Background: an optimization exercise with open tools, aiming at small area, a short achievable clock period and few clock cycles per item. Do not read the settings as production practice. Where RTL was checked, it was by simulation tests only, not by an equivalence proof against the original. Not every run is shown, and edits may drop behaviour that the tests do not exercise. Function not checked in runs 2 and 3: the RTL went through the layout flow alone.

--- flow/run.sh ---
#!/bin/bash
# synth_recipe.tcl (not shown) runs the flow's synth.tcl, then flattens the netlist and writes it again
# the make line also repeats each setting of config.mk as NAME=value (left out here)
make -C /OpenROAD-flow-scripts/flow DESIGN_CONFIG=/design/flow/config.mk WORK_HOME=/design/flow/orfs CLKGATE_MAP_FILE= SYNTH_SCRIPT=/design/flow/synth_recipe.tcl finish
--- flow/constraint.sdc ---
create_clock -name core_clock -period 14.0 [get_ports {clk}]
set_input_delay 2.8000 -clock core_clock [delete_from_list [all_inputs] [get_ports {clk}]]
set_output_delay 2.8000 -clock core_clock [all_outputs]
set_load 0.01 [all_outputs]
--- flow/config.mk ---
export PLATFORM = sky130hd
export DESIGN_NAME = muldiv_top
export DESIGN_NICKNAME = muldiv_top
export VERILOG_FILES = /design/flow/design.v
export SDC_FILE = /design/flow/constraint.sdc
export NUM_CORES = 4
export LEC_CHECK = 0
export CAP_MARGIN = 20
export CORE_MARGIN = 2
export CORE_UTILIZATION = 55
export PLACE_DENSITY = 0.7
export SETUP_SLACK_MARGIN = 5
export SLEW_MARGIN = 20
export TNS_END_PERCENT = 100
--- flow/design.v ---
typedef enum logic [16-1:0] {
    MTIME_LOW_R     = 16'hbff8,
    MTIME_HIGH_R    = 16'hbffc,
    MTIMECMP_LOW_R  = 16'h4000,
    MTIMECMP_HIGH_R = 16'h4004
} type_mtime_regs_e;
localparam int unsigned CSR_MTVEC_BASE_ALIGN_VECTOR = 6;
localparam int unsigned CSR_MTVEC_BASE_ALIGN_DIRECT = 2;
localparam int unsigned MODE_BIT = 0;
localparam int unsigned CSR_STVEC_BASE_ALIGN_VECTOR = 6;
localparam int unsigned CSR_STVEC_BASE_ALIGN_DIRECT = 2;
typedef enum logic [11:0] {
    CSR_ADDR_MVENDORID  = 12'hF11,
    CSR_ADDR_MARCHID    = 12'hF12,
    CSR_ADDR_MIMPID     = 12'hF13,
    CSR_ADDR_MHARTID    = 12'hF14,
    CSR_ADDR_MSTATUS    = 12'h300,   
    CSR_ADDR_MISA       = 12'h301,   
    CSR_ADDR_MEDELEG    = 12'h302,   
    CSR_ADDR_MIDELEG    = 12'h303,   
    CSR_ADDR_MIE        = 12'h304,   
    CSR_ADDR_MTVEC      = 12'h305,   
    CSR_ADDR_MCOUNTEREN = 12'h306,   
    CSR_ADDR_MSTATUSH   = 12'h310,   
    CSR_ADDR_MSCRATCH   = 12'h340,   
    CSR_ADDR_MEPC       = 12'h341,   
    CSR_ADDR_MCAUSE     = 12'h342,   
    CSR_ADDR_MTVAL      = 12'h343,   
    CSR_ADDR_MIP        = 12'h344,   
    CSR_ADDR_SSTATUS    = 12'h100,
    CSR_ADDR_SIE        = 12'h104,
    CSR_ADDR_STVEC      = 12'h105,
    CSR_ADDR_SCOUNTEREN = 12'h106,
    CSR_ADDR_SSCRATCH   = 12'h140,
    CSR_ADDR_SEPC       = 12'h141,
    CSR_ADDR_SCAUSE     = 12'h142,
    CSR_ADDR_STVAL      = 12'h143,
    CSR_ADDR_SIP        = 12'h144,
    CSR_ADDR_SATP       = 12'h180,
    CSR_ADDR_PMPCFG0   = 12'h3A0,
    CSR_ADDR_PMPADDR0  = 12'h3B0,
    CSR_ADDR_PMPADDR1  = 12'h3B1,
    CSR_ADDR_PMPADDR2  = 12'h3B2,
    CSR_ADDR_PMPADDR3  = 12'h3B3,
    CSR_ADDR_MCYCLE        = 12'hB00,
    CSR_ADDR_MCYCLEH       = 12'hB80,
    CSR_ADDR_MINSTRET      = 12'hB02,
    CSR_ADDR_MINSTRETH     = 12'hB82,
    CSR_ADDR_MHPMCOUNTER3  = 12'hB03,
    CSR_ADDR_MHPMCOUNTER3H = 12'hB83,
    CSR_ADDR_MCOUNTINHIBIT = 12'h320,
    CSR_ADDR_CYCLE         = 12'hC00,
    CSR_ADDR_TIME          = 12'hC01,
    CSR_ADDR_INSTRET       = 12'hC02,
    CSR_ADDR_CYCLEH        = 12'hC80,
    CSR_ADDR_TIMEH         = 12'hC81,
    CSR_ADDR_INSTRETH      = 12'hC82
} type_csr_addr_e;
localparam int unsigned EXC_CODE_WIDTH = 4;
typedef enum logic [EXC_CODE_WIDTH-1:0] {
    EXC_CODE_INSTR_MISALIGN        = 4'd0,      
    EXC_CODE_INSTR_ACCESS_FAULT    = 4'd1,      
    EXC_CODE_ILLEGAL_INSTR         = 4'd2,      
    EXC_CODE_BREAKPOINT            = 4'd3,      
    EXC_CODE_LD_ADDR_MISALIGN      = 4'd4,      
    EXC_CODE_LD_ACCESS_FAULT       = 4'd5,      
    EXC_CODE_ST_ADDR_MISALIGN      = 4'd6,      
    EXC_CODE_ST_ACCESS_FAULT       = 4'd7,      
    EXC_CODE_ECALL_UMODE           = 4'd8,      
    EXC_CODE_ECALL_SMODE           = 4'd9,      
    EXC_CODE_ECALL_MMODE           = 4'd11,     
    EXC_CODE_INST_PAGE_FAULT       = 4'd12,     
    EXC_CODE_LD_PAGE_FAULT         = 4'd13,     
    EXC_CODE_ST_PAGE_FAULT         = 4'd15,     
    EXC_CODE_NO_EXCEPTION          = 4'd14      
} type_exc_code_e;
localparam int unsigned S_SOFT_INT_IDX  = 1;
localparam int unsigned M_SOFT_INT_IDX  = 3;
localparam int unsigned S_TIMER_INT_IDX = 5;
localparam int unsigned M_TIMER_INT_IDX = 7;
localparam int unsigned S_EXT_INT_IDX   = 9;
localparam int unsigned M_EXT_INT_IDX   = 11;
localparam logic [32-1:0] MIE_SSIP = 1 << S_SOFT_INT_IDX;
localparam logic [32-1:0] MIE_MSIP = 1 << M_SOFT_INT_IDX;
localparam logic [32-1:0] MIE_STIP = 1 << S_TIMER_INT_IDX;
localparam logic [32-1:0] MIE_MTIP = 1 << M_TIMER_INT_IDX;
localparam logic [32-1:0] MIE_SEIP = 1 << S_EXT_INT_IDX;
localparam logic [32-1:0] MIE_MEIP = 1 << M_EXT_INT_IDX;
localparam logic [32-1:0] MIE_MASK = MIE_SSIP | MIE_STIP | MIE_SEIP | MIE_MSIP | MIE_MTIP | MIE_MEIP;
localparam logic [32-1:0] MIP_MASK = MIE_MASK;
localparam logic [32-1:0] SIE_MASK = MIE_SSIP | MIE_STIP | MIE_SEIP;
localparam logic [32-1:0] SIP_MASK = SIE_MASK;
localparam logic [32-1:0] SIE_SSIP = MIE_SSIP;
localparam logic [32-1:0] SIP_SSIP = SIE_SSIP;
localparam int unsigned IRQ_CODE_WIDTH = 4;
typedef enum logic [IRQ_CODE_WIDTH-1:0] {
    IRQ_CODE_NONE       = 4'd0,
    IRQ_CODE_S_SOFTWARE = 4'd1,      
    IRQ_CODE_M_SOFTWARE = 4'd3,      
    IRQ_CODE_S_TIMER    = 4'd5,      
    IRQ_CODE_M_TIMER    = 4'd7,      
    IRQ_CODE_S_EXTERNAL = 4'd9,      
    IRQ_CODE_M_EXTERNAL = 4'd11      
} type_irq_code_e;
typedef enum logic[1:0] {
    PRIV_MODE_M = 2'b11,
    PRIV_MODE_S = 2'b01,
    PRIV_MODE_U = 2'b00
} type_priv_mode_e;
 typedef struct packed {
    logic              sd;      
    logic [7:0]        wpri3;   
    logic              tsr;     
    logic              tw;      
    logic              tvm;     
    logic              mxr;     
    logic              sum;     
    logic              mprv;    
    logic [1:0]        xs;      
    logic [1:0]        fs;      
    type_priv_mode_e   mpp;     
    logic [1:0]        vs;      
    logic              spp;     
    logic              mpie;    
    logic              ube;     
    logic              spie;    
    logic              wpri2;   
    logic              mie;     
    logic              wpri1;   
    logic              sie;     
    logic              wpri0;   
} type_status_reg_s;
localparam logic [32-1:0] STATUS_SIE  = 'h00000002;
localparam logic [32-1:0] STATUS_SPIE = 'h00000020;
localparam logic [32-1:0] STATUS_UBE  = 'h00000040;
localparam logic [32-1:0] STATUS_SPP  = 'h00000100;
localparam logic [32-1:0] STATUS_VS   = 'h00000600;
localparam logic [32-1:0] STATUS_FS   = 'h00006000;
localparam logic [32-1:0] STATUS_XS   = 'h00018000;
localparam logic [32-1:0] STATUS_SUM  = 'h00040000;
localparam logic [32-1:0] STATUS_MXR  = 'h00080000;
localparam logic [32-1:0] STATUS_SD   = 'h80000000;
localparam logic [32-1:0] SSTATUS_READ_MASK  = STATUS_SIE | STATUS_SPIE
                                                | STATUS_UBE | STATUS_SPP
                                                | STATUS_VS  | STATUS_FS
                                                | STATUS_XS  | STATUS_SUM
                                                | STATUS_MXR | STATUS_SD;
localparam logic [32-1:0] SSTATUS_WRITE_MASK = STATUS_SIE | STATUS_SPIE
                                                | STATUS_SPP | STATUS_FS
                                                | STATUS_SUM | STATUS_MXR;
localparam logic [32-1:0] SATP_ASID_MASK  = 'h803FFFFF;
localparam SATP_MODE_WIDTH = 1;
localparam SATP_ASID_WIDTH = 9;
localparam SATP_PPN_WIDTH  = 22;
localparam MODE_SV32       = 1;
typedef struct packed {
    logic [SATP_MODE_WIDTH-1:0] mode;
    logic [SATP_ASID_WIDTH-1:0] asid;
    logic [SATP_PPN_WIDTH-1:0]  ppn;
} type_satp_reg_s;
localparam TVEC_MODE_WIDTH = 2;
localparam TVEC_BASE_WIDTH = 30;
typedef struct packed {
    logic [TVEC_BASE_WIDTH-1:0] base;
    logic [TVEC_MODE_WIDTH-1:0] mode;
} type_tvec_reg_s;
typedef struct packed {
    logic [14:0]                warl7;    
    logic                       uart;
    logic [3:0]                 warl6;
    logic                       meie;     
    logic                       warl5;
    logic                       seie;     
    logic                       warl4;
    logic                       mtie;     
    logic                       warl3;
    logic                       stie;     
    logic                       warl2;
    logic                       msie;     
    logic                       warl1;
    logic                       ssie;     
    logic                       warl0;
} type_mie_reg_s;
typedef struct packed {
    logic [14:0]                warl7;    
    logic                       uart;
    logic [3:0]                 warl6;
    logic                       meip;     
    logic                       warl5;
    logic                       seip;     
    logic                       warl4;
    logic                       mtip;     
    logic                       warl3;
    logic                       stip;     
    logic                       warl2;
    logic                       msip;     
    logic                       warl1;
    logic                       ssip;     
    logic                       warl0;
} type_mip_reg_s;
typedef struct packed {
    logic [14:0]                warl10;    
    logic                       uart;
    logic [3:0]                 warl9;
    logic                       warl8;   
    logic                       warl7;
    logic                       seie;     
    logic                       warl6;
    logic                       warl5;    
    logic                       warl4;
    logic                       stie;     
    logic                       warl3;
    logic                       warl2;    
    logic                       warl1;
    logic                       ssie;     
    logic                       warl0;
} type_sie_reg_s;
typedef struct packed {
    logic [14:0]                warl10;    
    logic                       uart;
    logic [3:0]                 warl9;
    logic                       warl8;   
    logic                       warl7;
    logic                       seip;     
    logic                       warl6;
    logic                       warl5;    
    logic                       warl4;
    logic                       stip;     
    logic                       warl3;
    logic                       warl2;    
    logic                       warl1;
    logic                       ssip;     
    logic                       warl0;
} type_sip_reg_s;
typedef struct packed {
    logic [27:0]               warl1;
    logic                       hpm3;
    logic                       ir;
    logic                       warl0;
    logic                       cy;
} type_mcountinhibit_reg_s;
 typedef enum logic [3:0] {
    AMO_OPS_NONE = '0,
    AMO_OPS_LR,
    AMO_OPS_SC,
    AMO_OPS_SWAP,
    AMO_OPS_ADD,
    AMO_OPS_XOR,
    AMO_OPS_AND,
    AMO_OPS_OR,
    AMO_OPS_MIN,
    AMO_OPS_MAX,
    AMO_OPS_MINU,
    AMO_OPS_MAXU
} type_amo_ops_e;
typedef enum logic [2:0] {
    AMO_IDLE  = 3'h0,
    AMO_LOAD  = 3'h1,
    AMO_OP    = 3'h2,
    AMO_ST    = 3'h3,
    AMO_DONE  = 3'h4
} type_amo_states_e;
typedef struct packed {                            
    type_amo_ops_e                   amo_ops;              
    logic                            is_amo; 
    logic                            amo_flush; 
    logic                            ack;  
} type_lsu2amo_ctrl_s;
typedef struct packed {                            
    logic [32-1:0]                lsu_addr;
    logic [32-1:0]                rs2_operand;
    logic [32-1:0]                r_data; 
} type_lsu2amo_data_s;
typedef struct packed {                      
    logic                            amo_done;      
    logic                            ld_req;     
    logic                            st_req; 
    logic                            rd_wr_req;
} type_amo2lsu_ctrl_s;
typedef struct packed {                            
    logic [32-1:0]                w_data; 
    logic [32-1:0]                amo_wrb_data; 
} type_amo2lsu_data_s;
typedef enum logic [4:0] {
    OPCODE_LOAD_INST      = 5'b00000,
    OPCODE_STORE_INST     = 5'b01000,
    OPCODE_MEM_FENCE_INST = 5'b00011,
    OPCODE_IMM_INST       = 5'b00100,
    OPCODE_AUIPC_INST     = 5'b00101,
    OPCODE_ARITH_INST     = 5'b01100,
    OPCODE_LUI_INST       = 5'b01101,
    OPCODE_BRANCH_INST    = 5'b11000,
    OPCODE_JALR_INST      = 5'b11001,
    OPCODE_JAL_INST       = 5'b11011,
    OPCODE_AMO_INST       = 5'b01011,
    OPCODE_SYSTEM_INST    = 5'b11100
} type_rv_opcode_e;
typedef enum logic {
    ALU_OPR1_PC = '0,        
    ALU_OPR1_REG             
} type_alu_opr1_sel_e;
typedef enum logic {
    ALU_OPR2_IMM = '0,      
    ALU_OPR2_REG            
} type_alu_opr2_sel_e;
typedef enum logic {
    ALU_CMP_OPR2_IMM = '0,  
    ALU_CMP_OPR2_REG        
} type_alu_cmp_opr2_sel_e;
typedef enum logic [3:0] {
    ALU_I_OPS_NONE = '0,    
    ALU_I_OPS_ADD,           
    ALU_I_OPS_SUB,           
    ALU_I_OPS_AND,           
    ALU_I_OPS_OR,            
    ALU_I_OPS_XOR,           
    ALU_I_OPS_SLT,           
    ALU_I_OPS_SLTU,          
    ALU_I_OPS_SLL,           
    ALU_I_OPS_SRL,           
    ALU_I_OPS_SRA,           
    ALU_I_OPS_COPY_OPR1,     
    ALU_I_OPS_COPY_OPR2      
} type_alu_i_ops_e;
typedef enum logic [3:0] {
    ALU_M_OPS_NONE = '0,    
    ALU_M_OPS_MUL    =  4'b0100,         
    ALU_M_OPS_MULH   =  4'b0101,         
    ALU_M_OPS_MULHSU =  4'b0110,         
    ALU_M_OPS_MULHU  =  4'b0111,         
    ALU_M_OPS_DIV    =  4'b1000,           
    ALU_M_OPS_DIVU   =  4'b1001,          
    ALU_M_OPS_REM    =  4'b1010,           
    ALU_M_OPS_REMU   =  4'b1011           
} type_alu_m_ops_e;
typedef enum logic [2:0] {
    BR_OPS_NONE = '0,   
    BR_OPS_EQ,           
    BR_OPS_NE,           
    BR_OPS_GE,           
    BR_OPS_GEU,          
    BR_OPS_LT,           
    BR_OPS_LTU           
} type_br_ops_e;
typedef enum logic [2:0] {
    LD_OPS_NONE = '0,
    LD_OPS_LB,
    LD_OPS_LBU,
    LD_OPS_LH,
    LD_OPS_LHU,
    LD_OPS_LW
} type_ld_ops_e;
typedef enum logic [1:0] {
    ST_OPS_NONE = '0,
    ST_OPS_SB,
    ST_OPS_SH,
    ST_OPS_SW
} type_st_ops_e;
typedef enum logic [2:0] {
    RD_WRB_NONE = '0,
    RD_WRB_ALU,                            
    RD_WRB_INC_PC,                         
    RD_WRB_DMEM,                           
    RD_WRB_CSR,                            
    RD_WRB_M_ALU                           
} type_rd_wrb_sel_e;
 typedef enum logic [2:0] {
    SYS_OPS_NONE = '0,
    SYS_OPS_SFENCE_VMA,
    SYS_OPS_SRET,
    SYS_OPS_MRET,
    SYS_OPS_WFI 
} type_sys_ops_e;
 typedef enum logic [1:0] {
    CSR_OPS_NONE = '0,
    CSR_OPS_WRITE,
    CSR_OPS_SET,
    CSR_OPS_CLEAR
} type_csr_ops_e;
typedef enum logic {
    CSR_OPR_REG = '0,        
    CSR_OPR_IMM              
} type_csr_opr_sel_e;
typedef struct packed {                            
    logic [32-1:0]                addr;
    logic                            req; 
} type_if2imem_s;
typedef struct packed {                            
    logic [32-1:0]                r_data;
    logic                            ack;  
} type_imem2if_s;
typedef struct packed {
    logic [32-1:0]                instr;
} type_pf2if_data_s;
typedef struct packed {
    logic       [1:0]               fifo_valid;
    logic                           stall;
    logic                           ack;
} type_pf2if_ctrl_s;
typedef struct packed {
    logic [32-1:0]               pc_ff;
    logic                           instr_req;
    logic                           is_comp;
    logic                           clear;
} type_if2pf_s;
typedef struct packed {                            
    logic [32-1:0]                instr;
    logic [32-1:0]                pc;
    logic [32-1:0]                pc_next;
    type_exc_code_e                  exc_code;
    logic                            instr_flushed;
} type_if2id_data_s;
typedef struct packed {                            
    logic                            exc_req;
} type_if2id_ctrl_s;
typedef struct packed {                            
    logic [32-1:0]                rs1_data;     
    logic [32-1:0]                rs2_data;
    logic [32-1:0]                instr;
    logic [32-1:0]                pc;
    logic [32-1:0]                pc_next;
    logic [32-1:0]                imm;  
    type_exc_code_e                  exc_code;
    logic                            instr_flushed;   
} type_id2exe_data_s;
typedef struct packed {                           
    type_alu_i_ops_e                 alu_i_ops;
    type_alu_m_ops_e                 alu_m_ops;
    type_ld_ops_e                    ld_ops;
    type_st_ops_e                    st_ops;
    type_br_ops_e                    branch_ops;
    type_csr_ops_e                   csr_ops;
    type_amo_ops_e                   amo_ops;
    type_sys_ops_e                   sys_ops;
    type_alu_opr1_sel_e              alu_opr1_sel;
    type_alu_opr2_sel_e              alu_opr2_sel;
    type_alu_cmp_opr2_sel_e          alu_cmp_opr2_sel;
    type_csr_opr_sel_e               csr_opr_sel;
    type_rd_wrb_sel_e                rd_wrb_sel;
    logic                            exc_req;
    logic                            rd_wr_req;
    logic                            jump_req;
    logic                            branch_req;
    logic                            fence_i_req;
    logic                            fence_req;
} type_id2exe_ctrl_s;
typedef struct packed {                            
    logic [32-1:0]                alu_result;
    logic [32-1:0]                pc_next;
    logic [32-1:0]                rs2_data;
} type_exe2lsu_data_s;
typedef struct packed {  
    logic [4:0]                      rd_addr;                         
    type_rd_wrb_sel_e                rd_wrb_sel;
    type_ld_ops_e                    ld_ops;
    type_st_ops_e                    st_ops;
    type_amo_ops_e                   amo_ops;
    logic                            rd_wr_req;
    logic                            jump_req;
    logic                            branch_req;
    logic                            fence_req;
} type_exe2lsu_ctrl_s;
typedef struct packed {                            
    logic [11:0]                     csr_addr;
    logic [32-1:0]                pc;
    logic [32-1:0]                instr;
    logic [32-1:0]                csr_wdata;  
    type_exc_code_e                  exc_code; 
    logic                            instr_flushed;     
} type_exe2csr_data_s;
typedef struct packed {                           
    type_csr_ops_e                   csr_ops;
    type_sys_ops_e                   sys_ops;
    logic                            exc_req;
    logic                            csr_rd_req;
    logic                            csr_wr_req;
    logic                            fence_i_req;
} type_exe2csr_ctrl_s;
typedef struct packed {                           
    type_ld_ops_e                    ld_ops;
    type_st_ops_e                    st_ops;
    logic                            ld_page_fault;
    logic                            st_page_fault;
    logic                            dcache_flush_ack;  
} type_lsu2csr_ctrl_s;
typedef struct packed {                            
    logic [32-1:0]                dbus_addr;
    logic [32-1:0]                pc_next; 
} type_lsu2csr_data_s;
typedef struct packed {                            
    logic [32-1:0]                csr_rdata;     
} type_csr2wrb_data_s;
typedef struct packed { 
    logic [32-1:0]                csr_mhartid;                           
    logic [1:0]                      ext_irq;   
    logic                            timer_irq;   
    logic                            soft_irq; 
    logic                            uart_irq;    
} type_pipe2csr_s;
typedef struct packed {                            
    logic [32-1:0]                alu_result;
    logic [32-1:0]                pc_next;
    logic [32-1:0]                r_data;  
    logic [5-1:0]           rd_addr; 
} type_lsu2wrb_data_s;
typedef struct packed {                           
    type_rd_wrb_sel_e                rd_wrb_sel;
    logic                            rd_wr_req;
} type_lsu2wrb_ctrl_s;
typedef struct packed {                            
    logic [32-1:0]                addr;
    logic [32-1:0]                w_data;
    type_st_ops_e                    st_ops;
    logic                            ld_req;  
    logic                            st_req;  
} type_lsu2dbus_s;
typedef struct packed {                            
    logic [32-1:0]                r_data;
    logic                            ack;  
} type_dbus2lsu_s;
typedef struct packed {                            
    logic [32-1:0]                addr;
    logic [32-1:0]                w_data;
    logic [3:0]                      sel_byte;  
    logic                            w_en;  
    logic                            req;
} type_dbus2peri_s;
typedef struct packed {                            
    logic [32-1:0]                r_data;
    logic                            ack;  
} type_peri2dbus_s;
typedef struct packed {                            
    logic [32-1:0]                pc_new;
} type_exe2if_fb_s;
typedef struct packed {                            
    logic [32-1:0]                pc_new;
    logic                            icache_flush;  
} type_csr2if_fb_s;
typedef struct packed {                            
    type_priv_mode_e                 priv_mode;
} type_csr2id_fb_s;
typedef struct packed {                            
    logic [32-1:0]                rd_data;
    logic [5-1:0]           rd_addr;
    logic                            rd_wr_req;  
} type_wrb2id_fb_s;
typedef struct packed {                        
    logic [5-1:0]           rd_addr;
    logic                            rd_wr_req;  
    logic                            lsu_req;
    logic                            lsu_ack;   
} type_lsu2fwd_s;
typedef struct packed {                            
    logic [5-1:0]           rd_addr;
    logic                            rd_wr_req;    
} type_wrb2fwd_s;
typedef struct packed {                            
    logic [5-1:0]           rs1_addr;
    logic [5-1:0]           rs2_addr;
    logic                            new_pc_req;  
    logic                            use_rs1;
    logic                            use_rs2; 
} type_exe2fwd_s;
typedef struct packed {                            
    logic                            new_pc_req; 
    logic                            irq_flush_lsu;
    logic                            wfi_req; 
    logic                            csr_read_req;
} type_csr2fwd_s;
typedef struct packed {  
    logic                            exe_new_pc_req;                            
    logic                            csr_new_pc_req;
    logic                            wfi_req; 
    logic                            if_stall;
} type_fwd2if_s;
typedef struct packed {                            
    logic                            fwd_wrb_rs1;
    logic                            fwd_wrb_rs2; 
    logic                            fwd_lsu_rs1;
    logic                            fwd_lsu_rs2; 
} type_fwd2exe_s;
typedef struct packed {  
    logic                            if2id_pipe_flush; 
    logic                            if2id_pipe_stall;
    logic                            id2exe_pipe_flush;  
    logic                            id2exe_pipe_stall; 
    logic                            exe2lsu_pipe_stall;
    logic                            exe2lsu_pipe_flush;
    logic                            lsu2wrb_pipe_flush; 
    logic                            pipe_fwd_wrb_rs1; 
    logic                            pipe_fwd_wrb_rs2;                          
} type_fwd2ptop_s;
typedef struct packed {  
    logic                            pipe_stall; 
    logic                            irq_stall;                           
} type_fwd2csr_s;
typedef struct packed {  
    logic                            lsu_flush;                           
} type_fwd2lsu_s;
typedef struct packed {                            
    logic [22-1:0]           satp_ppn;  
    logic                            en_vaddr;
    logic                            en_ld_st_vaddr;
    logic                            mxr; 
    logic                            lsu_flush;  
    logic                            tlb_flush;
    logic                            dcache_flush;
} type_csr2lsu_data_s;
typedef struct packed {                            
    logic [32-1:0]                timer_val;  
    logic                            flag;
} type_clint2csr_s;
typedef struct packed {                            
    logic [32-1:0]                reg_data;
    logic [5-1:0]           reg_addr;
    logic                            reg_wr_req;  
} type_debug_port_s;
typedef struct packed {                            
    logic [32-1:0]                alu_operand_1;     
    logic [32-1:0]                alu_operand_2; 
    type_alu_m_ops_e                 alu_m_ops;
} type_exe2mul_s;
typedef struct packed {                            
    logic                            mul_req;
    logic                            mul_ack;
} type_mul2fwd_s;
typedef struct packed {                            
    logic  [32-1:0]                alu_m_result;   
} type_mul2wrb_s;
typedef enum logic [1:0] {
    MULDIV_IDLE  = 2'h0,
    MULDIV_START = 2'h1,
    MULDIV_DONE  = 2'h2
} type_muldiv_states_e;
module mul33 (
    input  logic [32:0] a,
    input  logic [16:0] sel1,
    input  logic [16:0] sel2,
    input  logic [16:0] neg,
    output logic [63:0] p
);
    logic [33:0] ax;
    assign ax = {a[32], a};
    logic [33:0] pp0;
    logic [33:0] pp1;
    logic [33:0] pp2;
    logic [33:0] pp3;
    logic [33:0] pp4;
    logic [33:0] pp5;
    logic [33:0] pp6;
    logic [33:0] pp7;
    logic [33:0] pp8;
    logic [33:0] pp9;
    logic [33:0] pp10;
    logic [33:0] pp11;
    logic [33:0] pp12;
    logic [33:0] pp13;
    logic [33:0] pp14;
    logic [33:0] pp15;
    logic [33:0] pp16;
    assign pp0 = ({34{sel1[0]}} & ax | {34{sel2[0]}} & {ax[32:0], 1'b0}) ^ {34{neg[0]}};
    assign pp1 = ({34{sel1[1]}} & ax | {34{sel2[1]}} & {ax[32:0], 1'b0}) ^ {34{neg[1]}};
    assign pp2 = ({34{sel1[2]}} & ax | {34{sel2[2]}} & {ax[32:0], 1'b0}) ^ {34{neg[2]}};
    assign pp3 = ({34{sel1[3]}} & ax | {34{sel2[3]}} & {ax[32:0], 1'b0}) ^ {34{neg[3]}};
    assign pp4 = ({34{sel1[4]}} & ax | {34{sel2[4]}} & {ax[32:0], 1'b0}) ^ {34{neg[4]}};
    assign pp5 = ({34{sel1[5]}} & ax | {34{sel2[5]}} & {ax[32:0], 1'b0}) ^ {34{neg[5]}};
    assign pp6 = ({34{sel1[6]}} & ax | {34{sel2[6]}} & {ax[32:0], 1'b0}) ^ {34{neg[6]}};
    assign pp7 = ({34{sel1[7]}} & ax | {34{sel2[7]}} & {ax[32:0], 1'b0}) ^ {34{neg[7]}};
    assign pp8 = ({34{sel1[8]}} & ax | {34{sel2[8]}} & {ax[32:0], 1'b0}) ^ {34{neg[8]}};
    assign pp9 = ({34{sel1[9]}} & ax | {34{sel2[9]}} & {ax[32:0], 1'b0}) ^ {34{neg[9]}};
    assign pp10 = ({34{sel1[10]}} & ax | {34{sel2[10]}} & {ax[32:0], 1'b0}) ^ {34{neg[10]}};
    assign pp11 = ({34{sel1[11]}} & ax | {34{sel2[11]}} & {ax[32:0], 1'b0}) ^ {34{neg[11]}};
    assign pp12 = ({34{sel1[12]}} & ax | {34{sel2[12]}} & {ax[32:0], 1'b0}) ^ {34{neg[12]}};
    assign pp13 = ({34{sel1[13]}} & ax | {34{sel2[13]}} & {ax[32:0], 1'b0}) ^ {34{neg[13]}};
    assign pp14 = ({34{sel1[14]}} & ax | {34{sel2[14]}} & {ax[32:0], 1'b0}) ^ {34{neg[14]}};
    assign pp15 = ({34{sel1[15]}} & ax | {34{sel2[15]}} & {ax[32:0], 1'b0}) ^ {34{neg[15]}};
    assign pp16 = ({34{sel1[16]}} & ax | {34{sel2[16]}} & {ax[32:0], 1'b0}) ^ {34{neg[16]}};
    logic fs0, fc0;
    logic fs1, fc1;
    logic fs2, fc2;
    logic fs3, fc3;
    logic fs4, fc4;
    logic fs5, fc5;
    logic fs6, fc6;
    logic fs7, fc7;
    logic fs8, fc8;
    logic fs9, fc9;
    logic fs10, fc10;
    logic fs11, fc11;
    logic fs12, fc12;
    logic fs13, fc13;
    logic fs14, fc14;
    logic fs15, fc15;
    logic fs16, fc16;
    logic fs17, fc17;
    logic fs18, fc18;
    logic fs19, fc19;
    logic fs20, fc20;
    logic fs21, fc21;
    logic fs22, fc22;
    logic fs23, fc23;
    logic fs24, fc24;
    logic fs25, fc25;
    logic fs26, fc26;
    logic fs27, fc27;
    logic fs28, fc28;
    logic fs29, fc29;
    logic fs30, fc30;
    logic fs31, fc31;
    logic fs32, fc32;
    logic fs33, fc33;
    logic fs34, fc34;
    logic fs35, fc35;
    logic fs36, fc36;
    logic fs37, fc37;
    logic fs38, fc38;
    logic fs39, fc39;
    logic fs40, fc40;
    logic fs41, fc41;
    logic fs42, fc42;
    logic fs43, fc43;
    logic fs44, fc44;
    logic fs45, fc45;
    logic fs46, fc46;
    logic fs47, fc47;
    logic fs48, fc48;
    logic fs49, fc49;
    logic fs50, fc50;
    logic fs51, fc51;
    logic fs52, fc52;
    logic fs53, fc53;
    logic fs54, fc54;
    logic fs55, fc55;
    logic fs56, fc56;
    logic fs57, fc57;
    logic fs58, fc58;
    logic fs59, fc59;
    logic fs60, fc60;
    logic fs61, fc61;
    logic fs62, fc62;
    logic fs63, fc63;
    logic fs64, fc64;
    logic fs65, fc65;
    logic fs66, fc66;
    logic fs67, fc67;
    logic fs68, fc68;
    logic fs69, fc69;
    logic fs70, fc70;
    logic fs71, fc71;
    logic fs72, fc72;
    logic fs73, fc73;
    logic fs74, fc74;
    logic fs75, fc75;
    logic fs76, fc76;
    logic fs77, fc77;
    logic fs78, fc78;
    logic fs79, fc79;
    logic fs80, fc80;
    logic fs81, fc81;
    logic fs82, fc82;
    logic fs83, fc83;
    logic fs84, fc84;
    logic fs85, fc85;
    logic fs86, fc86;
    logic fs87, fc87;
    logic fs88, fc88;
    logic fs89, fc89;
    logic fs90, fc90;
    logic fs91, fc91;
    logic fs92, fc92;
    logic fs93, fc93;
    logic fs94, fc94;
    logic fs95, fc95;
    logic fs96, fc96;
    logic fs97, fc97;
    logic fs98, fc98;
    logic fs99, fc99;
    logic fs100, fc100;
    logic fs101, fc101;
    logic fs102, fc102;
    logic fs103, fc103;
    logic fs104, fc104;
    logic fs105, fc105;
    logic fs106, fc106;
    logic fs107, fc107;
    logic fs108, fc108;
    logic fs109, fc109;
    logic fs110, fc110;
    logic fs111, fc111;
    logic fs112, fc112;
    logic fs113, fc113;
    logic fs114, fc114;
    logic fs115, fc115;
    logic fs116, fc116;
    logic fs117, fc117;
    logic fs118, fc118;
    logic fs119, fc119;
    logic fs120, fc120;
    logic fs121, fc121;
    logic fs122, fc122;
    logic fs123, fc123;
    logic fs124, fc124;
    logic fs125, fc125;
    logic fs126, fc126;
    logic fs127, fc127;
    logic fs128, fc128;
    logic fs129, fc129;
    logic fs130, fc130;
    logic fs131, fc131;
    logic fs132, fc132;
    logic fs133, fc133;
    logic fs134, fc134;
    logic fs135, fc135;
    logic fs136, fc136;
    logic fs137, fc137;
    logic fs138, fc138;
    logic fs139, fc139;
    logic fs140, fc140;
    logic fs141, fc141;
    logic fs142, fc142;
    logic fs143, fc143;
    logic fs144, fc144;
    logic fs145, fc145;
    logic fs146, fc146;
    logic fs147, fc147;
    logic fs148, fc148;
    logic fs149, fc149;
    logic fs150, fc150;
    logic fs151, fc151;
    logic fs152, fc152;
    logic fs153, fc153;
    logic fs154, fc154;
    logic fs155, fc155;
    logic fs156, fc156;
    logic fs157, fc157;
    logic fs158, fc158;
    logic fs159, fc159;
    logic fs160, fc160;
    logic fs161, fc161;
    logic fs162, fc162;
    logic fs163, fc163;
    logic fs164, fc164;
    logic fs165, fc165;
    logic fs166, fc166;
    logic fs167, fc167;
    logic fs168, fc168;
    logic fs169, fc169;
    logic fs170, fc170;
    logic fs171, fc171;
    logic fs172, fc172;
    logic fs173, fc173;
    logic fs174, fc174;
    logic fs175, fc175;
    logic fs176, fc176;
    logic fs177, fc177;
    logic fs178, fc178;
    logic fs179, fc179;
    logic fs180, fc180;
    logic fs181, fc181;
    logic fs182, fc182;
    logic fs183, fc183;
    logic fs184, fc184;
    logic fs185, fc185;
    logic fs186, fc186;
    logic fs187, fc187;
    logic fs188, fc188;
    logic fs189, fc189;
    logic fs190, fc190;
    logic fs191, fc191;
    logic fs192, fc192;
    logic fs193, fc193;
    logic fs194, fc194;
    logic fs195, fc195;
    logic fs196, fc196;
    logic fs197, fc197;
    logic fs198, fc198;
    logic fs199, fc199;
    logic fs200, fc200;
    logic fs201, fc201;
    logic fs202, fc202;
    logic fs203, fc203;
    logic fs204, fc204;
    logic fs205, fc205;
    logic fs206, fc206;
    logic fs207, fc207;
    logic fs208, fc208;
    logic fs209, fc209;
    logic fs210, fc210;
    logic fs211, fc211;
    logic fs212, fc212;
    logic fs213, fc213;
    logic fs214, fc214;
    logic fs215, fc215;
    logic fs216, fc216;
    logic fs217, fc217;
    logic fs218, fc218;
    logic fs219, fc219;
    logic fs220, fc220;
    logic fs221, fc221;
    logic fs222, fc222;
    logic fs223, fc223;
    logic fs224, fc224;
    logic fs225, fc225;
    logic fs226, fc226;
    logic fs227, fc227;
    logic fs228, fc228;
    logic fs229, fc229;
    logic fs230, fc230;
    logic fs231, fc231;
    logic fs232, fc232;
    logic fs233, fc233;
    logic fs234, fc234;
    logic fs235, fc235;
    logic fs236, fc236;
    logic fs237, fc237;
    logic fs238, fc238;
    logic fs239, fc239;
    logic fs240, fc240;
    logic fs241, fc241;
    logic fs242, fc242;
    logic fs243, fc243;
    logic fs244, fc244;
    logic fs245, fc245;
    logic fs246, fc246;
    logic fs247, fc247;
    logic fs248, fc248;
    logic fs249, fc249;
    logic fs250, fc250;
    logic fs251, fc251;
    logic fs252, fc252;
    logic fs253, fc253;
    logic fs254, fc254;
    logic fs255, fc255;
    logic fs256, fc256;
    logic fs257, fc257;
    logic fs258, fc258;
    logic fs259, fc259;
    logic fs260, fc260;
    logic fs261, fc261;
    logic fs262, fc262;
    logic fs263, fc263;
    logic fs264, fc264;
    logic fs265, fc265;
    logic fs266, fc266;
    logic fs267, fc267;
    logic fs268, fc268;
    logic fs269, fc269;
    logic fs270, fc270;
    logic fs271, fc271;
    logic fs272, fc272;
    logic fs273, fc273;
    logic fs274, fc274;
    logic fs275, fc275;
    logic fs276, fc276;
    logic fs277, fc277;
    logic fs278, fc278;
    logic fs279, fc279;
    logic fs280, fc280;
    logic fs281, fc281;
    logic fs282, fc282;
    logic fs283, fc283;
    logic fs284, fc284;
    logic fs285, fc285;
    logic fs286, fc286;
    logic fs287, fc287;
    logic fs288, fc288;
    logic fs289, fc289;
    logic fs290, fc290;
    logic fs291, fc291;
    logic fs292, fc292;
    logic fs293, fc293;
    logic fs294, fc294;
    logic fs295, fc295;
    logic fs296, fc296;
    logic fs297, fc297;
    logic fs298, fc298;
    logic fs299, fc299;
    logic fs300, fc300;
    logic fs301, fc301;
    logic fs302, fc302;
    logic fs303, fc303;
    logic fs304, fc304;
    logic fs305, fc305;
    logic fs306, fc306;
    logic fs307, fc307;
    logic fs308, fc308;
    logic fs309, fc309;
    logic fs310, fc310;
    logic fs311, fc311;
    logic fs312, fc312;
    logic fs313, fc313;
    logic fs314, fc314;
    logic fs315, fc315;
    logic fs316, fc316;
    logic fs317, fc317;
    logic fs318, fc318;
    logic fs319, fc319;
    logic fs320, fc320;
    logic fs321, fc321;
    logic fs322, fc322;
    logic fs323, fc323;
    logic fs324, fc324;
    logic fs325, fc325;
    logic fs326, fc326;
    logic fs327, fc327;
    logic fs328, fc328;
    logic fs329, fc329;
    logic fs330, fc330;
    logic fs331, fc331;
    logic fs332, fc332;
    logic fs333, fc333;
    logic fs334, fc334;
    logic fs335, fc335;
    logic fs336, fc336;
    logic fs337, fc337;
    logic fs338, fc338;
    logic fs339, fc339;
    logic fs340, fc340;
    logic fs341, fc341;
    logic fs342, fc342;
    logic fs343, fc343;
    logic fs344, fc344;
    logic fs345, fc345;
    logic fs346, fc346;
    logic fs347, fc347;
    logic fs348, fc348;
    logic fs349, fc349;
    logic fs350, fc350;
    logic fs351, fc351;
    logic fs352, fc352;
    logic fs353, fc353;
    logic fs354, fc354;
    logic fs355, fc355;
    logic fs356, fc356;
    logic fs357, fc357;
    logic fs358, fc358;
    logic fs359, fc359;
    logic fs360, fc360;
    logic fs361, fc361;
    logic fs362, fc362;
    logic fs363, fc363;
    logic fs364, fc364;
    logic fs365, fc365;
    logic fs366, fc366;
    logic fs367, fc367;
    logic fs368, fc368;
    logic fs369, fc369;
    logic fs370, fc370;
    logic fs371, fc371;
    logic fs372, fc372;
    logic fs373, fc373;
    logic fs374, fc374;
    logic fs375, fc375;
    logic fs376, fc376;
    logic fs377, fc377;
    logic fs378, fc378;
    logic fs379, fc379;
    logic fs380, fc380;
    logic fs381, fc381;
    logic fs382, fc382;
    logic fs383, fc383;
    logic fs384, fc384;
    logic fs385, fc385;
    logic fs386, fc386;
    logic fs387, fc387;
    logic fs388, fc388;
    logic fs389, fc389;
    logic fs390, fc390;
    logic fs391, fc391;
    logic fs392, fc392;
    logic fs393, fc393;
    logic fs394, fc394;
    logic fs395, fc395;
    logic fs396, fc396;
    logic fs397, fc397;
    logic fs398, fc398;
    logic fs399, fc399;
    logic fs400, fc400;
    logic fs401, fc401;
    logic fs402, fc402;
    logic fs403, fc403;
    logic fs404, fc404;
    logic fs405, fc405;
    logic fs406, fc406;
    logic fs407, fc407;
    logic fs408, fc408;
    logic fs409, fc409;
    logic fs410, fc410;
    logic fs411, fc411;
    logic fs412, fc412;
    logic fs413, fc413;
    logic fs414, fc414;
    logic fs415, fc415;
    logic fs416, fc416;
    logic fs417, fc417;
    logic fs418, fc418;
    logic fs419, fc419;
    logic fs420, fc420;
    logic fs421, fc421;
    logic fs422, fc422;
    logic fs423, fc423;
    logic fs424, fc424;
    logic fs425, fc425;
    logic fs426, fc426;
    logic fs427, fc427;
    logic fs428, fc428;
    logic fs429, fc429;
    logic fs430, fc430;
    logic fs431, fc431;
    logic fs432, fc432;
    logic fs433, fc433;
    logic fs434, fc434;
    logic fs435, fc435;
    logic fs436, fc436;
    logic fs437, fc437;
    logic fs438, fc438;
    logic fs439, fc439;
    logic fs440, fc440;
    logic fs441, fc441;
    logic fs442, fc442;
    logic fs443, fc443;
    logic fs444, fc444;
    logic fs445, fc445;
    logic fs446, fc446;
    logic fs447, fc447;
    logic fs448, fc448;
    logic fs449, fc449;
    logic fs450, fc450;
    logic fs451, fc451;
    logic fs452, fc452;
    logic fs453, fc453;
    logic fs454, fc454;
    logic fs455, fc455;
    logic fs456, fc456;
    logic fs457, fc457;
    logic fs458, fc458;
    logic fs459, fc459;
    logic fs460, fc460;
    logic fs461, fc461;
    logic fs462, fc462;
    logic fs463, fc463;
    logic fs464, fc464;
    logic fs465, fc465;
    logic fs466, fc466;
    logic fs467, fc467;
    logic fs468, fc468;
    logic fs469, fc469;
    logic fs470, fc470;
    logic fs471, fc471;
    logic fs472, fc472;
    logic fs473, fc473;
    logic fs474, fc474;
    logic fs475, fc475;
    logic fs476, fc476;
    logic fs477, fc477;
    logic fs478, fc478;
    logic fs479, fc479;
    logic fs480, fc480;
    logic hs0, hc0;
    logic hs1, hc1;
    logic hs2, hc2;
    logic hs3, hc3;
    logic hs4, hc4;
    logic hs5, hc5;
    logic hs6, hc6;
    logic hs7, hc7;
    logic hs8, hc8;
    logic hs9, hc9;
    logic hs10, hc10;
    logic hs11, hc11;
    logic hs12, hc12;
    logic hs13, hc13;
    logic hs14, hc14;
    logic hs15, hc15;
    logic hs16, hc16;
    logic hs17, hc17;
    logic hs18, hc18;
    logic hs19, hc19;
    logic hs20, hc20;
    logic hs21, hc21;
    logic hs22, hc22;
    logic hs23, hc23;
    logic hs24, hc24;
    logic hs25, hc25;
    logic hs26, hc26;
    logic hs27, hc27;
    logic hs28, hc28;
    logic hs29, hc29;
    logic hs30, hc30;
    logic hs31, hc31;
    logic hs32, hc32;
    logic hs33, hc33;
    logic hs34, hc34;
    logic hs35, hc35;
    logic hs36, hc36;
    logic hs37, hc37;
    logic hs38, hc38;
    logic hs39, hc39;
    logic hs40, hc40;
    logic hs41, hc41;
    logic hs42, hc42;
    logic hs43, hc43;
    logic hs44, hc44;
    logic hs45, hc45;
    assign hs0 = pp0[24] ^ pp1[22];
    assign hc0 = pp0[24] & pp1[22];
    assign hs1 = pp0[25] ^ pp1[23];
    assign hc1 = pp0[25] & pp1[23];
    assign fs0 = pp0[26] ^ pp1[24] ^ pp2[22];
    assign fc0 = (pp0[26] & pp1[24]) | (pp0[26] & pp2[22]) | (pp1[24] & pp2[22]);
    assign hs2 = pp3[20] ^ pp4[18];
    assign hc2 = pp3[20] & pp4[18];
    assign fs1 = pp0[27] ^ pp1[25] ^ pp2[23];
    assign fc1 = (pp0[27] & pp1[25]) | (pp0[27] & pp2[23]) | (pp1[25] & pp2[23]);
    assign hs3 = pp3[21] ^ pp4[19];
    assign hc3 = pp3[21] & pp4[19];
    assign fs2 = pp0[28] ^ pp1[26] ^ pp2[24];
    assign fc2 = (pp0[28] & pp1[26]) | (pp0[28] & pp2[24]) | (pp1[26] & pp2[24]);
    assign fs3 = pp3[22] ^ pp4[20] ^ pp5[18];
    assign fc3 = (pp3[22] & pp4[20]) | (pp3[22] & pp5[18]) | (pp4[20] & pp5[18]);
    assign hs4 = pp6[16] ^ pp7[14];
    assign hc4 = pp6[16] & pp7[14];
    assign fs4 = pp0[29] ^ pp1[27] ^ pp2[25];
    assign fc4 = (pp0[29] & pp1[27]) | (pp0[29] & pp2[25]) | (pp1[27] & pp2[25]);
    assign fs5 = pp3[23] ^ pp4[21] ^ pp5[19];
    assign fc5 = (pp3[23] & pp4[21]) | (pp3[23] & pp5[19]) | (pp4[21] & pp5[19]);
    assign hs5 = pp6[17] ^ pp7[15];
    assign hc5 = pp6[17] & pp7[15];
    assign fs6 = pp0[30] ^ pp1[28] ^ pp2[26];
    assign fc6 = (pp0[30] & pp1[28]) | (pp0[30] & pp2[26]) | (pp1[28] & pp2[26]);
    assign fs7 = pp3[24] ^ pp4[22] ^ pp5[20];
    assign fc7 = (pp3[24] & pp4[22]) | (pp3[24] & pp5[20]) | (pp4[22] & pp5[20]);
    assign fs8 = pp6[18] ^ pp7[16] ^ pp8[14];
    assign fc8 = (pp6[18] & pp7[16]) | (pp6[18] & pp8[14]) | (pp7[16] & pp8[14]);
    assign hs6 = pp9[12] ^ pp10[10];
    assign hc6 = pp9[12] & pp10[10];
    assign fs9 = pp0[31] ^ pp1[29] ^ pp2[27];
    assign fc9 = (pp0[31] & pp1[29]) | (pp0[31] & pp2[27]) | (pp1[29] & pp2[27]);
    assign fs10 = pp3[25] ^ pp4[23] ^ pp5[21];
    assign fc10 = (pp3[25] & pp4[23]) | (pp3[25] & pp5[21]) | (pp4[23] & pp5[21]);
    assign fs11 = pp6[19] ^ pp7[17] ^ pp8[15];
    assign fc11 = (pp6[19] & pp7[17]) | (pp6[19] & pp8[15]) | (pp7[17] & pp8[15]);
    assign hs7 = pp9[13] ^ pp10[11];
    assign hc7 = pp9[13] & pp10[11];
    assign fs12 = pp0[32] ^ pp1[30] ^ pp2[28];
    assign fc12 = (pp0[32] & pp1[30]) | (pp0[32] & pp2[28]) | (pp1[30] & pp2[28]);
    assign fs13 = pp3[26] ^ pp4[24] ^ pp5[22];
    assign fc13 = (pp3[26] & pp4[24]) | (pp3[26] & pp5[22]) | (pp4[24] & pp5[22]);
    assign fs14 = pp6[20] ^ pp7[18] ^ pp8[16];
    assign fc14 = (pp6[20] & pp7[18]) | (pp6[20] & pp8[16]) | (pp7[18] & pp8[16]);
    assign fs15 = pp9[14] ^ pp10[12] ^ pp11[10];
    assign fc15 = (pp9[14] & pp10[12]) | (pp9[14] & pp11[10]) | (pp10[12] & pp11[10]);
    assign hs8 = pp12[8] ^ pp13[6];
    assign hc8 = pp12[8] & pp13[6];
    assign fs16 = ~pp0[33] ^ pp1[31] ^ pp2[29];
    assign fc16 = (~pp0[33] & pp1[31]) | (~pp0[33] & pp2[29]) | (pp1[31] & pp2[29]);
    assign fs17 = pp3[27] ^ pp4[25] ^ pp5[23];
    assign fc17 = (pp3[27] & pp4[25]) | (pp3[27] & pp5[23]) | (pp4[25] & pp5[23]);
    assign fs18 = pp6[21] ^ pp7[19] ^ pp8[17];
    assign fc18 = (pp6[21] & pp7[19]) | (pp6[21] & pp8[17]) | (pp7[19] & pp8[17]);
    assign fs19 = pp9[15] ^ pp10[13] ^ pp11[11];
    assign fc19 = (pp9[15] & pp10[13]) | (pp9[15] & pp11[11]) | (pp10[13] & pp11[11]);
    assign fs20 = pp12[9] ^ pp13[7] ^ pp14[5];
    assign fc20 = (pp12[9] & pp13[7]) | (pp12[9] & pp14[5]) | (pp13[7] & pp14[5]);
    assign fs21 = pp1[32] ^ pp2[30] ^ pp3[28];
    assign fc21 = (pp1[32] & pp2[30]) | (pp1[32] & pp3[28]) | (pp2[30] & pp3[28]);
    assign fs22 = pp4[26] ^ pp5[24] ^ pp6[22];
    assign fc22 = (pp4[26] & pp5[24]) | (pp4[26] & pp6[22]) | (pp5[24] & pp6[22]);
    assign fs23 = pp7[20] ^ pp8[18] ^ pp9[16];
    assign fc23 = (pp7[20] & pp8[18]) | (pp7[20] & pp9[16]) | (pp8[18] & pp9[16]);
    assign fs24 = pp10[14] ^ pp11[12] ^ pp12[10];
    assign fc24 = (pp10[14] & pp11[12]) | (pp10[14] & pp12[10]) | (pp11[12] & pp12[10]);
    assign hs9 = pp13[8] ^ pp14[6];
    assign hc9 = pp13[8] & pp14[6];
    assign fs25 = ~pp1[33] ^ pp2[31] ^ pp3[29];
    assign fc25 = (~pp1[33] & pp2[31]) | (~pp1[33] & pp3[29]) | (pp2[31] & pp3[29]);
    assign fs26 = pp4[27] ^ pp5[25] ^ pp6[23];
    assign fc26 = (pp4[27] & pp5[25]) | (pp4[27] & pp6[23]) | (pp5[25] & pp6[23]);
    assign fs27 = pp7[21] ^ pp8[19] ^ pp9[17];
    assign fc27 = (pp7[21] & pp8[19]) | (pp7[21] & pp9[17]) | (pp8[19] & pp9[17]);
    assign fs28 = pp10[15] ^ pp11[13] ^ pp12[11];
    assign fc28 = (pp10[15] & pp11[13]) | (pp10[15] & pp12[11]) | (pp11[13] & pp12[11]);
    assign fs29 = pp2[32] ^ pp3[30] ^ pp4[28];
    assign fc29 = (pp2[32] & pp3[30]) | (pp2[32] & pp4[28]) | (pp3[30] & pp4[28]);
    assign fs30 = pp5[26] ^ pp6[24] ^ pp7[22];
    assign fc30 = (pp5[26] & pp6[24]) | (pp5[26] & pp7[22]) | (pp6[24] & pp7[22]);
    assign fs31 = pp8[20] ^ pp9[18] ^ pp10[16];
    assign fc31 = (pp8[20] & pp9[18]) | (pp8[20] & pp10[16]) | (pp9[18] & pp10[16]);
    assign hs10 = pp11[14] ^ pp12[12];
    assign hc10 = pp11[14] & pp12[12];
    assign fs32 = ~pp2[33] ^ pp3[31] ^ pp4[29];
    assign fc32 = (~pp2[33] & pp3[31]) | (~pp2[33] & pp4[29]) | (pp3[31] & pp4[29]);
    assign fs33 = pp5[27] ^ pp6[25] ^ pp7[23];
    assign fc33 = (pp5[27] & pp6[25]) | (pp5[27] & pp7[23]) | (pp6[25] & pp7[23]);
    assign fs34 = pp8[21] ^ pp9[19] ^ pp10[17];
    assign fc34 = (pp8[21] & pp9[19]) | (pp8[21] & pp10[17]) | (pp9[19] & pp10[17]);
    assign fs35 = pp3[32] ^ pp4[30] ^ pp5[28];
    assign fc35 = (pp3[32] & pp4[30]) | (pp3[32] & pp5[28]) | (pp4[30] & pp5[28]);
    assign fs36 = pp6[26] ^ pp7[24] ^ pp8[22];
    assign fc36 = (pp6[26] & pp7[24]) | (pp6[26] & pp8[22]) | (pp7[24] & pp8[22]);
    assign hs11 = pp9[20] ^ pp10[18];
    assign hc11 = pp9[20] & pp10[18];
    assign fs37 = ~pp3[33] ^ pp4[31] ^ pp5[29];
    assign fc37 = (~pp3[33] & pp4[31]) | (~pp3[33] & pp5[29]) | (pp4[31] & pp5[29]);
    assign fs38 = pp6[27] ^ pp7[25] ^ pp8[23];
    assign fc38 = (pp6[27] & pp7[25]) | (pp6[27] & pp8[23]) | (pp7[25] & pp8[23]);
    assign fs39 = pp4[32] ^ pp5[30] ^ pp6[28];
    assign fc39 = (pp4[32] & pp5[30]) | (pp4[32] & pp6[28]) | (pp5[30] & pp6[28]);
    assign hs12 = pp7[26] ^ pp8[24];
    assign hc12 = pp7[26] & pp8[24];
    assign fs40 = ~pp4[33] ^ pp5[31] ^ pp6[29];
    assign fc40 = (~pp4[33] & pp5[31]) | (~pp4[33] & pp6[29]) | (pp5[31] & pp6[29]);
    assign hs13 = pp5[32] ^ pp6[30];
    assign hc13 = pp5[32] & pp6[30];
    assign hs14 = pp0[16] ^ pp1[14];
    assign hc14 = pp0[16] & pp1[14];
    assign hs15 = pp0[17] ^ pp1[15];
    assign hc15 = pp0[17] & pp1[15];
    assign fs41 = pp0[18] ^ pp1[16] ^ pp2[14];
    assign fc41 = (pp0[18] & pp1[16]) | (pp0[18] & pp2[14]) | (pp1[16] & pp2[14]);
    assign hs16 = pp3[12] ^ pp4[10];
    assign hc16 = pp3[12] & pp4[10];
    assign fs42 = pp0[19] ^ pp1[17] ^ pp2[15];
    assign fc42 = (pp0[19] & pp1[17]) | (pp0[19] & pp2[15]) | (pp1[17] & pp2[15]);
    assign hs17 = pp3[13] ^ pp4[11];
    assign hc17 = pp3[13] & pp4[11];
    assign fs43 = pp0[20] ^ pp1[18] ^ pp2[16];
    assign fc43 = (pp0[20] & pp1[18]) | (pp0[20] & pp2[16]) | (pp1[18] & pp2[16]);
    assign fs44 = pp3[14] ^ pp4[12] ^ pp5[10];
    assign fc44 = (pp3[14] & pp4[12]) | (pp3[14] & pp5[10]) | (pp4[12] & pp5[10]);
    assign hs18 = pp6[8] ^ pp7[6];
    assign hc18 = pp6[8] & pp7[6];
    assign fs45 = pp0[21] ^ pp1[19] ^ pp2[17];
    assign fc45 = (pp0[21] & pp1[19]) | (pp0[21] & pp2[17]) | (pp1[19] & pp2[17]);
    assign fs46 = pp3[15] ^ pp4[13] ^ pp5[11];
    assign fc46 = (pp3[15] & pp4[13]) | (pp3[15] & pp5[11]) | (pp4[13] & pp5[11]);
    assign hs19 = pp6[9] ^ pp7[7];
    assign hc19 = pp6[9] & pp7[7];
    assign fs47 = pp0[22] ^ pp1[20] ^ pp2[18];
    assign fc47 = (pp0[22] & pp1[20]) | (pp0[22] & pp2[18]) | (pp1[20] & pp2[18]);
    assign fs48 = pp3[16] ^ pp4[14] ^ pp5[12];
    assign fc48 = (pp3[16] & pp4[14]) | (pp3[16] & pp5[12]) | (pp4[14] & pp5[12]);
    assign fs49 = pp6[10] ^ pp7[8] ^ pp8[6];
    assign fc49 = (pp6[10] & pp7[8]) | (pp6[10] & pp8[6]) | (pp7[8] & pp8[6]);
    assign hs20 = pp9[4] ^ pp10[2];
    assign hc20 = pp9[4] & pp10[2];
    assign fs50 = pp0[23] ^ pp1[21] ^ pp2[19];
    assign fc50 = (pp0[23] & pp1[21]) | (pp0[23] & pp2[19]) | (pp1[21] & pp2[19]);
    assign fs51 = pp3[17] ^ pp4[15] ^ pp5[13];
    assign fc51 = (pp3[17] & pp4[15]) | (pp3[17] & pp5[13]) | (pp4[15] & pp5[13]);
    assign fs52 = pp6[11] ^ pp7[9] ^ pp8[7];
    assign fc52 = (pp6[11] & pp7[9]) | (pp6[11] & pp8[7]) | (pp7[9] & pp8[7]);
    assign hs21 = pp9[5] ^ pp10[3];
    assign hc21 = pp9[5] & pp10[3];
    assign fs53 = hs0 ^ pp2[20] ^ pp3[18];
    assign fc53 = (hs0 & pp2[20]) | (hs0 & pp3[18]) | (pp2[20] & pp3[18]);
    assign fs54 = pp4[16] ^ pp5[14] ^ pp6[12];
    assign fc54 = (pp4[16] & pp5[14]) | (pp4[16] & pp6[12]) | (pp5[14] & pp6[12]);
    assign fs55 = pp7[10] ^ pp8[8] ^ pp9[6];
    assign fc55 = (pp7[10] & pp8[8]) | (pp7[10] & pp9[6]) | (pp8[8] & pp9[6]);
    assign fs56 = pp10[4] ^ pp11[2] ^ pp12[0];
    assign fc56 = (pp10[4] & pp11[2]) | (pp10[4] & pp12[0]) | (pp11[2] & pp12[0]);
    assign fs57 = hc0 ^ hs1 ^ pp2[21];
    assign fc57 = (hc0 & hs1) | (hc0 & pp2[21]) | (hs1 & pp2[21]);
    assign fs58 = pp3[19] ^ pp4[17] ^ pp5[15];
    assign fc58 = (pp3[19] & pp4[17]) | (pp3[19] & pp5[15]) | (pp4[17] & pp5[15]);
    assign fs59 = pp6[13] ^ pp7[11] ^ pp8[9];
    assign fc59 = (pp6[13] & pp7[11]) | (pp6[13] & pp8[9]) | (pp7[11] & pp8[9]);
    assign fs60 = pp9[7] ^ pp10[5] ^ pp11[3];
    assign fc60 = (pp9[7] & pp10[5]) | (pp9[7] & pp11[3]) | (pp10[5] & pp11[3]);
    assign fs61 = hc1 ^ fs0 ^ hs2;
    assign fc61 = (hc1 & fs0) | (hc1 & hs2) | (fs0 & hs2);
    assign fs62 = pp5[16] ^ pp6[14] ^ pp7[12];
    assign fc62 = (pp5[16] & pp6[14]) | (pp5[16] & pp7[12]) | (pp6[14] & pp7[12]);
    assign fs63 = pp8[10] ^ pp9[8] ^ pp10[6];
    assign fc63 = (pp8[10] & pp9[8]) | (pp8[10] & pp10[6]) | (pp9[8] & pp10[6]);
    assign fs64 = pp11[4] ^ pp12[2] ^ pp13[0];
    assign fc64 = (pp11[4] & pp12[2]) | (pp11[4] & pp13[0]) | (pp12[2] & pp13[0]);
    assign fs65 = fc0 ^ hc2 ^ fs1;
    assign fc65 = (fc0 & hc2) | (fc0 & fs1) | (hc2 & fs1);
    assign fs66 = hs3 ^ pp5[17] ^ pp6[15];
    assign fc66 = (hs3 & pp5[17]) | (hs3 & pp6[15]) | (pp5[17] & pp6[15]);
    assign fs67 = pp7[13] ^ pp8[11] ^ pp9[9];
    assign fc67 = (pp7[13] & pp8[11]) | (pp7[13] & pp9[9]) | (pp8[11] & pp9[9]);
    assign fs68 = pp10[7] ^ pp11[5] ^ pp12[3];
    assign fc68 = (pp10[7] & pp11[5]) | (pp10[7] & pp12[3]) | (pp11[5] & pp12[3]);
    assign fs69 = fc1 ^ hc3 ^ fs2;
    assign fc69 = (fc1 & hc3) | (fc1 & fs2) | (hc3 & fs2);
    assign fs70 = fs3 ^ hs4 ^ pp8[12];
    assign fc70 = (fs3 & hs4) | (fs3 & pp8[12]) | (hs4 & pp8[12]);
    assign fs71 = pp9[10] ^ pp10[8] ^ pp11[6];
    assign fc71 = (pp9[10] & pp10[8]) | (pp9[10] & pp11[6]) | (pp10[8] & pp11[6]);
    assign fs72 = pp12[4] ^ pp13[2] ^ pp14[0];
    assign fc72 = (pp12[4] & pp13[2]) | (pp12[4] & pp14[0]) | (pp13[2] & pp14[0]);
    assign fs73 = fc2 ^ fc3 ^ hc4;
    assign fc73 = (fc2 & fc3) | (fc2 & hc4) | (fc3 & hc4);
    assign fs74 = fs4 ^ fs5 ^ hs5;
    assign fc74 = (fs4 & fs5) | (fs4 & hs5) | (fs5 & hs5);
    assign fs75 = pp8[13] ^ pp9[11] ^ pp10[9];
    assign fc75 = (pp8[13] & pp9[11]) | (pp8[13] & pp10[9]) | (pp9[11] & pp10[9]);
    assign fs76 = pp11[7] ^ pp12[5] ^ pp13[3];
    assign fc76 = (pp11[7] & pp12[5]) | (pp11[7] & pp13[3]) | (pp12[5] & pp13[3]);
    assign fs77 = fc4 ^ fc5 ^ hc5;
    assign fc77 = (fc4 & fc5) | (fc4 & hc5) | (fc5 & hc5);
    assign fs78 = fs6 ^ fs7 ^ fs8;
    assign fc78 = (fs6 & fs7) | (fs6 & fs8) | (fs7 & fs8);
    assign fs79 = hs6 ^ pp11[8] ^ pp12[6];
    assign fc79 = (hs6 & pp11[8]) | (hs6 & pp12[6]) | (pp11[8] & pp12[6]);
    assign fs80 = pp13[4] ^ pp14[2] ^ pp15[0];
    assign fc80 = (pp13[4] & pp14[2]) | (pp13[4] & pp15[0]) | (pp14[2] & pp15[0]);
    assign fs81 = fc6 ^ fc7 ^ fc8;
    assign fc81 = (fc6 & fc7) | (fc6 & fc8) | (fc7 & fc8);
    assign fs82 = hc6 ^ fs9 ^ fs10;
    assign fc82 = (hc6 & fs9) | (hc6 & fs10) | (fs9 & fs10);
    assign fs83 = fs11 ^ hs7 ^ pp11[9];
    assign fc83 = (fs11 & hs7) | (fs11 & pp11[9]) | (hs7 & pp11[9]);
    assign fs84 = pp12[7] ^ pp13[5] ^ pp14[3];
    assign fc84 = (pp12[7] & pp13[5]) | (pp12[7] & pp14[3]) | (pp13[5] & pp14[3]);
    assign fs85 = fc9 ^ fc10 ^ fc11;
    assign fc85 = (fc9 & fc10) | (fc9 & fc11) | (fc10 & fc11);
    assign fs86 = hc7 ^ fs12 ^ fs13;
    assign fc86 = (hc7 & fs12) | (hc7 & fs13) | (fs12 & fs13);
    assign fs87 = fs14 ^ fs15 ^ hs8;
    assign fc87 = (fs14 & fs15) | (fs14 & hs8) | (fs15 & hs8);
    assign fs88 = pp14[4] ^ pp15[2] ^ pp16[0];
    assign fc88 = (pp14[4] & pp15[2]) | (pp14[4] & pp16[0]) | (pp15[2] & pp16[0]);
    assign fs89 = fc12 ^ fc13 ^ fc14;
    assign fc89 = (fc12 & fc13) | (fc12 & fc14) | (fc13 & fc14);
    assign fs90 = fc15 ^ hc8 ^ fs16;
    assign fc90 = (fc15 & hc8) | (fc15 & fs16) | (hc8 & fs16);
    assign fs91 = fs17 ^ fs18 ^ fs19;
    assign fc91 = (fs17 & fs18) | (fs17 & fs19) | (fs18 & fs19);
    assign fs92 = fs20 ^ pp15[3] ^ pp16[1];
    assign fc92 = (fs20 & pp15[3]) | (fs20 & pp16[1]) | (pp15[3] & pp16[1]);
    assign fs93 = fc16 ^ fc17 ^ fc18;
    assign fc93 = (fc16 & fc17) | (fc16 & fc18) | (fc17 & fc18);
    assign fs94 = fc19 ^ fc20 ^ fs21;
    assign fc94 = (fc19 & fc20) | (fc19 & fs21) | (fc20 & fs21);
    assign fs95 = fs22 ^ fs23 ^ fs24;
    assign fc95 = (fs22 & fs23) | (fs22 & fs24) | (fs23 & fs24);
    assign fs96 = hs9 ^ pp15[4] ^ pp16[2];
    assign fc96 = (hs9 & pp15[4]) | (hs9 & pp16[2]) | (pp15[4] & pp16[2]);
    assign fs97 = fc21 ^ fc22 ^ fc23;
    assign fc97 = (fc21 & fc22) | (fc21 & fc23) | (fc22 & fc23);
    assign fs98 = fc24 ^ hc9 ^ fs25;
    assign fc98 = (fc24 & hc9) | (fc24 & fs25) | (hc9 & fs25);
    assign fs99 = fs26 ^ fs27 ^ fs28;
    assign fc99 = (fs26 & fs27) | (fs26 & fs28) | (fs27 & fs28);
    assign fs100 = pp13[9] ^ pp14[7] ^ pp15[5];
    assign fc100 = (pp13[9] & pp14[7]) | (pp13[9] & pp15[5]) | (pp14[7] & pp15[5]);
    assign fs101 = fc25 ^ fc26 ^ fc27;
    assign fc101 = (fc25 & fc26) | (fc25 & fc27) | (fc26 & fc27);
    assign fs102 = fc28 ^ fs29 ^ fs30;
    assign fc102 = (fc28 & fs29) | (fc28 & fs30) | (fs29 & fs30);
    assign fs103 = fs31 ^ hs10 ^ pp13[10];
    assign fc103 = (fs31 & hs10) | (fs31 & pp13[10]) | (hs10 & pp13[10]);
    assign fs104 = pp14[8] ^ pp15[6] ^ pp16[4];
    assign fc104 = (pp14[8] & pp15[6]) | (pp14[8] & pp16[4]) | (pp15[6] & pp16[4]);
    assign fs105 = fc29 ^ fc30 ^ fc31;
    assign fc105 = (fc29 & fc30) | (fc29 & fc31) | (fc30 & fc31);
    assign fs106 = hc10 ^ fs32 ^ fs33;
    assign fc106 = (hc10 & fs32) | (hc10 & fs33) | (fs32 & fs33);
    assign fs107 = fs34 ^ pp11[15] ^ pp12[13];
    assign fc107 = (fs34 & pp11[15]) | (fs34 & pp12[13]) | (pp11[15] & pp12[13]);
    assign fs108 = pp13[11] ^ pp14[9] ^ pp15[7];
    assign fc108 = (pp13[11] & pp14[9]) | (pp13[11] & pp15[7]) | (pp14[9] & pp15[7]);
    assign fs109 = fc32 ^ fc33 ^ fc34;
    assign fc109 = (fc32 & fc33) | (fc32 & fc34) | (fc33 & fc34);
    assign fs110 = fs35 ^ fs36 ^ hs11;
    assign fc110 = (fs35 & fs36) | (fs35 & hs11) | (fs36 & hs11);
    assign fs111 = pp11[16] ^ pp12[14] ^ pp13[12];
    assign fc111 = (pp11[16] & pp12[14]) | (pp11[16] & pp13[12]) | (pp12[14] & pp13[12]);
    assign fs112 = pp14[10] ^ pp15[8] ^ pp16[6];
    assign fc112 = (pp14[10] & pp15[8]) | (pp14[10] & pp16[6]) | (pp15[8] & pp16[6]);
    assign fs113 = fc35 ^ fc36 ^ hc11;
    assign fc113 = (fc35 & fc36) | (fc35 & hc11) | (fc36 & hc11);
    assign fs114 = fs37 ^ fs38 ^ pp9[21];
    assign fc114 = (fs37 & fs38) | (fs37 & pp9[21]) | (fs38 & pp9[21]);
    assign fs115 = pp10[19] ^ pp11[17] ^ pp12[15];
    assign fc115 = (pp10[19] & pp11[17]) | (pp10[19] & pp12[15]) | (pp11[17] & pp12[15]);
    assign fs116 = pp13[13] ^ pp14[11] ^ pp15[9];
    assign fc116 = (pp13[13] & pp14[11]) | (pp13[13] & pp15[9]) | (pp14[11] & pp15[9]);
    assign fs117 = fc37 ^ fc38 ^ fs39;
    assign fc117 = (fc37 & fc38) | (fc37 & fs39) | (fc38 & fs39);
    assign fs118 = hs12 ^ pp9[22] ^ pp10[20];
    assign fc118 = (hs12 & pp9[22]) | (hs12 & pp10[20]) | (pp9[22] & pp10[20]);
    assign fs119 = pp11[18] ^ pp12[16] ^ pp13[14];
    assign fc119 = (pp11[18] & pp12[16]) | (pp11[18] & pp13[14]) | (pp12[16] & pp13[14]);
    assign fs120 = pp14[12] ^ pp15[10] ^ pp16[8];
    assign fc120 = (pp14[12] & pp15[10]) | (pp14[12] & pp16[8]) | (pp15[10] & pp16[8]);
    assign fs121 = fc39 ^ hc12 ^ fs40;
    assign fc121 = (fc39 & hc12) | (fc39 & fs40) | (hc12 & fs40);
    assign fs122 = pp7[27] ^ pp8[25] ^ pp9[23];
    assign fc122 = (pp7[27] & pp8[25]) | (pp7[27] & pp9[23]) | (pp8[25] & pp9[23]);
    assign fs123 = pp10[21] ^ pp11[19] ^ pp12[17];
    assign fc123 = (pp10[21] & pp11[19]) | (pp10[21] & pp12[17]) | (pp11[19] & pp12[17]);
    assign fs124 = pp13[15] ^ pp14[13] ^ pp15[11];
    assign fc124 = (pp13[15] & pp14[13]) | (pp13[15] & pp15[11]) | (pp14[13] & pp15[11]);
    assign fs125 = fc40 ^ hs13 ^ pp7[28];
    assign fc125 = (fc40 & hs13) | (fc40 & pp7[28]) | (hs13 & pp7[28]);
    assign fs126 = pp8[26] ^ pp9[24] ^ pp10[22];
    assign fc126 = (pp8[26] & pp9[24]) | (pp8[26] & pp10[22]) | (pp9[24] & pp10[22]);
    assign fs127 = pp11[20] ^ pp12[18] ^ pp13[16];
    assign fc127 = (pp11[20] & pp12[18]) | (pp11[20] & pp13[16]) | (pp12[18] & pp13[16]);
    assign fs128 = pp14[14] ^ pp15[12] ^ pp16[10];
    assign fc128 = (pp14[14] & pp15[12]) | (pp14[14] & pp16[10]) | (pp15[12] & pp16[10]);
    assign fs129 = hc13 ^ ~pp5[33] ^ pp6[31];
    assign fc129 = (hc13 & ~pp5[33]) | (hc13 & pp6[31]) | (~pp5[33] & pp6[31]);
    assign fs130 = pp7[29] ^ pp8[27] ^ pp9[25];
    assign fc130 = (pp7[29] & pp8[27]) | (pp7[29] & pp9[25]) | (pp8[27] & pp9[25]);
    assign fs131 = pp10[23] ^ pp11[21] ^ pp12[19];
    assign fc131 = (pp10[23] & pp11[21]) | (pp10[23] & pp12[19]) | (pp11[21] & pp12[19]);
    assign fs132 = pp13[17] ^ pp14[15] ^ pp15[13];
    assign fc132 = (pp13[17] & pp14[15]) | (pp13[17] & pp15[13]) | (pp14[15] & pp15[13]);
    assign fs133 = pp6[32] ^ pp7[30] ^ pp8[28];
    assign fc133 = (pp6[32] & pp7[30]) | (pp6[32] & pp8[28]) | (pp7[30] & pp8[28]);
    assign fs134 = pp9[26] ^ pp10[24] ^ pp11[22];
    assign fc134 = (pp9[26] & pp10[24]) | (pp9[26] & pp11[22]) | (pp10[24] & pp11[22]);
    assign fs135 = pp12[20] ^ pp13[18] ^ pp14[16];
    assign fc135 = (pp12[20] & pp13[18]) | (pp12[20] & pp14[16]) | (pp13[18] & pp14[16]);
    assign hs22 = pp15[14] ^ pp16[12];
    assign hc22 = pp15[14] & pp16[12];
    assign fs136 = ~pp6[33] ^ pp7[31] ^ pp8[29];
    assign fc136 = (~pp6[33] & pp7[31]) | (~pp6[33] & pp8[29]) | (pp7[31] & pp8[29]);
    assign fs137 = pp9[27] ^ pp10[25] ^ pp11[23];
    assign fc137 = (pp9[27] & pp10[25]) | (pp9[27] & pp11[23]) | (pp10[25] & pp11[23]);
    assign fs138 = pp12[21] ^ pp13[19] ^ pp14[17];
    assign fc138 = (pp12[21] & pp13[19]) | (pp12[21] & pp14[17]) | (pp13[19] & pp14[17]);
    assign fs139 = pp7[32] ^ pp8[30] ^ pp9[28];
    assign fc139 = (pp7[32] & pp8[30]) | (pp7[32] & pp9[28]) | (pp8[30] & pp9[28]);
    assign fs140 = pp10[26] ^ pp11[24] ^ pp12[22];
    assign fc140 = (pp10[26] & pp11[24]) | (pp10[26] & pp12[22]) | (pp11[24] & pp12[22]);
    assign hs23 = pp13[20] ^ pp14[18];
    assign hc23 = pp13[20] & pp14[18];
    assign fs141 = ~pp7[33] ^ pp8[31] ^ pp9[29];
    assign fc141 = (~pp7[33] & pp8[31]) | (~pp7[33] & pp9[29]) | (pp8[31] & pp9[29]);
    assign fs142 = pp10[27] ^ pp11[25] ^ pp12[23];
    assign fc142 = (pp10[27] & pp11[25]) | (pp10[27] & pp12[23]) | (pp11[25] & pp12[23]);
    assign fs143 = pp8[32] ^ pp9[30] ^ pp10[28];
    assign fc143 = (pp8[32] & pp9[30]) | (pp8[32] & pp10[28]) | (pp9[30] & pp10[28]);
    assign hs24 = pp11[26] ^ pp12[24];
    assign hc24 = pp11[26] & pp12[24];
    assign fs144 = ~pp8[33] ^ pp9[31] ^ pp10[29];
    assign fc144 = (~pp8[33] & pp9[31]) | (~pp8[33] & pp10[29]) | (pp9[31] & pp10[29]);
    assign hs25 = pp9[32] ^ pp10[30];
    assign hc25 = pp9[32] & pp10[30];
    assign hs26 = pp0[10] ^ pp1[8];
    assign hc26 = pp0[10] & pp1[8];
    assign hs27 = pp0[11] ^ pp1[9];
    assign hc27 = pp0[11] & pp1[9];
    assign fs145 = pp0[12] ^ pp1[10] ^ pp2[8];
    assign fc145 = (pp0[12] & pp1[10]) | (pp0[12] & pp2[8]) | (pp1[10] & pp2[8]);
    assign hs28 = pp3[6] ^ pp4[4];
    assign hc28 = pp3[6] & pp4[4];
    assign fs146 = pp0[13] ^ pp1[11] ^ pp2[9];
    assign fc146 = (pp0[13] & pp1[11]) | (pp0[13] & pp2[9]) | (pp1[11] & pp2[9]);
    assign hs29 = pp3[7] ^ pp4[5];
    assign hc29 = pp3[7] & pp4[5];
    assign fs147 = pp0[14] ^ pp1[12] ^ pp2[10];
    assign fc147 = (pp0[14] & pp1[12]) | (pp0[14] & pp2[10]) | (pp1[12] & pp2[10]);
    assign fs148 = pp3[8] ^ pp4[6] ^ pp5[4];
    assign fc148 = (pp3[8] & pp4[6]) | (pp3[8] & pp5[4]) | (pp4[6] & pp5[4]);
    assign hs30 = pp6[2] ^ pp7[0];
    assign hc30 = pp6[2] & pp7[0];
    assign fs149 = pp0[15] ^ pp1[13] ^ pp2[11];
    assign fc149 = (pp0[15] & pp1[13]) | (pp0[15] & pp2[11]) | (pp1[13] & pp2[11]);
    assign fs150 = pp3[9] ^ pp4[7] ^ pp5[5];
    assign fc150 = (pp3[9] & pp4[7]) | (pp3[9] & pp5[5]) | (pp4[7] & pp5[5]);
    assign hs31 = pp6[3] ^ pp7[1];
    assign hc31 = pp6[3] & pp7[1];
    assign fs151 = hs14 ^ pp2[12] ^ pp3[10];
    assign fc151 = (hs14 & pp2[12]) | (hs14 & pp3[10]) | (pp2[12] & pp3[10]);
    assign fs152 = pp4[8] ^ pp5[6] ^ pp6[4];
    assign fc152 = (pp4[8] & pp5[6]) | (pp4[8] & pp6[4]) | (pp5[6] & pp6[4]);
    assign fs153 = pp7[2] ^ pp8[0] ^ neg[8];
    assign fc153 = (pp7[2] & pp8[0]) | (pp7[2] & neg[8]) | (pp8[0] & neg[8]);
    assign fs154 = hc14 ^ hs15 ^ pp2[13];
    assign fc154 = (hc14 & hs15) | (hc14 & pp2[13]) | (hs15 & pp2[13]);
    assign fs155 = pp3[11] ^ pp4[9] ^ pp5[7];
    assign fc155 = (pp3[11] & pp4[9]) | (pp3[11] & pp5[7]) | (pp4[9] & pp5[7]);
    assign fs156 = pp6[5] ^ pp7[3] ^ pp8[1];
    assign fc156 = (pp6[5] & pp7[3]) | (pp6[5] & pp8[1]) | (pp7[3] & pp8[1]);
    assign fs157 = hc15 ^ fs41 ^ hs16;
    assign fc157 = (hc15 & fs41) | (hc15 & hs16) | (fs41 & hs16);
    assign fs158 = pp5[8] ^ pp6[6] ^ pp7[4];
    assign fc158 = (pp5[8] & pp6[6]) | (pp5[8] & pp7[4]) | (pp6[6] & pp7[4]);
    assign fs159 = pp8[2] ^ pp9[0] ^ neg[9];
    assign fc159 = (pp8[2] & pp9[0]) | (pp8[2] & neg[9]) | (pp9[0] & neg[9]);
    assign fs160 = fc41 ^ hc16 ^ fs42;
    assign fc160 = (fc41 & hc16) | (fc41 & fs42) | (hc16 & fs42);
    assign fs161 = hs17 ^ pp5[9] ^ pp6[7];
    assign fc161 = (hs17 & pp5[9]) | (hs17 & pp6[7]) | (pp5[9] & pp6[7]);
    assign fs162 = pp7[5] ^ pp8[3] ^ pp9[1];
    assign fc162 = (pp7[5] & pp8[3]) | (pp7[5] & pp9[1]) | (pp8[3] & pp9[1]);
    assign fs163 = fc42 ^ hc17 ^ fs43;
    assign fc163 = (fc42 & hc17) | (fc42 & fs43) | (hc17 & fs43);
    assign fs164 = fs44 ^ hs18 ^ pp8[4];
    assign fc164 = (fs44 & hs18) | (fs44 & pp8[4]) | (hs18 & pp8[4]);
    assign fs165 = pp9[2] ^ pp10[0] ^ neg[10];
    assign fc165 = (pp9[2] & pp10[0]) | (pp9[2] & neg[10]) | (pp10[0] & neg[10]);
    assign fs166 = fc43 ^ fc44 ^ hc18;
    assign fc166 = (fc43 & fc44) | (fc43 & hc18) | (fc44 & hc18);
    assign fs167 = fs45 ^ fs46 ^ hs19;
    assign fc167 = (fs45 & fs46) | (fs45 & hs19) | (fs46 & hs19);
    assign fs168 = pp8[5] ^ pp9[3] ^ pp10[1];
    assign fc168 = (pp8[5] & pp9[3]) | (pp8[5] & pp10[1]) | (pp9[3] & pp10[1]);
    assign fs169 = fc45 ^ fc46 ^ hc19;
    assign fc169 = (fc45 & fc46) | (fc45 & hc19) | (fc46 & hc19);
    assign fs170 = fs47 ^ fs48 ^ fs49;
    assign fc170 = (fs47 & fs48) | (fs47 & fs49) | (fs48 & fs49);
    assign fs171 = hs20 ^ pp11[0] ^ neg[11];
    assign fc171 = (hs20 & pp11[0]) | (hs20 & neg[11]) | (pp11[0] & neg[11]);
    assign fs172 = fc47 ^ fc48 ^ fc49;
    assign fc172 = (fc47 & fc48) | (fc47 & fc49) | (fc48 & fc49);
    assign fs173 = hc20 ^ fs50 ^ fs51;
    assign fc173 = (hc20 & fs50) | (hc20 & fs51) | (fs50 & fs51);
    assign fs174 = fs52 ^ hs21 ^ pp11[1];
    assign fc174 = (fs52 & hs21) | (fs52 & pp11[1]) | (hs21 & pp11[1]);
    assign fs175 = fc50 ^ fc51 ^ fc52;
    assign fc175 = (fc50 & fc51) | (fc50 & fc52) | (fc51 & fc52);
    assign fs176 = hc21 ^ fs53 ^ fs54;
    assign fc176 = (hc21 & fs53) | (hc21 & fs54) | (fs53 & fs54);
    assign fs177 = fs55 ^ fs56 ^ neg[12];
    assign fc177 = (fs55 & fs56) | (fs55 & neg[12]) | (fs56 & neg[12]);
    assign fs178 = fc53 ^ fc54 ^ fc55;
    assign fc178 = (fc53 & fc54) | (fc53 & fc55) | (fc54 & fc55);
    assign fs179 = fc56 ^ fs57 ^ fs58;
    assign fc179 = (fc56 & fs57) | (fc56 & fs58) | (fs57 & fs58);
    assign fs180 = fs59 ^ fs60 ^ pp12[1];
    assign fc180 = (fs59 & fs60) | (fs59 & pp12[1]) | (fs60 & pp12[1]);
    assign fs181 = fc57 ^ fc58 ^ fc59;
    assign fc181 = (fc57 & fc58) | (fc57 & fc59) | (fc58 & fc59);
    assign fs182 = fc60 ^ fs61 ^ fs62;
    assign fc182 = (fc60 & fs61) | (fc60 & fs62) | (fs61 & fs62);
    assign fs183 = fs63 ^ fs64 ^ neg[13];
    assign fc183 = (fs63 & fs64) | (fs63 & neg[13]) | (fs64 & neg[13]);
    assign fs184 = fc61 ^ fc62 ^ fc63;
    assign fc184 = (fc61 & fc62) | (fc61 & fc63) | (fc62 & fc63);
    assign fs185 = fc64 ^ fs65 ^ fs66;
    assign fc185 = (fc64 & fs65) | (fc64 & fs66) | (fs65 & fs66);
    assign fs186 = fs67 ^ fs68 ^ pp13[1];
    assign fc186 = (fs67 & fs68) | (fs67 & pp13[1]) | (fs68 & pp13[1]);
    assign fs187 = fc65 ^ fc66 ^ fc67;
    assign fc187 = (fc65 & fc66) | (fc65 & fc67) | (fc66 & fc67);
    assign fs188 = fc68 ^ fs69 ^ fs70;
    assign fc188 = (fc68 & fs69) | (fc68 & fs70) | (fs69 & fs70);
    assign fs189 = fs71 ^ fs72 ^ neg[14];
    assign fc189 = (fs71 & fs72) | (fs71 & neg[14]) | (fs72 & neg[14]);
    assign fs190 = fc69 ^ fc70 ^ fc71;
    assign fc190 = (fc69 & fc70) | (fc69 & fc71) | (fc70 & fc71);
    assign fs191 = fc72 ^ fs73 ^ fs74;
    assign fc191 = (fc72 & fs73) | (fc72 & fs74) | (fs73 & fs74);
    assign fs192 = fs75 ^ fs76 ^ pp14[1];
    assign fc192 = (fs75 & fs76) | (fs75 & pp14[1]) | (fs76 & pp14[1]);
    assign fs193 = fc73 ^ fc74 ^ fc75;
    assign fc193 = (fc73 & fc74) | (fc73 & fc75) | (fc74 & fc75);
    assign fs194 = fc76 ^ fs77 ^ fs78;
    assign fc194 = (fc76 & fs77) | (fc76 & fs78) | (fs77 & fs78);
    assign fs195 = fs79 ^ fs80 ^ neg[15];
    assign fc195 = (fs79 & fs80) | (fs79 & neg[15]) | (fs80 & neg[15]);
    assign fs196 = fc77 ^ fc78 ^ fc79;
    assign fc196 = (fc77 & fc78) | (fc77 & fc79) | (fc78 & fc79);
    assign fs197 = fc80 ^ fs81 ^ fs82;
    assign fc197 = (fc80 & fs81) | (fc80 & fs82) | (fs81 & fs82);
    assign fs198 = fs83 ^ fs84 ^ pp15[1];
    assign fc198 = (fs83 & fs84) | (fs83 & pp15[1]) | (fs84 & pp15[1]);
    assign fs199 = fc81 ^ fc82 ^ fc83;
    assign fc199 = (fc81 & fc82) | (fc81 & fc83) | (fc82 & fc83);
    assign fs200 = fc84 ^ fs85 ^ fs86;
    assign fc200 = (fc84 & fs85) | (fc84 & fs86) | (fs85 & fs86);
    assign fs201 = fs87 ^ fs88 ^ neg[16];
    assign fc201 = (fs87 & fs88) | (fs87 & neg[16]) | (fs88 & neg[16]);
    assign fs202 = fc85 ^ fc86 ^ fc87;
    assign fc202 = (fc85 & fc86) | (fc85 & fc87) | (fc86 & fc87);
    assign fs203 = fc88 ^ fs89 ^ fs90;
    assign fc203 = (fc88 & fs89) | (fc88 & fs90) | (fs89 & fs90);
    assign fs204 = fs91 ^ fs92 ^ 1'b1;
    assign fc204 = (fs91 & fs92) | (fs91 & 1'b1) | (fs92 & 1'b1);
    assign fs205 = fc89 ^ fc90 ^ fc91;
    assign fc205 = (fc89 & fc90) | (fc89 & fc91) | (fc90 & fc91);
    assign fs206 = fc92 ^ fs93 ^ fs94;
    assign fc206 = (fc92 & fs93) | (fc92 & fs94) | (fs93 & fs94);
    assign fs207 = fs95 ^ fs96 ^ 1'b1;
    assign fc207 = (fs95 & fs96) | (fs95 & 1'b1) | (fs96 & 1'b1);
    assign fs208 = fc93 ^ fc94 ^ fc95;
    assign fc208 = (fc93 & fc94) | (fc93 & fc95) | (fc94 & fc95);
    assign fs209 = fc96 ^ fs97 ^ fs98;
    assign fc209 = (fc96 & fs97) | (fc96 & fs98) | (fs97 & fs98);
    assign fs210 = fs99 ^ fs100 ^ pp16[3];
    assign fc210 = (fs99 & fs100) | (fs99 & pp16[3]) | (fs100 & pp16[3]);
    assign fs211 = fc97 ^ fc98 ^ fc99;
    assign fc211 = (fc97 & fc98) | (fc97 & fc99) | (fc98 & fc99);
    assign fs212 = fc100 ^ fs101 ^ fs102;
    assign fc212 = (fc100 & fs101) | (fc100 & fs102) | (fs101 & fs102);
    assign fs213 = fs103 ^ fs104 ^ 1'b1;
    assign fc213 = (fs103 & fs104) | (fs103 & 1'b1) | (fs104 & 1'b1);
    assign fs214 = fc101 ^ fc102 ^ fc103;
    assign fc214 = (fc101 & fc102) | (fc101 & fc103) | (fc102 & fc103);
    assign fs215 = fc104 ^ fs105 ^ fs106;
    assign fc215 = (fc104 & fs105) | (fc104 & fs106) | (fs105 & fs106);
    assign fs216 = fs107 ^ fs108 ^ pp16[5];
    assign fc216 = (fs107 & fs108) | (fs107 & pp16[5]) | (fs108 & pp16[5]);
    assign fs217 = fc105 ^ fc106 ^ fc107;
    assign fc217 = (fc105 & fc106) | (fc105 & fc107) | (fc106 & fc107);
    assign fs218 = fc108 ^ fs109 ^ fs110;
    assign fc218 = (fc108 & fs109) | (fc108 & fs110) | (fs109 & fs110);
    assign fs219 = fs111 ^ fs112 ^ 1'b1;
    assign fc219 = (fs111 & fs112) | (fs111 & 1'b1) | (fs112 & 1'b1);
    assign fs220 = fc109 ^ fc110 ^ fc111;
    assign fc220 = (fc109 & fc110) | (fc109 & fc111) | (fc110 & fc111);
    assign fs221 = fc112 ^ fs113 ^ fs114;
    assign fc221 = (fc112 & fs113) | (fc112 & fs114) | (fs113 & fs114);
    assign fs222 = fs115 ^ fs116 ^ pp16[7];
    assign fc222 = (fs115 & fs116) | (fs115 & pp16[7]) | (fs116 & pp16[7]);
    assign fs223 = fc113 ^ fc114 ^ fc115;
    assign fc223 = (fc113 & fc114) | (fc113 & fc115) | (fc114 & fc115);
    assign fs224 = fc116 ^ fs117 ^ fs118;
    assign fc224 = (fc116 & fs117) | (fc116 & fs118) | (fs117 & fs118);
    assign fs225 = fs119 ^ fs120 ^ 1'b1;
    assign fc225 = (fs119 & fs120) | (fs119 & 1'b1) | (fs120 & 1'b1);
    assign fs226 = fc117 ^ fc118 ^ fc119;
    assign fc226 = (fc117 & fc118) | (fc117 & fc119) | (fc118 & fc119);
    assign fs227 = fc120 ^ fs121 ^ fs122;
    assign fc227 = (fc120 & fs121) | (fc120 & fs122) | (fs121 & fs122);
    assign fs228 = fs123 ^ fs124 ^ pp16[9];
    assign fc228 = (fs123 & fs124) | (fs123 & pp16[9]) | (fs124 & pp16[9]);
    assign fs229 = fc121 ^ fc122 ^ fc123;
    assign fc229 = (fc121 & fc122) | (fc121 & fc123) | (fc122 & fc123);
    assign fs230 = fc124 ^ fs125 ^ fs126;
    assign fc230 = (fc124 & fs125) | (fc124 & fs126) | (fs125 & fs126);
    assign fs231 = fs127 ^ fs128 ^ 1'b1;
    assign fc231 = (fs127 & fs128) | (fs127 & 1'b1) | (fs128 & 1'b1);
    assign fs232 = fc125 ^ fc126 ^ fc127;
    assign fc232 = (fc125 & fc126) | (fc125 & fc127) | (fc126 & fc127);
    assign fs233 = fc128 ^ fs129 ^ fs130;
    assign fc233 = (fc128 & fs129) | (fc128 & fs130) | (fs129 & fs130);
    assign fs234 = fs131 ^ fs132 ^ pp16[11];
    assign fc234 = (fs131 & fs132) | (fs131 & pp16[11]) | (fs132 & pp16[11]);
    assign fs235 = fc129 ^ fc130 ^ fc131;
    assign fc235 = (fc129 & fc130) | (fc129 & fc131) | (fc130 & fc131);
    assign fs236 = fc132 ^ fs133 ^ fs134;
    assign fc236 = (fc132 & fs133) | (fc132 & fs134) | (fs133 & fs134);
    assign fs237 = fs135 ^ hs22 ^ 1'b1;
    assign fc237 = (fs135 & hs22) | (fs135 & 1'b1) | (hs22 & 1'b1);
    assign fs238 = fc133 ^ fc134 ^ fc135;
    assign fc238 = (fc133 & fc134) | (fc133 & fc135) | (fc134 & fc135);
    assign fs239 = hc22 ^ fs136 ^ fs137;
    assign fc239 = (hc22 & fs136) | (hc22 & fs137) | (fs136 & fs137);
    assign fs240 = fs138 ^ pp15[15] ^ pp16[13];
    assign fc240 = (fs138 & pp15[15]) | (fs138 & pp16[13]) | (pp15[15] & pp16[13]);
    assign fs241 = fc136 ^ fc137 ^ fc138;
    assign fc241 = (fc136 & fc137) | (fc136 & fc138) | (fc137 & fc138);
    assign fs242 = fs139 ^ fs140 ^ hs23;
    assign fc242 = (fs139 & fs140) | (fs139 & hs23) | (fs140 & hs23);
    assign fs243 = pp15[16] ^ pp16[14] ^ 1'b1;
    assign fc243 = (pp15[16] & pp16[14]) | (pp15[16] & 1'b1) | (pp16[14] & 1'b1);
    assign fs244 = fc139 ^ fc140 ^ hc23;
    assign fc244 = (fc139 & fc140) | (fc139 & hc23) | (fc140 & hc23);
    assign fs245 = fs141 ^ fs142 ^ pp13[21];
    assign fc245 = (fs141 & fs142) | (fs141 & pp13[21]) | (fs142 & pp13[21]);
    assign fs246 = pp14[19] ^ pp15[17] ^ pp16[15];
    assign fc246 = (pp14[19] & pp15[17]) | (pp14[19] & pp16[15]) | (pp15[17] & pp16[15]);
    assign fs247 = fc141 ^ fc142 ^ fs143;
    assign fc247 = (fc141 & fc142) | (fc141 & fs143) | (fc142 & fs143);
    assign fs248 = hs24 ^ pp13[22] ^ pp14[20];
    assign fc248 = (hs24 & pp13[22]) | (hs24 & pp14[20]) | (pp13[22] & pp14[20]);
    assign fs249 = pp15[18] ^ pp16[16] ^ 1'b1;
    assign fc249 = (pp15[18] & pp16[16]) | (pp15[18] & 1'b1) | (pp16[16] & 1'b1);
    assign fs250 = fc143 ^ hc24 ^ fs144;
    assign fc250 = (fc143 & hc24) | (fc143 & fs144) | (hc24 & fs144);
    assign fs251 = pp11[27] ^ pp12[25] ^ pp13[23];
    assign fc251 = (pp11[27] & pp12[25]) | (pp11[27] & pp13[23]) | (pp12[25] & pp13[23]);
    assign fs252 = pp14[21] ^ pp15[19] ^ pp16[17];
    assign fc252 = (pp14[21] & pp15[19]) | (pp14[21] & pp16[17]) | (pp15[19] & pp16[17]);
    assign fs253 = fc144 ^ hs25 ^ pp11[28];
    assign fc253 = (fc144 & hs25) | (fc144 & pp11[28]) | (hs25 & pp11[28]);
    assign fs254 = pp12[26] ^ pp13[24] ^ pp14[22];
    assign fc254 = (pp12[26] & pp13[24]) | (pp12[26] & pp14[22]) | (pp13[24] & pp14[22]);
    assign fs255 = pp15[20] ^ pp16[18] ^ 1'b1;
    assign fc255 = (pp15[20] & pp16[18]) | (pp15[20] & 1'b1) | (pp16[18] & 1'b1);
    assign fs256 = hc25 ^ ~pp9[33] ^ pp10[31];
    assign fc256 = (hc25 & ~pp9[33]) | (hc25 & pp10[31]) | (~pp9[33] & pp10[31]);
    assign fs257 = pp11[29] ^ pp12[27] ^ pp13[25];
    assign fc257 = (pp11[29] & pp12[27]) | (pp11[29] & pp13[25]) | (pp12[27] & pp13[25]);
    assign fs258 = pp14[23] ^ pp15[21] ^ pp16[19];
    assign fc258 = (pp14[23] & pp15[21]) | (pp14[23] & pp16[19]) | (pp15[21] & pp16[19]);
    assign fs259 = pp10[32] ^ pp11[30] ^ pp12[28];
    assign fc259 = (pp10[32] & pp11[30]) | (pp10[32] & pp12[28]) | (pp11[30] & pp12[28]);
    assign fs260 = pp13[26] ^ pp14[24] ^ pp15[22];
    assign fc260 = (pp13[26] & pp14[24]) | (pp13[26] & pp15[22]) | (pp14[24] & pp15[22]);
    assign hs32 = pp16[20] ^ 1'b1;
    assign hc32 = pp16[20] & 1'b1;
    assign fs261 = ~pp10[33] ^ pp11[31] ^ pp12[29];
    assign fc261 = (~pp10[33] & pp11[31]) | (~pp10[33] & pp12[29]) | (pp11[31] & pp12[29]);
    assign fs262 = pp13[27] ^ pp14[25] ^ pp15[23];
    assign fc262 = (pp13[27] & pp14[25]) | (pp13[27] & pp15[23]) | (pp14[25] & pp15[23]);
    assign fs263 = pp11[32] ^ pp12[30] ^ pp13[28];
    assign fc263 = (pp11[32] & pp12[30]) | (pp11[32] & pp13[28]) | (pp12[30] & pp13[28]);
    assign hs33 = pp14[26] ^ pp15[24];
    assign hc33 = pp14[26] & pp15[24];
    assign fs264 = ~pp11[33] ^ pp12[31] ^ pp13[29];
    assign fc264 = (~pp11[33] & pp12[31]) | (~pp11[33] & pp13[29]) | (pp12[31] & pp13[29]);
    assign hs34 = pp12[32] ^ pp13[30];
    assign hc34 = pp12[32] & pp13[30];
    assign hs35 = pp0[6] ^ pp1[4];
    assign hc35 = pp0[6] & pp1[4];
    assign hs36 = pp0[7] ^ pp1[5];
    assign hc36 = pp0[7] & pp1[5];
    assign fs265 = pp0[8] ^ pp1[6] ^ pp2[4];
    assign fc265 = (pp0[8] & pp1[6]) | (pp0[8] & pp2[4]) | (pp1[6] & pp2[4]);
    assign hs37 = pp3[2] ^ pp4[0];
    assign hc37 = pp3[2] & pp4[0];
    assign fs266 = pp0[9] ^ pp1[7] ^ pp2[5];
    assign fc266 = (pp0[9] & pp1[7]) | (pp0[9] & pp2[5]) | (pp1[7] & pp2[5]);
    assign hs38 = pp3[3] ^ pp4[1];
    assign hc38 = pp3[3] & pp4[1];
    assign fs267 = hs26 ^ pp2[6] ^ pp3[4];
    assign fc267 = (hs26 & pp2[6]) | (hs26 & pp3[4]) | (pp2[6] & pp3[4]);
    assign fs268 = pp4[2] ^ pp5[0] ^ neg[5];
    assign fc268 = (pp4[2] & pp5[0]) | (pp4[2] & neg[5]) | (pp5[0] & neg[5]);
    assign fs269 = hc26 ^ hs27 ^ pp2[7];
    assign fc269 = (hc26 & hs27) | (hc26 & pp2[7]) | (hs27 & pp2[7]);
    assign fs270 = pp3[5] ^ pp4[3] ^ pp5[1];
    assign fc270 = (pp3[5] & pp4[3]) | (pp3[5] & pp5[1]) | (pp4[3] & pp5[1]);
    assign fs271 = hc27 ^ fs145 ^ hs28;
    assign fc271 = (hc27 & fs145) | (hc27 & hs28) | (fs145 & hs28);
    assign fs272 = pp5[2] ^ pp6[0] ^ neg[6];
    assign fc272 = (pp5[2] & pp6[0]) | (pp5[2] & neg[6]) | (pp6[0] & neg[6]);
    assign fs273 = fc145 ^ hc28 ^ fs146;
    assign fc273 = (fc145 & hc28) | (fc145 & fs146) | (hc28 & fs146);
    assign fs274 = hs29 ^ pp5[3] ^ pp6[1];
    assign fc274 = (hs29 & pp5[3]) | (hs29 & pp6[1]) | (pp5[3] & pp6[1]);
    assign fs275 = fc146 ^ hc29 ^ fs147;
    assign fc275 = (fc146 & hc29) | (fc146 & fs147) | (hc29 & fs147);
    assign fs276 = fs148 ^ hs30 ^ neg[7];
    assign fc276 = (fs148 & hs30) | (fs148 & neg[7]) | (hs30 & neg[7]);
    assign fs277 = fc147 ^ fc148 ^ hc30;
    assign fc277 = (fc147 & fc148) | (fc147 & hc30) | (fc148 & hc30);
    assign fs278 = fs149 ^ fs150 ^ hs31;
    assign fc278 = (fs149 & fs150) | (fs149 & hs31) | (fs150 & hs31);
    assign fs279 = fc149 ^ fc150 ^ hc31;
    assign fc279 = (fc149 & fc150) | (fc149 & hc31) | (fc150 & hc31);
    assign fs280 = fs151 ^ fs152 ^ fs153;
    assign fc280 = (fs151 & fs152) | (fs151 & fs153) | (fs152 & fs153);
    assign fs281 = fc151 ^ fc152 ^ fc153;
    assign fc281 = (fc151 & fc152) | (fc151 & fc153) | (fc152 & fc153);
    assign fs282 = fs154 ^ fs155 ^ fs156;
    assign fc282 = (fs154 & fs155) | (fs154 & fs156) | (fs155 & fs156);
    assign fs283 = fc154 ^ fc155 ^ fc156;
    assign fc283 = (fc154 & fc155) | (fc154 & fc156) | (fc155 & fc156);
    assign fs284 = fs157 ^ fs158 ^ fs159;
    assign fc284 = (fs157 & fs158) | (fs157 & fs159) | (fs158 & fs159);
    assign fs285 = fc157 ^ fc158 ^ fc159;
    assign fc285 = (fc157 & fc158) | (fc157 & fc159) | (fc158 & fc159);
    assign fs286 = fs160 ^ fs161 ^ fs162;
    assign fc286 = (fs160 & fs161) | (fs160 & fs162) | (fs161 & fs162);
    assign fs287 = fc160 ^ fc161 ^ fc162;
    assign fc287 = (fc160 & fc161) | (fc160 & fc162) | (fc161 & fc162);
    assign fs288 = fs163 ^ fs164 ^ fs165;
    assign fc288 = (fs163 & fs164) | (fs163 & fs165) | (fs164 & fs165);
    assign fs289 = fc163 ^ fc164 ^ fc165;
    assign fc289 = (fc163 & fc164) | (fc163 & fc165) | (fc164 & fc165);
    assign fs290 = fs166 ^ fs167 ^ fs168;
    assign fc290 = (fs166 & fs167) | (fs166 & fs168) | (fs167 & fs168);
    assign fs291 = fc166 ^ fc167 ^ fc168;
    assign fc291 = (fc166 & fc167) | (fc166 & fc168) | (fc167 & fc168);
    assign fs292 = fs169 ^ fs170 ^ fs171;
    assign fc292 = (fs169 & fs170) | (fs169 & fs171) | (fs170 & fs171);
    assign fs293 = fc169 ^ fc170 ^ fc171;
    assign fc293 = (fc169 & fc170) | (fc169 & fc171) | (fc170 & fc171);
    assign fs294 = fs172 ^ fs173 ^ fs174;
    assign fc294 = (fs172 & fs173) | (fs172 & fs174) | (fs173 & fs174);
    assign fs295 = fc172 ^ fc173 ^ fc174;
    assign fc295 = (fc172 & fc173) | (fc172 & fc174) | (fc173 & fc174);
    assign fs296 = fs175 ^ fs176 ^ fs177;
    assign fc296 = (fs175 & fs176) | (fs175 & fs177) | (fs176 & fs177);
    assign fs297 = fc175 ^ fc176 ^ fc177;
    assign fc297 = (fc175 & fc176) | (fc175 & fc177) | (fc176 & fc177);
    assign fs298 = fs178 ^ fs179 ^ fs180;
    assign fc298 = (fs178 & fs179) | (fs178 & fs180) | (fs179 & fs180);
    assign fs299 = fc178 ^ fc179 ^ fc180;
    assign fc299 = (fc178 & fc179) | (fc178 & fc180) | (fc179 & fc180);
    assign fs300 = fs181 ^ fs182 ^ fs183;
    assign fc300 = (fs181 & fs182) | (fs181 & fs183) | (fs182 & fs183);
    assign fs301 = fc181 ^ fc182 ^ fc183;
    assign fc301 = (fc181 & fc182) | (fc181 & fc183) | (fc182 & fc183);
    assign fs302 = fs184 ^ fs185 ^ fs186;
    assign fc302 = (fs184 & fs185) | (fs184 & fs186) | (fs185 & fs186);
    assign fs303 = fc184 ^ fc185 ^ fc186;
    assign fc303 = (fc184 & fc185) | (fc184 & fc186) | (fc185 & fc186);
    assign fs304 = fs187 ^ fs188 ^ fs189;
    assign fc304 = (fs187 & fs188) | (fs187 & fs189) | (fs188 & fs189);
    assign fs305 = fc187 ^ fc188 ^ fc189;
    assign fc305 = (fc187 & fc188) | (fc187 & fc189) | (fc188 & fc189);
    assign fs306 = fs190 ^ fs191 ^ fs192;
    assign fc306 = (fs190 & fs191) | (fs190 & fs192) | (fs191 & fs192);
    assign fs307 = fc190 ^ fc191 ^ fc192;
    assign fc307 = (fc190 & fc191) | (fc190 & fc192) | (fc191 & fc192);
    assign fs308 = fs193 ^ fs194 ^ fs195;
    assign fc308 = (fs193 & fs194) | (fs193 & fs195) | (fs194 & fs195);
    assign fs309 = fc193 ^ fc194 ^ fc195;
    assign fc309 = (fc193 & fc194) | (fc193 & fc195) | (fc194 & fc195);
    assign fs310 = fs196 ^ fs197 ^ fs198;
    assign fc310 = (fs196 & fs197) | (fs196 & fs198) | (fs197 & fs198);
    assign fs311 = fc196 ^ fc197 ^ fc198;
    assign fc311 = (fc196 & fc197) | (fc196 & fc198) | (fc197 & fc198);
    assign fs312 = fs199 ^ fs200 ^ fs201;
    assign fc312 = (fs199 & fs200) | (fs199 & fs201) | (fs200 & fs201);
    assign fs313 = fc199 ^ fc200 ^ fc201;
    assign fc313 = (fc199 & fc200) | (fc199 & fc201) | (fc200 & fc201);
    assign fs314 = fs202 ^ fs203 ^ fs204;
    assign fc314 = (fs202 & fs203) | (fs202 & fs204) | (fs203 & fs204);
    assign fs315 = fc202 ^ fc203 ^ fc204;
    assign fc315 = (fc202 & fc203) | (fc202 & fc204) | (fc203 & fc204);
    assign fs316 = fs205 ^ fs206 ^ fs207;
    assign fc316 = (fs205 & fs206) | (fs205 & fs207) | (fs206 & fs207);
    assign fs317 = fc205 ^ fc206 ^ fc207;
    assign fc317 = (fc205 & fc206) | (fc205 & fc207) | (fc206 & fc207);
    assign fs318 = fs208 ^ fs209 ^ fs210;
    assign fc318 = (fs208 & fs209) | (fs208 & fs210) | (fs209 & fs210);
    assign fs319 = fc208 ^ fc209 ^ fc210;
    assign fc319 = (fc208 & fc209) | (fc208 & fc210) | (fc209 & fc210);
    assign fs320 = fs211 ^ fs212 ^ fs213;
    assign fc320 = (fs211 & fs212) | (fs211 & fs213) | (fs212 & fs213);
    assign fs321 = fc211 ^ fc212 ^ fc213;
    assign fc321 = (fc211 & fc212) | (fc211 & fc213) | (fc212 & fc213);
    assign fs322 = fs214 ^ fs215 ^ fs216;
    assign fc322 = (fs214 & fs215) | (fs214 & fs216) | (fs215 & fs216);
    assign fs323 = fc214 ^ fc215 ^ fc216;
    assign fc323 = (fc214 & fc215) | (fc214 & fc216) | (fc215 & fc216);
    assign fs324 = fs217 ^ fs218 ^ fs219;
    assign fc324 = (fs217 & fs218) | (fs217 & fs219) | (fs218 & fs219);
    assign fs325 = fc217 ^ fc218 ^ fc219;
    assign fc325 = (fc217 & fc218) | (fc217 & fc219) | (fc218 & fc219);
    assign fs326 = fs220 ^ fs221 ^ fs222;
    assign fc326 = (fs220 & fs221) | (fs220 & fs222) | (fs221 & fs222);
    assign fs327 = fc220 ^ fc221 ^ fc222;
    assign fc327 = (fc220 & fc221) | (fc220 & fc222) | (fc221 & fc222);
    assign fs328 = fs223 ^ fs224 ^ fs225;
    assign fc328 = (fs223 & fs224) | (fs223 & fs225) | (fs224 & fs225);
    assign fs329 = fc223 ^ fc224 ^ fc225;
    assign fc329 = (fc223 & fc224) | (fc223 & fc225) | (fc224 & fc225);
    assign fs330 = fs226 ^ fs227 ^ fs228;
    assign fc330 = (fs226 & fs227) | (fs226 & fs228) | (fs227 & fs228);
    assign fs331 = fc226 ^ fc227 ^ fc228;
    assign fc331 = (fc226 & fc227) | (fc226 & fc228) | (fc227 & fc228);
    assign fs332 = fs229 ^ fs230 ^ fs231;
    assign fc332 = (fs229 & fs230) | (fs229 & fs231) | (fs230 & fs231);
    assign fs333 = fc229 ^ fc230 ^ fc231;
    assign fc333 = (fc229 & fc230) | (fc229 & fc231) | (fc230 & fc231);
    assign fs334 = fs232 ^ fs233 ^ fs234;
    assign fc334 = (fs232 & fs233) | (fs232 & fs234) | (fs233 & fs234);
    assign fs335 = fc232 ^ fc233 ^ fc234;
    assign fc335 = (fc232 & fc233) | (fc232 & fc234) | (fc233 & fc234);
    assign fs336 = fs235 ^ fs236 ^ fs237;
    assign fc336 = (fs235 & fs236) | (fs235 & fs237) | (fs236 & fs237);
    assign fs337 = fc235 ^ fc236 ^ fc237;
    assign fc337 = (fc235 & fc236) | (fc235 & fc237) | (fc236 & fc237);
    assign fs338 = fs238 ^ fs239 ^ fs240;
    assign fc338 = (fs238 & fs239) | (fs238 & fs240) | (fs239 & fs240);
    assign fs339 = fc238 ^ fc239 ^ fc240;
    assign fc339 = (fc238 & fc239) | (fc238 & fc240) | (fc239 & fc240);
    assign fs340 = fs241 ^ fs242 ^ fs243;
    assign fc340 = (fs241 & fs242) | (fs241 & fs243) | (fs242 & fs243);
    assign fs341 = fc241 ^ fc242 ^ fc243;
    assign fc341 = (fc241 & fc242) | (fc241 & fc243) | (fc242 & fc243);
    assign fs342 = fs244 ^ fs245 ^ fs246;
    assign fc342 = (fs244 & fs245) | (fs244 & fs246) | (fs245 & fs246);
    assign fs343 = fc244 ^ fc245 ^ fc246;
    assign fc343 = (fc244 & fc245) | (fc244 & fc246) | (fc245 & fc246);
    assign fs344 = fs247 ^ fs248 ^ fs249;
    assign fc344 = (fs247 & fs248) | (fs247 & fs249) | (fs248 & fs249);
    assign fs345 = fc247 ^ fc248 ^ fc249;
    assign fc345 = (fc247 & fc248) | (fc247 & fc249) | (fc248 & fc249);
    assign fs346 = fs250 ^ fs251 ^ fs252;
    assign fc346 = (fs250 & fs251) | (fs250 & fs252) | (fs251 & fs252);
    assign fs347 = fc250 ^ fc251 ^ fc252;
    assign fc347 = (fc250 & fc251) | (fc250 & fc252) | (fc251 & fc252);
    assign fs348 = fs253 ^ fs254 ^ fs255;
    assign fc348 = (fs253 & fs254) | (fs253 & fs255) | (fs254 & fs255);
    assign fs349 = fc253 ^ fc254 ^ fc255;
    assign fc349 = (fc253 & fc254) | (fc253 & fc255) | (fc254 & fc255);
    assign fs350 = fs256 ^ fs257 ^ fs258;
    assign fc350 = (fs256 & fs257) | (fs256 & fs258) | (fs257 & fs258);
    assign fs351 = fc256 ^ fc257 ^ fc258;
    assign fc351 = (fc256 & fc257) | (fc256 & fc258) | (fc257 & fc258);
    assign fs352 = fs259 ^ fs260 ^ hs32;
    assign fc352 = (fs259 & fs260) | (fs259 & hs32) | (fs260 & hs32);
    assign fs353 = fc259 ^ fc260 ^ hc32;
    assign fc353 = (fc259 & fc260) | (fc259 & hc32) | (fc260 & hc32);
    assign fs354 = fs261 ^ fs262 ^ pp16[21];
    assign fc354 = (fs261 & fs262) | (fs261 & pp16[21]) | (fs262 & pp16[21]);
    assign fs355 = fc261 ^ fc262 ^ fs263;
    assign fc355 = (fc261 & fc262) | (fc261 & fs263) | (fc262 & fs263);
    assign fs356 = hs33 ^ pp16[22] ^ 1'b1;
    assign fc356 = (hs33 & pp16[22]) | (hs33 & 1'b1) | (pp16[22] & 1'b1);
    assign fs357 = fc263 ^ hc33 ^ fs264;
    assign fc357 = (fc263 & hc33) | (fc263 & fs264) | (hc33 & fs264);
    assign fs358 = pp14[27] ^ pp15[25] ^ pp16[23];
    assign fc358 = (pp14[27] & pp15[25]) | (pp14[27] & pp16[23]) | (pp15[25] & pp16[23]);
    assign fs359 = fc264 ^ hs34 ^ pp14[28];
    assign fc359 = (fc264 & hs34) | (fc264 & pp14[28]) | (hs34 & pp14[28]);
    assign fs360 = pp15[26] ^ pp16[24] ^ 1'b1;
    assign fc360 = (pp15[26] & pp16[24]) | (pp15[26] & 1'b1) | (pp16[24] & 1'b1);
    assign fs361 = hc34 ^ ~pp12[33] ^ pp13[31];
    assign fc361 = (hc34 & ~pp12[33]) | (hc34 & pp13[31]) | (~pp12[33] & pp13[31]);
    assign fs362 = pp14[29] ^ pp15[27] ^ pp16[25];
    assign fc362 = (pp14[29] & pp15[27]) | (pp14[29] & pp16[25]) | (pp15[27] & pp16[25]);
    assign fs363 = pp13[32] ^ pp14[30] ^ pp15[28];
    assign fc363 = (pp13[32] & pp14[30]) | (pp13[32] & pp15[28]) | (pp14[30] & pp15[28]);
    assign hs39 = pp16[26] ^ 1'b1;
    assign hc39 = pp16[26] & 1'b1;
    assign fs364 = ~pp13[33] ^ pp14[31] ^ pp15[29];
    assign fc364 = (~pp13[33] & pp14[31]) | (~pp13[33] & pp15[29]) | (pp14[31] & pp15[29]);
    assign hs40 = pp14[32] ^ pp15[30];
    assign hc40 = pp14[32] & pp15[30];
    assign hs41 = pp0[4] ^ pp1[2];
    assign hc41 = pp0[4] & pp1[2];
    assign hs42 = pp0[5] ^ pp1[3];
    assign hc42 = pp0[5] & pp1[3];
    assign fs365 = hs35 ^ pp2[2] ^ pp3[0];
    assign fc365 = (hs35 & pp2[2]) | (hs35 & pp3[0]) | (pp2[2] & pp3[0]);
    assign fs366 = hc35 ^ hs36 ^ pp2[3];
    assign fc366 = (hc35 & hs36) | (hc35 & pp2[3]) | (hs36 & pp2[3]);
    assign fs367 = hc36 ^ fs265 ^ hs37;
    assign fc367 = (hc36 & fs265) | (hc36 & hs37) | (fs265 & hs37);
    assign fs368 = fc265 ^ hc37 ^ fs266;
    assign fc368 = (fc265 & hc37) | (fc265 & fs266) | (hc37 & fs266);
    assign fs369 = fc266 ^ hc38 ^ fs267;
    assign fc369 = (fc266 & hc38) | (fc266 & fs267) | (hc38 & fs267);
    assign fs370 = fc267 ^ fc268 ^ fs269;
    assign fc370 = (fc267 & fc268) | (fc267 & fs269) | (fc268 & fs269);
    assign fs371 = fc269 ^ fc270 ^ fs271;
    assign fc371 = (fc269 & fc270) | (fc269 & fs271) | (fc270 & fs271);
    assign fs372 = fc271 ^ fc272 ^ fs273;
    assign fc372 = (fc271 & fc272) | (fc271 & fs273) | (fc272 & fs273);
    assign fs373 = fc273 ^ fc274 ^ fs275;
    assign fc373 = (fc273 & fc274) | (fc273 & fs275) | (fc274 & fs275);
    assign fs374 = fc275 ^ fc276 ^ fs277;
    assign fc374 = (fc275 & fc276) | (fc275 & fs277) | (fc276 & fs277);
    assign fs375 = fc277 ^ fc278 ^ fs279;
    assign fc375 = (fc277 & fc278) | (fc277 & fs279) | (fc278 & fs279);
    assign fs376 = fc279 ^ fc280 ^ fs281;
    assign fc376 = (fc279 & fc280) | (fc279 & fs281) | (fc280 & fs281);
    assign fs377 = fc281 ^ fc282 ^ fs283;
    assign fc377 = (fc281 & fc282) | (fc281 & fs283) | (fc282 & fs283);
    assign fs378 = fc283 ^ fc284 ^ fs285;
    assign fc378 = (fc283 & fc284) | (fc283 & fs285) | (fc284 & fs285);
    assign fs379 = fc285 ^ fc286 ^ fs287;
    assign fc379 = (fc285 & fc286) | (fc285 & fs287) | (fc286 & fs287);
    assign fs380 = fc287 ^ fc288 ^ fs289;
    assign fc380 = (fc287 & fc288) | (fc287 & fs289) | (fc288 & fs289);
    assign fs381 = fc289 ^ fc290 ^ fs291;
    assign fc381 = (fc289 & fc290) | (fc289 & fs291) | (fc290 & fs291);
    assign fs382 = fc291 ^ fc292 ^ fs293;
    assign fc382 = (fc291 & fc292) | (fc291 & fs293) | (fc292 & fs293);
    assign fs383 = fc293 ^ fc294 ^ fs295;
    assign fc383 = (fc293 & fc294) | (fc293 & fs295) | (fc294 & fs295);
    assign fs384 = fc295 ^ fc296 ^ fs297;
    assign fc384 = (fc295 & fc296) | (fc295 & fs297) | (fc296 & fs297);
    assign fs385 = fc297 ^ fc298 ^ fs299;
    assign fc385 = (fc297 & fc298) | (fc297 & fs299) | (fc298 & fs299);
    assign fs386 = fc299 ^ fc300 ^ fs301;
    assign fc386 = (fc299 & fc300) | (fc299 & fs301) | (fc300 & fs301);
    assign fs387 = fc301 ^ fc302 ^ fs303;
    assign fc387 = (fc301 & fc302) | (fc301 & fs303) | (fc302 & fs303);
    assign fs388 = fc303 ^ fc304 ^ fs305;
    assign fc388 = (fc303 & fc304) | (fc303 & fs305) | (fc304 & fs305);
    assign fs389 = fc305 ^ fc306 ^ fs307;
    assign fc389 = (fc305 & fc306) | (fc305 & fs307) | (fc306 & fs307);
    assign fs390 = fc307 ^ fc308 ^ fs309;
    assign fc390 = (fc307 & fc308) | (fc307 & fs309) | (fc308 & fs309);
    assign fs391 = fc309 ^ fc310 ^ fs311;
    assign fc391 = (fc309 & fc310) | (fc309 & fs311) | (fc310 & fs311);
    assign fs392 = fc311 ^ fc312 ^ fs313;
    assign fc392 = (fc311 & fc312) | (fc311 & fs313) | (fc312 & fs313);
    assign fs393 = fc313 ^ fc314 ^ fs315;
    assign fc393 = (fc313 & fc314) | (fc313 & fs315) | (fc314 & fs315);
    assign fs394 = fc315 ^ fc316 ^ fs317;
    assign fc394 = (fc315 & fc316) | (fc315 & fs317) | (fc316 & fs317);
    assign fs395 = fc317 ^ fc318 ^ fs319;
    assign fc395 = (fc317 & fc318) | (fc317 & fs319) | (fc318 & fs319);
    assign fs396 = fc319 ^ fc320 ^ fs321;
    assign fc396 = (fc319 & fc320) | (fc319 & fs321) | (fc320 & fs321);
    assign fs397 = fc321 ^ fc322 ^ fs323;
    assign fc397 = (fc321 & fc322) | (fc321 & fs323) | (fc322 & fs323);
    assign fs398 = fc323 ^ fc324 ^ fs325;
    assign fc398 = (fc323 & fc324) | (fc323 & fs325) | (fc324 & fs325);
    assign fs399 = fc325 ^ fc326 ^ fs327;
    assign fc399 = (fc325 & fc326) | (fc325 & fs327) | (fc326 & fs327);
    assign fs400 = fc327 ^ fc328 ^ fs329;
    assign fc400 = (fc327 & fc328) | (fc327 & fs329) | (fc328 & fs329);
    assign fs401 = fc329 ^ fc330 ^ fs331;
    assign fc401 = (fc329 & fc330) | (fc329 & fs331) | (fc330 & fs331);
    assign fs402 = fc331 ^ fc332 ^ fs333;
    assign fc402 = (fc331 & fc332) | (fc331 & fs333) | (fc332 & fs333);
    assign fs403 = fc333 ^ fc334 ^ fs335;
    assign fc403 = (fc333 & fc334) | (fc333 & fs335) | (fc334 & fs335);
    assign fs404 = fc335 ^ fc336 ^ fs337;
    assign fc404 = (fc335 & fc336) | (fc335 & fs337) | (fc336 & fs337);
    assign fs405 = fc337 ^ fc338 ^ fs339;
    assign fc405 = (fc337 & fc338) | (fc337 & fs339) | (fc338 & fs339);
    assign fs406 = fc339 ^ fc340 ^ fs341;
    assign fc406 = (fc339 & fc340) | (fc339 & fs341) | (fc340 & fs341);
    assign fs407 = fc341 ^ fc342 ^ fs343;
    assign fc407 = (fc341 & fc342) | (fc341 & fs343) | (fc342 & fs343);
    assign fs408 = fc343 ^ fc344 ^ fs345;
    assign fc408 = (fc343 & fc344) | (fc343 & fs345) | (fc344 & fs345);
    assign fs409 = fc345 ^ fc346 ^ fs347;
    assign fc409 = (fc345 & fc346) | (fc345 & fs347) | (fc346 & fs347);
    assign fs410 = fc347 ^ fc348 ^ fs349;
    assign fc410 = (fc347 & fc348) | (fc347 & fs349) | (fc348 & fs349);
    assign fs411 = fc349 ^ fc350 ^ fs351;
    assign fc411 = (fc349 & fc350) | (fc349 & fs351) | (fc350 & fs351);
    assign fs412 = fc351 ^ fc352 ^ fs353;
    assign fc412 = (fc351 & fc352) | (fc351 & fs353) | (fc352 & fs353);
    assign fs413 = fc353 ^ fc354 ^ fs355;
    assign fc413 = (fc353 & fc354) | (fc353 & fs355) | (fc354 & fs355);
    assign fs414 = fc355 ^ fc356 ^ fs357;
    assign fc414 = (fc355 & fc356) | (fc355 & fs357) | (fc356 & fs357);
    assign fs415 = fc357 ^ fc358 ^ fs359;
    assign fc415 = (fc357 & fc358) | (fc357 & fs359) | (fc358 & fs359);
    assign fs416 = fc359 ^ fc360 ^ fs361;
    assign fc416 = (fc359 & fc360) | (fc359 & fs361) | (fc360 & fs361);
    assign fs417 = fc361 ^ fc362 ^ fs363;
    assign fc417 = (fc361 & fc362) | (fc361 & fs363) | (fc362 & fs363);
    assign fs418 = fc363 ^ hc39 ^ fs364;
    assign fc418 = (fc363 & hc39) | (fc363 & fs364) | (hc39 & fs364);
    assign fs419 = fc364 ^ hs40 ^ pp16[28];
    assign fc419 = (fc364 & hs40) | (fc364 & pp16[28]) | (hs40 & pp16[28]);
    assign fs420 = hc40 ^ ~pp14[33] ^ pp15[31];
    assign fc420 = (hc40 & ~pp14[33]) | (hc40 & pp15[31]) | (~pp14[33] & pp15[31]);
    assign hs43 = pp15[32] ^ pp16[30];
    assign hc43 = pp15[32] & pp16[30];
    assign hs44 = pp0[2] ^ pp1[0];
    assign hc44 = pp0[2] & pp1[0];
    assign hs45 = pp0[3] ^ pp1[1];
    assign hc45 = pp0[3] & pp1[1];
    assign fs421 = hs41 ^ pp2[0] ^ neg[2];
    assign fc421 = (hs41 & pp2[0]) | (hs41 & neg[2]) | (pp2[0] & neg[2]);
    assign fs422 = hc41 ^ hs42 ^ pp2[1];
    assign fc422 = (hc41 & hs42) | (hc41 & pp2[1]) | (hs42 & pp2[1]);
    assign fs423 = hc42 ^ fs365 ^ neg[3];
    assign fc423 = (hc42 & fs365) | (hc42 & neg[3]) | (fs365 & neg[3]);
    assign fs424 = fc365 ^ fs366 ^ pp3[1];
    assign fc424 = (fc365 & fs366) | (fc365 & pp3[1]) | (fs366 & pp3[1]);
    assign fs425 = fc366 ^ fs367 ^ neg[4];
    assign fc425 = (fc366 & fs367) | (fc366 & neg[4]) | (fs367 & neg[4]);
    assign fs426 = fc367 ^ fs368 ^ hs38;
    assign fc426 = (fc367 & fs368) | (fc367 & hs38) | (fs368 & hs38);
    assign fs427 = fc368 ^ fs369 ^ fs268;
    assign fc427 = (fc368 & fs369) | (fc368 & fs268) | (fs369 & fs268);
    assign fs428 = fc369 ^ fs370 ^ fs270;
    assign fc428 = (fc369 & fs370) | (fc369 & fs270) | (fs370 & fs270);
    assign fs429 = fc370 ^ fs371 ^ fs272;
    assign fc429 = (fc370 & fs371) | (fc370 & fs272) | (fs371 & fs272);
    assign fs430 = fc371 ^ fs372 ^ fs274;
    assign fc430 = (fc371 & fs372) | (fc371 & fs274) | (fs372 & fs274);
    assign fs431 = fc372 ^ fs373 ^ fs276;
    assign fc431 = (fc372 & fs373) | (fc372 & fs276) | (fs373 & fs276);
    assign fs432 = fc373 ^ fs374 ^ fs278;
    assign fc432 = (fc373 & fs374) | (fc373 & fs278) | (fs374 & fs278);
    assign fs433 = fc374 ^ fs375 ^ fs280;
    assign fc433 = (fc374 & fs375) | (fc374 & fs280) | (fs375 & fs280);
    assign fs434 = fc375 ^ fs376 ^ fs282;
    assign fc434 = (fc375 & fs376) | (fc375 & fs282) | (fs376 & fs282);
    assign fs435 = fc376 ^ fs377 ^ fs284;
    assign fc435 = (fc376 & fs377) | (fc376 & fs284) | (fs377 & fs284);
    assign fs436 = fc377 ^ fs378 ^ fs286;
    assign fc436 = (fc377 & fs378) | (fc377 & fs286) | (fs378 & fs286);
    assign fs437 = fc378 ^ fs379 ^ fs288;
    assign fc437 = (fc378 & fs379) | (fc378 & fs288) | (fs379 & fs288);
    assign fs438 = fc379 ^ fs380 ^ fs290;
    assign fc438 = (fc379 & fs380) | (fc379 & fs290) | (fs380 & fs290);
    assign fs439 = fc380 ^ fs381 ^ fs292;
    assign fc439 = (fc380 & fs381) | (fc380 & fs292) | (fs381 & fs292);
    assign fs440 = fc381 ^ fs382 ^ fs294;
    assign fc440 = (fc381 & fs382) | (fc381 & fs294) | (fs382 & fs294);
    assign fs441 = fc382 ^ fs383 ^ fs296;
    assign fc441 = (fc382 & fs383) | (fc382 & fs296) | (fs383 & fs296);
    assign fs442 = fc383 ^ fs384 ^ fs298;
    assign fc442 = (fc383 & fs384) | (fc383 & fs298) | (fs384 & fs298);
    assign fs443 = fc384 ^ fs385 ^ fs300;
    assign fc443 = (fc384 & fs385) | (fc384 & fs300) | (fs385 & fs300);
    assign fs444 = fc385 ^ fs386 ^ fs302;
    assign fc444 = (fc385 & fs386) | (fc385 & fs302) | (fs386 & fs302);
    assign fs445 = fc386 ^ fs387 ^ fs304;
    assign fc445 = (fc386 & fs387) | (fc386 & fs304) | (fs387 & fs304);
    assign fs446 = fc387 ^ fs388 ^ fs306;
    assign fc446 = (fc387 & fs388) | (fc387 & fs306) | (fs388 & fs306);
    assign fs447 = fc388 ^ fs389 ^ fs308;
    assign fc447 = (fc388 & fs389) | (fc388 & fs308) | (fs389 & fs308);
    assign fs448 = fc389 ^ fs390 ^ fs310;
    assign fc448 = (fc389 & fs390) | (fc389 & fs310) | (fs390 & fs310);
    assign fs449 = fc390 ^ fs391 ^ fs312;
    assign fc449 = (fc390 & fs391) | (fc390 & fs312) | (fs391 & fs312);
    assign fs450 = fc391 ^ fs392 ^ fs314;
    assign fc450 = (fc391 & fs392) | (fc391 & fs314) | (fs392 & fs314);
    assign fs451 = fc392 ^ fs393 ^ fs316;
    assign fc451 = (fc392 & fs393) | (fc392 & fs316) | (fs393 & fs316);
    assign fs452 = fc393 ^ fs394 ^ fs318;
    assign fc452 = (fc393 & fs394) | (fc393 & fs318) | (fs394 & fs318);
    assign fs453 = fc394 ^ fs395 ^ fs320;
    assign fc453 = (fc394 & fs395) | (fc394 & fs320) | (fs395 & fs320);
    assign fs454 = fc395 ^ fs396 ^ fs322;
    assign fc454 = (fc395 & fs396) | (fc395 & fs322) | (fs396 & fs322);
    assign fs455 = fc396 ^ fs397 ^ fs324;
    assign fc455 = (fc396 & fs397) | (fc396 & fs324) | (fs397 & fs324);
    assign fs456 = fc397 ^ fs398 ^ fs326;
    assign fc456 = (fc397 & fs398) | (fc397 & fs326) | (fs398 & fs326);
    assign fs457 = fc398 ^ fs399 ^ fs328;
    assign fc457 = (fc398 & fs399) | (fc398 & fs328) | (fs399 & fs328);
    assign fs458 = fc399 ^ fs400 ^ fs330;
    assign fc458 = (fc399 & fs400) | (fc399 & fs330) | (fs400 & fs330);
    assign fs459 = fc400 ^ fs401 ^ fs332;
    assign fc459 = (fc400 & fs401) | (fc400 & fs332) | (fs401 & fs332);
    assign fs460 = fc401 ^ fs402 ^ fs334;
    assign fc460 = (fc401 & fs402) | (fc401 & fs334) | (fs402 & fs334);
    assign fs461 = fc402 ^ fs403 ^ fs336;
    assign fc461 = (fc402 & fs403) | (fc402 & fs336) | (fs403 & fs336);
    assign fs462 = fc403 ^ fs404 ^ fs338;
    assign fc462 = (fc403 & fs404) | (fc403 & fs338) | (fs404 & fs338);
    assign fs463 = fc404 ^ fs405 ^ fs340;
    assign fc463 = (fc404 & fs405) | (fc404 & fs340) | (fs405 & fs340);
    assign fs464 = fc405 ^ fs406 ^ fs342;
    assign fc464 = (fc405 & fs406) | (fc405 & fs342) | (fs406 & fs342);
    assign fs465 = fc406 ^ fs407 ^ fs344;
    assign fc465 = (fc406 & fs407) | (fc406 & fs344) | (fs407 & fs344);
    assign fs466 = fc407 ^ fs408 ^ fs346;
    assign fc466 = (fc407 & fs408) | (fc407 & fs346) | (fs408 & fs346);
    assign fs467 = fc408 ^ fs409 ^ fs348;
    assign fc467 = (fc408 & fs409) | (fc408 & fs348) | (fs409 & fs348);
    assign fs468 = fc409 ^ fs410 ^ fs350;
    assign fc468 = (fc409 & fs410) | (fc409 & fs350) | (fs410 & fs350);
    assign fs469 = fc410 ^ fs411 ^ fs352;
    assign fc469 = (fc410 & fs411) | (fc410 & fs352) | (fs411 & fs352);
    assign fs470 = fc411 ^ fs412 ^ fs354;
    assign fc470 = (fc411 & fs412) | (fc411 & fs354) | (fs412 & fs354);
    assign fs471 = fc412 ^ fs413 ^ fs356;
    assign fc471 = (fc412 & fs413) | (fc412 & fs356) | (fs413 & fs356);
    assign fs472 = fc413 ^ fs414 ^ fs358;
    assign fc472 = (fc413 & fs414) | (fc413 & fs358) | (fs414 & fs358);
    assign fs473 = fc414 ^ fs415 ^ fs360;
    assign fc473 = (fc414 & fs415) | (fc414 & fs360) | (fs415 & fs360);
    assign fs474 = fc415 ^ fs416 ^ fs362;
    assign fc474 = (fc415 & fs416) | (fc415 & fs362) | (fs416 & fs362);
    assign fs475 = fc416 ^ fs417 ^ hs39;
    assign fc475 = (fc416 & fs417) | (fc416 & hs39) | (fs417 & hs39);
    assign fs476 = fc417 ^ fs418 ^ pp16[27];
    assign fc476 = (fc417 & fs418) | (fc417 & pp16[27]) | (fs418 & pp16[27]);
    assign fs477 = fc418 ^ fs419 ^ 1'b1;
    assign fc477 = (fc418 & fs419) | (fc418 & 1'b1) | (fs419 & 1'b1);
    assign fs478 = fc419 ^ fs420 ^ pp16[29];
    assign fc478 = (fc419 & fs420) | (fc419 & pp16[29]) | (fs420 & pp16[29]);
    assign fs479 = fc420 ^ hs43 ^ 1'b1;
    assign fc479 = (fc420 & hs43) | (fc420 & 1'b1) | (hs43 & 1'b1);
    assign fs480 = hc43 ^ ~pp15[33] ^ pp16[31];
    assign fc480 = (hc43 & ~pp15[33]) | (hc43 & pp16[31]) | (~pp15[33] & pp16[31]);
    logic [63:0] x, y;
    assign x = {fc479, fc478, fc477, fc476, fc475, fc474, fc473, fc472, fc471, fc470, fc469, fc468, fc467, fc466, fc465, fc464, fc463, fc462, fc461, fc460, fc459, fc458, fc457, fc456, fc455, fc454, fc453, fc452, fc451, fc450, fc449, fc448, fc447, fc446, fc445, fc444, fc443, fc442, fc441, fc440, fc439, fc438, fc437, fc436, fc435, fc434, fc433, fc432, fc431, fc430, fc429, fc428, fc427, fc426, fc425, fc424, fc423, fc422, fc421, hc45, hc44, hs44, pp0[1], pp0[0]};
    assign y = {fs480, fs479, fs478, fs477, fs476, fs475, fs474, fs473, fs472, fs471, fs470, fs469, fs468, fs467, fs466, fs465, fs464, fs463, fs462, fs461, fs460, fs459, fs458, fs457, fs456, fs455, fs454, fs453, fs452, fs451, fs450, fs449, fs448, fs447, fs446, fs445, fs444, fs443, fs442, fs441, fs440, fs439, fs438, fs437, fs436, fs435, fs434, fs433, fs432, fs431, fs430, fs429, fs428, fs427, fs426, fs425, fs424, fs423, fs422, fs421, hs45, neg[1], 1'b0, neg[0]};
    add64 fin (.a(x), .b(y), .s(p));
endmodule
module add64 (
    input  logic [63:0] a,
    input  logic [63:0] b,
    output logic [63:0] s
);
    logic [63:0] g [7];
    logic [63:0] p [7];
    assign g[0] = a & b;
    assign p[0] = a ^ b;
    for (genvar l = 0; l < 6; l++) begin : g_lvl
        for (genvar i = 0; i < 64; i++) begin : g_bit
            if ((i >> l) & 1) begin : g_m
                localparam int J = ((i >> l) << l) - 1;
                assign g[l+1][i] = g[l][i] | (p[l][i] & g[l][J]);
                assign p[l+1][i] = p[l][i] & p[l][J];
            end else begin : g_t
                assign g[l+1][i] = g[l][i];
                assign p[l+1][i] = p[l][i];
            end
        end
    end
    assign s = p[0] ^ {g[6][62:0], 1'b0};
endmodule
module muldiv_top (
    input  logic               clk,
    input  logic               rst_n,
    input  logic [3:0]         op_i,
    input  logic [31:0]        opr1_i,
    input  logic [31:0]        opr2_i,
    input  logic               flush_i,
    output logic               busy_o,
    output logic               done_o,
    output logic [31:0]        result_o
);
localparam int S  = 4;            
localparam int BW = 36;           
localparam int CW = 4;            
function automatic logic [5:0] clz32(input logic [31:0] x);
    logic [15:0]      v1;
    logic [15:0][0:0] c1;
    logic [7:0]       v2;
    logic [7:0][1:0]  c2;
    logic [3:0]       v3;
    logic [3:0][2:0]  c3;
    logic [1:0]       v4;
    logic [1:0][3:0]  c4;
    logic             v5;
    logic [4:0]       c5;
    for (int k = 0; k < 16; k++) begin
        v1[k] = x[2*k+1] | x[2*k];
        c1[k] = ~x[2*k+1];
    end
    for (int k = 0; k < 8; k++) begin
        v2[k] = v1[2*k+1] | v1[2*k];
        c2[k] = v1[2*k+1] ? {1'b0, c1[2*k+1]} : {1'b1, c1[2*k]};
    end
    for (int k = 0; k < 4; k++) begin
        v3[k] = v2[2*k+1] | v2[2*k];
        c3[k] = v2[2*k+1] ? {1'b0, c2[2*k+1]} : {1'b1, c2[2*k]};
    end
    for (int k = 0; k < 2; k++) begin
        v4[k] = v3[2*k+1] | v3[2*k];
        c4[k] = v3[2*k+1] ? {1'b0, c3[2*k+1]} : {1'b1, c3[2*k]};
    end
    v5 = v4[1] | v4[0];
    c5 = v4[1] ? {1'b0, c4[1]} : {1'b1, c4[0]};
    clz32 = v5 ? {1'b0, c5} : 6'd32;
endfunction
logic              mul_q;       
logic              div_q;       
logic              imm_q;       
logic              rem_q;       
logic              bz_q;        
logic              hi_q;        
logic              neg_q;       
logic [CW-1:0]     cnt_q;       
logic [32:0]       a_q;         
logic [BW-1:0]     b_q;         
logic [31:0]       q_q;         
logic              done_q;
logic              oneg_q;      
logic [31:0]       res_q;
logic        last_iter;
logic        take;
logic        is_div;
logic        nma, nmb;          
logic        na, nb;            
logic [31:0] ua, ub;            
logic [5:0]  lza, lzb;          
logic [6:0]  dd;                
logic        bz, imm;
logic [3:0]  dsh4;              
assign last_iter = ~imm_q & (cnt_q == CW'(0));
assign busy_o    = div_q & ~imm_q & ~last_iter;
assign take      = ~busy_o & ~flush_i & (op_i != 4'b0000);
assign is_div    = op_i[3];
assign nma  = ((op_i[1:0] == 2'b01) | (op_i[1:0] == 2'b10)) & opr1_i[31];
assign nmb  = (op_i[1:0] == 2'b01) & opr2_i[31];
assign na   = ~op_i[0] & opr1_i[31];
assign nb   = ~op_i[0] & opr2_i[31];
assign ua   = (na & is_div) ? (~opr1_i + 32'd1) : opr1_i;    
assign ub   = nb ? (~opr2_i + 32'd1) : opr2_i;
assign lza  = clz32(na ? ~opr1_i : opr1_i);
assign lzb  = clz32(nb ? ~opr2_i : opr2_i);
assign bz   = (opr2_i == 32'd0);
assign dd   = {1'b0, lzb} - {1'b0, lza} + 7'(na);
assign imm  = bz | dd[6];
assign dsh4 = dd[5:2];
logic [35:0] bx;
logic [16:0] bsel1, bsel2, bneg;
logic [16:0] bsel1_q, bsel2_q, bneg_q;
logic [63:0] prod;
assign bx = {nmb, nmb, opr2_i, 1'b0};
always_comb begin
    for (int i = 0; i < 17; i++) begin
        bsel1[i] = bx[2*i+1] ^ bx[2*i];
        bsel2[i] = (bx[2*i+2] & ~bx[2*i+1] & ~bx[2*i]) | (~bx[2*i+2] & bx[2*i+1] & bx[2*i]);
        bneg[i]  = bx[2*i+2];
    end
end
always_ff @(posedge clk) begin
    bsel1_q <= bsel1;
    bsel2_q <= bsel2;
    bneg_q  <= bneg;
end
mul33 mul_u (.a(a_q), .sel1(bsel1_q), .sel2(bsel2_q), .neg(bneg_q), .p(prod));
logic [31:0]    r_it;
logic [S-1:0]   qb_it;
localparam int DW = BW + 2;       
logic [31:0]    r_k  [3];           
logic [DW-1:0]  bh_k [2], bf_k [2];
logic [DW-1:0]  d1_k [2], d2_k [2], d3_k [2];
logic           ge1_k [2], ge2_k [2], ge3_k [2];
assign r_k[0] = a_q[31:0];
for (genvar k = 0; k < 2; k++) begin : g_r4
    assign bf_k[k] = DW'(b_q >> (2*k));         
    assign bh_k[k] = DW'(b_q >> (2*k+1));       
    logic [DW-1:0] cs_s, cs_c;
    assign cs_s = DW'(r_k[k]) ^ ~bf_k[k] ^ ~bh_k[k];
    assign cs_c = (DW'(r_k[k]) & ~bf_k[k]) | (DW'(r_k[k]) & ~bh_k[k]) | (~bf_k[k] & ~bh_k[k]);
    sub_ge #(.W(DW)) s1 (.a(DW'(r_k[k])), .b(bh_k[k]), .d(d1_k[k]), .ge(ge1_k[k]));
    sub_ge #(.W(DW)) s2 (.a(DW'(r_k[k])), .b(bf_k[k]), .d(d2_k[k]), .ge(ge2_k[k]));
    add_pf #(.W(DW)) s3 (.a(cs_s), .b({cs_c[DW-2:0], 1'b1}), .s(d3_k[k]));
    assign ge3_k[k] = ~d3_k[k][DW-1];
    assign qb_it[3-2*k] = ge2_k[k];
    assign qb_it[2-2*k] = ge3_k[k] | (ge1_k[k] & ~ge2_k[k]);
    assign r_k[k+1]     = ge3_k[k] ? d3_k[k][31:0] :
                          ge2_k[k] ? d2_k[k][31:0] :
                          ge1_k[k] ? d1_k[k][31:0] : r_k[k];
end
assign r_it = r_k[2];
always_ff @(posedge clk or negedge rst_n) begin
    if (~rst_n) begin
        mul_q  <= 1'b0;
        div_q  <= 1'b0;
        done_q <= 1'b0;
    end else if (flush_i) begin
        mul_q  <= 1'b0;
        div_q  <= 1'b0;
        done_q <= 1'b0;
    end else begin
        done_q <= mul_q | (div_q & (imm_q | last_iter));
        mul_q  <= take & ~is_div;
        if (take)
            div_q <= is_div;
        else if (imm_q | last_iter)
            div_q <= 1'b0;
    end
end
always_ff @(posedge clk) begin
    if (take) begin
        hi_q  <= (op_i[1:0] != 2'b00);
        rem_q <= op_i[1];
        bz_q  <= bz;
        imm_q <= ~is_div | imm;
        neg_q <= op_i[1] ? na : ((na ^ nb) & ~bz);
    end
end
always_ff @(posedge clk) begin
    if (take) begin
        a_q   <= {nma & ~is_div, ua};
        b_q   <= BW'({ub, 3'b000}) << {dsh4, 2'b00};
        q_q   <= '0;
        cnt_q <= dsh4;
    end else begin
        a_q   <= {1'b0, r_it};
        b_q   <= b_q >> S;
        q_q   <= {q_q[31-S:0], qb_it};
        cnt_q <= cnt_q - CW'(1);
    end
    oneg_q <= div_q & neg_q;
    if (mul_q)
        res_q <= hi_q ? prod[63:32] : prod[31:0];
    else if (imm_q)
        res_q <= rem_q ? a_q[31:0] : {32{bz_q}};
    else
        res_q <= rem_q ? r_it : {q_q[31-S:0], qb_it};
end
assign done_o   = done_q;
assign result_o = oneg_q ? (~res_q + 32'd1) : res_q;
endmodule
module sub_ge #(parameter int W = 38) (
    input  logic [W-1:0] a,
    input  logic [W-1:0] b,
    output logic [W-1:0] d,
    output logic         ge
);
    localparam int L = $clog2(W);
    logic [W-1:0] p0;
    logic [W-1:0] g [L+1];
    logic [W-1:0] p [L+1];
    assign p0   = a ^ ~b;
    assign p[0] = p0;
    assign g[0] = (a & ~b) | {{(W-1){1'b0}}, p0[0]};
    for (genvar l = 0; l < L; l++) begin : g_lvl
        for (genvar i = 0; i < W; i++) begin : g_bit
            if ((i >> l) & 1) begin : g_m
                localparam int J = ((i >> l) << l) - 1;
                assign g[l+1][i] = g[l][i] | (p[l][i] & g[l][J]);
                assign p[l+1][i] = p[l][i] & p[l][J];
            end else begin : g_t
                assign g[l+1][i] = g[l][i];
                assign p[l+1][i] = p[l][i];
            end
        end
    end
    assign d  = p0 ^ {g[L][W-2:0], 1'b1};
    assign ge = g[L][W-1];
endmodule
module add_pf #(parameter int W = 38) (
    input  logic [W-1:0] a,
    input  logic [W-1:0] b,
    output logic [W-1:0] s
);
    logic [W-1:0] d;
    logic         ge;
    sub_ge #(.W(W)) u (.a(a), .b(~b), .d(s), .ge(ge));
endmodule
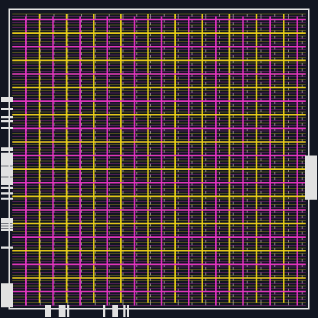
Figure 1: run 1, supply network.
Drawn at 1 px/µm. Pins as bars on the die edge. Tap cells in grey.
VDD: marked yellow. VSS: marked magenta.
105 signal pins sit on the boundary. 21 straps on met4. 108 met1 rails follow the rows. The core has 107 rows. 21 straps on met5.
total core area: 85,410 µm²
die width: 297.9 µm

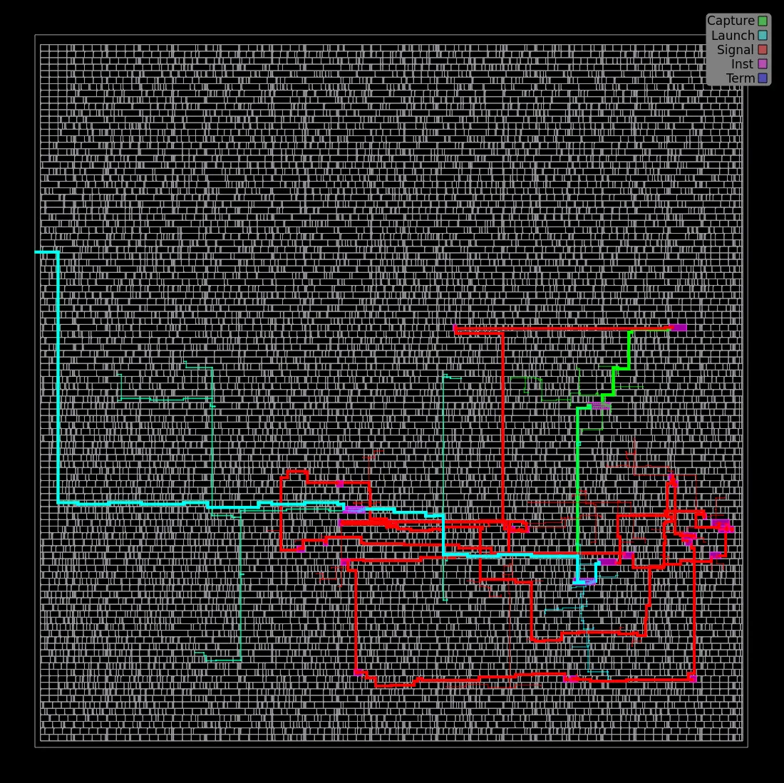
Figure 2: run 1, worst path highlighted.
setup ws final: 5223 ps
Finished Layout Cells: 6,710
post-layout util: 0.5829
setup TNS: 0 ps

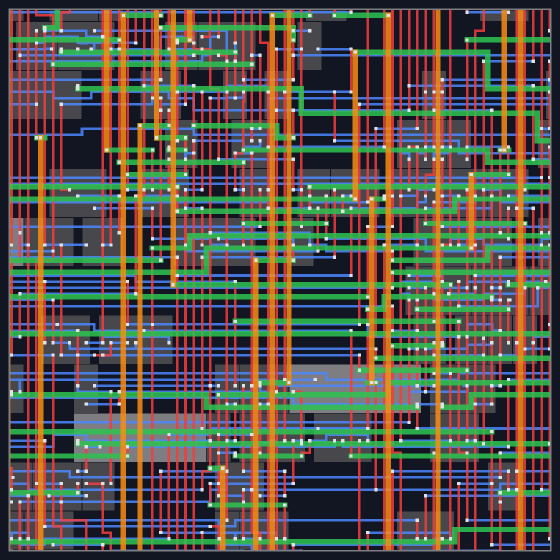
Figure 3: run 1, layout detail.
Region (134, 74) to (164, 104) µm. Cells in grey, sequential cells in the stronger grey; small squares are vias.
metal 4: marked orange. metal 2: marked red. metal 3: marked green. metal 1: marked blue.
Netlist names of flops here include `a_q` (1), `res_q` (1). 54 logic cells have their middle in the window. Sequential cells in the window: 2. Most frequent: nand2_1 (9), o22ai_1 (4).

==> impl_metrics.json, run 1 <==
{
  "synth.distinct_cells": 111,
  "rows": 107,
  "dp_cells": 6672,
  "crit_buf_inv": 3,
  "grt_start_max_net_pins": 70,
  "vias": 45389,
  "fin_worst_skew_ps": 22.07,
  "critPathTopFamily": "compound AO/OA/AOI/OAI gates",
  "numCtsBuffers": 17,
  "synthArstFlopShare": 0.01563,
  "synth_flop_cell": "dfxtp_1",
  "worst-path-max-fanout": 39,
  "dr_wl_met2_um": 79010,
  "gr-usage-met2": 0.6106,
  "dpl_cell_area_um2": 49100,
  "post-dp-hpwl_um": 142700,
  "synth_seq_cells": 192,
  "crit_arrival_ps": 9100,
  "yosys-top-cells-count": "739 x inv_1, 556 x fa_1, 526 x a22oi_1",
  "track_usage": 0.4336,
  "stdcell_area_um2": 49790,
  "cts_max_level": 4,
  "met3_wirelength_um": 29750,
  "met1_usage": 0.5741,
  "worstMarginPinSlew_ps": 1119,
  "synth_most_common_cell": "inv_1",
  "yosysTopAreaCellShare": 0.2343,
  "n_fill_cell": 8010,
  "fmax_mhz": 113.9,
  "gp_congestion": 1.107,
  "antenna_found_initial": 12,
  "grt.met3_usage": 0.1604,
  "ios": 105,
  "slew_headroom": 0.2484,
  "crit_type": "reg -> reg",
  "start_util": 0.5561,
  "cp-end-kind": "register",
  "seqCellArea_um2": 3963,
  "rsz0062_at_grt": "no",
  "crit_chain": "inv_1 > fa_1 > ha_1 > a21oi_1 > nor3b_2 > a211oi_2 > o21ai_0 > a31o_2 > buf_4 > o21ai_0 > o22ai_1 > inv_1 > ha_1 > o211ai_1 > o211ai_1 > nand4b_1 > nand2_1 > a211o_1 > a21bo_2 > nor2_1 > a221oi_1 > o21ai_1 > nand3_1 > nand2_1",
  "status": "no timing/DRC/antenna violations",
  "area_delta_synth_final_pct": 4.820,
  "gr-max-usage-layer": "met2",
  "hold_viol": 0
}
Testbench counts for the RTL of run 1, summed over its fixed seeds: cycles 3,733, ops 2,400.
-- run 1: cell families after synthesis --
| logic type | count (synthesis) | synth area share |
|---|---|---|
| flip-flops | 192 | 0.08229 |
| XOR/XNOR | 851 | 0.1569 |
| multiplexers | 44 | 0.009509 |
| buffers and inverters | 1207 | 0.09712 |
| AND/OR/NAND/NOR | 984 | 0.09678 |
| AO/OA/AOI/OAI | 1594 | 0.2314 |
| adder cells (fa/ha/maj) | 904 | 0.3260 |
-- run 1: placed cells by master (no fill, tap or decap), drive strengths merged, types with 23 or more instances in the layout --
cell           instances
clkdlybuf4s50        104
mux2i                 35
nand2                367
nor3                  72
and3                  35
o21ai                261
a22oi                527
o211ai                37
a31oi                 54
a21o                  69
nor2b                 27
xnor2                437
o22ai                 46
and2                  41
a21oi                279
o21a                  40
nand3                 75
o31ai                 35
dfxtp                184
buf                  114
xor2                 414
inv                  748
fa                   556
nor2                 241
or3                   23
a211oi                54
ha                   348
-- run 1: worst paths after layout --
path	to	start	cells after the start
setup / recovery	res_q[24]	b_q[5]	24
hold / removal	cnt_q[0]	cnt_q[0]	1
setup reg to reg	res_q[24]	b_q[5]	24
hold reg to reg	cnt_q[0]	cnt_q[0]	1
max in group asynchronous	done_q	rst_n	1
min in group asynchronous	mul_q	rst_n	1
-- run 1: registers in the layout, indices dropped and copies added, names as in the netlist --
signal,count
a_q,33
b_q,36
bneg_q,17
bsel1_q,17
bsel2_q,16
bz_q,1
cnt_q,4
div_q,1
done_q,1
hi_q,1
imm_q,1
mul_q,1
neg_q,1
oneg_q,1
q_q,28
rem_q,1
res_q,32
-- run 1: cell type report --
cell class,count,area share
Antenna cell,5,0.0002513
Sequential cell,192,0.07958
Tap cell,1144,0.02875
Clock buffer,18,0.008820
Timing Repair Buffer,218,0.03847
Inverter,742,0.05594
Clock inverter,14,0.003694
Multi-Input combinational cell,4377,0.7845
-- run 1: repair_timing --
item                       CTS  global route
hold buffers                 0             0
hold endpoints to repair     0             0
setup endpoints to repair    0            36
resized for setup            0             8
buffers inserted             0             0
==> run 1 -> run 2 <==
--- a/flow/design.v
+++ b/flow/design.v
@@ -2339,6 +2339,7 @@
 logic [CW-1:0]     cnt_q;       
 logic [32:0]       a_q;         
 logic [BW-1:0]     b_q;         
+logic [BW+1:0]     b3_q;        
 logic [31:0]       q_q;         
 logic              done_q;
 logic              oneg_q;      
@@ -2349,6 +2350,7 @@
 logic        nma, nmb;          
 logic        na, nb;            
 logic [31:0] ua, ub;            
+logic [33:0] ub3;                
 logic [5:0]  lza, lzb;          
 logic [6:0]  dd;                
 logic        bz, imm;
@@ -2367,6 +2369,7 @@
 assign lzb  = clz32(nb ? ~opr2_i : opr2_i);
 assign bz   = (opr2_i == 32'd0);
 assign dd   = {1'b0, lzb} - {1'b0, lza} + 7'(na);
+assign ub3  = {1'b0, ub, 1'b0} + {2'b00, ub};
 assign imm  = bz | dd[6];
 assign dsh4 = dd[5:2];
 logic [35:0] bx;
@@ -2389,27 +2392,28 @@
 mul33 mul_u (.a(a_q), .sel1(bsel1_q), .sel2(bsel2_q), .neg(bneg_q), .p(prod));
 logic [31:0]    r_it;
 logic [S-1:0]   qb_it;
-localparam int DW = BW + 2;       
 logic [31:0]    r_k  [3];           
-logic [DW-1:0]  bh_k [2], bf_k [2];
-logic [DW-1:0]  d1_k [2], d2_k [2], d3_k [2];
+logic [31:0]    d1_k [2], d2_k [2], d3_k [2];
 logic           ge1_k [2], ge2_k [2], ge3_k [2];
 assign r_k[0] = a_q[31:0];
 for (genvar k = 0; k < 2; k++) begin : g_r4
-    assign bf_k[k] = DW'(b_q >> (2*k));         
-    assign bh_k[k] = DW'(b_q >> (2*k+1));       
-    logic [DW-1:0] cs_s, cs_c;
-    assign cs_s = DW'(r_k[k]) ^ ~bf_k[k] ^ ~bh_k[k];
-    assign cs_c = (DW'(r_k[k]) & ~bf_k[k]) | (DW'(r_k[k]) & ~bh_k[k]) | (~bf_k[k] & ~bh_k[k]);
-    sub_ge #(.W(DW)) s1 (.a(DW'(r_k[k])), .b(bh_k[k]), .d(d1_k[k]), .ge(ge1_k[k]));
-    sub_ge #(.W(DW)) s2 (.a(DW'(r_k[k])), .b(bf_k[k]), .d(d2_k[k]), .ge(ge2_k[k]));
-    add_pf #(.W(DW)) s3 (.a(cs_s), .b({cs_c[DW-2:0], 1'b1}), .s(d3_k[k]));
-    assign ge3_k[k] = ~d3_k[k][DW-1];
+    logic [BW-1:0] bf, bh;              
+    logic [BW+1:0] b3;                  
+    logic          c1, c2, c3;
+    assign bf = b_q >> (2*k);
+    assign bh = b_q >> (2*k+1);
+    assign b3 = b3_q >> (2*k+1);
+    sub_ge #(.W(32)) s1 (.a(r_k[k]), .b(bh[31:0]), .d(d1_k[k]), .ge(c1));
+    sub_ge #(.W(32)) s2 (.a(r_k[k]), .b(bf[31:0]), .d(d2_k[k]), .ge(c2));
+    sub_ge #(.W(32)) s3 (.a(r_k[k]), .b(b3[31:0]), .d(d3_k[k]), .ge(c3));
+    assign ge1_k[k] = c1 & ~|bh[BW-1:32];
+    assign ge2_k[k] = c2 & ~|bf[BW-1:32];
+    assign ge3_k[k] = c3 & ~|b3[BW+1:32];
     assign qb_it[3-2*k] = ge2_k[k];
     assign qb_it[2-2*k] = ge3_k[k] | (ge1_k[k] & ~ge2_k[k]);
-    assign r_k[k+1]     = ge3_k[k] ? d3_k[k][31:0] :
-                          ge2_k[k] ? d2_k[k][31:0] :
-                          ge1_k[k] ? d1_k[k][31:0] : r_k[k];
+    assign r_k[k+1]     = ge3_k[k] ? d3_k[k] :
+                          ge2_k[k] ? d2_k[k] :
+                          ge1_k[k] ? d1_k[k] : r_k[k];
 end
 assign r_it = r_k[2];
 always_ff @(posedge clk or negedge rst_n) begin
@@ -2443,11 +2447,13 @@
     if (take) begin
         a_q   <= {nma & ~is_div, ua};
         b_q   <= BW'({ub, 3'b000}) << {dsh4, 2'b00};
+        b3_q  <= (BW+2)'({ub3, 3'b000}) << {dsh4, 2'b00};
         q_q   <= '0;
         cnt_q <= dsh4;
     end else begin
         a_q   <= {1'b0, r_it};
         b_q   <= b_q >> S;
+        b3_q  <= b3_q >> S;
         q_q   <= {q_q[31-S:0], qb_it};
         cnt_q <= cnt_q - CW'(1);
     end
@@ -2490,12 +2496,3 @@
     assign d  = p0 ^ {g[L][W-2:0], 1'b1};
     assign ge = g[L][W-1];
 endmodule
-module add_pf #(parameter int W = 38) (
-    input  logic [W-1:0] a,
-    input  logic [W-1:0] b,
-    output logic [W-1:0] s
-);
-    logic [W-1:0] d;
-    logic         ge;
-    sub_ge #(.W(W)) u (.a(a), .b(~b), .d(s), .ge(ge));
-endmodule
==> flow/flow/run.sh (new file) <==
#!/bin/bash
# The standard layout (standard.sh, standard synthesis included), with
# the port buffers made from sky130_fd_sc_hd__buf_2 cells instead of the delay
# buffer cells ORFS picks by default.
set -euo pipefail
bash standard.sh finish "BUFFER_PORTS_ARGS=-buffer_cell sky130_fd_sc_hd__buf_2" > standard_flow.log 2>&1
==> flow/standard.sh (new file) <==
#!/bin/bash
# synth_recipe.tcl (not shown) runs the flow's synth.tcl, then flattens the netlist and writes it again
# the make line also repeats each setting of config.mk as NAME=value (left out here)
make -C /OpenROAD-flow-scripts/flow DESIGN_CONFIG=/design/flow/config.mk WORK_HOME=/design/flow/orfs CLKGATE_MAP_FILE= SYNTH_SCRIPT=/design/flow/synth_recipe.tcl "${@:-finish}"
removed: flow/run.sh
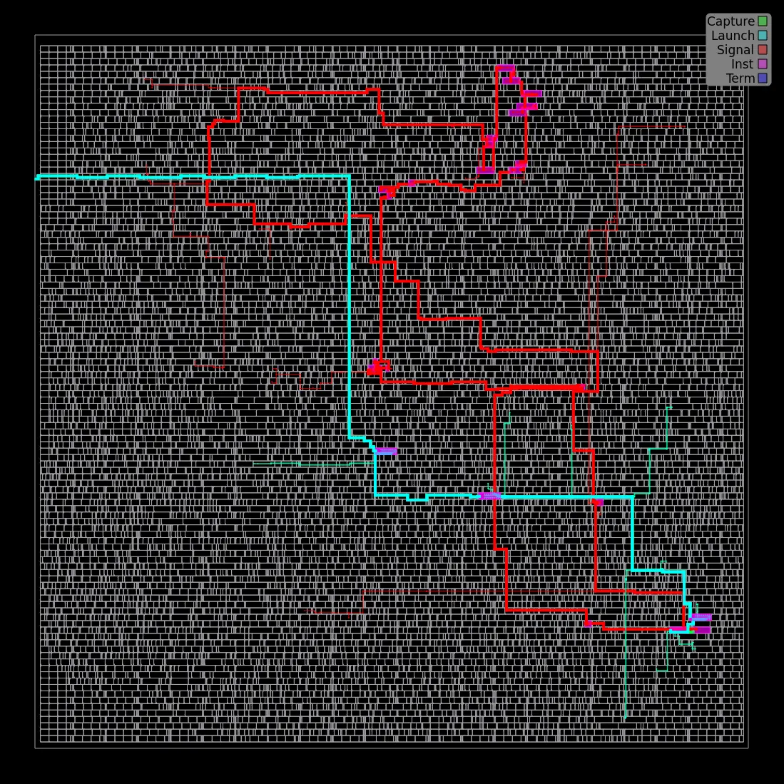
Figure 4: run 2, worst path highlighted.
Tmin final: 8993 ps
post-layout util: 0.5803
setup ws final: 5007 ps

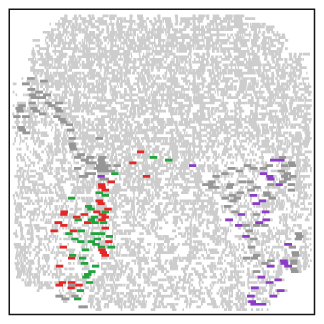
Figure 5: run 2, sequential cells coloured by netlist name.
Drawn at 1 px/µm.
`b3_q`: marked green, placed flops 37, where south-west. `a_q`: marked purple, placed flops 33. `b_q`: marked red, placed flops 36.
Another 123 sequential cells are not coloured.

==> run 2 against run 1 <==
- highest routed layer unchanged
- sequential cell count up 37
- wire length up 4.0%
- critical path depth up 1
- largest cell class unchanged
- non-clock buffer count up 6
- synthesized cell count up 5.9%
==> impl_metrics.json, run 2 <==
{
  "vias": 48100,
  "tns_ps": 0,
  "dr.pass1.iters": 10,
  "whs_ps": 457.2,
  "overflow": 0,
  "hp-class": "reg -> reg",
  "cts_max_path_buffers": 3,
  "synth_most_common_cell": "inv_1",
  "yosysTopAreaCell": "fa_1",
  "maxCapViolCount": 0,
  "setup_viol": 0,
  "synth_edf_count": 5,
  "cpMaxStageDelayCell": "dfxtp_2",
  "ctsHoldBuffers": 0,
  "final_common_cell": "inv_1",
  "yosysTopAreaCellShare": 0.2005,
  "rows": 109,
  "clk_pin_slew_worst_paths_ps": 60,
  "avgSynthCellArea_um2": 8.078,
  "crit_buf_inv": 5,
  "nets": 6819,
  "post-dp-hpwl_um": 144600,
  "cts_tree": "built",
  "grt_start_max_net_pins": 69,
  "port_buffers": 104,
  "cts.sinks": 229,
  "fin_worst_skew_ps": 25.58,
  "antenna_found_initial": 18,
  "slew_headroom": 0.2867,
  "layout_common_cells": "704 x inv_1, 524 x a22oi_1, 495 x fa_1",
  "yosys_warnings": 18,
  "synthArstFlopShare": 0.01310,
  "die_h_um": 303.8,
  "start_kind": "register",
  "postCtsSetupBuffers": 0,
  "finalNonFillerCells": 7069,
  "clk_latency_ps": 580,
  "antenna_left": 0,
  "die_x_um": 303.8,
  "yosys-top-cells-count": "705 x inv_1, 524 x a22oi_1, 495 x fa_1",
  "dp_cells": 7016,
  "syn-cell-area_um2": 49430,
  "required_ps": 14440,
  "drt_iter0_drc": 7292,
  "vias_per_cell": 6.804,
  "synth_flop_cell": "dfxtp_1",
  "worstMarginPinSlew_ps": 1057,
  "root_buffer": "clkbuf_16",
  "timing.critical_path.mode_cell": "fa_1",
  "yosysSeqAreaShare": 0.09406,
  "coreArea_um2": 88780,
  "start_util": 0.5567,
  "routedWlPerCell_um": 28.87,
  "synth_seq_cells": 229,
  "critPathTopFamily": "adder cells",
  "crit_arrival_ps": 9430,
  "ios": 105,
  "top_regs": "b3_q: 37 flops, b_q: 36 flops, a_q: 33 flops",
  "synth.distinct_cells": 112,
  "syn-num-nets": 7058,
  "top_register": "b3_q",
  "finalMaxSlewViolations": 0,
  "grt_pass1_wl_um": 301500,
  "largest_reg_flops": 37,
  "hold_viol": 0,
  "die_area_um2": 92290,
  "cp-end-kind": "register",
  "worst-path-max-fanout": 30,
  "drive_above_1_share": 0.06812,
  "wirelength_um": 204100,
  "numCtsBuffers": 27,
  "ys_top_cells_by_area": "fa_1 20%, ha_1 9.4%, dfxtp_1 9.0%, xnor2_1 8.2%, a22oi_1 8.0%",
  "slowest_delay_ps": 720,
  "gp_congestion": 1.031,
  "syn_inst": 6119,
  "cts_max_level": 1,
  "crit_type": "reg -> reg",
  "status": "no timing/DRC/antenna violations",
  "route.detailed.drc": 0,
  "rsz0062_at_grt": "yes",
  "grt_pass1_vias": 46932,
  "fin_crit_sh": 0.6423,
  "track_usage": 0.4310,
  "area_delta_synth_final_pct": 4.235,
  "fmax_mhz": 111.2
}
## run 2: area by class of cell
type / count / area [µm²]
Inverter: 707 / 2655
Sequential cell: 229 / 4691
Tap cell: 1165 / 1458
Multi-Input combinational cell: 4691 / 40350
Timing Repair Buffer: 224 / 1421
Clock inverter: 17 / 200.2
Fill cell: 8174 / 37260
Antenna cell: 3 / 7.507
Clock buffer: 33 / 739.5
## run 2: stage by stage
step / cell area, µm² / setup WS (ps)
finish: 51520 / 5007
floorplan: 49430 / 6856
detailed placement: 50540 / 4012
global placement: 50540 / 3768
global route: 51520 / 4937
CTS: 51500 / 5053
## run 2: final timing paths
kind / startpoint / endpoint / slack (ps) / depth (start not counted)
min reg2reg: q_q[11] / q_q[15] / 460 / 1
max reg2reg: a_q[19] / res_q[27] / 5010 / 25
min in group asynchronous: rst_n / done_q / 2040 / 1
min: q_q[11] / q_q[15] / 460 / 1
max in group asynchronous: rst_n / div_q / 11790 / 1
max: a_q[19] / res_q[27] / 5010 / 25
## run 2: logic make-up (layout without fill, tap and decap cells)
kind of cell,Yosys count,after routing,share of synthesized area
AOI/OAI and AO/OA,1787,1787,0.2441
buffers and inverters,1199,981,0.09211
and+or+nand+nor,1082,1082,0.1026
xor gates and xnor gates,871,871,0.1543
adders and majority gates,868,868,0.2949
DFF,229,229,0.09406
muxes,83,83,0.01787
other,0,3,0
## run 2: what timing repair did
action                     in CTS  in global routing
pin swaps                       0                  1
setup endpoints to repair      21                 50
gates resized for setup         4                  6
## run 2: routing by layer
| layer | part of all wire | vias up | track usage |
|---|---|---|---|
| li1 | - | 20572 | - |
| met1 | 0.38 | 22963 | 0.5850 |
| met2 | 0.39 | 3732 | 0.6009 |
| met3 | 0.16 | 821 | 0.1637 |
| met4 | 0.059 | 12 | 0.2021 |
| met5 | 0.00039 | - | 0 |
==> run 2 -> run 3 <==
--- a/flow/design.v
+++ b/flow/design.v
@@ -2365,11 +2365,13 @@
 assign nb   = ~op_i[0] & opr2_i[31];
 assign ua   = (na & is_div) ? (~opr1_i + 32'd1) : opr1_i;    
 assign ub   = nb ? (~opr2_i + 32'd1) : opr2_i;
-assign lza  = clz32(na ? ~opr1_i : opr1_i);
+assign lza  = clz32(na ? {~opr1_i[30:0], 1'b1} : opr1_i);
 assign lzb  = clz32(nb ? ~opr2_i : opr2_i);
 assign bz   = (opr2_i == 32'd0);
-assign dd   = {1'b0, lzb} - {1'b0, lza} + 7'(na);
-assign ub3  = {1'b0, ub, 1'b0} + {2'b00, ub};
+assign dd   = {1'b0, lzb} - {1'b0, lza};
+logic [31:0] xb;
+assign xb   = opr2_i ^ {32{nb}};
+assign ub3  = {1'b0, xb, 1'b0} + {2'b00, xb} + {32'd0, nb, nb};
 assign imm  = bz | dd[6];
 assign dsh4 = dd[5:2];
 logic [35:0] bx;
==> flow/flow/run.sh (replaced) <==
#!/bin/bash
# The standard layout (standard.sh, standard synthesis included), with
# the port buffers made from sky130_fd_sc_hd__buf_2 cells instead of the delay
# buffer cells ORFS picks by default, and timing repair aiming for 6 ns of
# setup slack.
set -euo pipefail
bash standard.sh finish "BUFFER_PORTS_ARGS=-buffer_cell sky130_fd_sc_hd__buf_2" SETUP_SLACK_MARGIN=6 > standard_flow.log 2>&1
--- a/flow/config.mk
+++ b/flow/config.mk
@@ -9,6 +9,5 @@
 export CORE_MARGIN = 2
 export CORE_UTILIZATION = 55
 export PLACE_DENSITY = 0.7
-export SETUP_SLACK_MARGIN = 5
 export SLEW_MARGIN = 20
 export TNS_END_PERCENT = 100
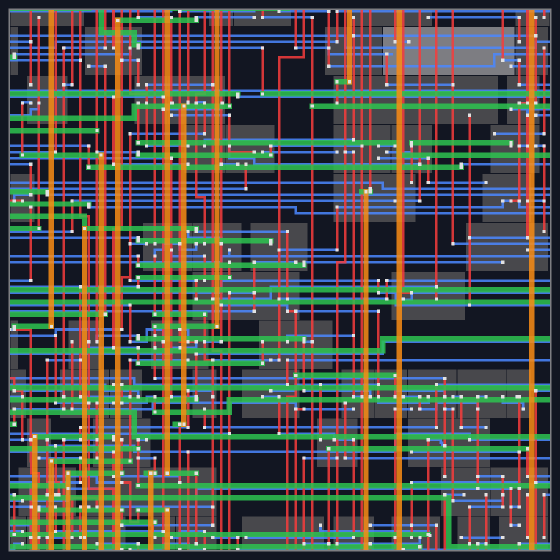
Figure 6: run 3, layout detail.
Region (138, 77) to (168, 107) µm. Cells in grey, sequential cells in the stronger grey; small squares are vias.
metal 1: marked blue. metal 2: marked red. metal 3: marked green. metal 4: marked orange.
Netlist names of flops here include `b3_q` (1). Sequential cells in the window: 1. 57 logic cells have their middle in the window. Most frequent: a21oi_1 (5), ha_1 (5).

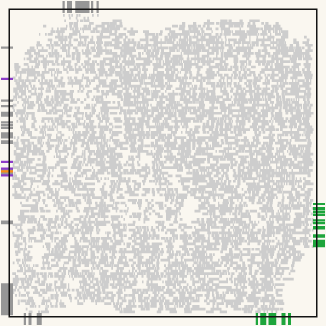
Figure 7: run 3, I/O pins on the die edge.
Drawn at 1 px/µm. Pins as bars across the die edge, other pins in grey.
`flush_i`: marked orange, pins 1, direction input, edge west. `op_i`: marked purple, pins 4, direction input, edge west. `result_o`: marked green, pins 32, direction output, edge 16 south, 16 east.
All pins by edge: 48 west, 23 south, 18 north, 16 east.

==> run 3 against run 2 <==
- maximum frequency grew 13%
- final cell count grew 0.82%
- design area rose by 2.6%
- critical endpoint is now res_q[11]
- still clean on timing, DRC and antenna
- clock skew rose by 4.3 ps
==> impl_metrics.json, run 3 <==
{
  "status": "no timing/DRC/antenna violations",
  "r2r-start": "bneg_q[3]",
  "endpoint": "res_q[11]",
  "gp_congestion": 1.118,
  "die_h_um": 305.9,
  "fmax_mhz": 126.0,
  "crit_arrival_ps": 8390,
  "rrSetupSlack_ps": 6070,
  "start_util": 0.5560,
  "cts_tree": "built",
  "top_regs": "b3_q: 37 flops, b_q: 36 flops, a_q: 33 flops",
  "setup_viol": 0,
  "nets": 6898,
  "largest_reg_flops": 37,
  "clk_pin_slew_worst_paths_ps": 70,
  "antenna_left": 0,
  "synth_edf_count": 5,
  "synth_seq_cells": 229,
  "crit_type": "reg -> reg",
  "yosys-top-cells-count": "678 x inv_1, 533 x a22oi_1, 495 x fa_1",
  "stdcell_area_um2": 52880,
  "hold_viol": 0,
  "post-dp-hpwl_um": 149600,
  "die_area_um2": 93560,
  "slowest_delay_ps": 910,
  "cp-end-kind": "register",
  "route.detailed.drc": 0,
  "coreArea_um2": 90150,
  "ff2ff_path_depth": 25,
  "start_kind": "register",
  "cpMaxStageDelayCell": "a41oi_1",
  "slew_headroom": 0.1779,
  "startpoint": "bneg_q[3]",
  "antenna_found_initial": 12,
  "syn_inst": 6143,
  "grt_pass1_vias": 48336,
  "syn-num-nets": 7120,
  "avgSynthCellArea_um2": 8.159,
  "final_common_cell": "inv_1",
  "timing.critical_path.mode_cell": "fa_1",
  "dpl_cell_area_um2": 51180,
  "syn-cell-area_um2": 50120,
  "track_usage": 0.4476,
  "layout_common_cells": "676 x inv_1, 533 x a22oi_1, 495 x fa_1",
  "required_ps": 14450,
  "rsz0062_at_grt": "yes",
  "routedWlPerCell_um": 30.19,
  "hp-class": "reg -> reg",
  "whs_ps": 455.6,
  "fin_worst_skew_ps": 29.90,
  "fin_crit_sh": 0.5667,
  "cts_max_level": 1,
  "yosysTopAreaCellShare": 0.1977,
  "tns_ps": 0,
  "n_fill_cell": 8183,
  "die_x_um": 305.9,
  "finalMaxSlewViolations": 0,
  "fin_ws_ps": 6066,
  "drt_iter0_drc": 7209,
  "period_minus_slack_ps": 7934,
  "synthArstFlopShare": 0.01310,
  "synth_flop_cell": "dfxtp_1",
  "yosys_warnings": 18,
  "numCtsBuffers": 30,
  "yosysTopAreaCell": "fa_1",
  "wirelength_um": 215200,
  "drive_above_1_share": 0.08259,
  "yosysSeqAreaShare": 0.09276,
  "dr.pass1.iters": 6,
  "worstMarginPinSlew_ps": 1217,
  "vias": 49431,
  "rr_endpoint": "res_q[11]",
  "cts_max_path_buffers": 3,
  "clk_latency_ps": 620,
  "area_delta_synth_final_pct": 5.509,
  "final_util": 0.5866,
  "synth.distinct_cells": 100,
  "detailedPlace.worstSlack_ps": 4623,
  "maxCapViolCount": 0,
  "root_buffer": "clkbuf_16",
  "rows": 110,
  "grt_pass1_wl_um": 314600,
  "top_register": "b3_q",
  "ys_top_cells_by_area": "fa_1 20%, ha_1 10%, dfxtp_1 8.8%, xnor2_1 8.2%, a22oi_1 8.0%"
}
[run 3: changes by cell type after synthesis, moves of 16 or more]
| cell | delta |
|---|---|
| a21oi_1 | -37 |
| a31oi_1 | -16 |
| and3_1 | +17 |
| clkbuf_1 | -19 |
| ha_1 | +38 |
| inv_1 | -27 |
| mux2i_1 | -17 |
| nand2_1 | -44 |
| nand3_1 | +40 |
| o221ai_1 | +18 |
| o22ai_1 | -22 |
[run 3: per-stage QoR]
step           cells
2_1_floorplan   6143
3_3_place_gp    7053
3_5_place_dp    7053
4_1_cts         7113
5_1_grt         7121
6_report        7127
[run 3: cells by family (layout without fill, tap and decap cells)]
group                      after synthesis  count (layout)  synth area share
AOI/OAI and AO/OA                     1761            1762            0.2405
DFF                                    229             229           0.09276
xor gates and xnor gates               889             889            0.1555
muxes                                   76              76           0.01615
buffers and inverters                 1178             977           0.09024
adders and majority gates              906             906            0.3003
and+or+nand+nor                       1104            1106            0.1045
other                                    0               6                 0
[run 3: how the worst min path moves through the flow]
stage / from / end / cells after the start
finish: q_q[13] / q_q[17] / 1
global route: q_q[15] / q_q[19] / 1
CTS: q_q[13] / q_q[17] / 1
detailed placement: q_q[13] / q_q[17] / 1
global placement: q_q[6] / q_q[10] / 1
floorplan: q_q[6] / q_q[10] / 1
[run 3: timing repair]
action,4_1_cts,5_1_grt
pin swaps,3,13
gates cloned,1,2
setup buffers,3,6
resized for setup,44,83
setup endpoints to repair,127,111
[run 3: routing by layer]
layer,GRT usage,vias to the layer above,wire [µm]
met4,0.2838,6,16850
met3,0.1643,972,32570
li1,-,20833,-
met5,0,-,110
met1,0.5612,23642,77340
met2,0.6493,3978,88300
[run 3: worst max-delay path, delay by kind of cell (launching register included)]
kind	cells	cell delay [ps]
AOI/OAI and AO/OA	10	2940
xor gates and xnor gates	1	200
and+or+nand+nor	1	50
DFF	1	310
buffers and inverters	7	1550
adders and majority gates	6	2670
[run 3: area by class of cell]
cell class / instances / area, µm² / area share
clock buffer: 38 / 810.8 / 0.01533
multi-input combinational: 4739 / 41460 / 0.7840
inverter: 681 / 2562 / 0.04846
antenna: 6 / 15.01 / 0.0002839
tap: 1176 / 1471 / 0.02782
clock inverter: 18 / 196.4 / 0.003715
timing repair buffer: 240 / 1653 / 0.03125
sequential: 229 / 4716 / 0.08917
==> run 3 -> run 4 <==
--- a/flow/design.v
+++ b/flow/design.v
@@ -2339,7 +2339,6 @@
 logic [CW-1:0]     cnt_q;       
 logic [32:0]       a_q;         
 logic [BW-1:0]     b_q;         
-logic [BW+1:0]     b3_q;        
 logic [31:0]       q_q;         
 logic              done_q;
 logic              oneg_q;      
@@ -2350,7 +2349,6 @@
 logic        nma, nmb;          
 logic        na, nb;            
 logic [31:0] ua, ub;            
-logic [33:0] ub3;                
 logic [5:0]  lza, lzb;          
 logic [6:0]  dd;                
 logic        bz, imm;
@@ -2369,9 +2367,6 @@
 assign lzb  = clz32(nb ? ~opr2_i : opr2_i);
 assign bz   = (opr2_i == 32'd0);
 assign dd   = {1'b0, lzb} - {1'b0, lza};
-logic [31:0] xb;
-assign xb   = opr2_i ^ {32{nb}};
-assign ub3  = {1'b0, xb, 1'b0} + {2'b00, xb} + {32'd0, nb, nb};
 assign imm  = bz | dd[6];
 assign dsh4 = dd[5:2];
 logic [35:0] bx;
@@ -2395,25 +2390,32 @@
 logic [31:0]    r_it;
 logic [S-1:0]   qb_it;
 logic [31:0]    r_k  [3];           
-logic [31:0]    d1_k [2], d2_k [2], d3_k [2];
+logic [31:0]    d1_k [2], d2_k [2];
+logic [33:0]    d3_k [2];
 logic           ge1_k [2], ge2_k [2], ge3_k [2];
 assign r_k[0] = a_q[31:0];
 for (genvar k = 0; k < 2; k++) begin : g_r4
     logic [BW-1:0] bf, bh;              
-    logic [BW+1:0] b3;                  
-    logic          c1, c2, c3;
+    logic          c1, c2, hf, hh;
+    logic [33:0]   x, yf, yh, cs_s, cs_c;
     assign bf = b_q >> (2*k);
     assign bh = b_q >> (2*k+1);
-    assign b3 = b3_q >> (2*k+1);
+    assign hf = |bf[BW-1:32];
+    assign hh = |bh[BW-1:32];
     sub_ge #(.W(32)) s1 (.a(r_k[k]), .b(bh[31:0]), .d(d1_k[k]), .ge(c1));
     sub_ge #(.W(32)) s2 (.a(r_k[k]), .b(bf[31:0]), .d(d2_k[k]), .ge(c2));
-    sub_ge #(.W(32)) s3 (.a(r_k[k]), .b(b3[31:0]), .d(d3_k[k]), .ge(c3));
-    assign ge1_k[k] = c1 & ~|bh[BW-1:32];
-    assign ge2_k[k] = c2 & ~|bf[BW-1:32];
-    assign ge3_k[k] = c3 & ~|b3[BW+1:32];
+    assign x    = {2'b00, r_k[k]};
+    assign yf   = ~{2'b00, bf[31:0]};
+    assign yh   = ~{2'b00, bh[31:0]};
+    assign cs_s = x ^ yf ^ yh;
+    assign cs_c = (x & yf) | (x & yh) | (yf & yh);
+    add_pf #(.W(34)) s3 (.a(cs_s), .b({cs_c[32:0], 1'b1}), .s(d3_k[k]));
+    assign ge1_k[k] = c1 & ~hh;
+    assign ge2_k[k] = c2 & ~hf;
+    assign ge3_k[k] = ~d3_k[k][33] & ~hf & ~hh;
     assign qb_it[3-2*k] = ge2_k[k];
     assign qb_it[2-2*k] = ge3_k[k] | (ge1_k[k] & ~ge2_k[k]);
-    assign r_k[k+1]     = ge3_k[k] ? d3_k[k] :
+    assign r_k[k+1]     = ge3_k[k] ? d3_k[k][31:0] :
                           ge2_k[k] ? d2_k[k] :
                           ge1_k[k] ? d1_k[k] : r_k[k];
 end
@@ -2449,13 +2451,11 @@
     if (take) begin
         a_q   <= {nma & ~is_div, ua};
         b_q   <= BW'({ub, 3'b000}) << {dsh4, 2'b00};
-        b3_q  <= (BW+2)'({ub3, 3'b000}) << {dsh4, 2'b00};
         q_q   <= '0;
         cnt_q <= dsh4;
     end else begin
         a_q   <= {1'b0, r_it};
         b_q   <= b_q >> S;
-        b3_q  <= b3_q >> S;
         q_q   <= {q_q[31-S:0], qb_it};
         cnt_q <= cnt_q - CW'(1);
     end
@@ -2498,3 +2498,12 @@
     assign d  = p0 ^ {g[L][W-2:0], 1'b1};
     assign ge = g[L][W-1];
 endmodule
+module add_pf #(parameter int W = 38) (
+    input  logic [W-1:0] a,
+    input  logic [W-1:0] b,
+    output logic [W-1:0] s
+);
+    logic [W-1:0] d;
+    logic         ge;
+    sub_ge #(.W(W)) u (.a(a), .b(~b), .d(s), .ge(ge));
+endmodule
==> flow/flow/run.sh (replaced) <==
#!/bin/bash
# The standard layout (standard.sh, standard synthesis included), with
# the port buffers made from sky130_fd_sc_hd__buf_2 cells instead of the delay
# buffer cells ORFS picks by default.
set -euo pipefail
bash standard.sh finish "BUFFER_PORTS_ARGS=-buffer_cell sky130_fd_sc_hd__buf_2" > standard_flow.log 2>&1
--- a/flow/config.mk
+++ b/flow/config.mk
@@ -9,5 +9,6 @@
 export CORE_MARGIN = 2
 export CORE_UTILIZATION = 55
 export PLACE_DENSITY = 0.7
+export SETUP_SLACK_MARGIN = 5
 export SLEW_MARGIN = 20
 export TNS_END_PERCENT = 100
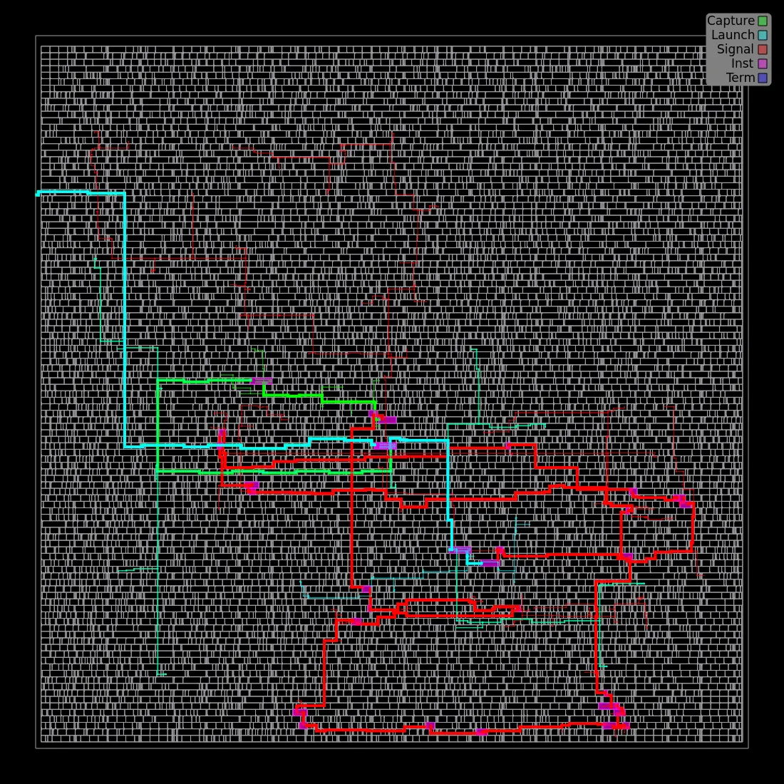
Figure 8: run 4, worst path highlighted.
Tmin final: 8781 ps
post-layout util: 0.5795
setup ws final: 5219 ps

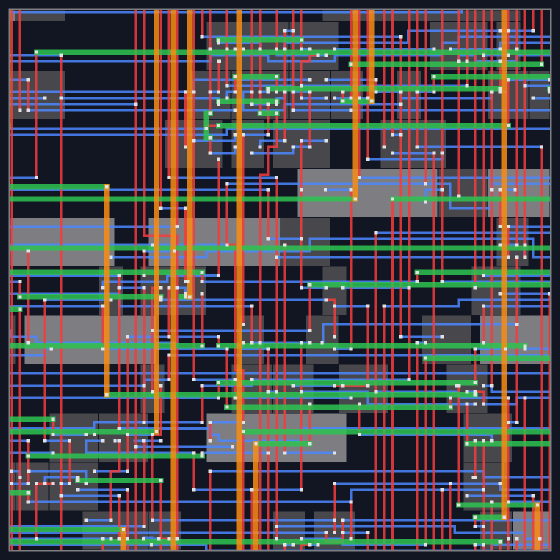
Figure 9: run 4, layout detail.
Region (134, 74) to (164, 104) µm. Cells in grey, sequential cells in the stronger grey; small squares are vias.
metal 2: marked red. metal 3: marked green. metal 1: marked blue. metal 4: marked orange.
Netlist names of flops here include `res_q` (4), `a_q` (2). Sequential cells in the window: 6. Most frequent: a21oi_1 (7). 48 logic cells have their middle in the window.

==> run 4 against run 3 <==
- area after synthesis down 5.0%
- critical endpoint is now res_q[23]
- synthesized cell count fell by 6.4%
- count of clock-buffer cells in the layout shrank 21
- global-route usage fell by 0.29 points
- clock skew shrank 12 ps
- still clean
- core utilization is 0.71 points lower
- final cell count decreased by 6.1%
- critical path depth rose by 2
- wire length is 6.6% lower
- largest cell class unchanged
- highest routed layer unchanged
- die area down 5.0%
==> impl_metrics.json, run 4 <==
{
  "clk_latency_ps": 510,
  "port_buffers": 104,
  "synth_seq_cells": 192,
  "worstMarginPinSlew_ps": 1139,
  "timing.critical_path.mode_cell": "a21o_1",
  "numCtsBuffers": 17,
  "largest_reg_flops": 36,
  "n_fill_cell": 7936,
  "synth.distinct_cells": 103,
  "rows": 107,
  "slew_headroom": 0.2326,
  "nets": 6488,
  "r2r-start": "a_q[2]",
  "hold_viol": 0,
  "cp-end-kind": "register",
  "drive_above_1_share": 0.07349,
  "overflow": 0,
  "rsz0062_at_grt": "no",
  "fin_crit_sh": 0.6272,
  "route.detailed.drc": 0,
  "cts.sinks": 192,
  "required_ps": 14400,
  "stdcell_area_um2": 49500,
  "dpl_cell_area_um2": 48710,
  "antenna_left": 0,
  "antenna_found_initial": 23,
  "hold_path_depth": 1,
  "die_h_um": 298.2,
  "grt_start_max_net_pins": 55,
  "root_buffer": "clkbuf_16",
  "top_regs": "b_q: 36 flops, a_q: 33 flops, res_q: 32 flops",
  "dr.pass1.iters": 8,
  "grt_pass1_wl_um": 293200,
  "yosysTopAreaCellShare": 0.2338,
  "status": "no timing/DRC/antenna violations",
  "rrSetupSlack_ps": 5220,
  "track_usage": 0.4447,
  "avgSynthCellArea_um2": 8.278,
  "ios": 105,
  "drt_iter0_drc": 6199
}
Testbench counts for the RTL of run 4, summed over its fixed seeds: cycles 3,733, ops 2,400.
run 4: cell count changes in the layout (fill, tap and decap cells not counted), moves of 18 or more:
cell	change
nand3_1	-49
nand2_1	-18
and3_1	-21
ha_1	-74
o21ai_0	-63
xnor2_1	-47
inv_1	+59
a21oi_1	-43
fa_1	+61
nor2_1	-36
dfxtp_1	-39
o221ai_1	-21
run 4: cell type report:
type | count | area [µm²] | share of cell area
multi-input cells | 4352 | 39250 | 0.7929
flip-flops and latches | 192 | 3968 | 0.08015
inverters | 738 | 2770 | 0.05596
repair buffers | 224 | 1459 | 0.02947
well taps | 1144 | 1431 | 0.02892
clock buffers | 17 | 425.4 | 0.008594
clock inverters | 15 | 176.4 | 0.003564
diodes | 9 | 22.52 | 0.0004550
run 4: how the worst max path moves through the flow:
stage,from,slack [ps],cells after the start,end
after floorplan,a_q[8],6120,30,res_q[30]
after global placement,b_q[12],4740,26,res_q[2]
after detailed placement,b_q[12],4680,26,res_q[7]
after CTS,a_q[12],4990,31,res_q[7]
after global routing,a_q[13],5020,29,res_q[7]
final,a_q[2],5220,27,res_q[23]
run 4: metal layers:
metal / GRT usage / share of wire / vias up
met2: 0.6406 / 0.41 / 3477
met1: 0.5852 / 0.38 / 21860
li1: - / - / 19184
met5: 0 / 0.00054 / -
met3: 0.1569 / 0.15 / 771
met4: 0.2303 / 0.061 / 16
run 4: kinds of logic after synthesis:
family / Yosys count / share of synthesized area
compound gates: 1554 / 0.2269
buf+inv: 1206 / 0.09674
simple gates: 985 / 0.09978
fa+ha+maj: 892 / 0.3222
xor+xnor: 841 / 0.1549
flops: 192 / 0.08212
mux: 80 / 0.01735
run 4: metrics by stage:
stage	cells	util	setup slack, ps	hold WS [ps]
6_report	6691	0.5795	5219	457.9
5_1_grt	6683	0.5793	5023	473.8
4_1_cts	6677	0.5777	4992	455.6
3_5_place_dp	6645	0.5702	4679	435.4
3_3_place_gp	6645	0.5702	4736	434.9
2_1_floorplan	5750	-	6119	416.0
run 4: timing repair:
item                       4_1_cts  5_1_grt
pin swaps                        0        3
resized for setup                6       24
setup endpoints to repair       36       63
setup buffers                    0        4
==> run 4 -> run 5 <==
==> flow/run.sh (new file) <==
#!/bin/bash
# synth_recipe.tcl (not shown) runs the flow's synth.tcl, then flattens the netlist and writes it again
# the make line also repeats each setting of config.mk as NAME=value (left out here)
make -C /OpenROAD-flow-scripts/flow DESIGN_CONFIG=/design/flow/config.mk WORK_HOME=/design/flow/orfs CLKGATE_MAP_FILE= SYNTH_SCRIPT=/design/flow/synth_recipe.tcl finish
removed: flow/flow/run.sh
removed: flow/standard.sh
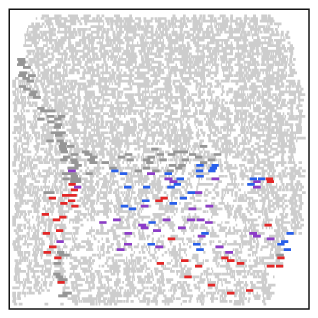
Figure 10: run 5, sequential cells coloured by netlist name.
Drawn at 1 px/µm.
`b_q`: marked red, placed flops 36. `a_q`: marked purple, placed flops 33. `res_q`: marked blue, placed flops 32.
Seq area share: 0.07923
FF/Latch Area: 3964 µm²

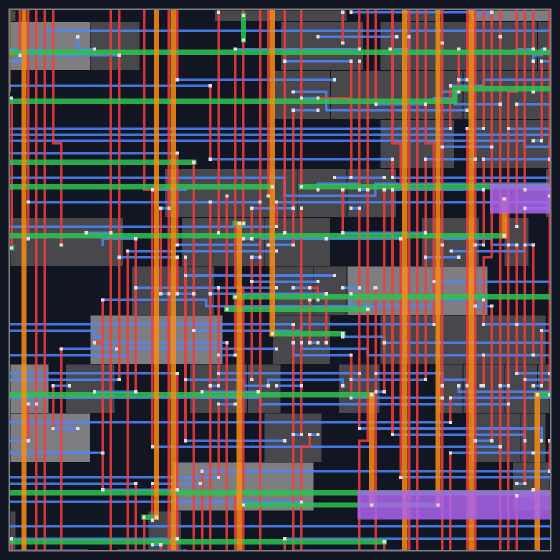
Figure 11: run 5, layout detail.
Region (134, 74) to (164, 104) µm. Cells in grey, sequential cells in the stronger grey; small squares are vias.
metal 5: marked purple. metal 3: marked green. metal 4: marked orange. metal 2: marked red. metal 1: marked blue.
Netlist names of flops here include `a_q` (4), `res_q` (1). Sequential cells in the window: 5. 40 logic cells have their middle in the window. Most frequent: fa_1 (5).

==> run 5 against run 4 <==
- setup slack better by 170 ps
- critical path depth stayed put
- count of clock-buffer cells in the layout stayed put
- maximum frequency is 2.0% higher
- highest routed layer unchanged
- via count is 0.38% lower
- worst hold slack worse by 15 ps
- design area is 1.1% higher
==> impl_metrics.json, run 5 <==
{
  "status": "no timing/DRC/antenna violations",
  "cts_tree": "built",
  "grt_pass1_vias": 44720,
  "die_area_um2": 88910,
  "period_minus_slack_ps": 8612,
  "dp_cells": 6648,
  "syn-num-nets": 6713,
  "worst-path-max-fanout": 38,
  "die_x_um": 298.2,
  "clk_pin_slew_worst_paths_ps": 100,
  "yosysTopAreaCellShare": 0.2338,
  "crit_type": "reg -> reg",
  "hold_viol": 0,
  "syn_inst": 5750,
  "routedWlPerCell_um": 29.01,
  "root_buffer": "clkbuf_16",
  "antenna_found_initial": 16,
  "crit_buf_inv": 4,
  "finalMaxSlewViolations": 0,
  "layout_common_cells": "735 x inv_1, 556 x fa_1, 527 x a22oi_1",
  "vias": 45134,
  "vias_per_cell": 6.744,
  "worstMarginPinSlew_ps": 1156,
  "fmax_mhz": 116.1,
  "cts_max_path_buffers": 2,
  "ys_top_cells_by_area": "fa_1 23%, ha_1 8.8%, a22oi_1 8.3%, dfxtp_1 7.7%, xnor2_1 7.7%",
  "slowest_delay_ps": 550,
  "overflow": 0,
  "n_fill_cell": 7975,
  "setup_viol": 0,
  "fin_worst_skew_ps": 28.37,
  "gp_congestion": 1.076,
  "synth_most_common_cell": "inv_1",
  "area_delta_synth_final_pct": 5.102,
  "drive_above_1_share": 0.05434,
  "synth_flop_cell": "dfxtp_1",
  "synth_seq_cells": 192,
  "die_h_um": 298.2,
  "nets": 6489,
  "tns_ps": 0,
  "cts_max_level": 4,
  "hp-class": "reg -> reg",
  "rows": 107,
  "antenna_left": 0,
  "synth.distinct_cells": 103,
  "dr.pass1.iters": 13,
  "post-dp-hpwl_um": 140800,
  "largest_reg_flops": 36,
  "yosysTopAreaCell": "fa_1",
  "syn-cell-area_um2": 47600,
  "clk_latency_ps": 510,
  "start_util": 0.5573,
  "multiInputGateArea_um2": 39250,
  "maxCapViolCount": 0,
  "start_kind": "register",
  "cts.sinks": 192,
  "cpMaxStageDelayCell": "or4_1",
  "top_regs": "b_q: 36 flops, a_q: 33 flops, res_q: 32 flops"
}
[run 5: per-layer routing]
metal / global-route usage / part of all wire / vias up / wire [µm]
li1: - / - / 19175 / -
met1: 0.5576 / 0.38 / 21923 / 73740
met2: 0.6305 / 0.42 / 3237 / 80970
met3: 0.1537 / 0.14 / 781 / 27700
met4: 0.2237 / 0.060 / 18 / 11590
met5: 0 / 0.00063 / - / 122
[run 5: metrics by stage]
| stage | hold WS (ps) | area, µm² | utilization | setup WS (ps) |
|---|---|---|---|---|
| final | 443.0 | 50030 | 0.5857 | 5388 |
| after global routing | 476.8 | 50010 | 0.5855 | 4980 |
| after CTS | 441.2 | 49890 | 0.5841 | 5109 |
| after detailed placement | 429.2 | 49240 | 0.5764 | 4403 |
| after global placement | 421.8 | 49240 | 0.5764 | 4468 |
| after floorplan | 416.0 | 47600 | - | 6119 |
[run 5: worst paths after layout]
kind                            startpoint  slack [ps]  cells after the start        to
min in group asynchronous            rst_n        2470                      1    done_q
worst max-delay path                a_q[3]        5390                     27  res_q[2]
max in group asynchronous            rst_n       11380                      1     mul_q
worst min register to register     q_q[19]         440                      2   q_q[23]
worst min-delay path               q_q[19]         440                      2   q_q[23]
worst max register to register      a_q[3]        5390                     27  res_q[2]
[run 5: repair_timing]
item,CTS,global route
gates cloned,0,0
setup endpoints to repair,48,63
gates resized for setup,7,18
buffers inserted,0,3
hold endpoints to repair,0,0
pin swaps,0,1
[run 5: area by class of cell]
type,count,share of cell area
Antenna cell,9,0.0004502
Clock buffer,17,0.008504
Clock inverter,15,0.003977
Inverter,738,0.05537
Multi-Input combinational cell,4352,0.7845
Sequential cell,192,0.07923
Tap cell,1144,0.02861
Timing Repair Buffer,225,0.03934
[run 5: cell families after synthesis]
group | after synthesis | synth area share
compound gates | 1554 | 0.2269
buf+inv | 1206 | 0.09674
simple gates | 985 | 0.09978
fa+ha+maj | 892 | 0.3222
xor+xnor | 841 | 0.1549
flops | 192 | 0.08212
mux | 80 | 0.01735
==> run 5 -> run 6 <==
==> flow/flow/run.sh (new file) <==
#!/bin/bash
# The standard layout (standard.sh, standard synthesis included), with
# the port buffers made from sky130_fd_sc_hd__buf_2 cells instead of the delay
# buffer cells ORFS picks by default, and timing repair aiming for 7 ns of
# setup slack.
set -euo pipefail
bash standard.sh finish "BUFFER_PORTS_ARGS=-buffer_cell sky130_fd_sc_hd__buf_2" SETUP_SLACK_MARGIN=7 > standard_flow.log 2>&1
==> flow/standard.sh (new file) <==
#!/bin/bash
# synth_recipe.tcl (not shown) runs the flow's synth.tcl, then flattens the netlist and writes it again
# the make line also repeats each setting of config.mk as NAME=value (left out here)
make -C /OpenROAD-flow-scripts/flow DESIGN_CONFIG=/design/flow/config.mk WORK_HOME=/design/flow/orfs CLKGATE_MAP_FILE= SYNTH_SCRIPT=/design/flow/synth_recipe.tcl "${@:-finish}"
--- a/flow/config.mk
+++ b/flow/config.mk
@@ -9,6 +9,5 @@
 export CORE_MARGIN = 2
 export CORE_UTILIZATION = 55
 export PLACE_DENSITY = 0.7
-export SETUP_SLACK_MARGIN = 5
 export SLEW_MARGIN = 20
 export TNS_END_PERCENT = 100
removed: flow/run.sh
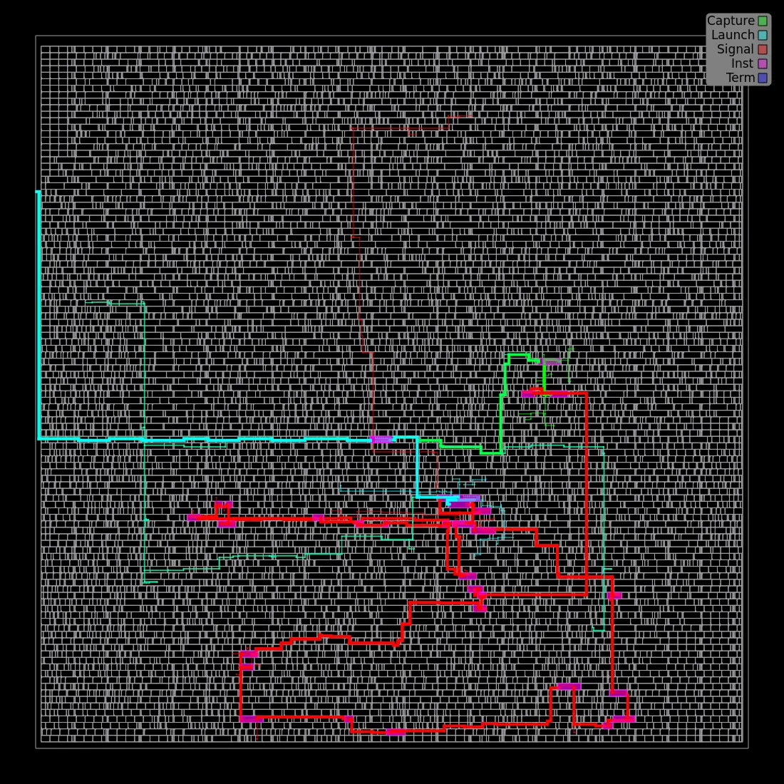
Figure 12: run 6, worst path highlighted.
post-layout util: 0.6682
setup ws final: 6794 ps
Tmin final: 7206 ps
Finished Layout Cells: 7,015

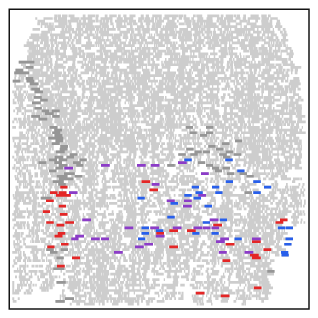
Figure 13: run 6, sequential cells coloured by netlist name.
Drawn at 1 px/µm.
`res_q`: marked blue, placed flops 32. `a_q`: marked purple, placed flops 33. `b_q`: marked red, placed flops 36, where a horizontal strip, bottom.
Another 91 sequential cells are not coloured.
FF/Latch Area: 4143 µm²
Seq area share: 0.07259

==> run 6 against run 5 <==
- still clean on timing, DRC and antenna
- non-clock buffer count is 315 higher
- global-route usage grew 5.1 points
- wire length grew 15%
- clock skew down 6.6 ps
- maximum frequency increased by 20%
==> impl_metrics.json, run 6 <==
{
  "dp_cells": 6643,
  "rrSetupSlack_ps": 6790,
  "slew_headroom": 0.1241,
  "grt_pass1_vias": 46665,
  "synth_seq_cells": 192,
  "critPathTopFamily": "compound AO/OA/AOI/OAI gates",
  "antenna_left": 0,
  "yosys-top-cells-count": "735 x inv_1, 556 x fa_1, 528 x a22oi_1",
  "required_ps": 14360,
  "layout_common_cells": "699 x inv_1, 541 x fa_1, 499 x a22oi_1",
  "drive_above_1_share": 0.1954,
  "synth_most_common_cell": "inv_1",
  "wirelength_um": 224100,
  "port_buffers": 104,
  "vias": 48955,
  "synthMuxAreaShare": 0.01735,
  "synth_flop_cell": "dfxtp_1",
  "routedWlPerCell_um": 31.94,
  "finalMaxSlewViolations": 0,
  "min_from": "q_q[19]",
  "maxCapViolCount": 0,
  "antenna_found_initial": 26,
  "synth.distinct_cells": 103,
  "cts_max_level": 4,
  "multiInputGateArea_um2": 41720,
  "post-dp-hpwl_um": 141800,
  "synth-adder-area-share": 0.3222,
  "synth-xor-area-share": 0.1549,
  "rows": 107,
  "synth_top_family_by_area": "adder cells",
  "largest_reg_flops": 36,
  "route.detailed.drc": 0,
  "synth_edf_count": 5,
  "worst-path-max-fanout": 7,
  "synth_compound_area_frac": 0.2269,
  "clk_pin_slew_worst_paths_ps": 80,
  "status": "no timing/DRC/antenna violations",
  "cts_tree": "built",
  "cts_max_path_buffers": 2,
  "fin_worst_skew_ps": 21.73,
  "top_register": "b_q",
  "gp_congestion": 1.081,
  "cts.sinks": 192,
  "coreArea_um2": 85410,
  "die_area_um2": 88910,
  "startpoint": "a_q[13]",
  "fin_crit_sh": 0.5147,
  "cp-end-kind": "register",
  "die_x_um": 298.2,
  "timing.critical_path.mode_cell": "buf_12",
  "yosysTopAreaCell": "fa_1",
  "grt_pass1_wl_um": 314800,
  "dr.pass1.iters": 9,
  "yosys.area_share.simple": 0.09978,
  "nets": 6806,
  "synthArstFlopShare": 0.01563,
  "overflow": 0,
  "die_h_um": 298.2,
  "n_fill_cell": 7033,
  "hp-class": "reg -> reg",
  "vias_per_cell": 6.979,
  "final_common_cell": "inv_1",
  "numCtsBuffers": 17,
  "grt_start_max_net_pins": 73,
  "drt_iter0_drc": 7338,
  "worstMarginPinSlew_ps": 1314,
  "cpMaxStageDelayCell": "fa_2",
  "hold_viol": 0,
  "slowest_delay_ps": 600,
  "track_usage": 0.4814,
  "rsz0062_at_grt": "yes",
  "avgSynthCellArea_um2": 8.278,
  "root_buffer": "clkbuf_16",
  "tns_ps": 0,
  "top_regs": "b_q: 36 flops, a_q: 33 flops, res_q: 32 flops",
  "crit_type": "reg -> reg",
  "ios": 105,
  "syn_inst": 5750,
  "r2r-start": "a_q[13]",
  "yosysTopAreaCellShare": 0.2338,
  "yosysSeqAreaShare": 0.08212,
  "clk_latency_ps": 510,
  "start_util": 0.5573,
  "yosys_warnings": 21,
  "area_delta_synth_final_pct": 19.90,
  "ys_top_cells_by_area": "fa_1 23%, ha_1 8.8%, a22oi_1 8.3%, dfxtp_1 7.7%, xnor2_1 7.7%",
  "crit_arrival_ps": 7560
}
[run 6: cell counts after synthesis]
Identical to the previous run, type by type.
[run 6: worst paths after layout]
kind | cells after the start | to
max | 27 | res_q[11]
min | 2 | q_q[23]
max reg2reg | 27 | res_q[11]
min reg2reg | 2 | q_q[23]
max in group asynchronous | 1 | mul_q
min in group asynchronous | 1 | done_q
[run 6: area by class of cell]
cell class                      count  share of cell area
Multi-Input combinational cell   4354              0.7310
Clock inverter                     15            0.002455
Inverter                          738             0.05020
Sequential cell                   192             0.07259
Clock buffer                       17            0.007454
Timing Repair Buffer              540              0.1105
Antenna cell                       15           0.0006577
Tap cell                         1144             0.02508
[run 6: cells by family (layout without fill, tap and decap cells)]
group,count (synthesis),after routing
compound gates,1554,1554
buf+inv,1206,1310
simple gates,985,987
fa+ha+maj,892,892
xor+xnor,841,841
flops,192,192
mux,80,80
other cells,0,15
[run 6: tightest hold or removal path, delay by kind of cell, from the launching register on]
family | cells | cell delay, ps
buf+inv | 1 | 60
flops | 1 | 300
simple gates | 1 | 40
[run 6: timing repair]
| item | 4_1_cts | 5_1_grt |
|---|---|---|
| setup buffers | 175 | 92 |
| setup endpoints to repair | 91 | 93 |
| cloned | 43 | 15 |
| pin swaps | 100 | 123 |
| resized for setup | 596 | 322 |
| hold buffers | 0 | 0 |
[run 6: through the flow]
stage / area, µm² / hold WS (ps) / worst slack (ps)
after floorplan: 47690 / 416.0 / 7010
after global placement: 48710 / 421.5 / 4726
after detailed placement: 48710 / 431.5 / 4593
after CTS: 54530 / 442.6 / 6967
after global routing: 57040 / 455.1 / 6669
final: 57070 / 445.7 / 6794
[run 6: per-layer routing]
layer	vias up	wire length, µm	global-route usage
met2	4397	88030	0.6680
met3	1312	38120	0.2099
li1	19873	-	-
met5	-	460	0.005952
met4	26	19970	0.3179
met1	23347	77500	0.6023
==> run 6 -> run 7 <==
==> flow/flow/run.sh (replaced) <==
#!/bin/bash
# The standard layout (standard.sh, standard synthesis included), with
# the port buffers made from sky130_fd_sc_hd__buf_2 cells instead of the delay
# buffer cells ORFS picks by default, and timing repair aiming for 6 ns of
# setup slack.
set -euo pipefail
bash standard.sh finish "BUFFER_PORTS_ARGS=-buffer_cell sky130_fd_sc_hd__buf_2" SETUP_SLACK_MARGIN=6 > standard_flow.log 2>&1
--- a/flow/config.mk
+++ b/flow/config.mk
@@ -8,6 +8,6 @@
 export CAP_MARGIN = 20
 export CORE_MARGIN = 2
 export CORE_UTILIZATION = 55
-export PLACE_DENSITY = 0.7
+export PLACE_DENSITY = 0.8
 export SLEW_MARGIN = 20
 export TNS_END_PERCENT = 100
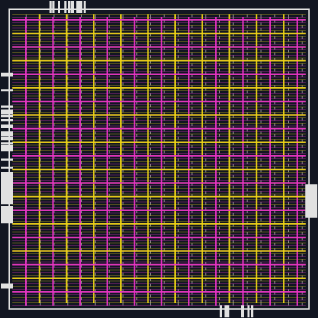
Figure 14: run 7, supply network.
Drawn at 1 px/µm. Pins as bars on the die edge. Tap cells in grey.
VDD: marked yellow. VSS: marked magenta.
21 straps on met5. 1,144 tap cells. 108 met1 rails follow the rows.
die width: 298.2 µm

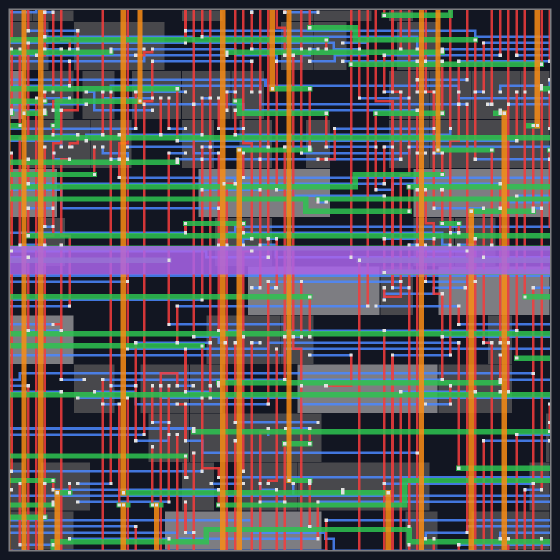
Figure 15: run 7, layout detail.
Region (134, 74) to (164, 104) µm. Cells in grey, sequential cells in the stronger grey; small squares are vias.
metal 3: marked green. metal 1: marked blue. metal 5: marked purple. metal 2: marked red. metal 4: marked orange.
Netlist names of flops here include `a_q` (3), `res_q` (3). 49 logic cells have their middle in the window. Sequential cells in the window: 6. Most frequent: a21oi_1 (7), a31oi_1 (4).

==> run 7 against run 6 <==
- still clean
- worst hold slack improved by 19 ps
- synthesized cell count unchanged
- sequential share of layout area increased by 0.64 points
- final cell count decreased by 4.3%
- critical path type is now in -> reg
==> impl_metrics.json, run 7 <==
{
  "ys_top_cells_by_area": "fa_1 23%, ha_1 8.8%, a22oi_1 8.3%, dfxtp_1 7.7%, xnor2_1 7.7%",
  "cts_max_path_buffers": 2,
  "numCtsBuffers": 17,
  "setup_viol": 0,
  "start_kind": "input port",
  "status": "no timing/DRC/antenna violations",
  "dr_wl_met2_um": 79820,
  "synth_most_common_cell": "inv_1",
  "track_usage": 0.4372,
  "fmax_mhz": 125.3,
  "synth_seq_cells": 192,
  "slowest_delay_ps": 920,
  "yosys-top-cells-count": "735 x inv_1, 556 x fa_1, 528 x a22oi_1",
  "worst-path-max-fanout": 31,
  "fin_worst_skew_ps": 22.91,
  "met1_usage": 0.5585,
  "vias": 46438,
  "vias_per_cell": 6.920,
  "route.detailed.drc": 0,
  "syn_inst": 5750,
  "gr-usage-met2": 0.6197,
  "cpMaxStageDelayCell": "nor2_1",
  "ctsHoldBuffers": 0,
  "critPathTopFamily": "simple AND/OR/NAND/NOR gates",
  "drive_above_1_share": 0.08597,
  "routedWlPerCell_um": 29.74,
  "tns_ps": 0,
  "n_fill_cell": 7633,
  "required_ps": 14390,
  "root_buffer": "clkbuf_16",
  "ios": 105,
  "nets": 6510,
  "grt_pass1_wl_um": 293400,
  "yosys_warnings": 21
}
## run 7: cell counts after synthesis
No cell type changed its count.
## run 7: cell type report
type | count | area share
well taps | 1144 | 0.02838
diodes | 7 | 0.0003474
flip-flops and latches | 192 | 0.07895
clock inverters | 15 | 0.003895
inverters | 738 | 0.05536
multi-input cells | 4353 | 0.7843
repair buffers | 245 | 0.04029
clock buffers | 17 | 0.008436
## run 7: worst register-to-register path, stage by stage, from the launching register on
cell	delay, ps
dfxtp_1	480
clkinvlp_4	220
buf_4	200
ha_1	190
a21o_1	160
a21oi_1	380
a32oi_4	260
nand3_1	330
a21o_2	330
a21o_4	300
a21o_1	310
buf_8	340
mux2i_1	440
o21ai_4	160
fa_1	480
ha_1	230
or4_4	570
o2111ai_4	340
o31ai_4	150
o211a_4	290
o2111ai_4	270
a21o_4	230
buf_12	180
mux2_2	370
a311o_1	340
nand3_1	110
a221oi_1	90
## run 7: cells by family (layout without fill, tap and decap cells)
group	after synthesis	count (layout)	synth area share
flip-flops	192	192	0.08212
AO/OA/AOI/OAI	1554	1554	0.2269
AND/OR/NAND/NOR	985	986	0.09978
buffers and inverters	1206	1015	0.09674
XOR/XNOR	841	841	0.1549
other	0	7	0
multiplexers	80	80	0.01735
adder cells (fa/ha/maj)	892	892	0.3222
## run 7: repair_timing
action | in CTS | in global routing
setup buffers | 8 | 19
gates resized for setup | 92 | 107
setup endpoints to repair | 69 | 71
pin swaps | 3 | 10
cloned | 3 | 4
## run 7: final timing paths
kind                             end  slack [ps]  depth (start not counted)
min in group asynchronous     done_q        2080                          1
min reg2reg                  q_q[20]         460                          1
min                          q_q[20]         460                          1
max                          b_q[13]        6020                         16
max in group asynchronous      div_q       11810                          1
max reg2reg                res_q[11]        6070                         26
## run 7: stage by stage
step / setup WS [ps] / std cells / util / cell area [µm²] / hold WS (ps)
floorplan: 6119 / 5750 / - / 47600 / 416.0
CTS: 6001 / 6681 / 0.5833 / 49820 / 457.2
finish: 6022 / 6711 / 0.5904 / 50430 / 465.0
detailed placement: 3488 / 6638 / 0.5696 / 48650 / 442.8
global placement: 3574 / 6638 / 0.5695 / 48650 / 432.7
global route: 5932 / 6705 / 0.5902 / 50410 / 471.1
==> run 7 -> run 8 <==
--- a/flow/config.mk
+++ b/flow/config.mk
@@ -8,6 +8,6 @@
 export CAP_MARGIN = 20
 export CORE_MARGIN = 2
 export CORE_UTILIZATION = 55
-export PLACE_DENSITY = 0.8
+export PLACE_DENSITY = 0.7
 export SLEW_MARGIN = 20
 export TNS_END_PERCENT = 100
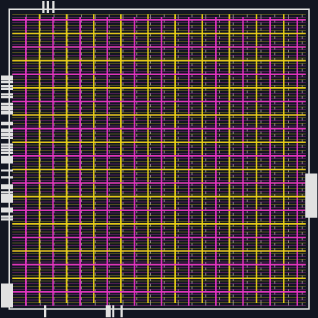
Figure 16: run 8, supply network.
Drawn at 1 px/µm. Pins as bars on the die edge. Tap cells in grey.
VDD: marked yellow. VSS: marked magenta.
1,144 tap cells. 21 straps on met4. 21 straps on met5. 105 signal pins sit on the boundary. 108 met1 rails follow the rows.

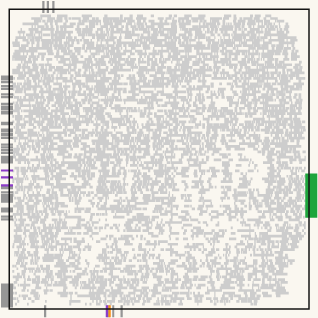
Figure 17: run 8, I/O pins on the die edge.
Drawn at 1 px/µm. Pins as bars across the die edge, other pins in grey.
`flush_i`: marked orange, pins 1, direction input, edge south. `result_o`: marked green, pins 32, direction output, edge east. `op_i`: marked purple, pins 4, direction input, edge 3 west, 1 south.
All pins by edge: 64 west, 32 east, 6 south, 3 north.

==> run 8 against run 7 <==
- count of clock-buffer cells in the layout unchanged
- via count decreased by 2.0%
- clock skew is 8.8 ps lower
- wire length grew 1.9%
- still clean
- worst hold slack got worse by 6.1 ps
- global-route usage up 0.98 points
- highest routed layer unchanged
- die area unchanged
==> impl_metrics.json, run 8 <==
{
  "status": "no timing/DRC/antenna violations",
  "yosysTopAreaCellShare": 0.2338,
  "timing.critical_path.mode_cell": "buf_4",
  "startpoint": "b_q[13]",
  "clk_pin_slew_worst_paths_ps": 90,
  "cp-end-kind": "register",
  "synth_seq_cells": 192,
  "synth_edf_count": 5,
  "dr.pass1.iters": 10,
  "required_ps": 14410,
  "min_from": "q_q[9]",
  "nets": 6523,
  "die_h_um": 298.2,
  "die_area_um2": 88910,
  "yosysTopAreaCell": "fa_1",
  "yosys-top-cells-count": "735 x inv_1, 556 x fa_1, 528 x a22oi_1",
  "port_buffers": 104,
  "clk_latency_ps": 510,
  "start_kind": "register",
  "top_regs": "b_q: 36 flops, a_q: 33 flops, res_q: 32 flops",
  "crit_arrival_ps": 8380,
  "area_delta_synth_final_pct": 5.936,
  "fmax_mhz": 125.5,
  "syn_inst": 5750,
  "synth.distinct_cells": 103,
  "fin_worst_skew_ps": 14.11,
  "yosysSeqAreaShare": 0.08212,
  "track_usage": 0.4470,
  "wirelength_um": 203400,
  "grt_start_max_net_pins": 55,
  "largest_reg_flops": 36,
  "hold_viol": 0,
  "layout_common_cells": "724 x inv_1, 556 x fa_1, 526 x a22oi_1",
  "drive_above_1_share": 0.09026,
  "synth_most_common_cell": "inv_1",
  "top_register": "b_q",
  "whs_ps": 458.8,
  "slowest_delay_ps": 550,
  "worstMarginPinSlew_ps": 1124,
  "seqCellArea_um2": 3995,
  "cts.sinks": 192,
  "fin_ws_ps": 6030,
  "fin_crit_sh": 0.5693,
  "grt_pass1_vias": 44072,
  "synth_flop_cell": "dfxtp_1",
  "ys_top_cells_by_area": "fa_1 23%, ha_1 8.8%, a22oi_1 8.3%, dfxtp_1 7.7%, xnor2_1 7.7%",
  "syn-cell-area_um2": 47600,
  "start_util": 0.5573,
  "rsz0062_at_grt": "yes",
  "multiInputGateArea_um2": 39490,
  "ctsHoldBuffers": 0,
  "die_x_um": 298.2,
  "setup_viol": 0,
  "finalMaxSlewViolations": 0,
  "grt_pass1_wl_um": 294700,
  "tns_ps": 0,
  "maxCapViolCount": 0,
  "rows": 107,
  "drt_iter0_drc": 6408,
  "detailedPlace.worstSlack_ps": 4679,
  "vias_per_cell": 6.768,
  "root_buffer": "clkbuf_16",
  "routedWlPerCell_um": 30.24,
  "n_fill_cell": 7881
}
-- run 8: kinds of logic after synthesis --
logic type,after synthesis,synth area share
compound gates,1554,0.2269
xor+xnor,841,0.1549
flops,192,0.08212
fa+ha+maj,892,0.3222
mux,80,0.01735
simple gates,985,0.09978
buf+inv,1206,0.09674
-- run 8: path summary, 6_finish.rpt --
kind / to / slack, ps / cells after the start
max: res_q[7] / 6030 / 28
min: q_q[13] / 460 / 1
max reg2reg: res_q[7] / 6030 / 28
min reg2reg: q_q[13] / 460 / 1
max in group asynchronous: mul_q / 11810 / 1
min in group asynchronous: done_q / 2080 / 1
-- run 8: through the flow --
stage / instances / util / area [µm²]
after floorplan: 5750 / - / 47600
after global placement: 6645 / 0.5702 / 48710
after detailed placement: 6645 / 0.5702 / 48710
after CTS: 6687 / 0.5817 / 49680
after global routing: 6718 / 0.5901 / 50400
final: 6726 / 0.5903 / 50420
-- run 8: layer usage --
| metal | up-vias | GRT usage | wire length [µm] |
|---|---|---|---|
| met1 | 21929 | 0.5935 | 77310 |
| met2 | 3560 | 0.6415 | 82970 |
| li1 | 19224 | - | - |
| met4 | 18 | 0.2373 | 12950 |
| met5 | - | 0 | 134 |
| met3 | 790 | 0.1491 | 30030 |
-- run 8: area by class of cell --
class | count | area share
diodes | 9 | 0.0004466
clock buffers | 17 | 0.008437
clock inverters | 15 | 0.003499
inverters | 738 | 0.05573
multi-input cells | 4352 | 0.7832
flip-flops and latches | 192 | 0.07923
well taps | 1144 | 0.02839
repair buffers | 259 | 0.04102
-- run 8: worst max-delay path: cells and delay by family (launching register included) --
kind	cells	cell delay, ps
muxes	2	450
and+or+nand+nor	6	1210
AOI/OAI and AO/OA	12	3450
adders and majority gates	2	860
DFF	1	480
buffers and inverters	6	1340
-- run 8: repair_timing --
action	4_1_cts	5_1_grt
gates cloned	2	2
hold endpoints to repair	0	0
endpoints found under the setup margin	65	78
gates resized for setup	63	112
buffers inserted	8	28
pin swaps	3	8

what the ideal ports hide:
In the flow no input, the clock included, has a driving cell. The finished layouts below were timed again as built, in two steps.
Step 1, drivers: a clkbuf_16 drives clk and a buf_2 each remaining input, both assumed.
Step 2 times the ports against the registers' clock, not the clock port: input delays grow and output delays shrink by t, the midpoint of the rising clock arrivals with the driver on.
Slacks: ideal / step 1 / step 2; pairs: ideal / step 1.
| run | t (ns) | setup WS [ns] | worst setup path after step 2 | clock arrival spread, ns | worst register clock-pin slew, ns |
|---|---|---|---|---|---|
| run 1 | 0.550 | 5.223 / 5.223 / 5.054 | input to register | 0.022 / 0.022 | 0.09 / 0.09 |
| run 2 | 0.643 | 5.007 / 5.007 / 4.595 | input to register | 0.026 / 0.026 | 0.07 / 0.07 |
| run 3 | 0.676 | 6.066 / 6.066 / 5.523 | input to register | 0.030 / 0.030 | 0.07 / 0.07 |
| run 4 | 0.573 | 5.219 / 5.219 / 5.219 | register to register | 0.019 / 0.019 | 0.09 / 0.09 |
| run 5 | 0.565 | 5.388 / 5.388 / 5.058 | input to register | 0.028 / 0.028 | 0.10 / 0.10 |
| run 6 | 0.569 | 6.794 / 6.794 / 6.447 | input to register | 0.023 / 0.023 | 0.10 / 0.10 |
| run 7 | 0.558 | 6.022 / 6.061 / 5.503 | input to register | 0.023 / 0.023 | 0.10 / 0.10 |
| run 8 | 0.574 | 6.030 / 6.030 / 5.643 | input to register | 0.014 / 0.014 | 0.09 / 0.09 |
After both steps every run listed still meets setup and hold. For run 3, which loses most, drivers alone change the setup slack by 0.000 ns; drivers and shift together by -0.543 ns.
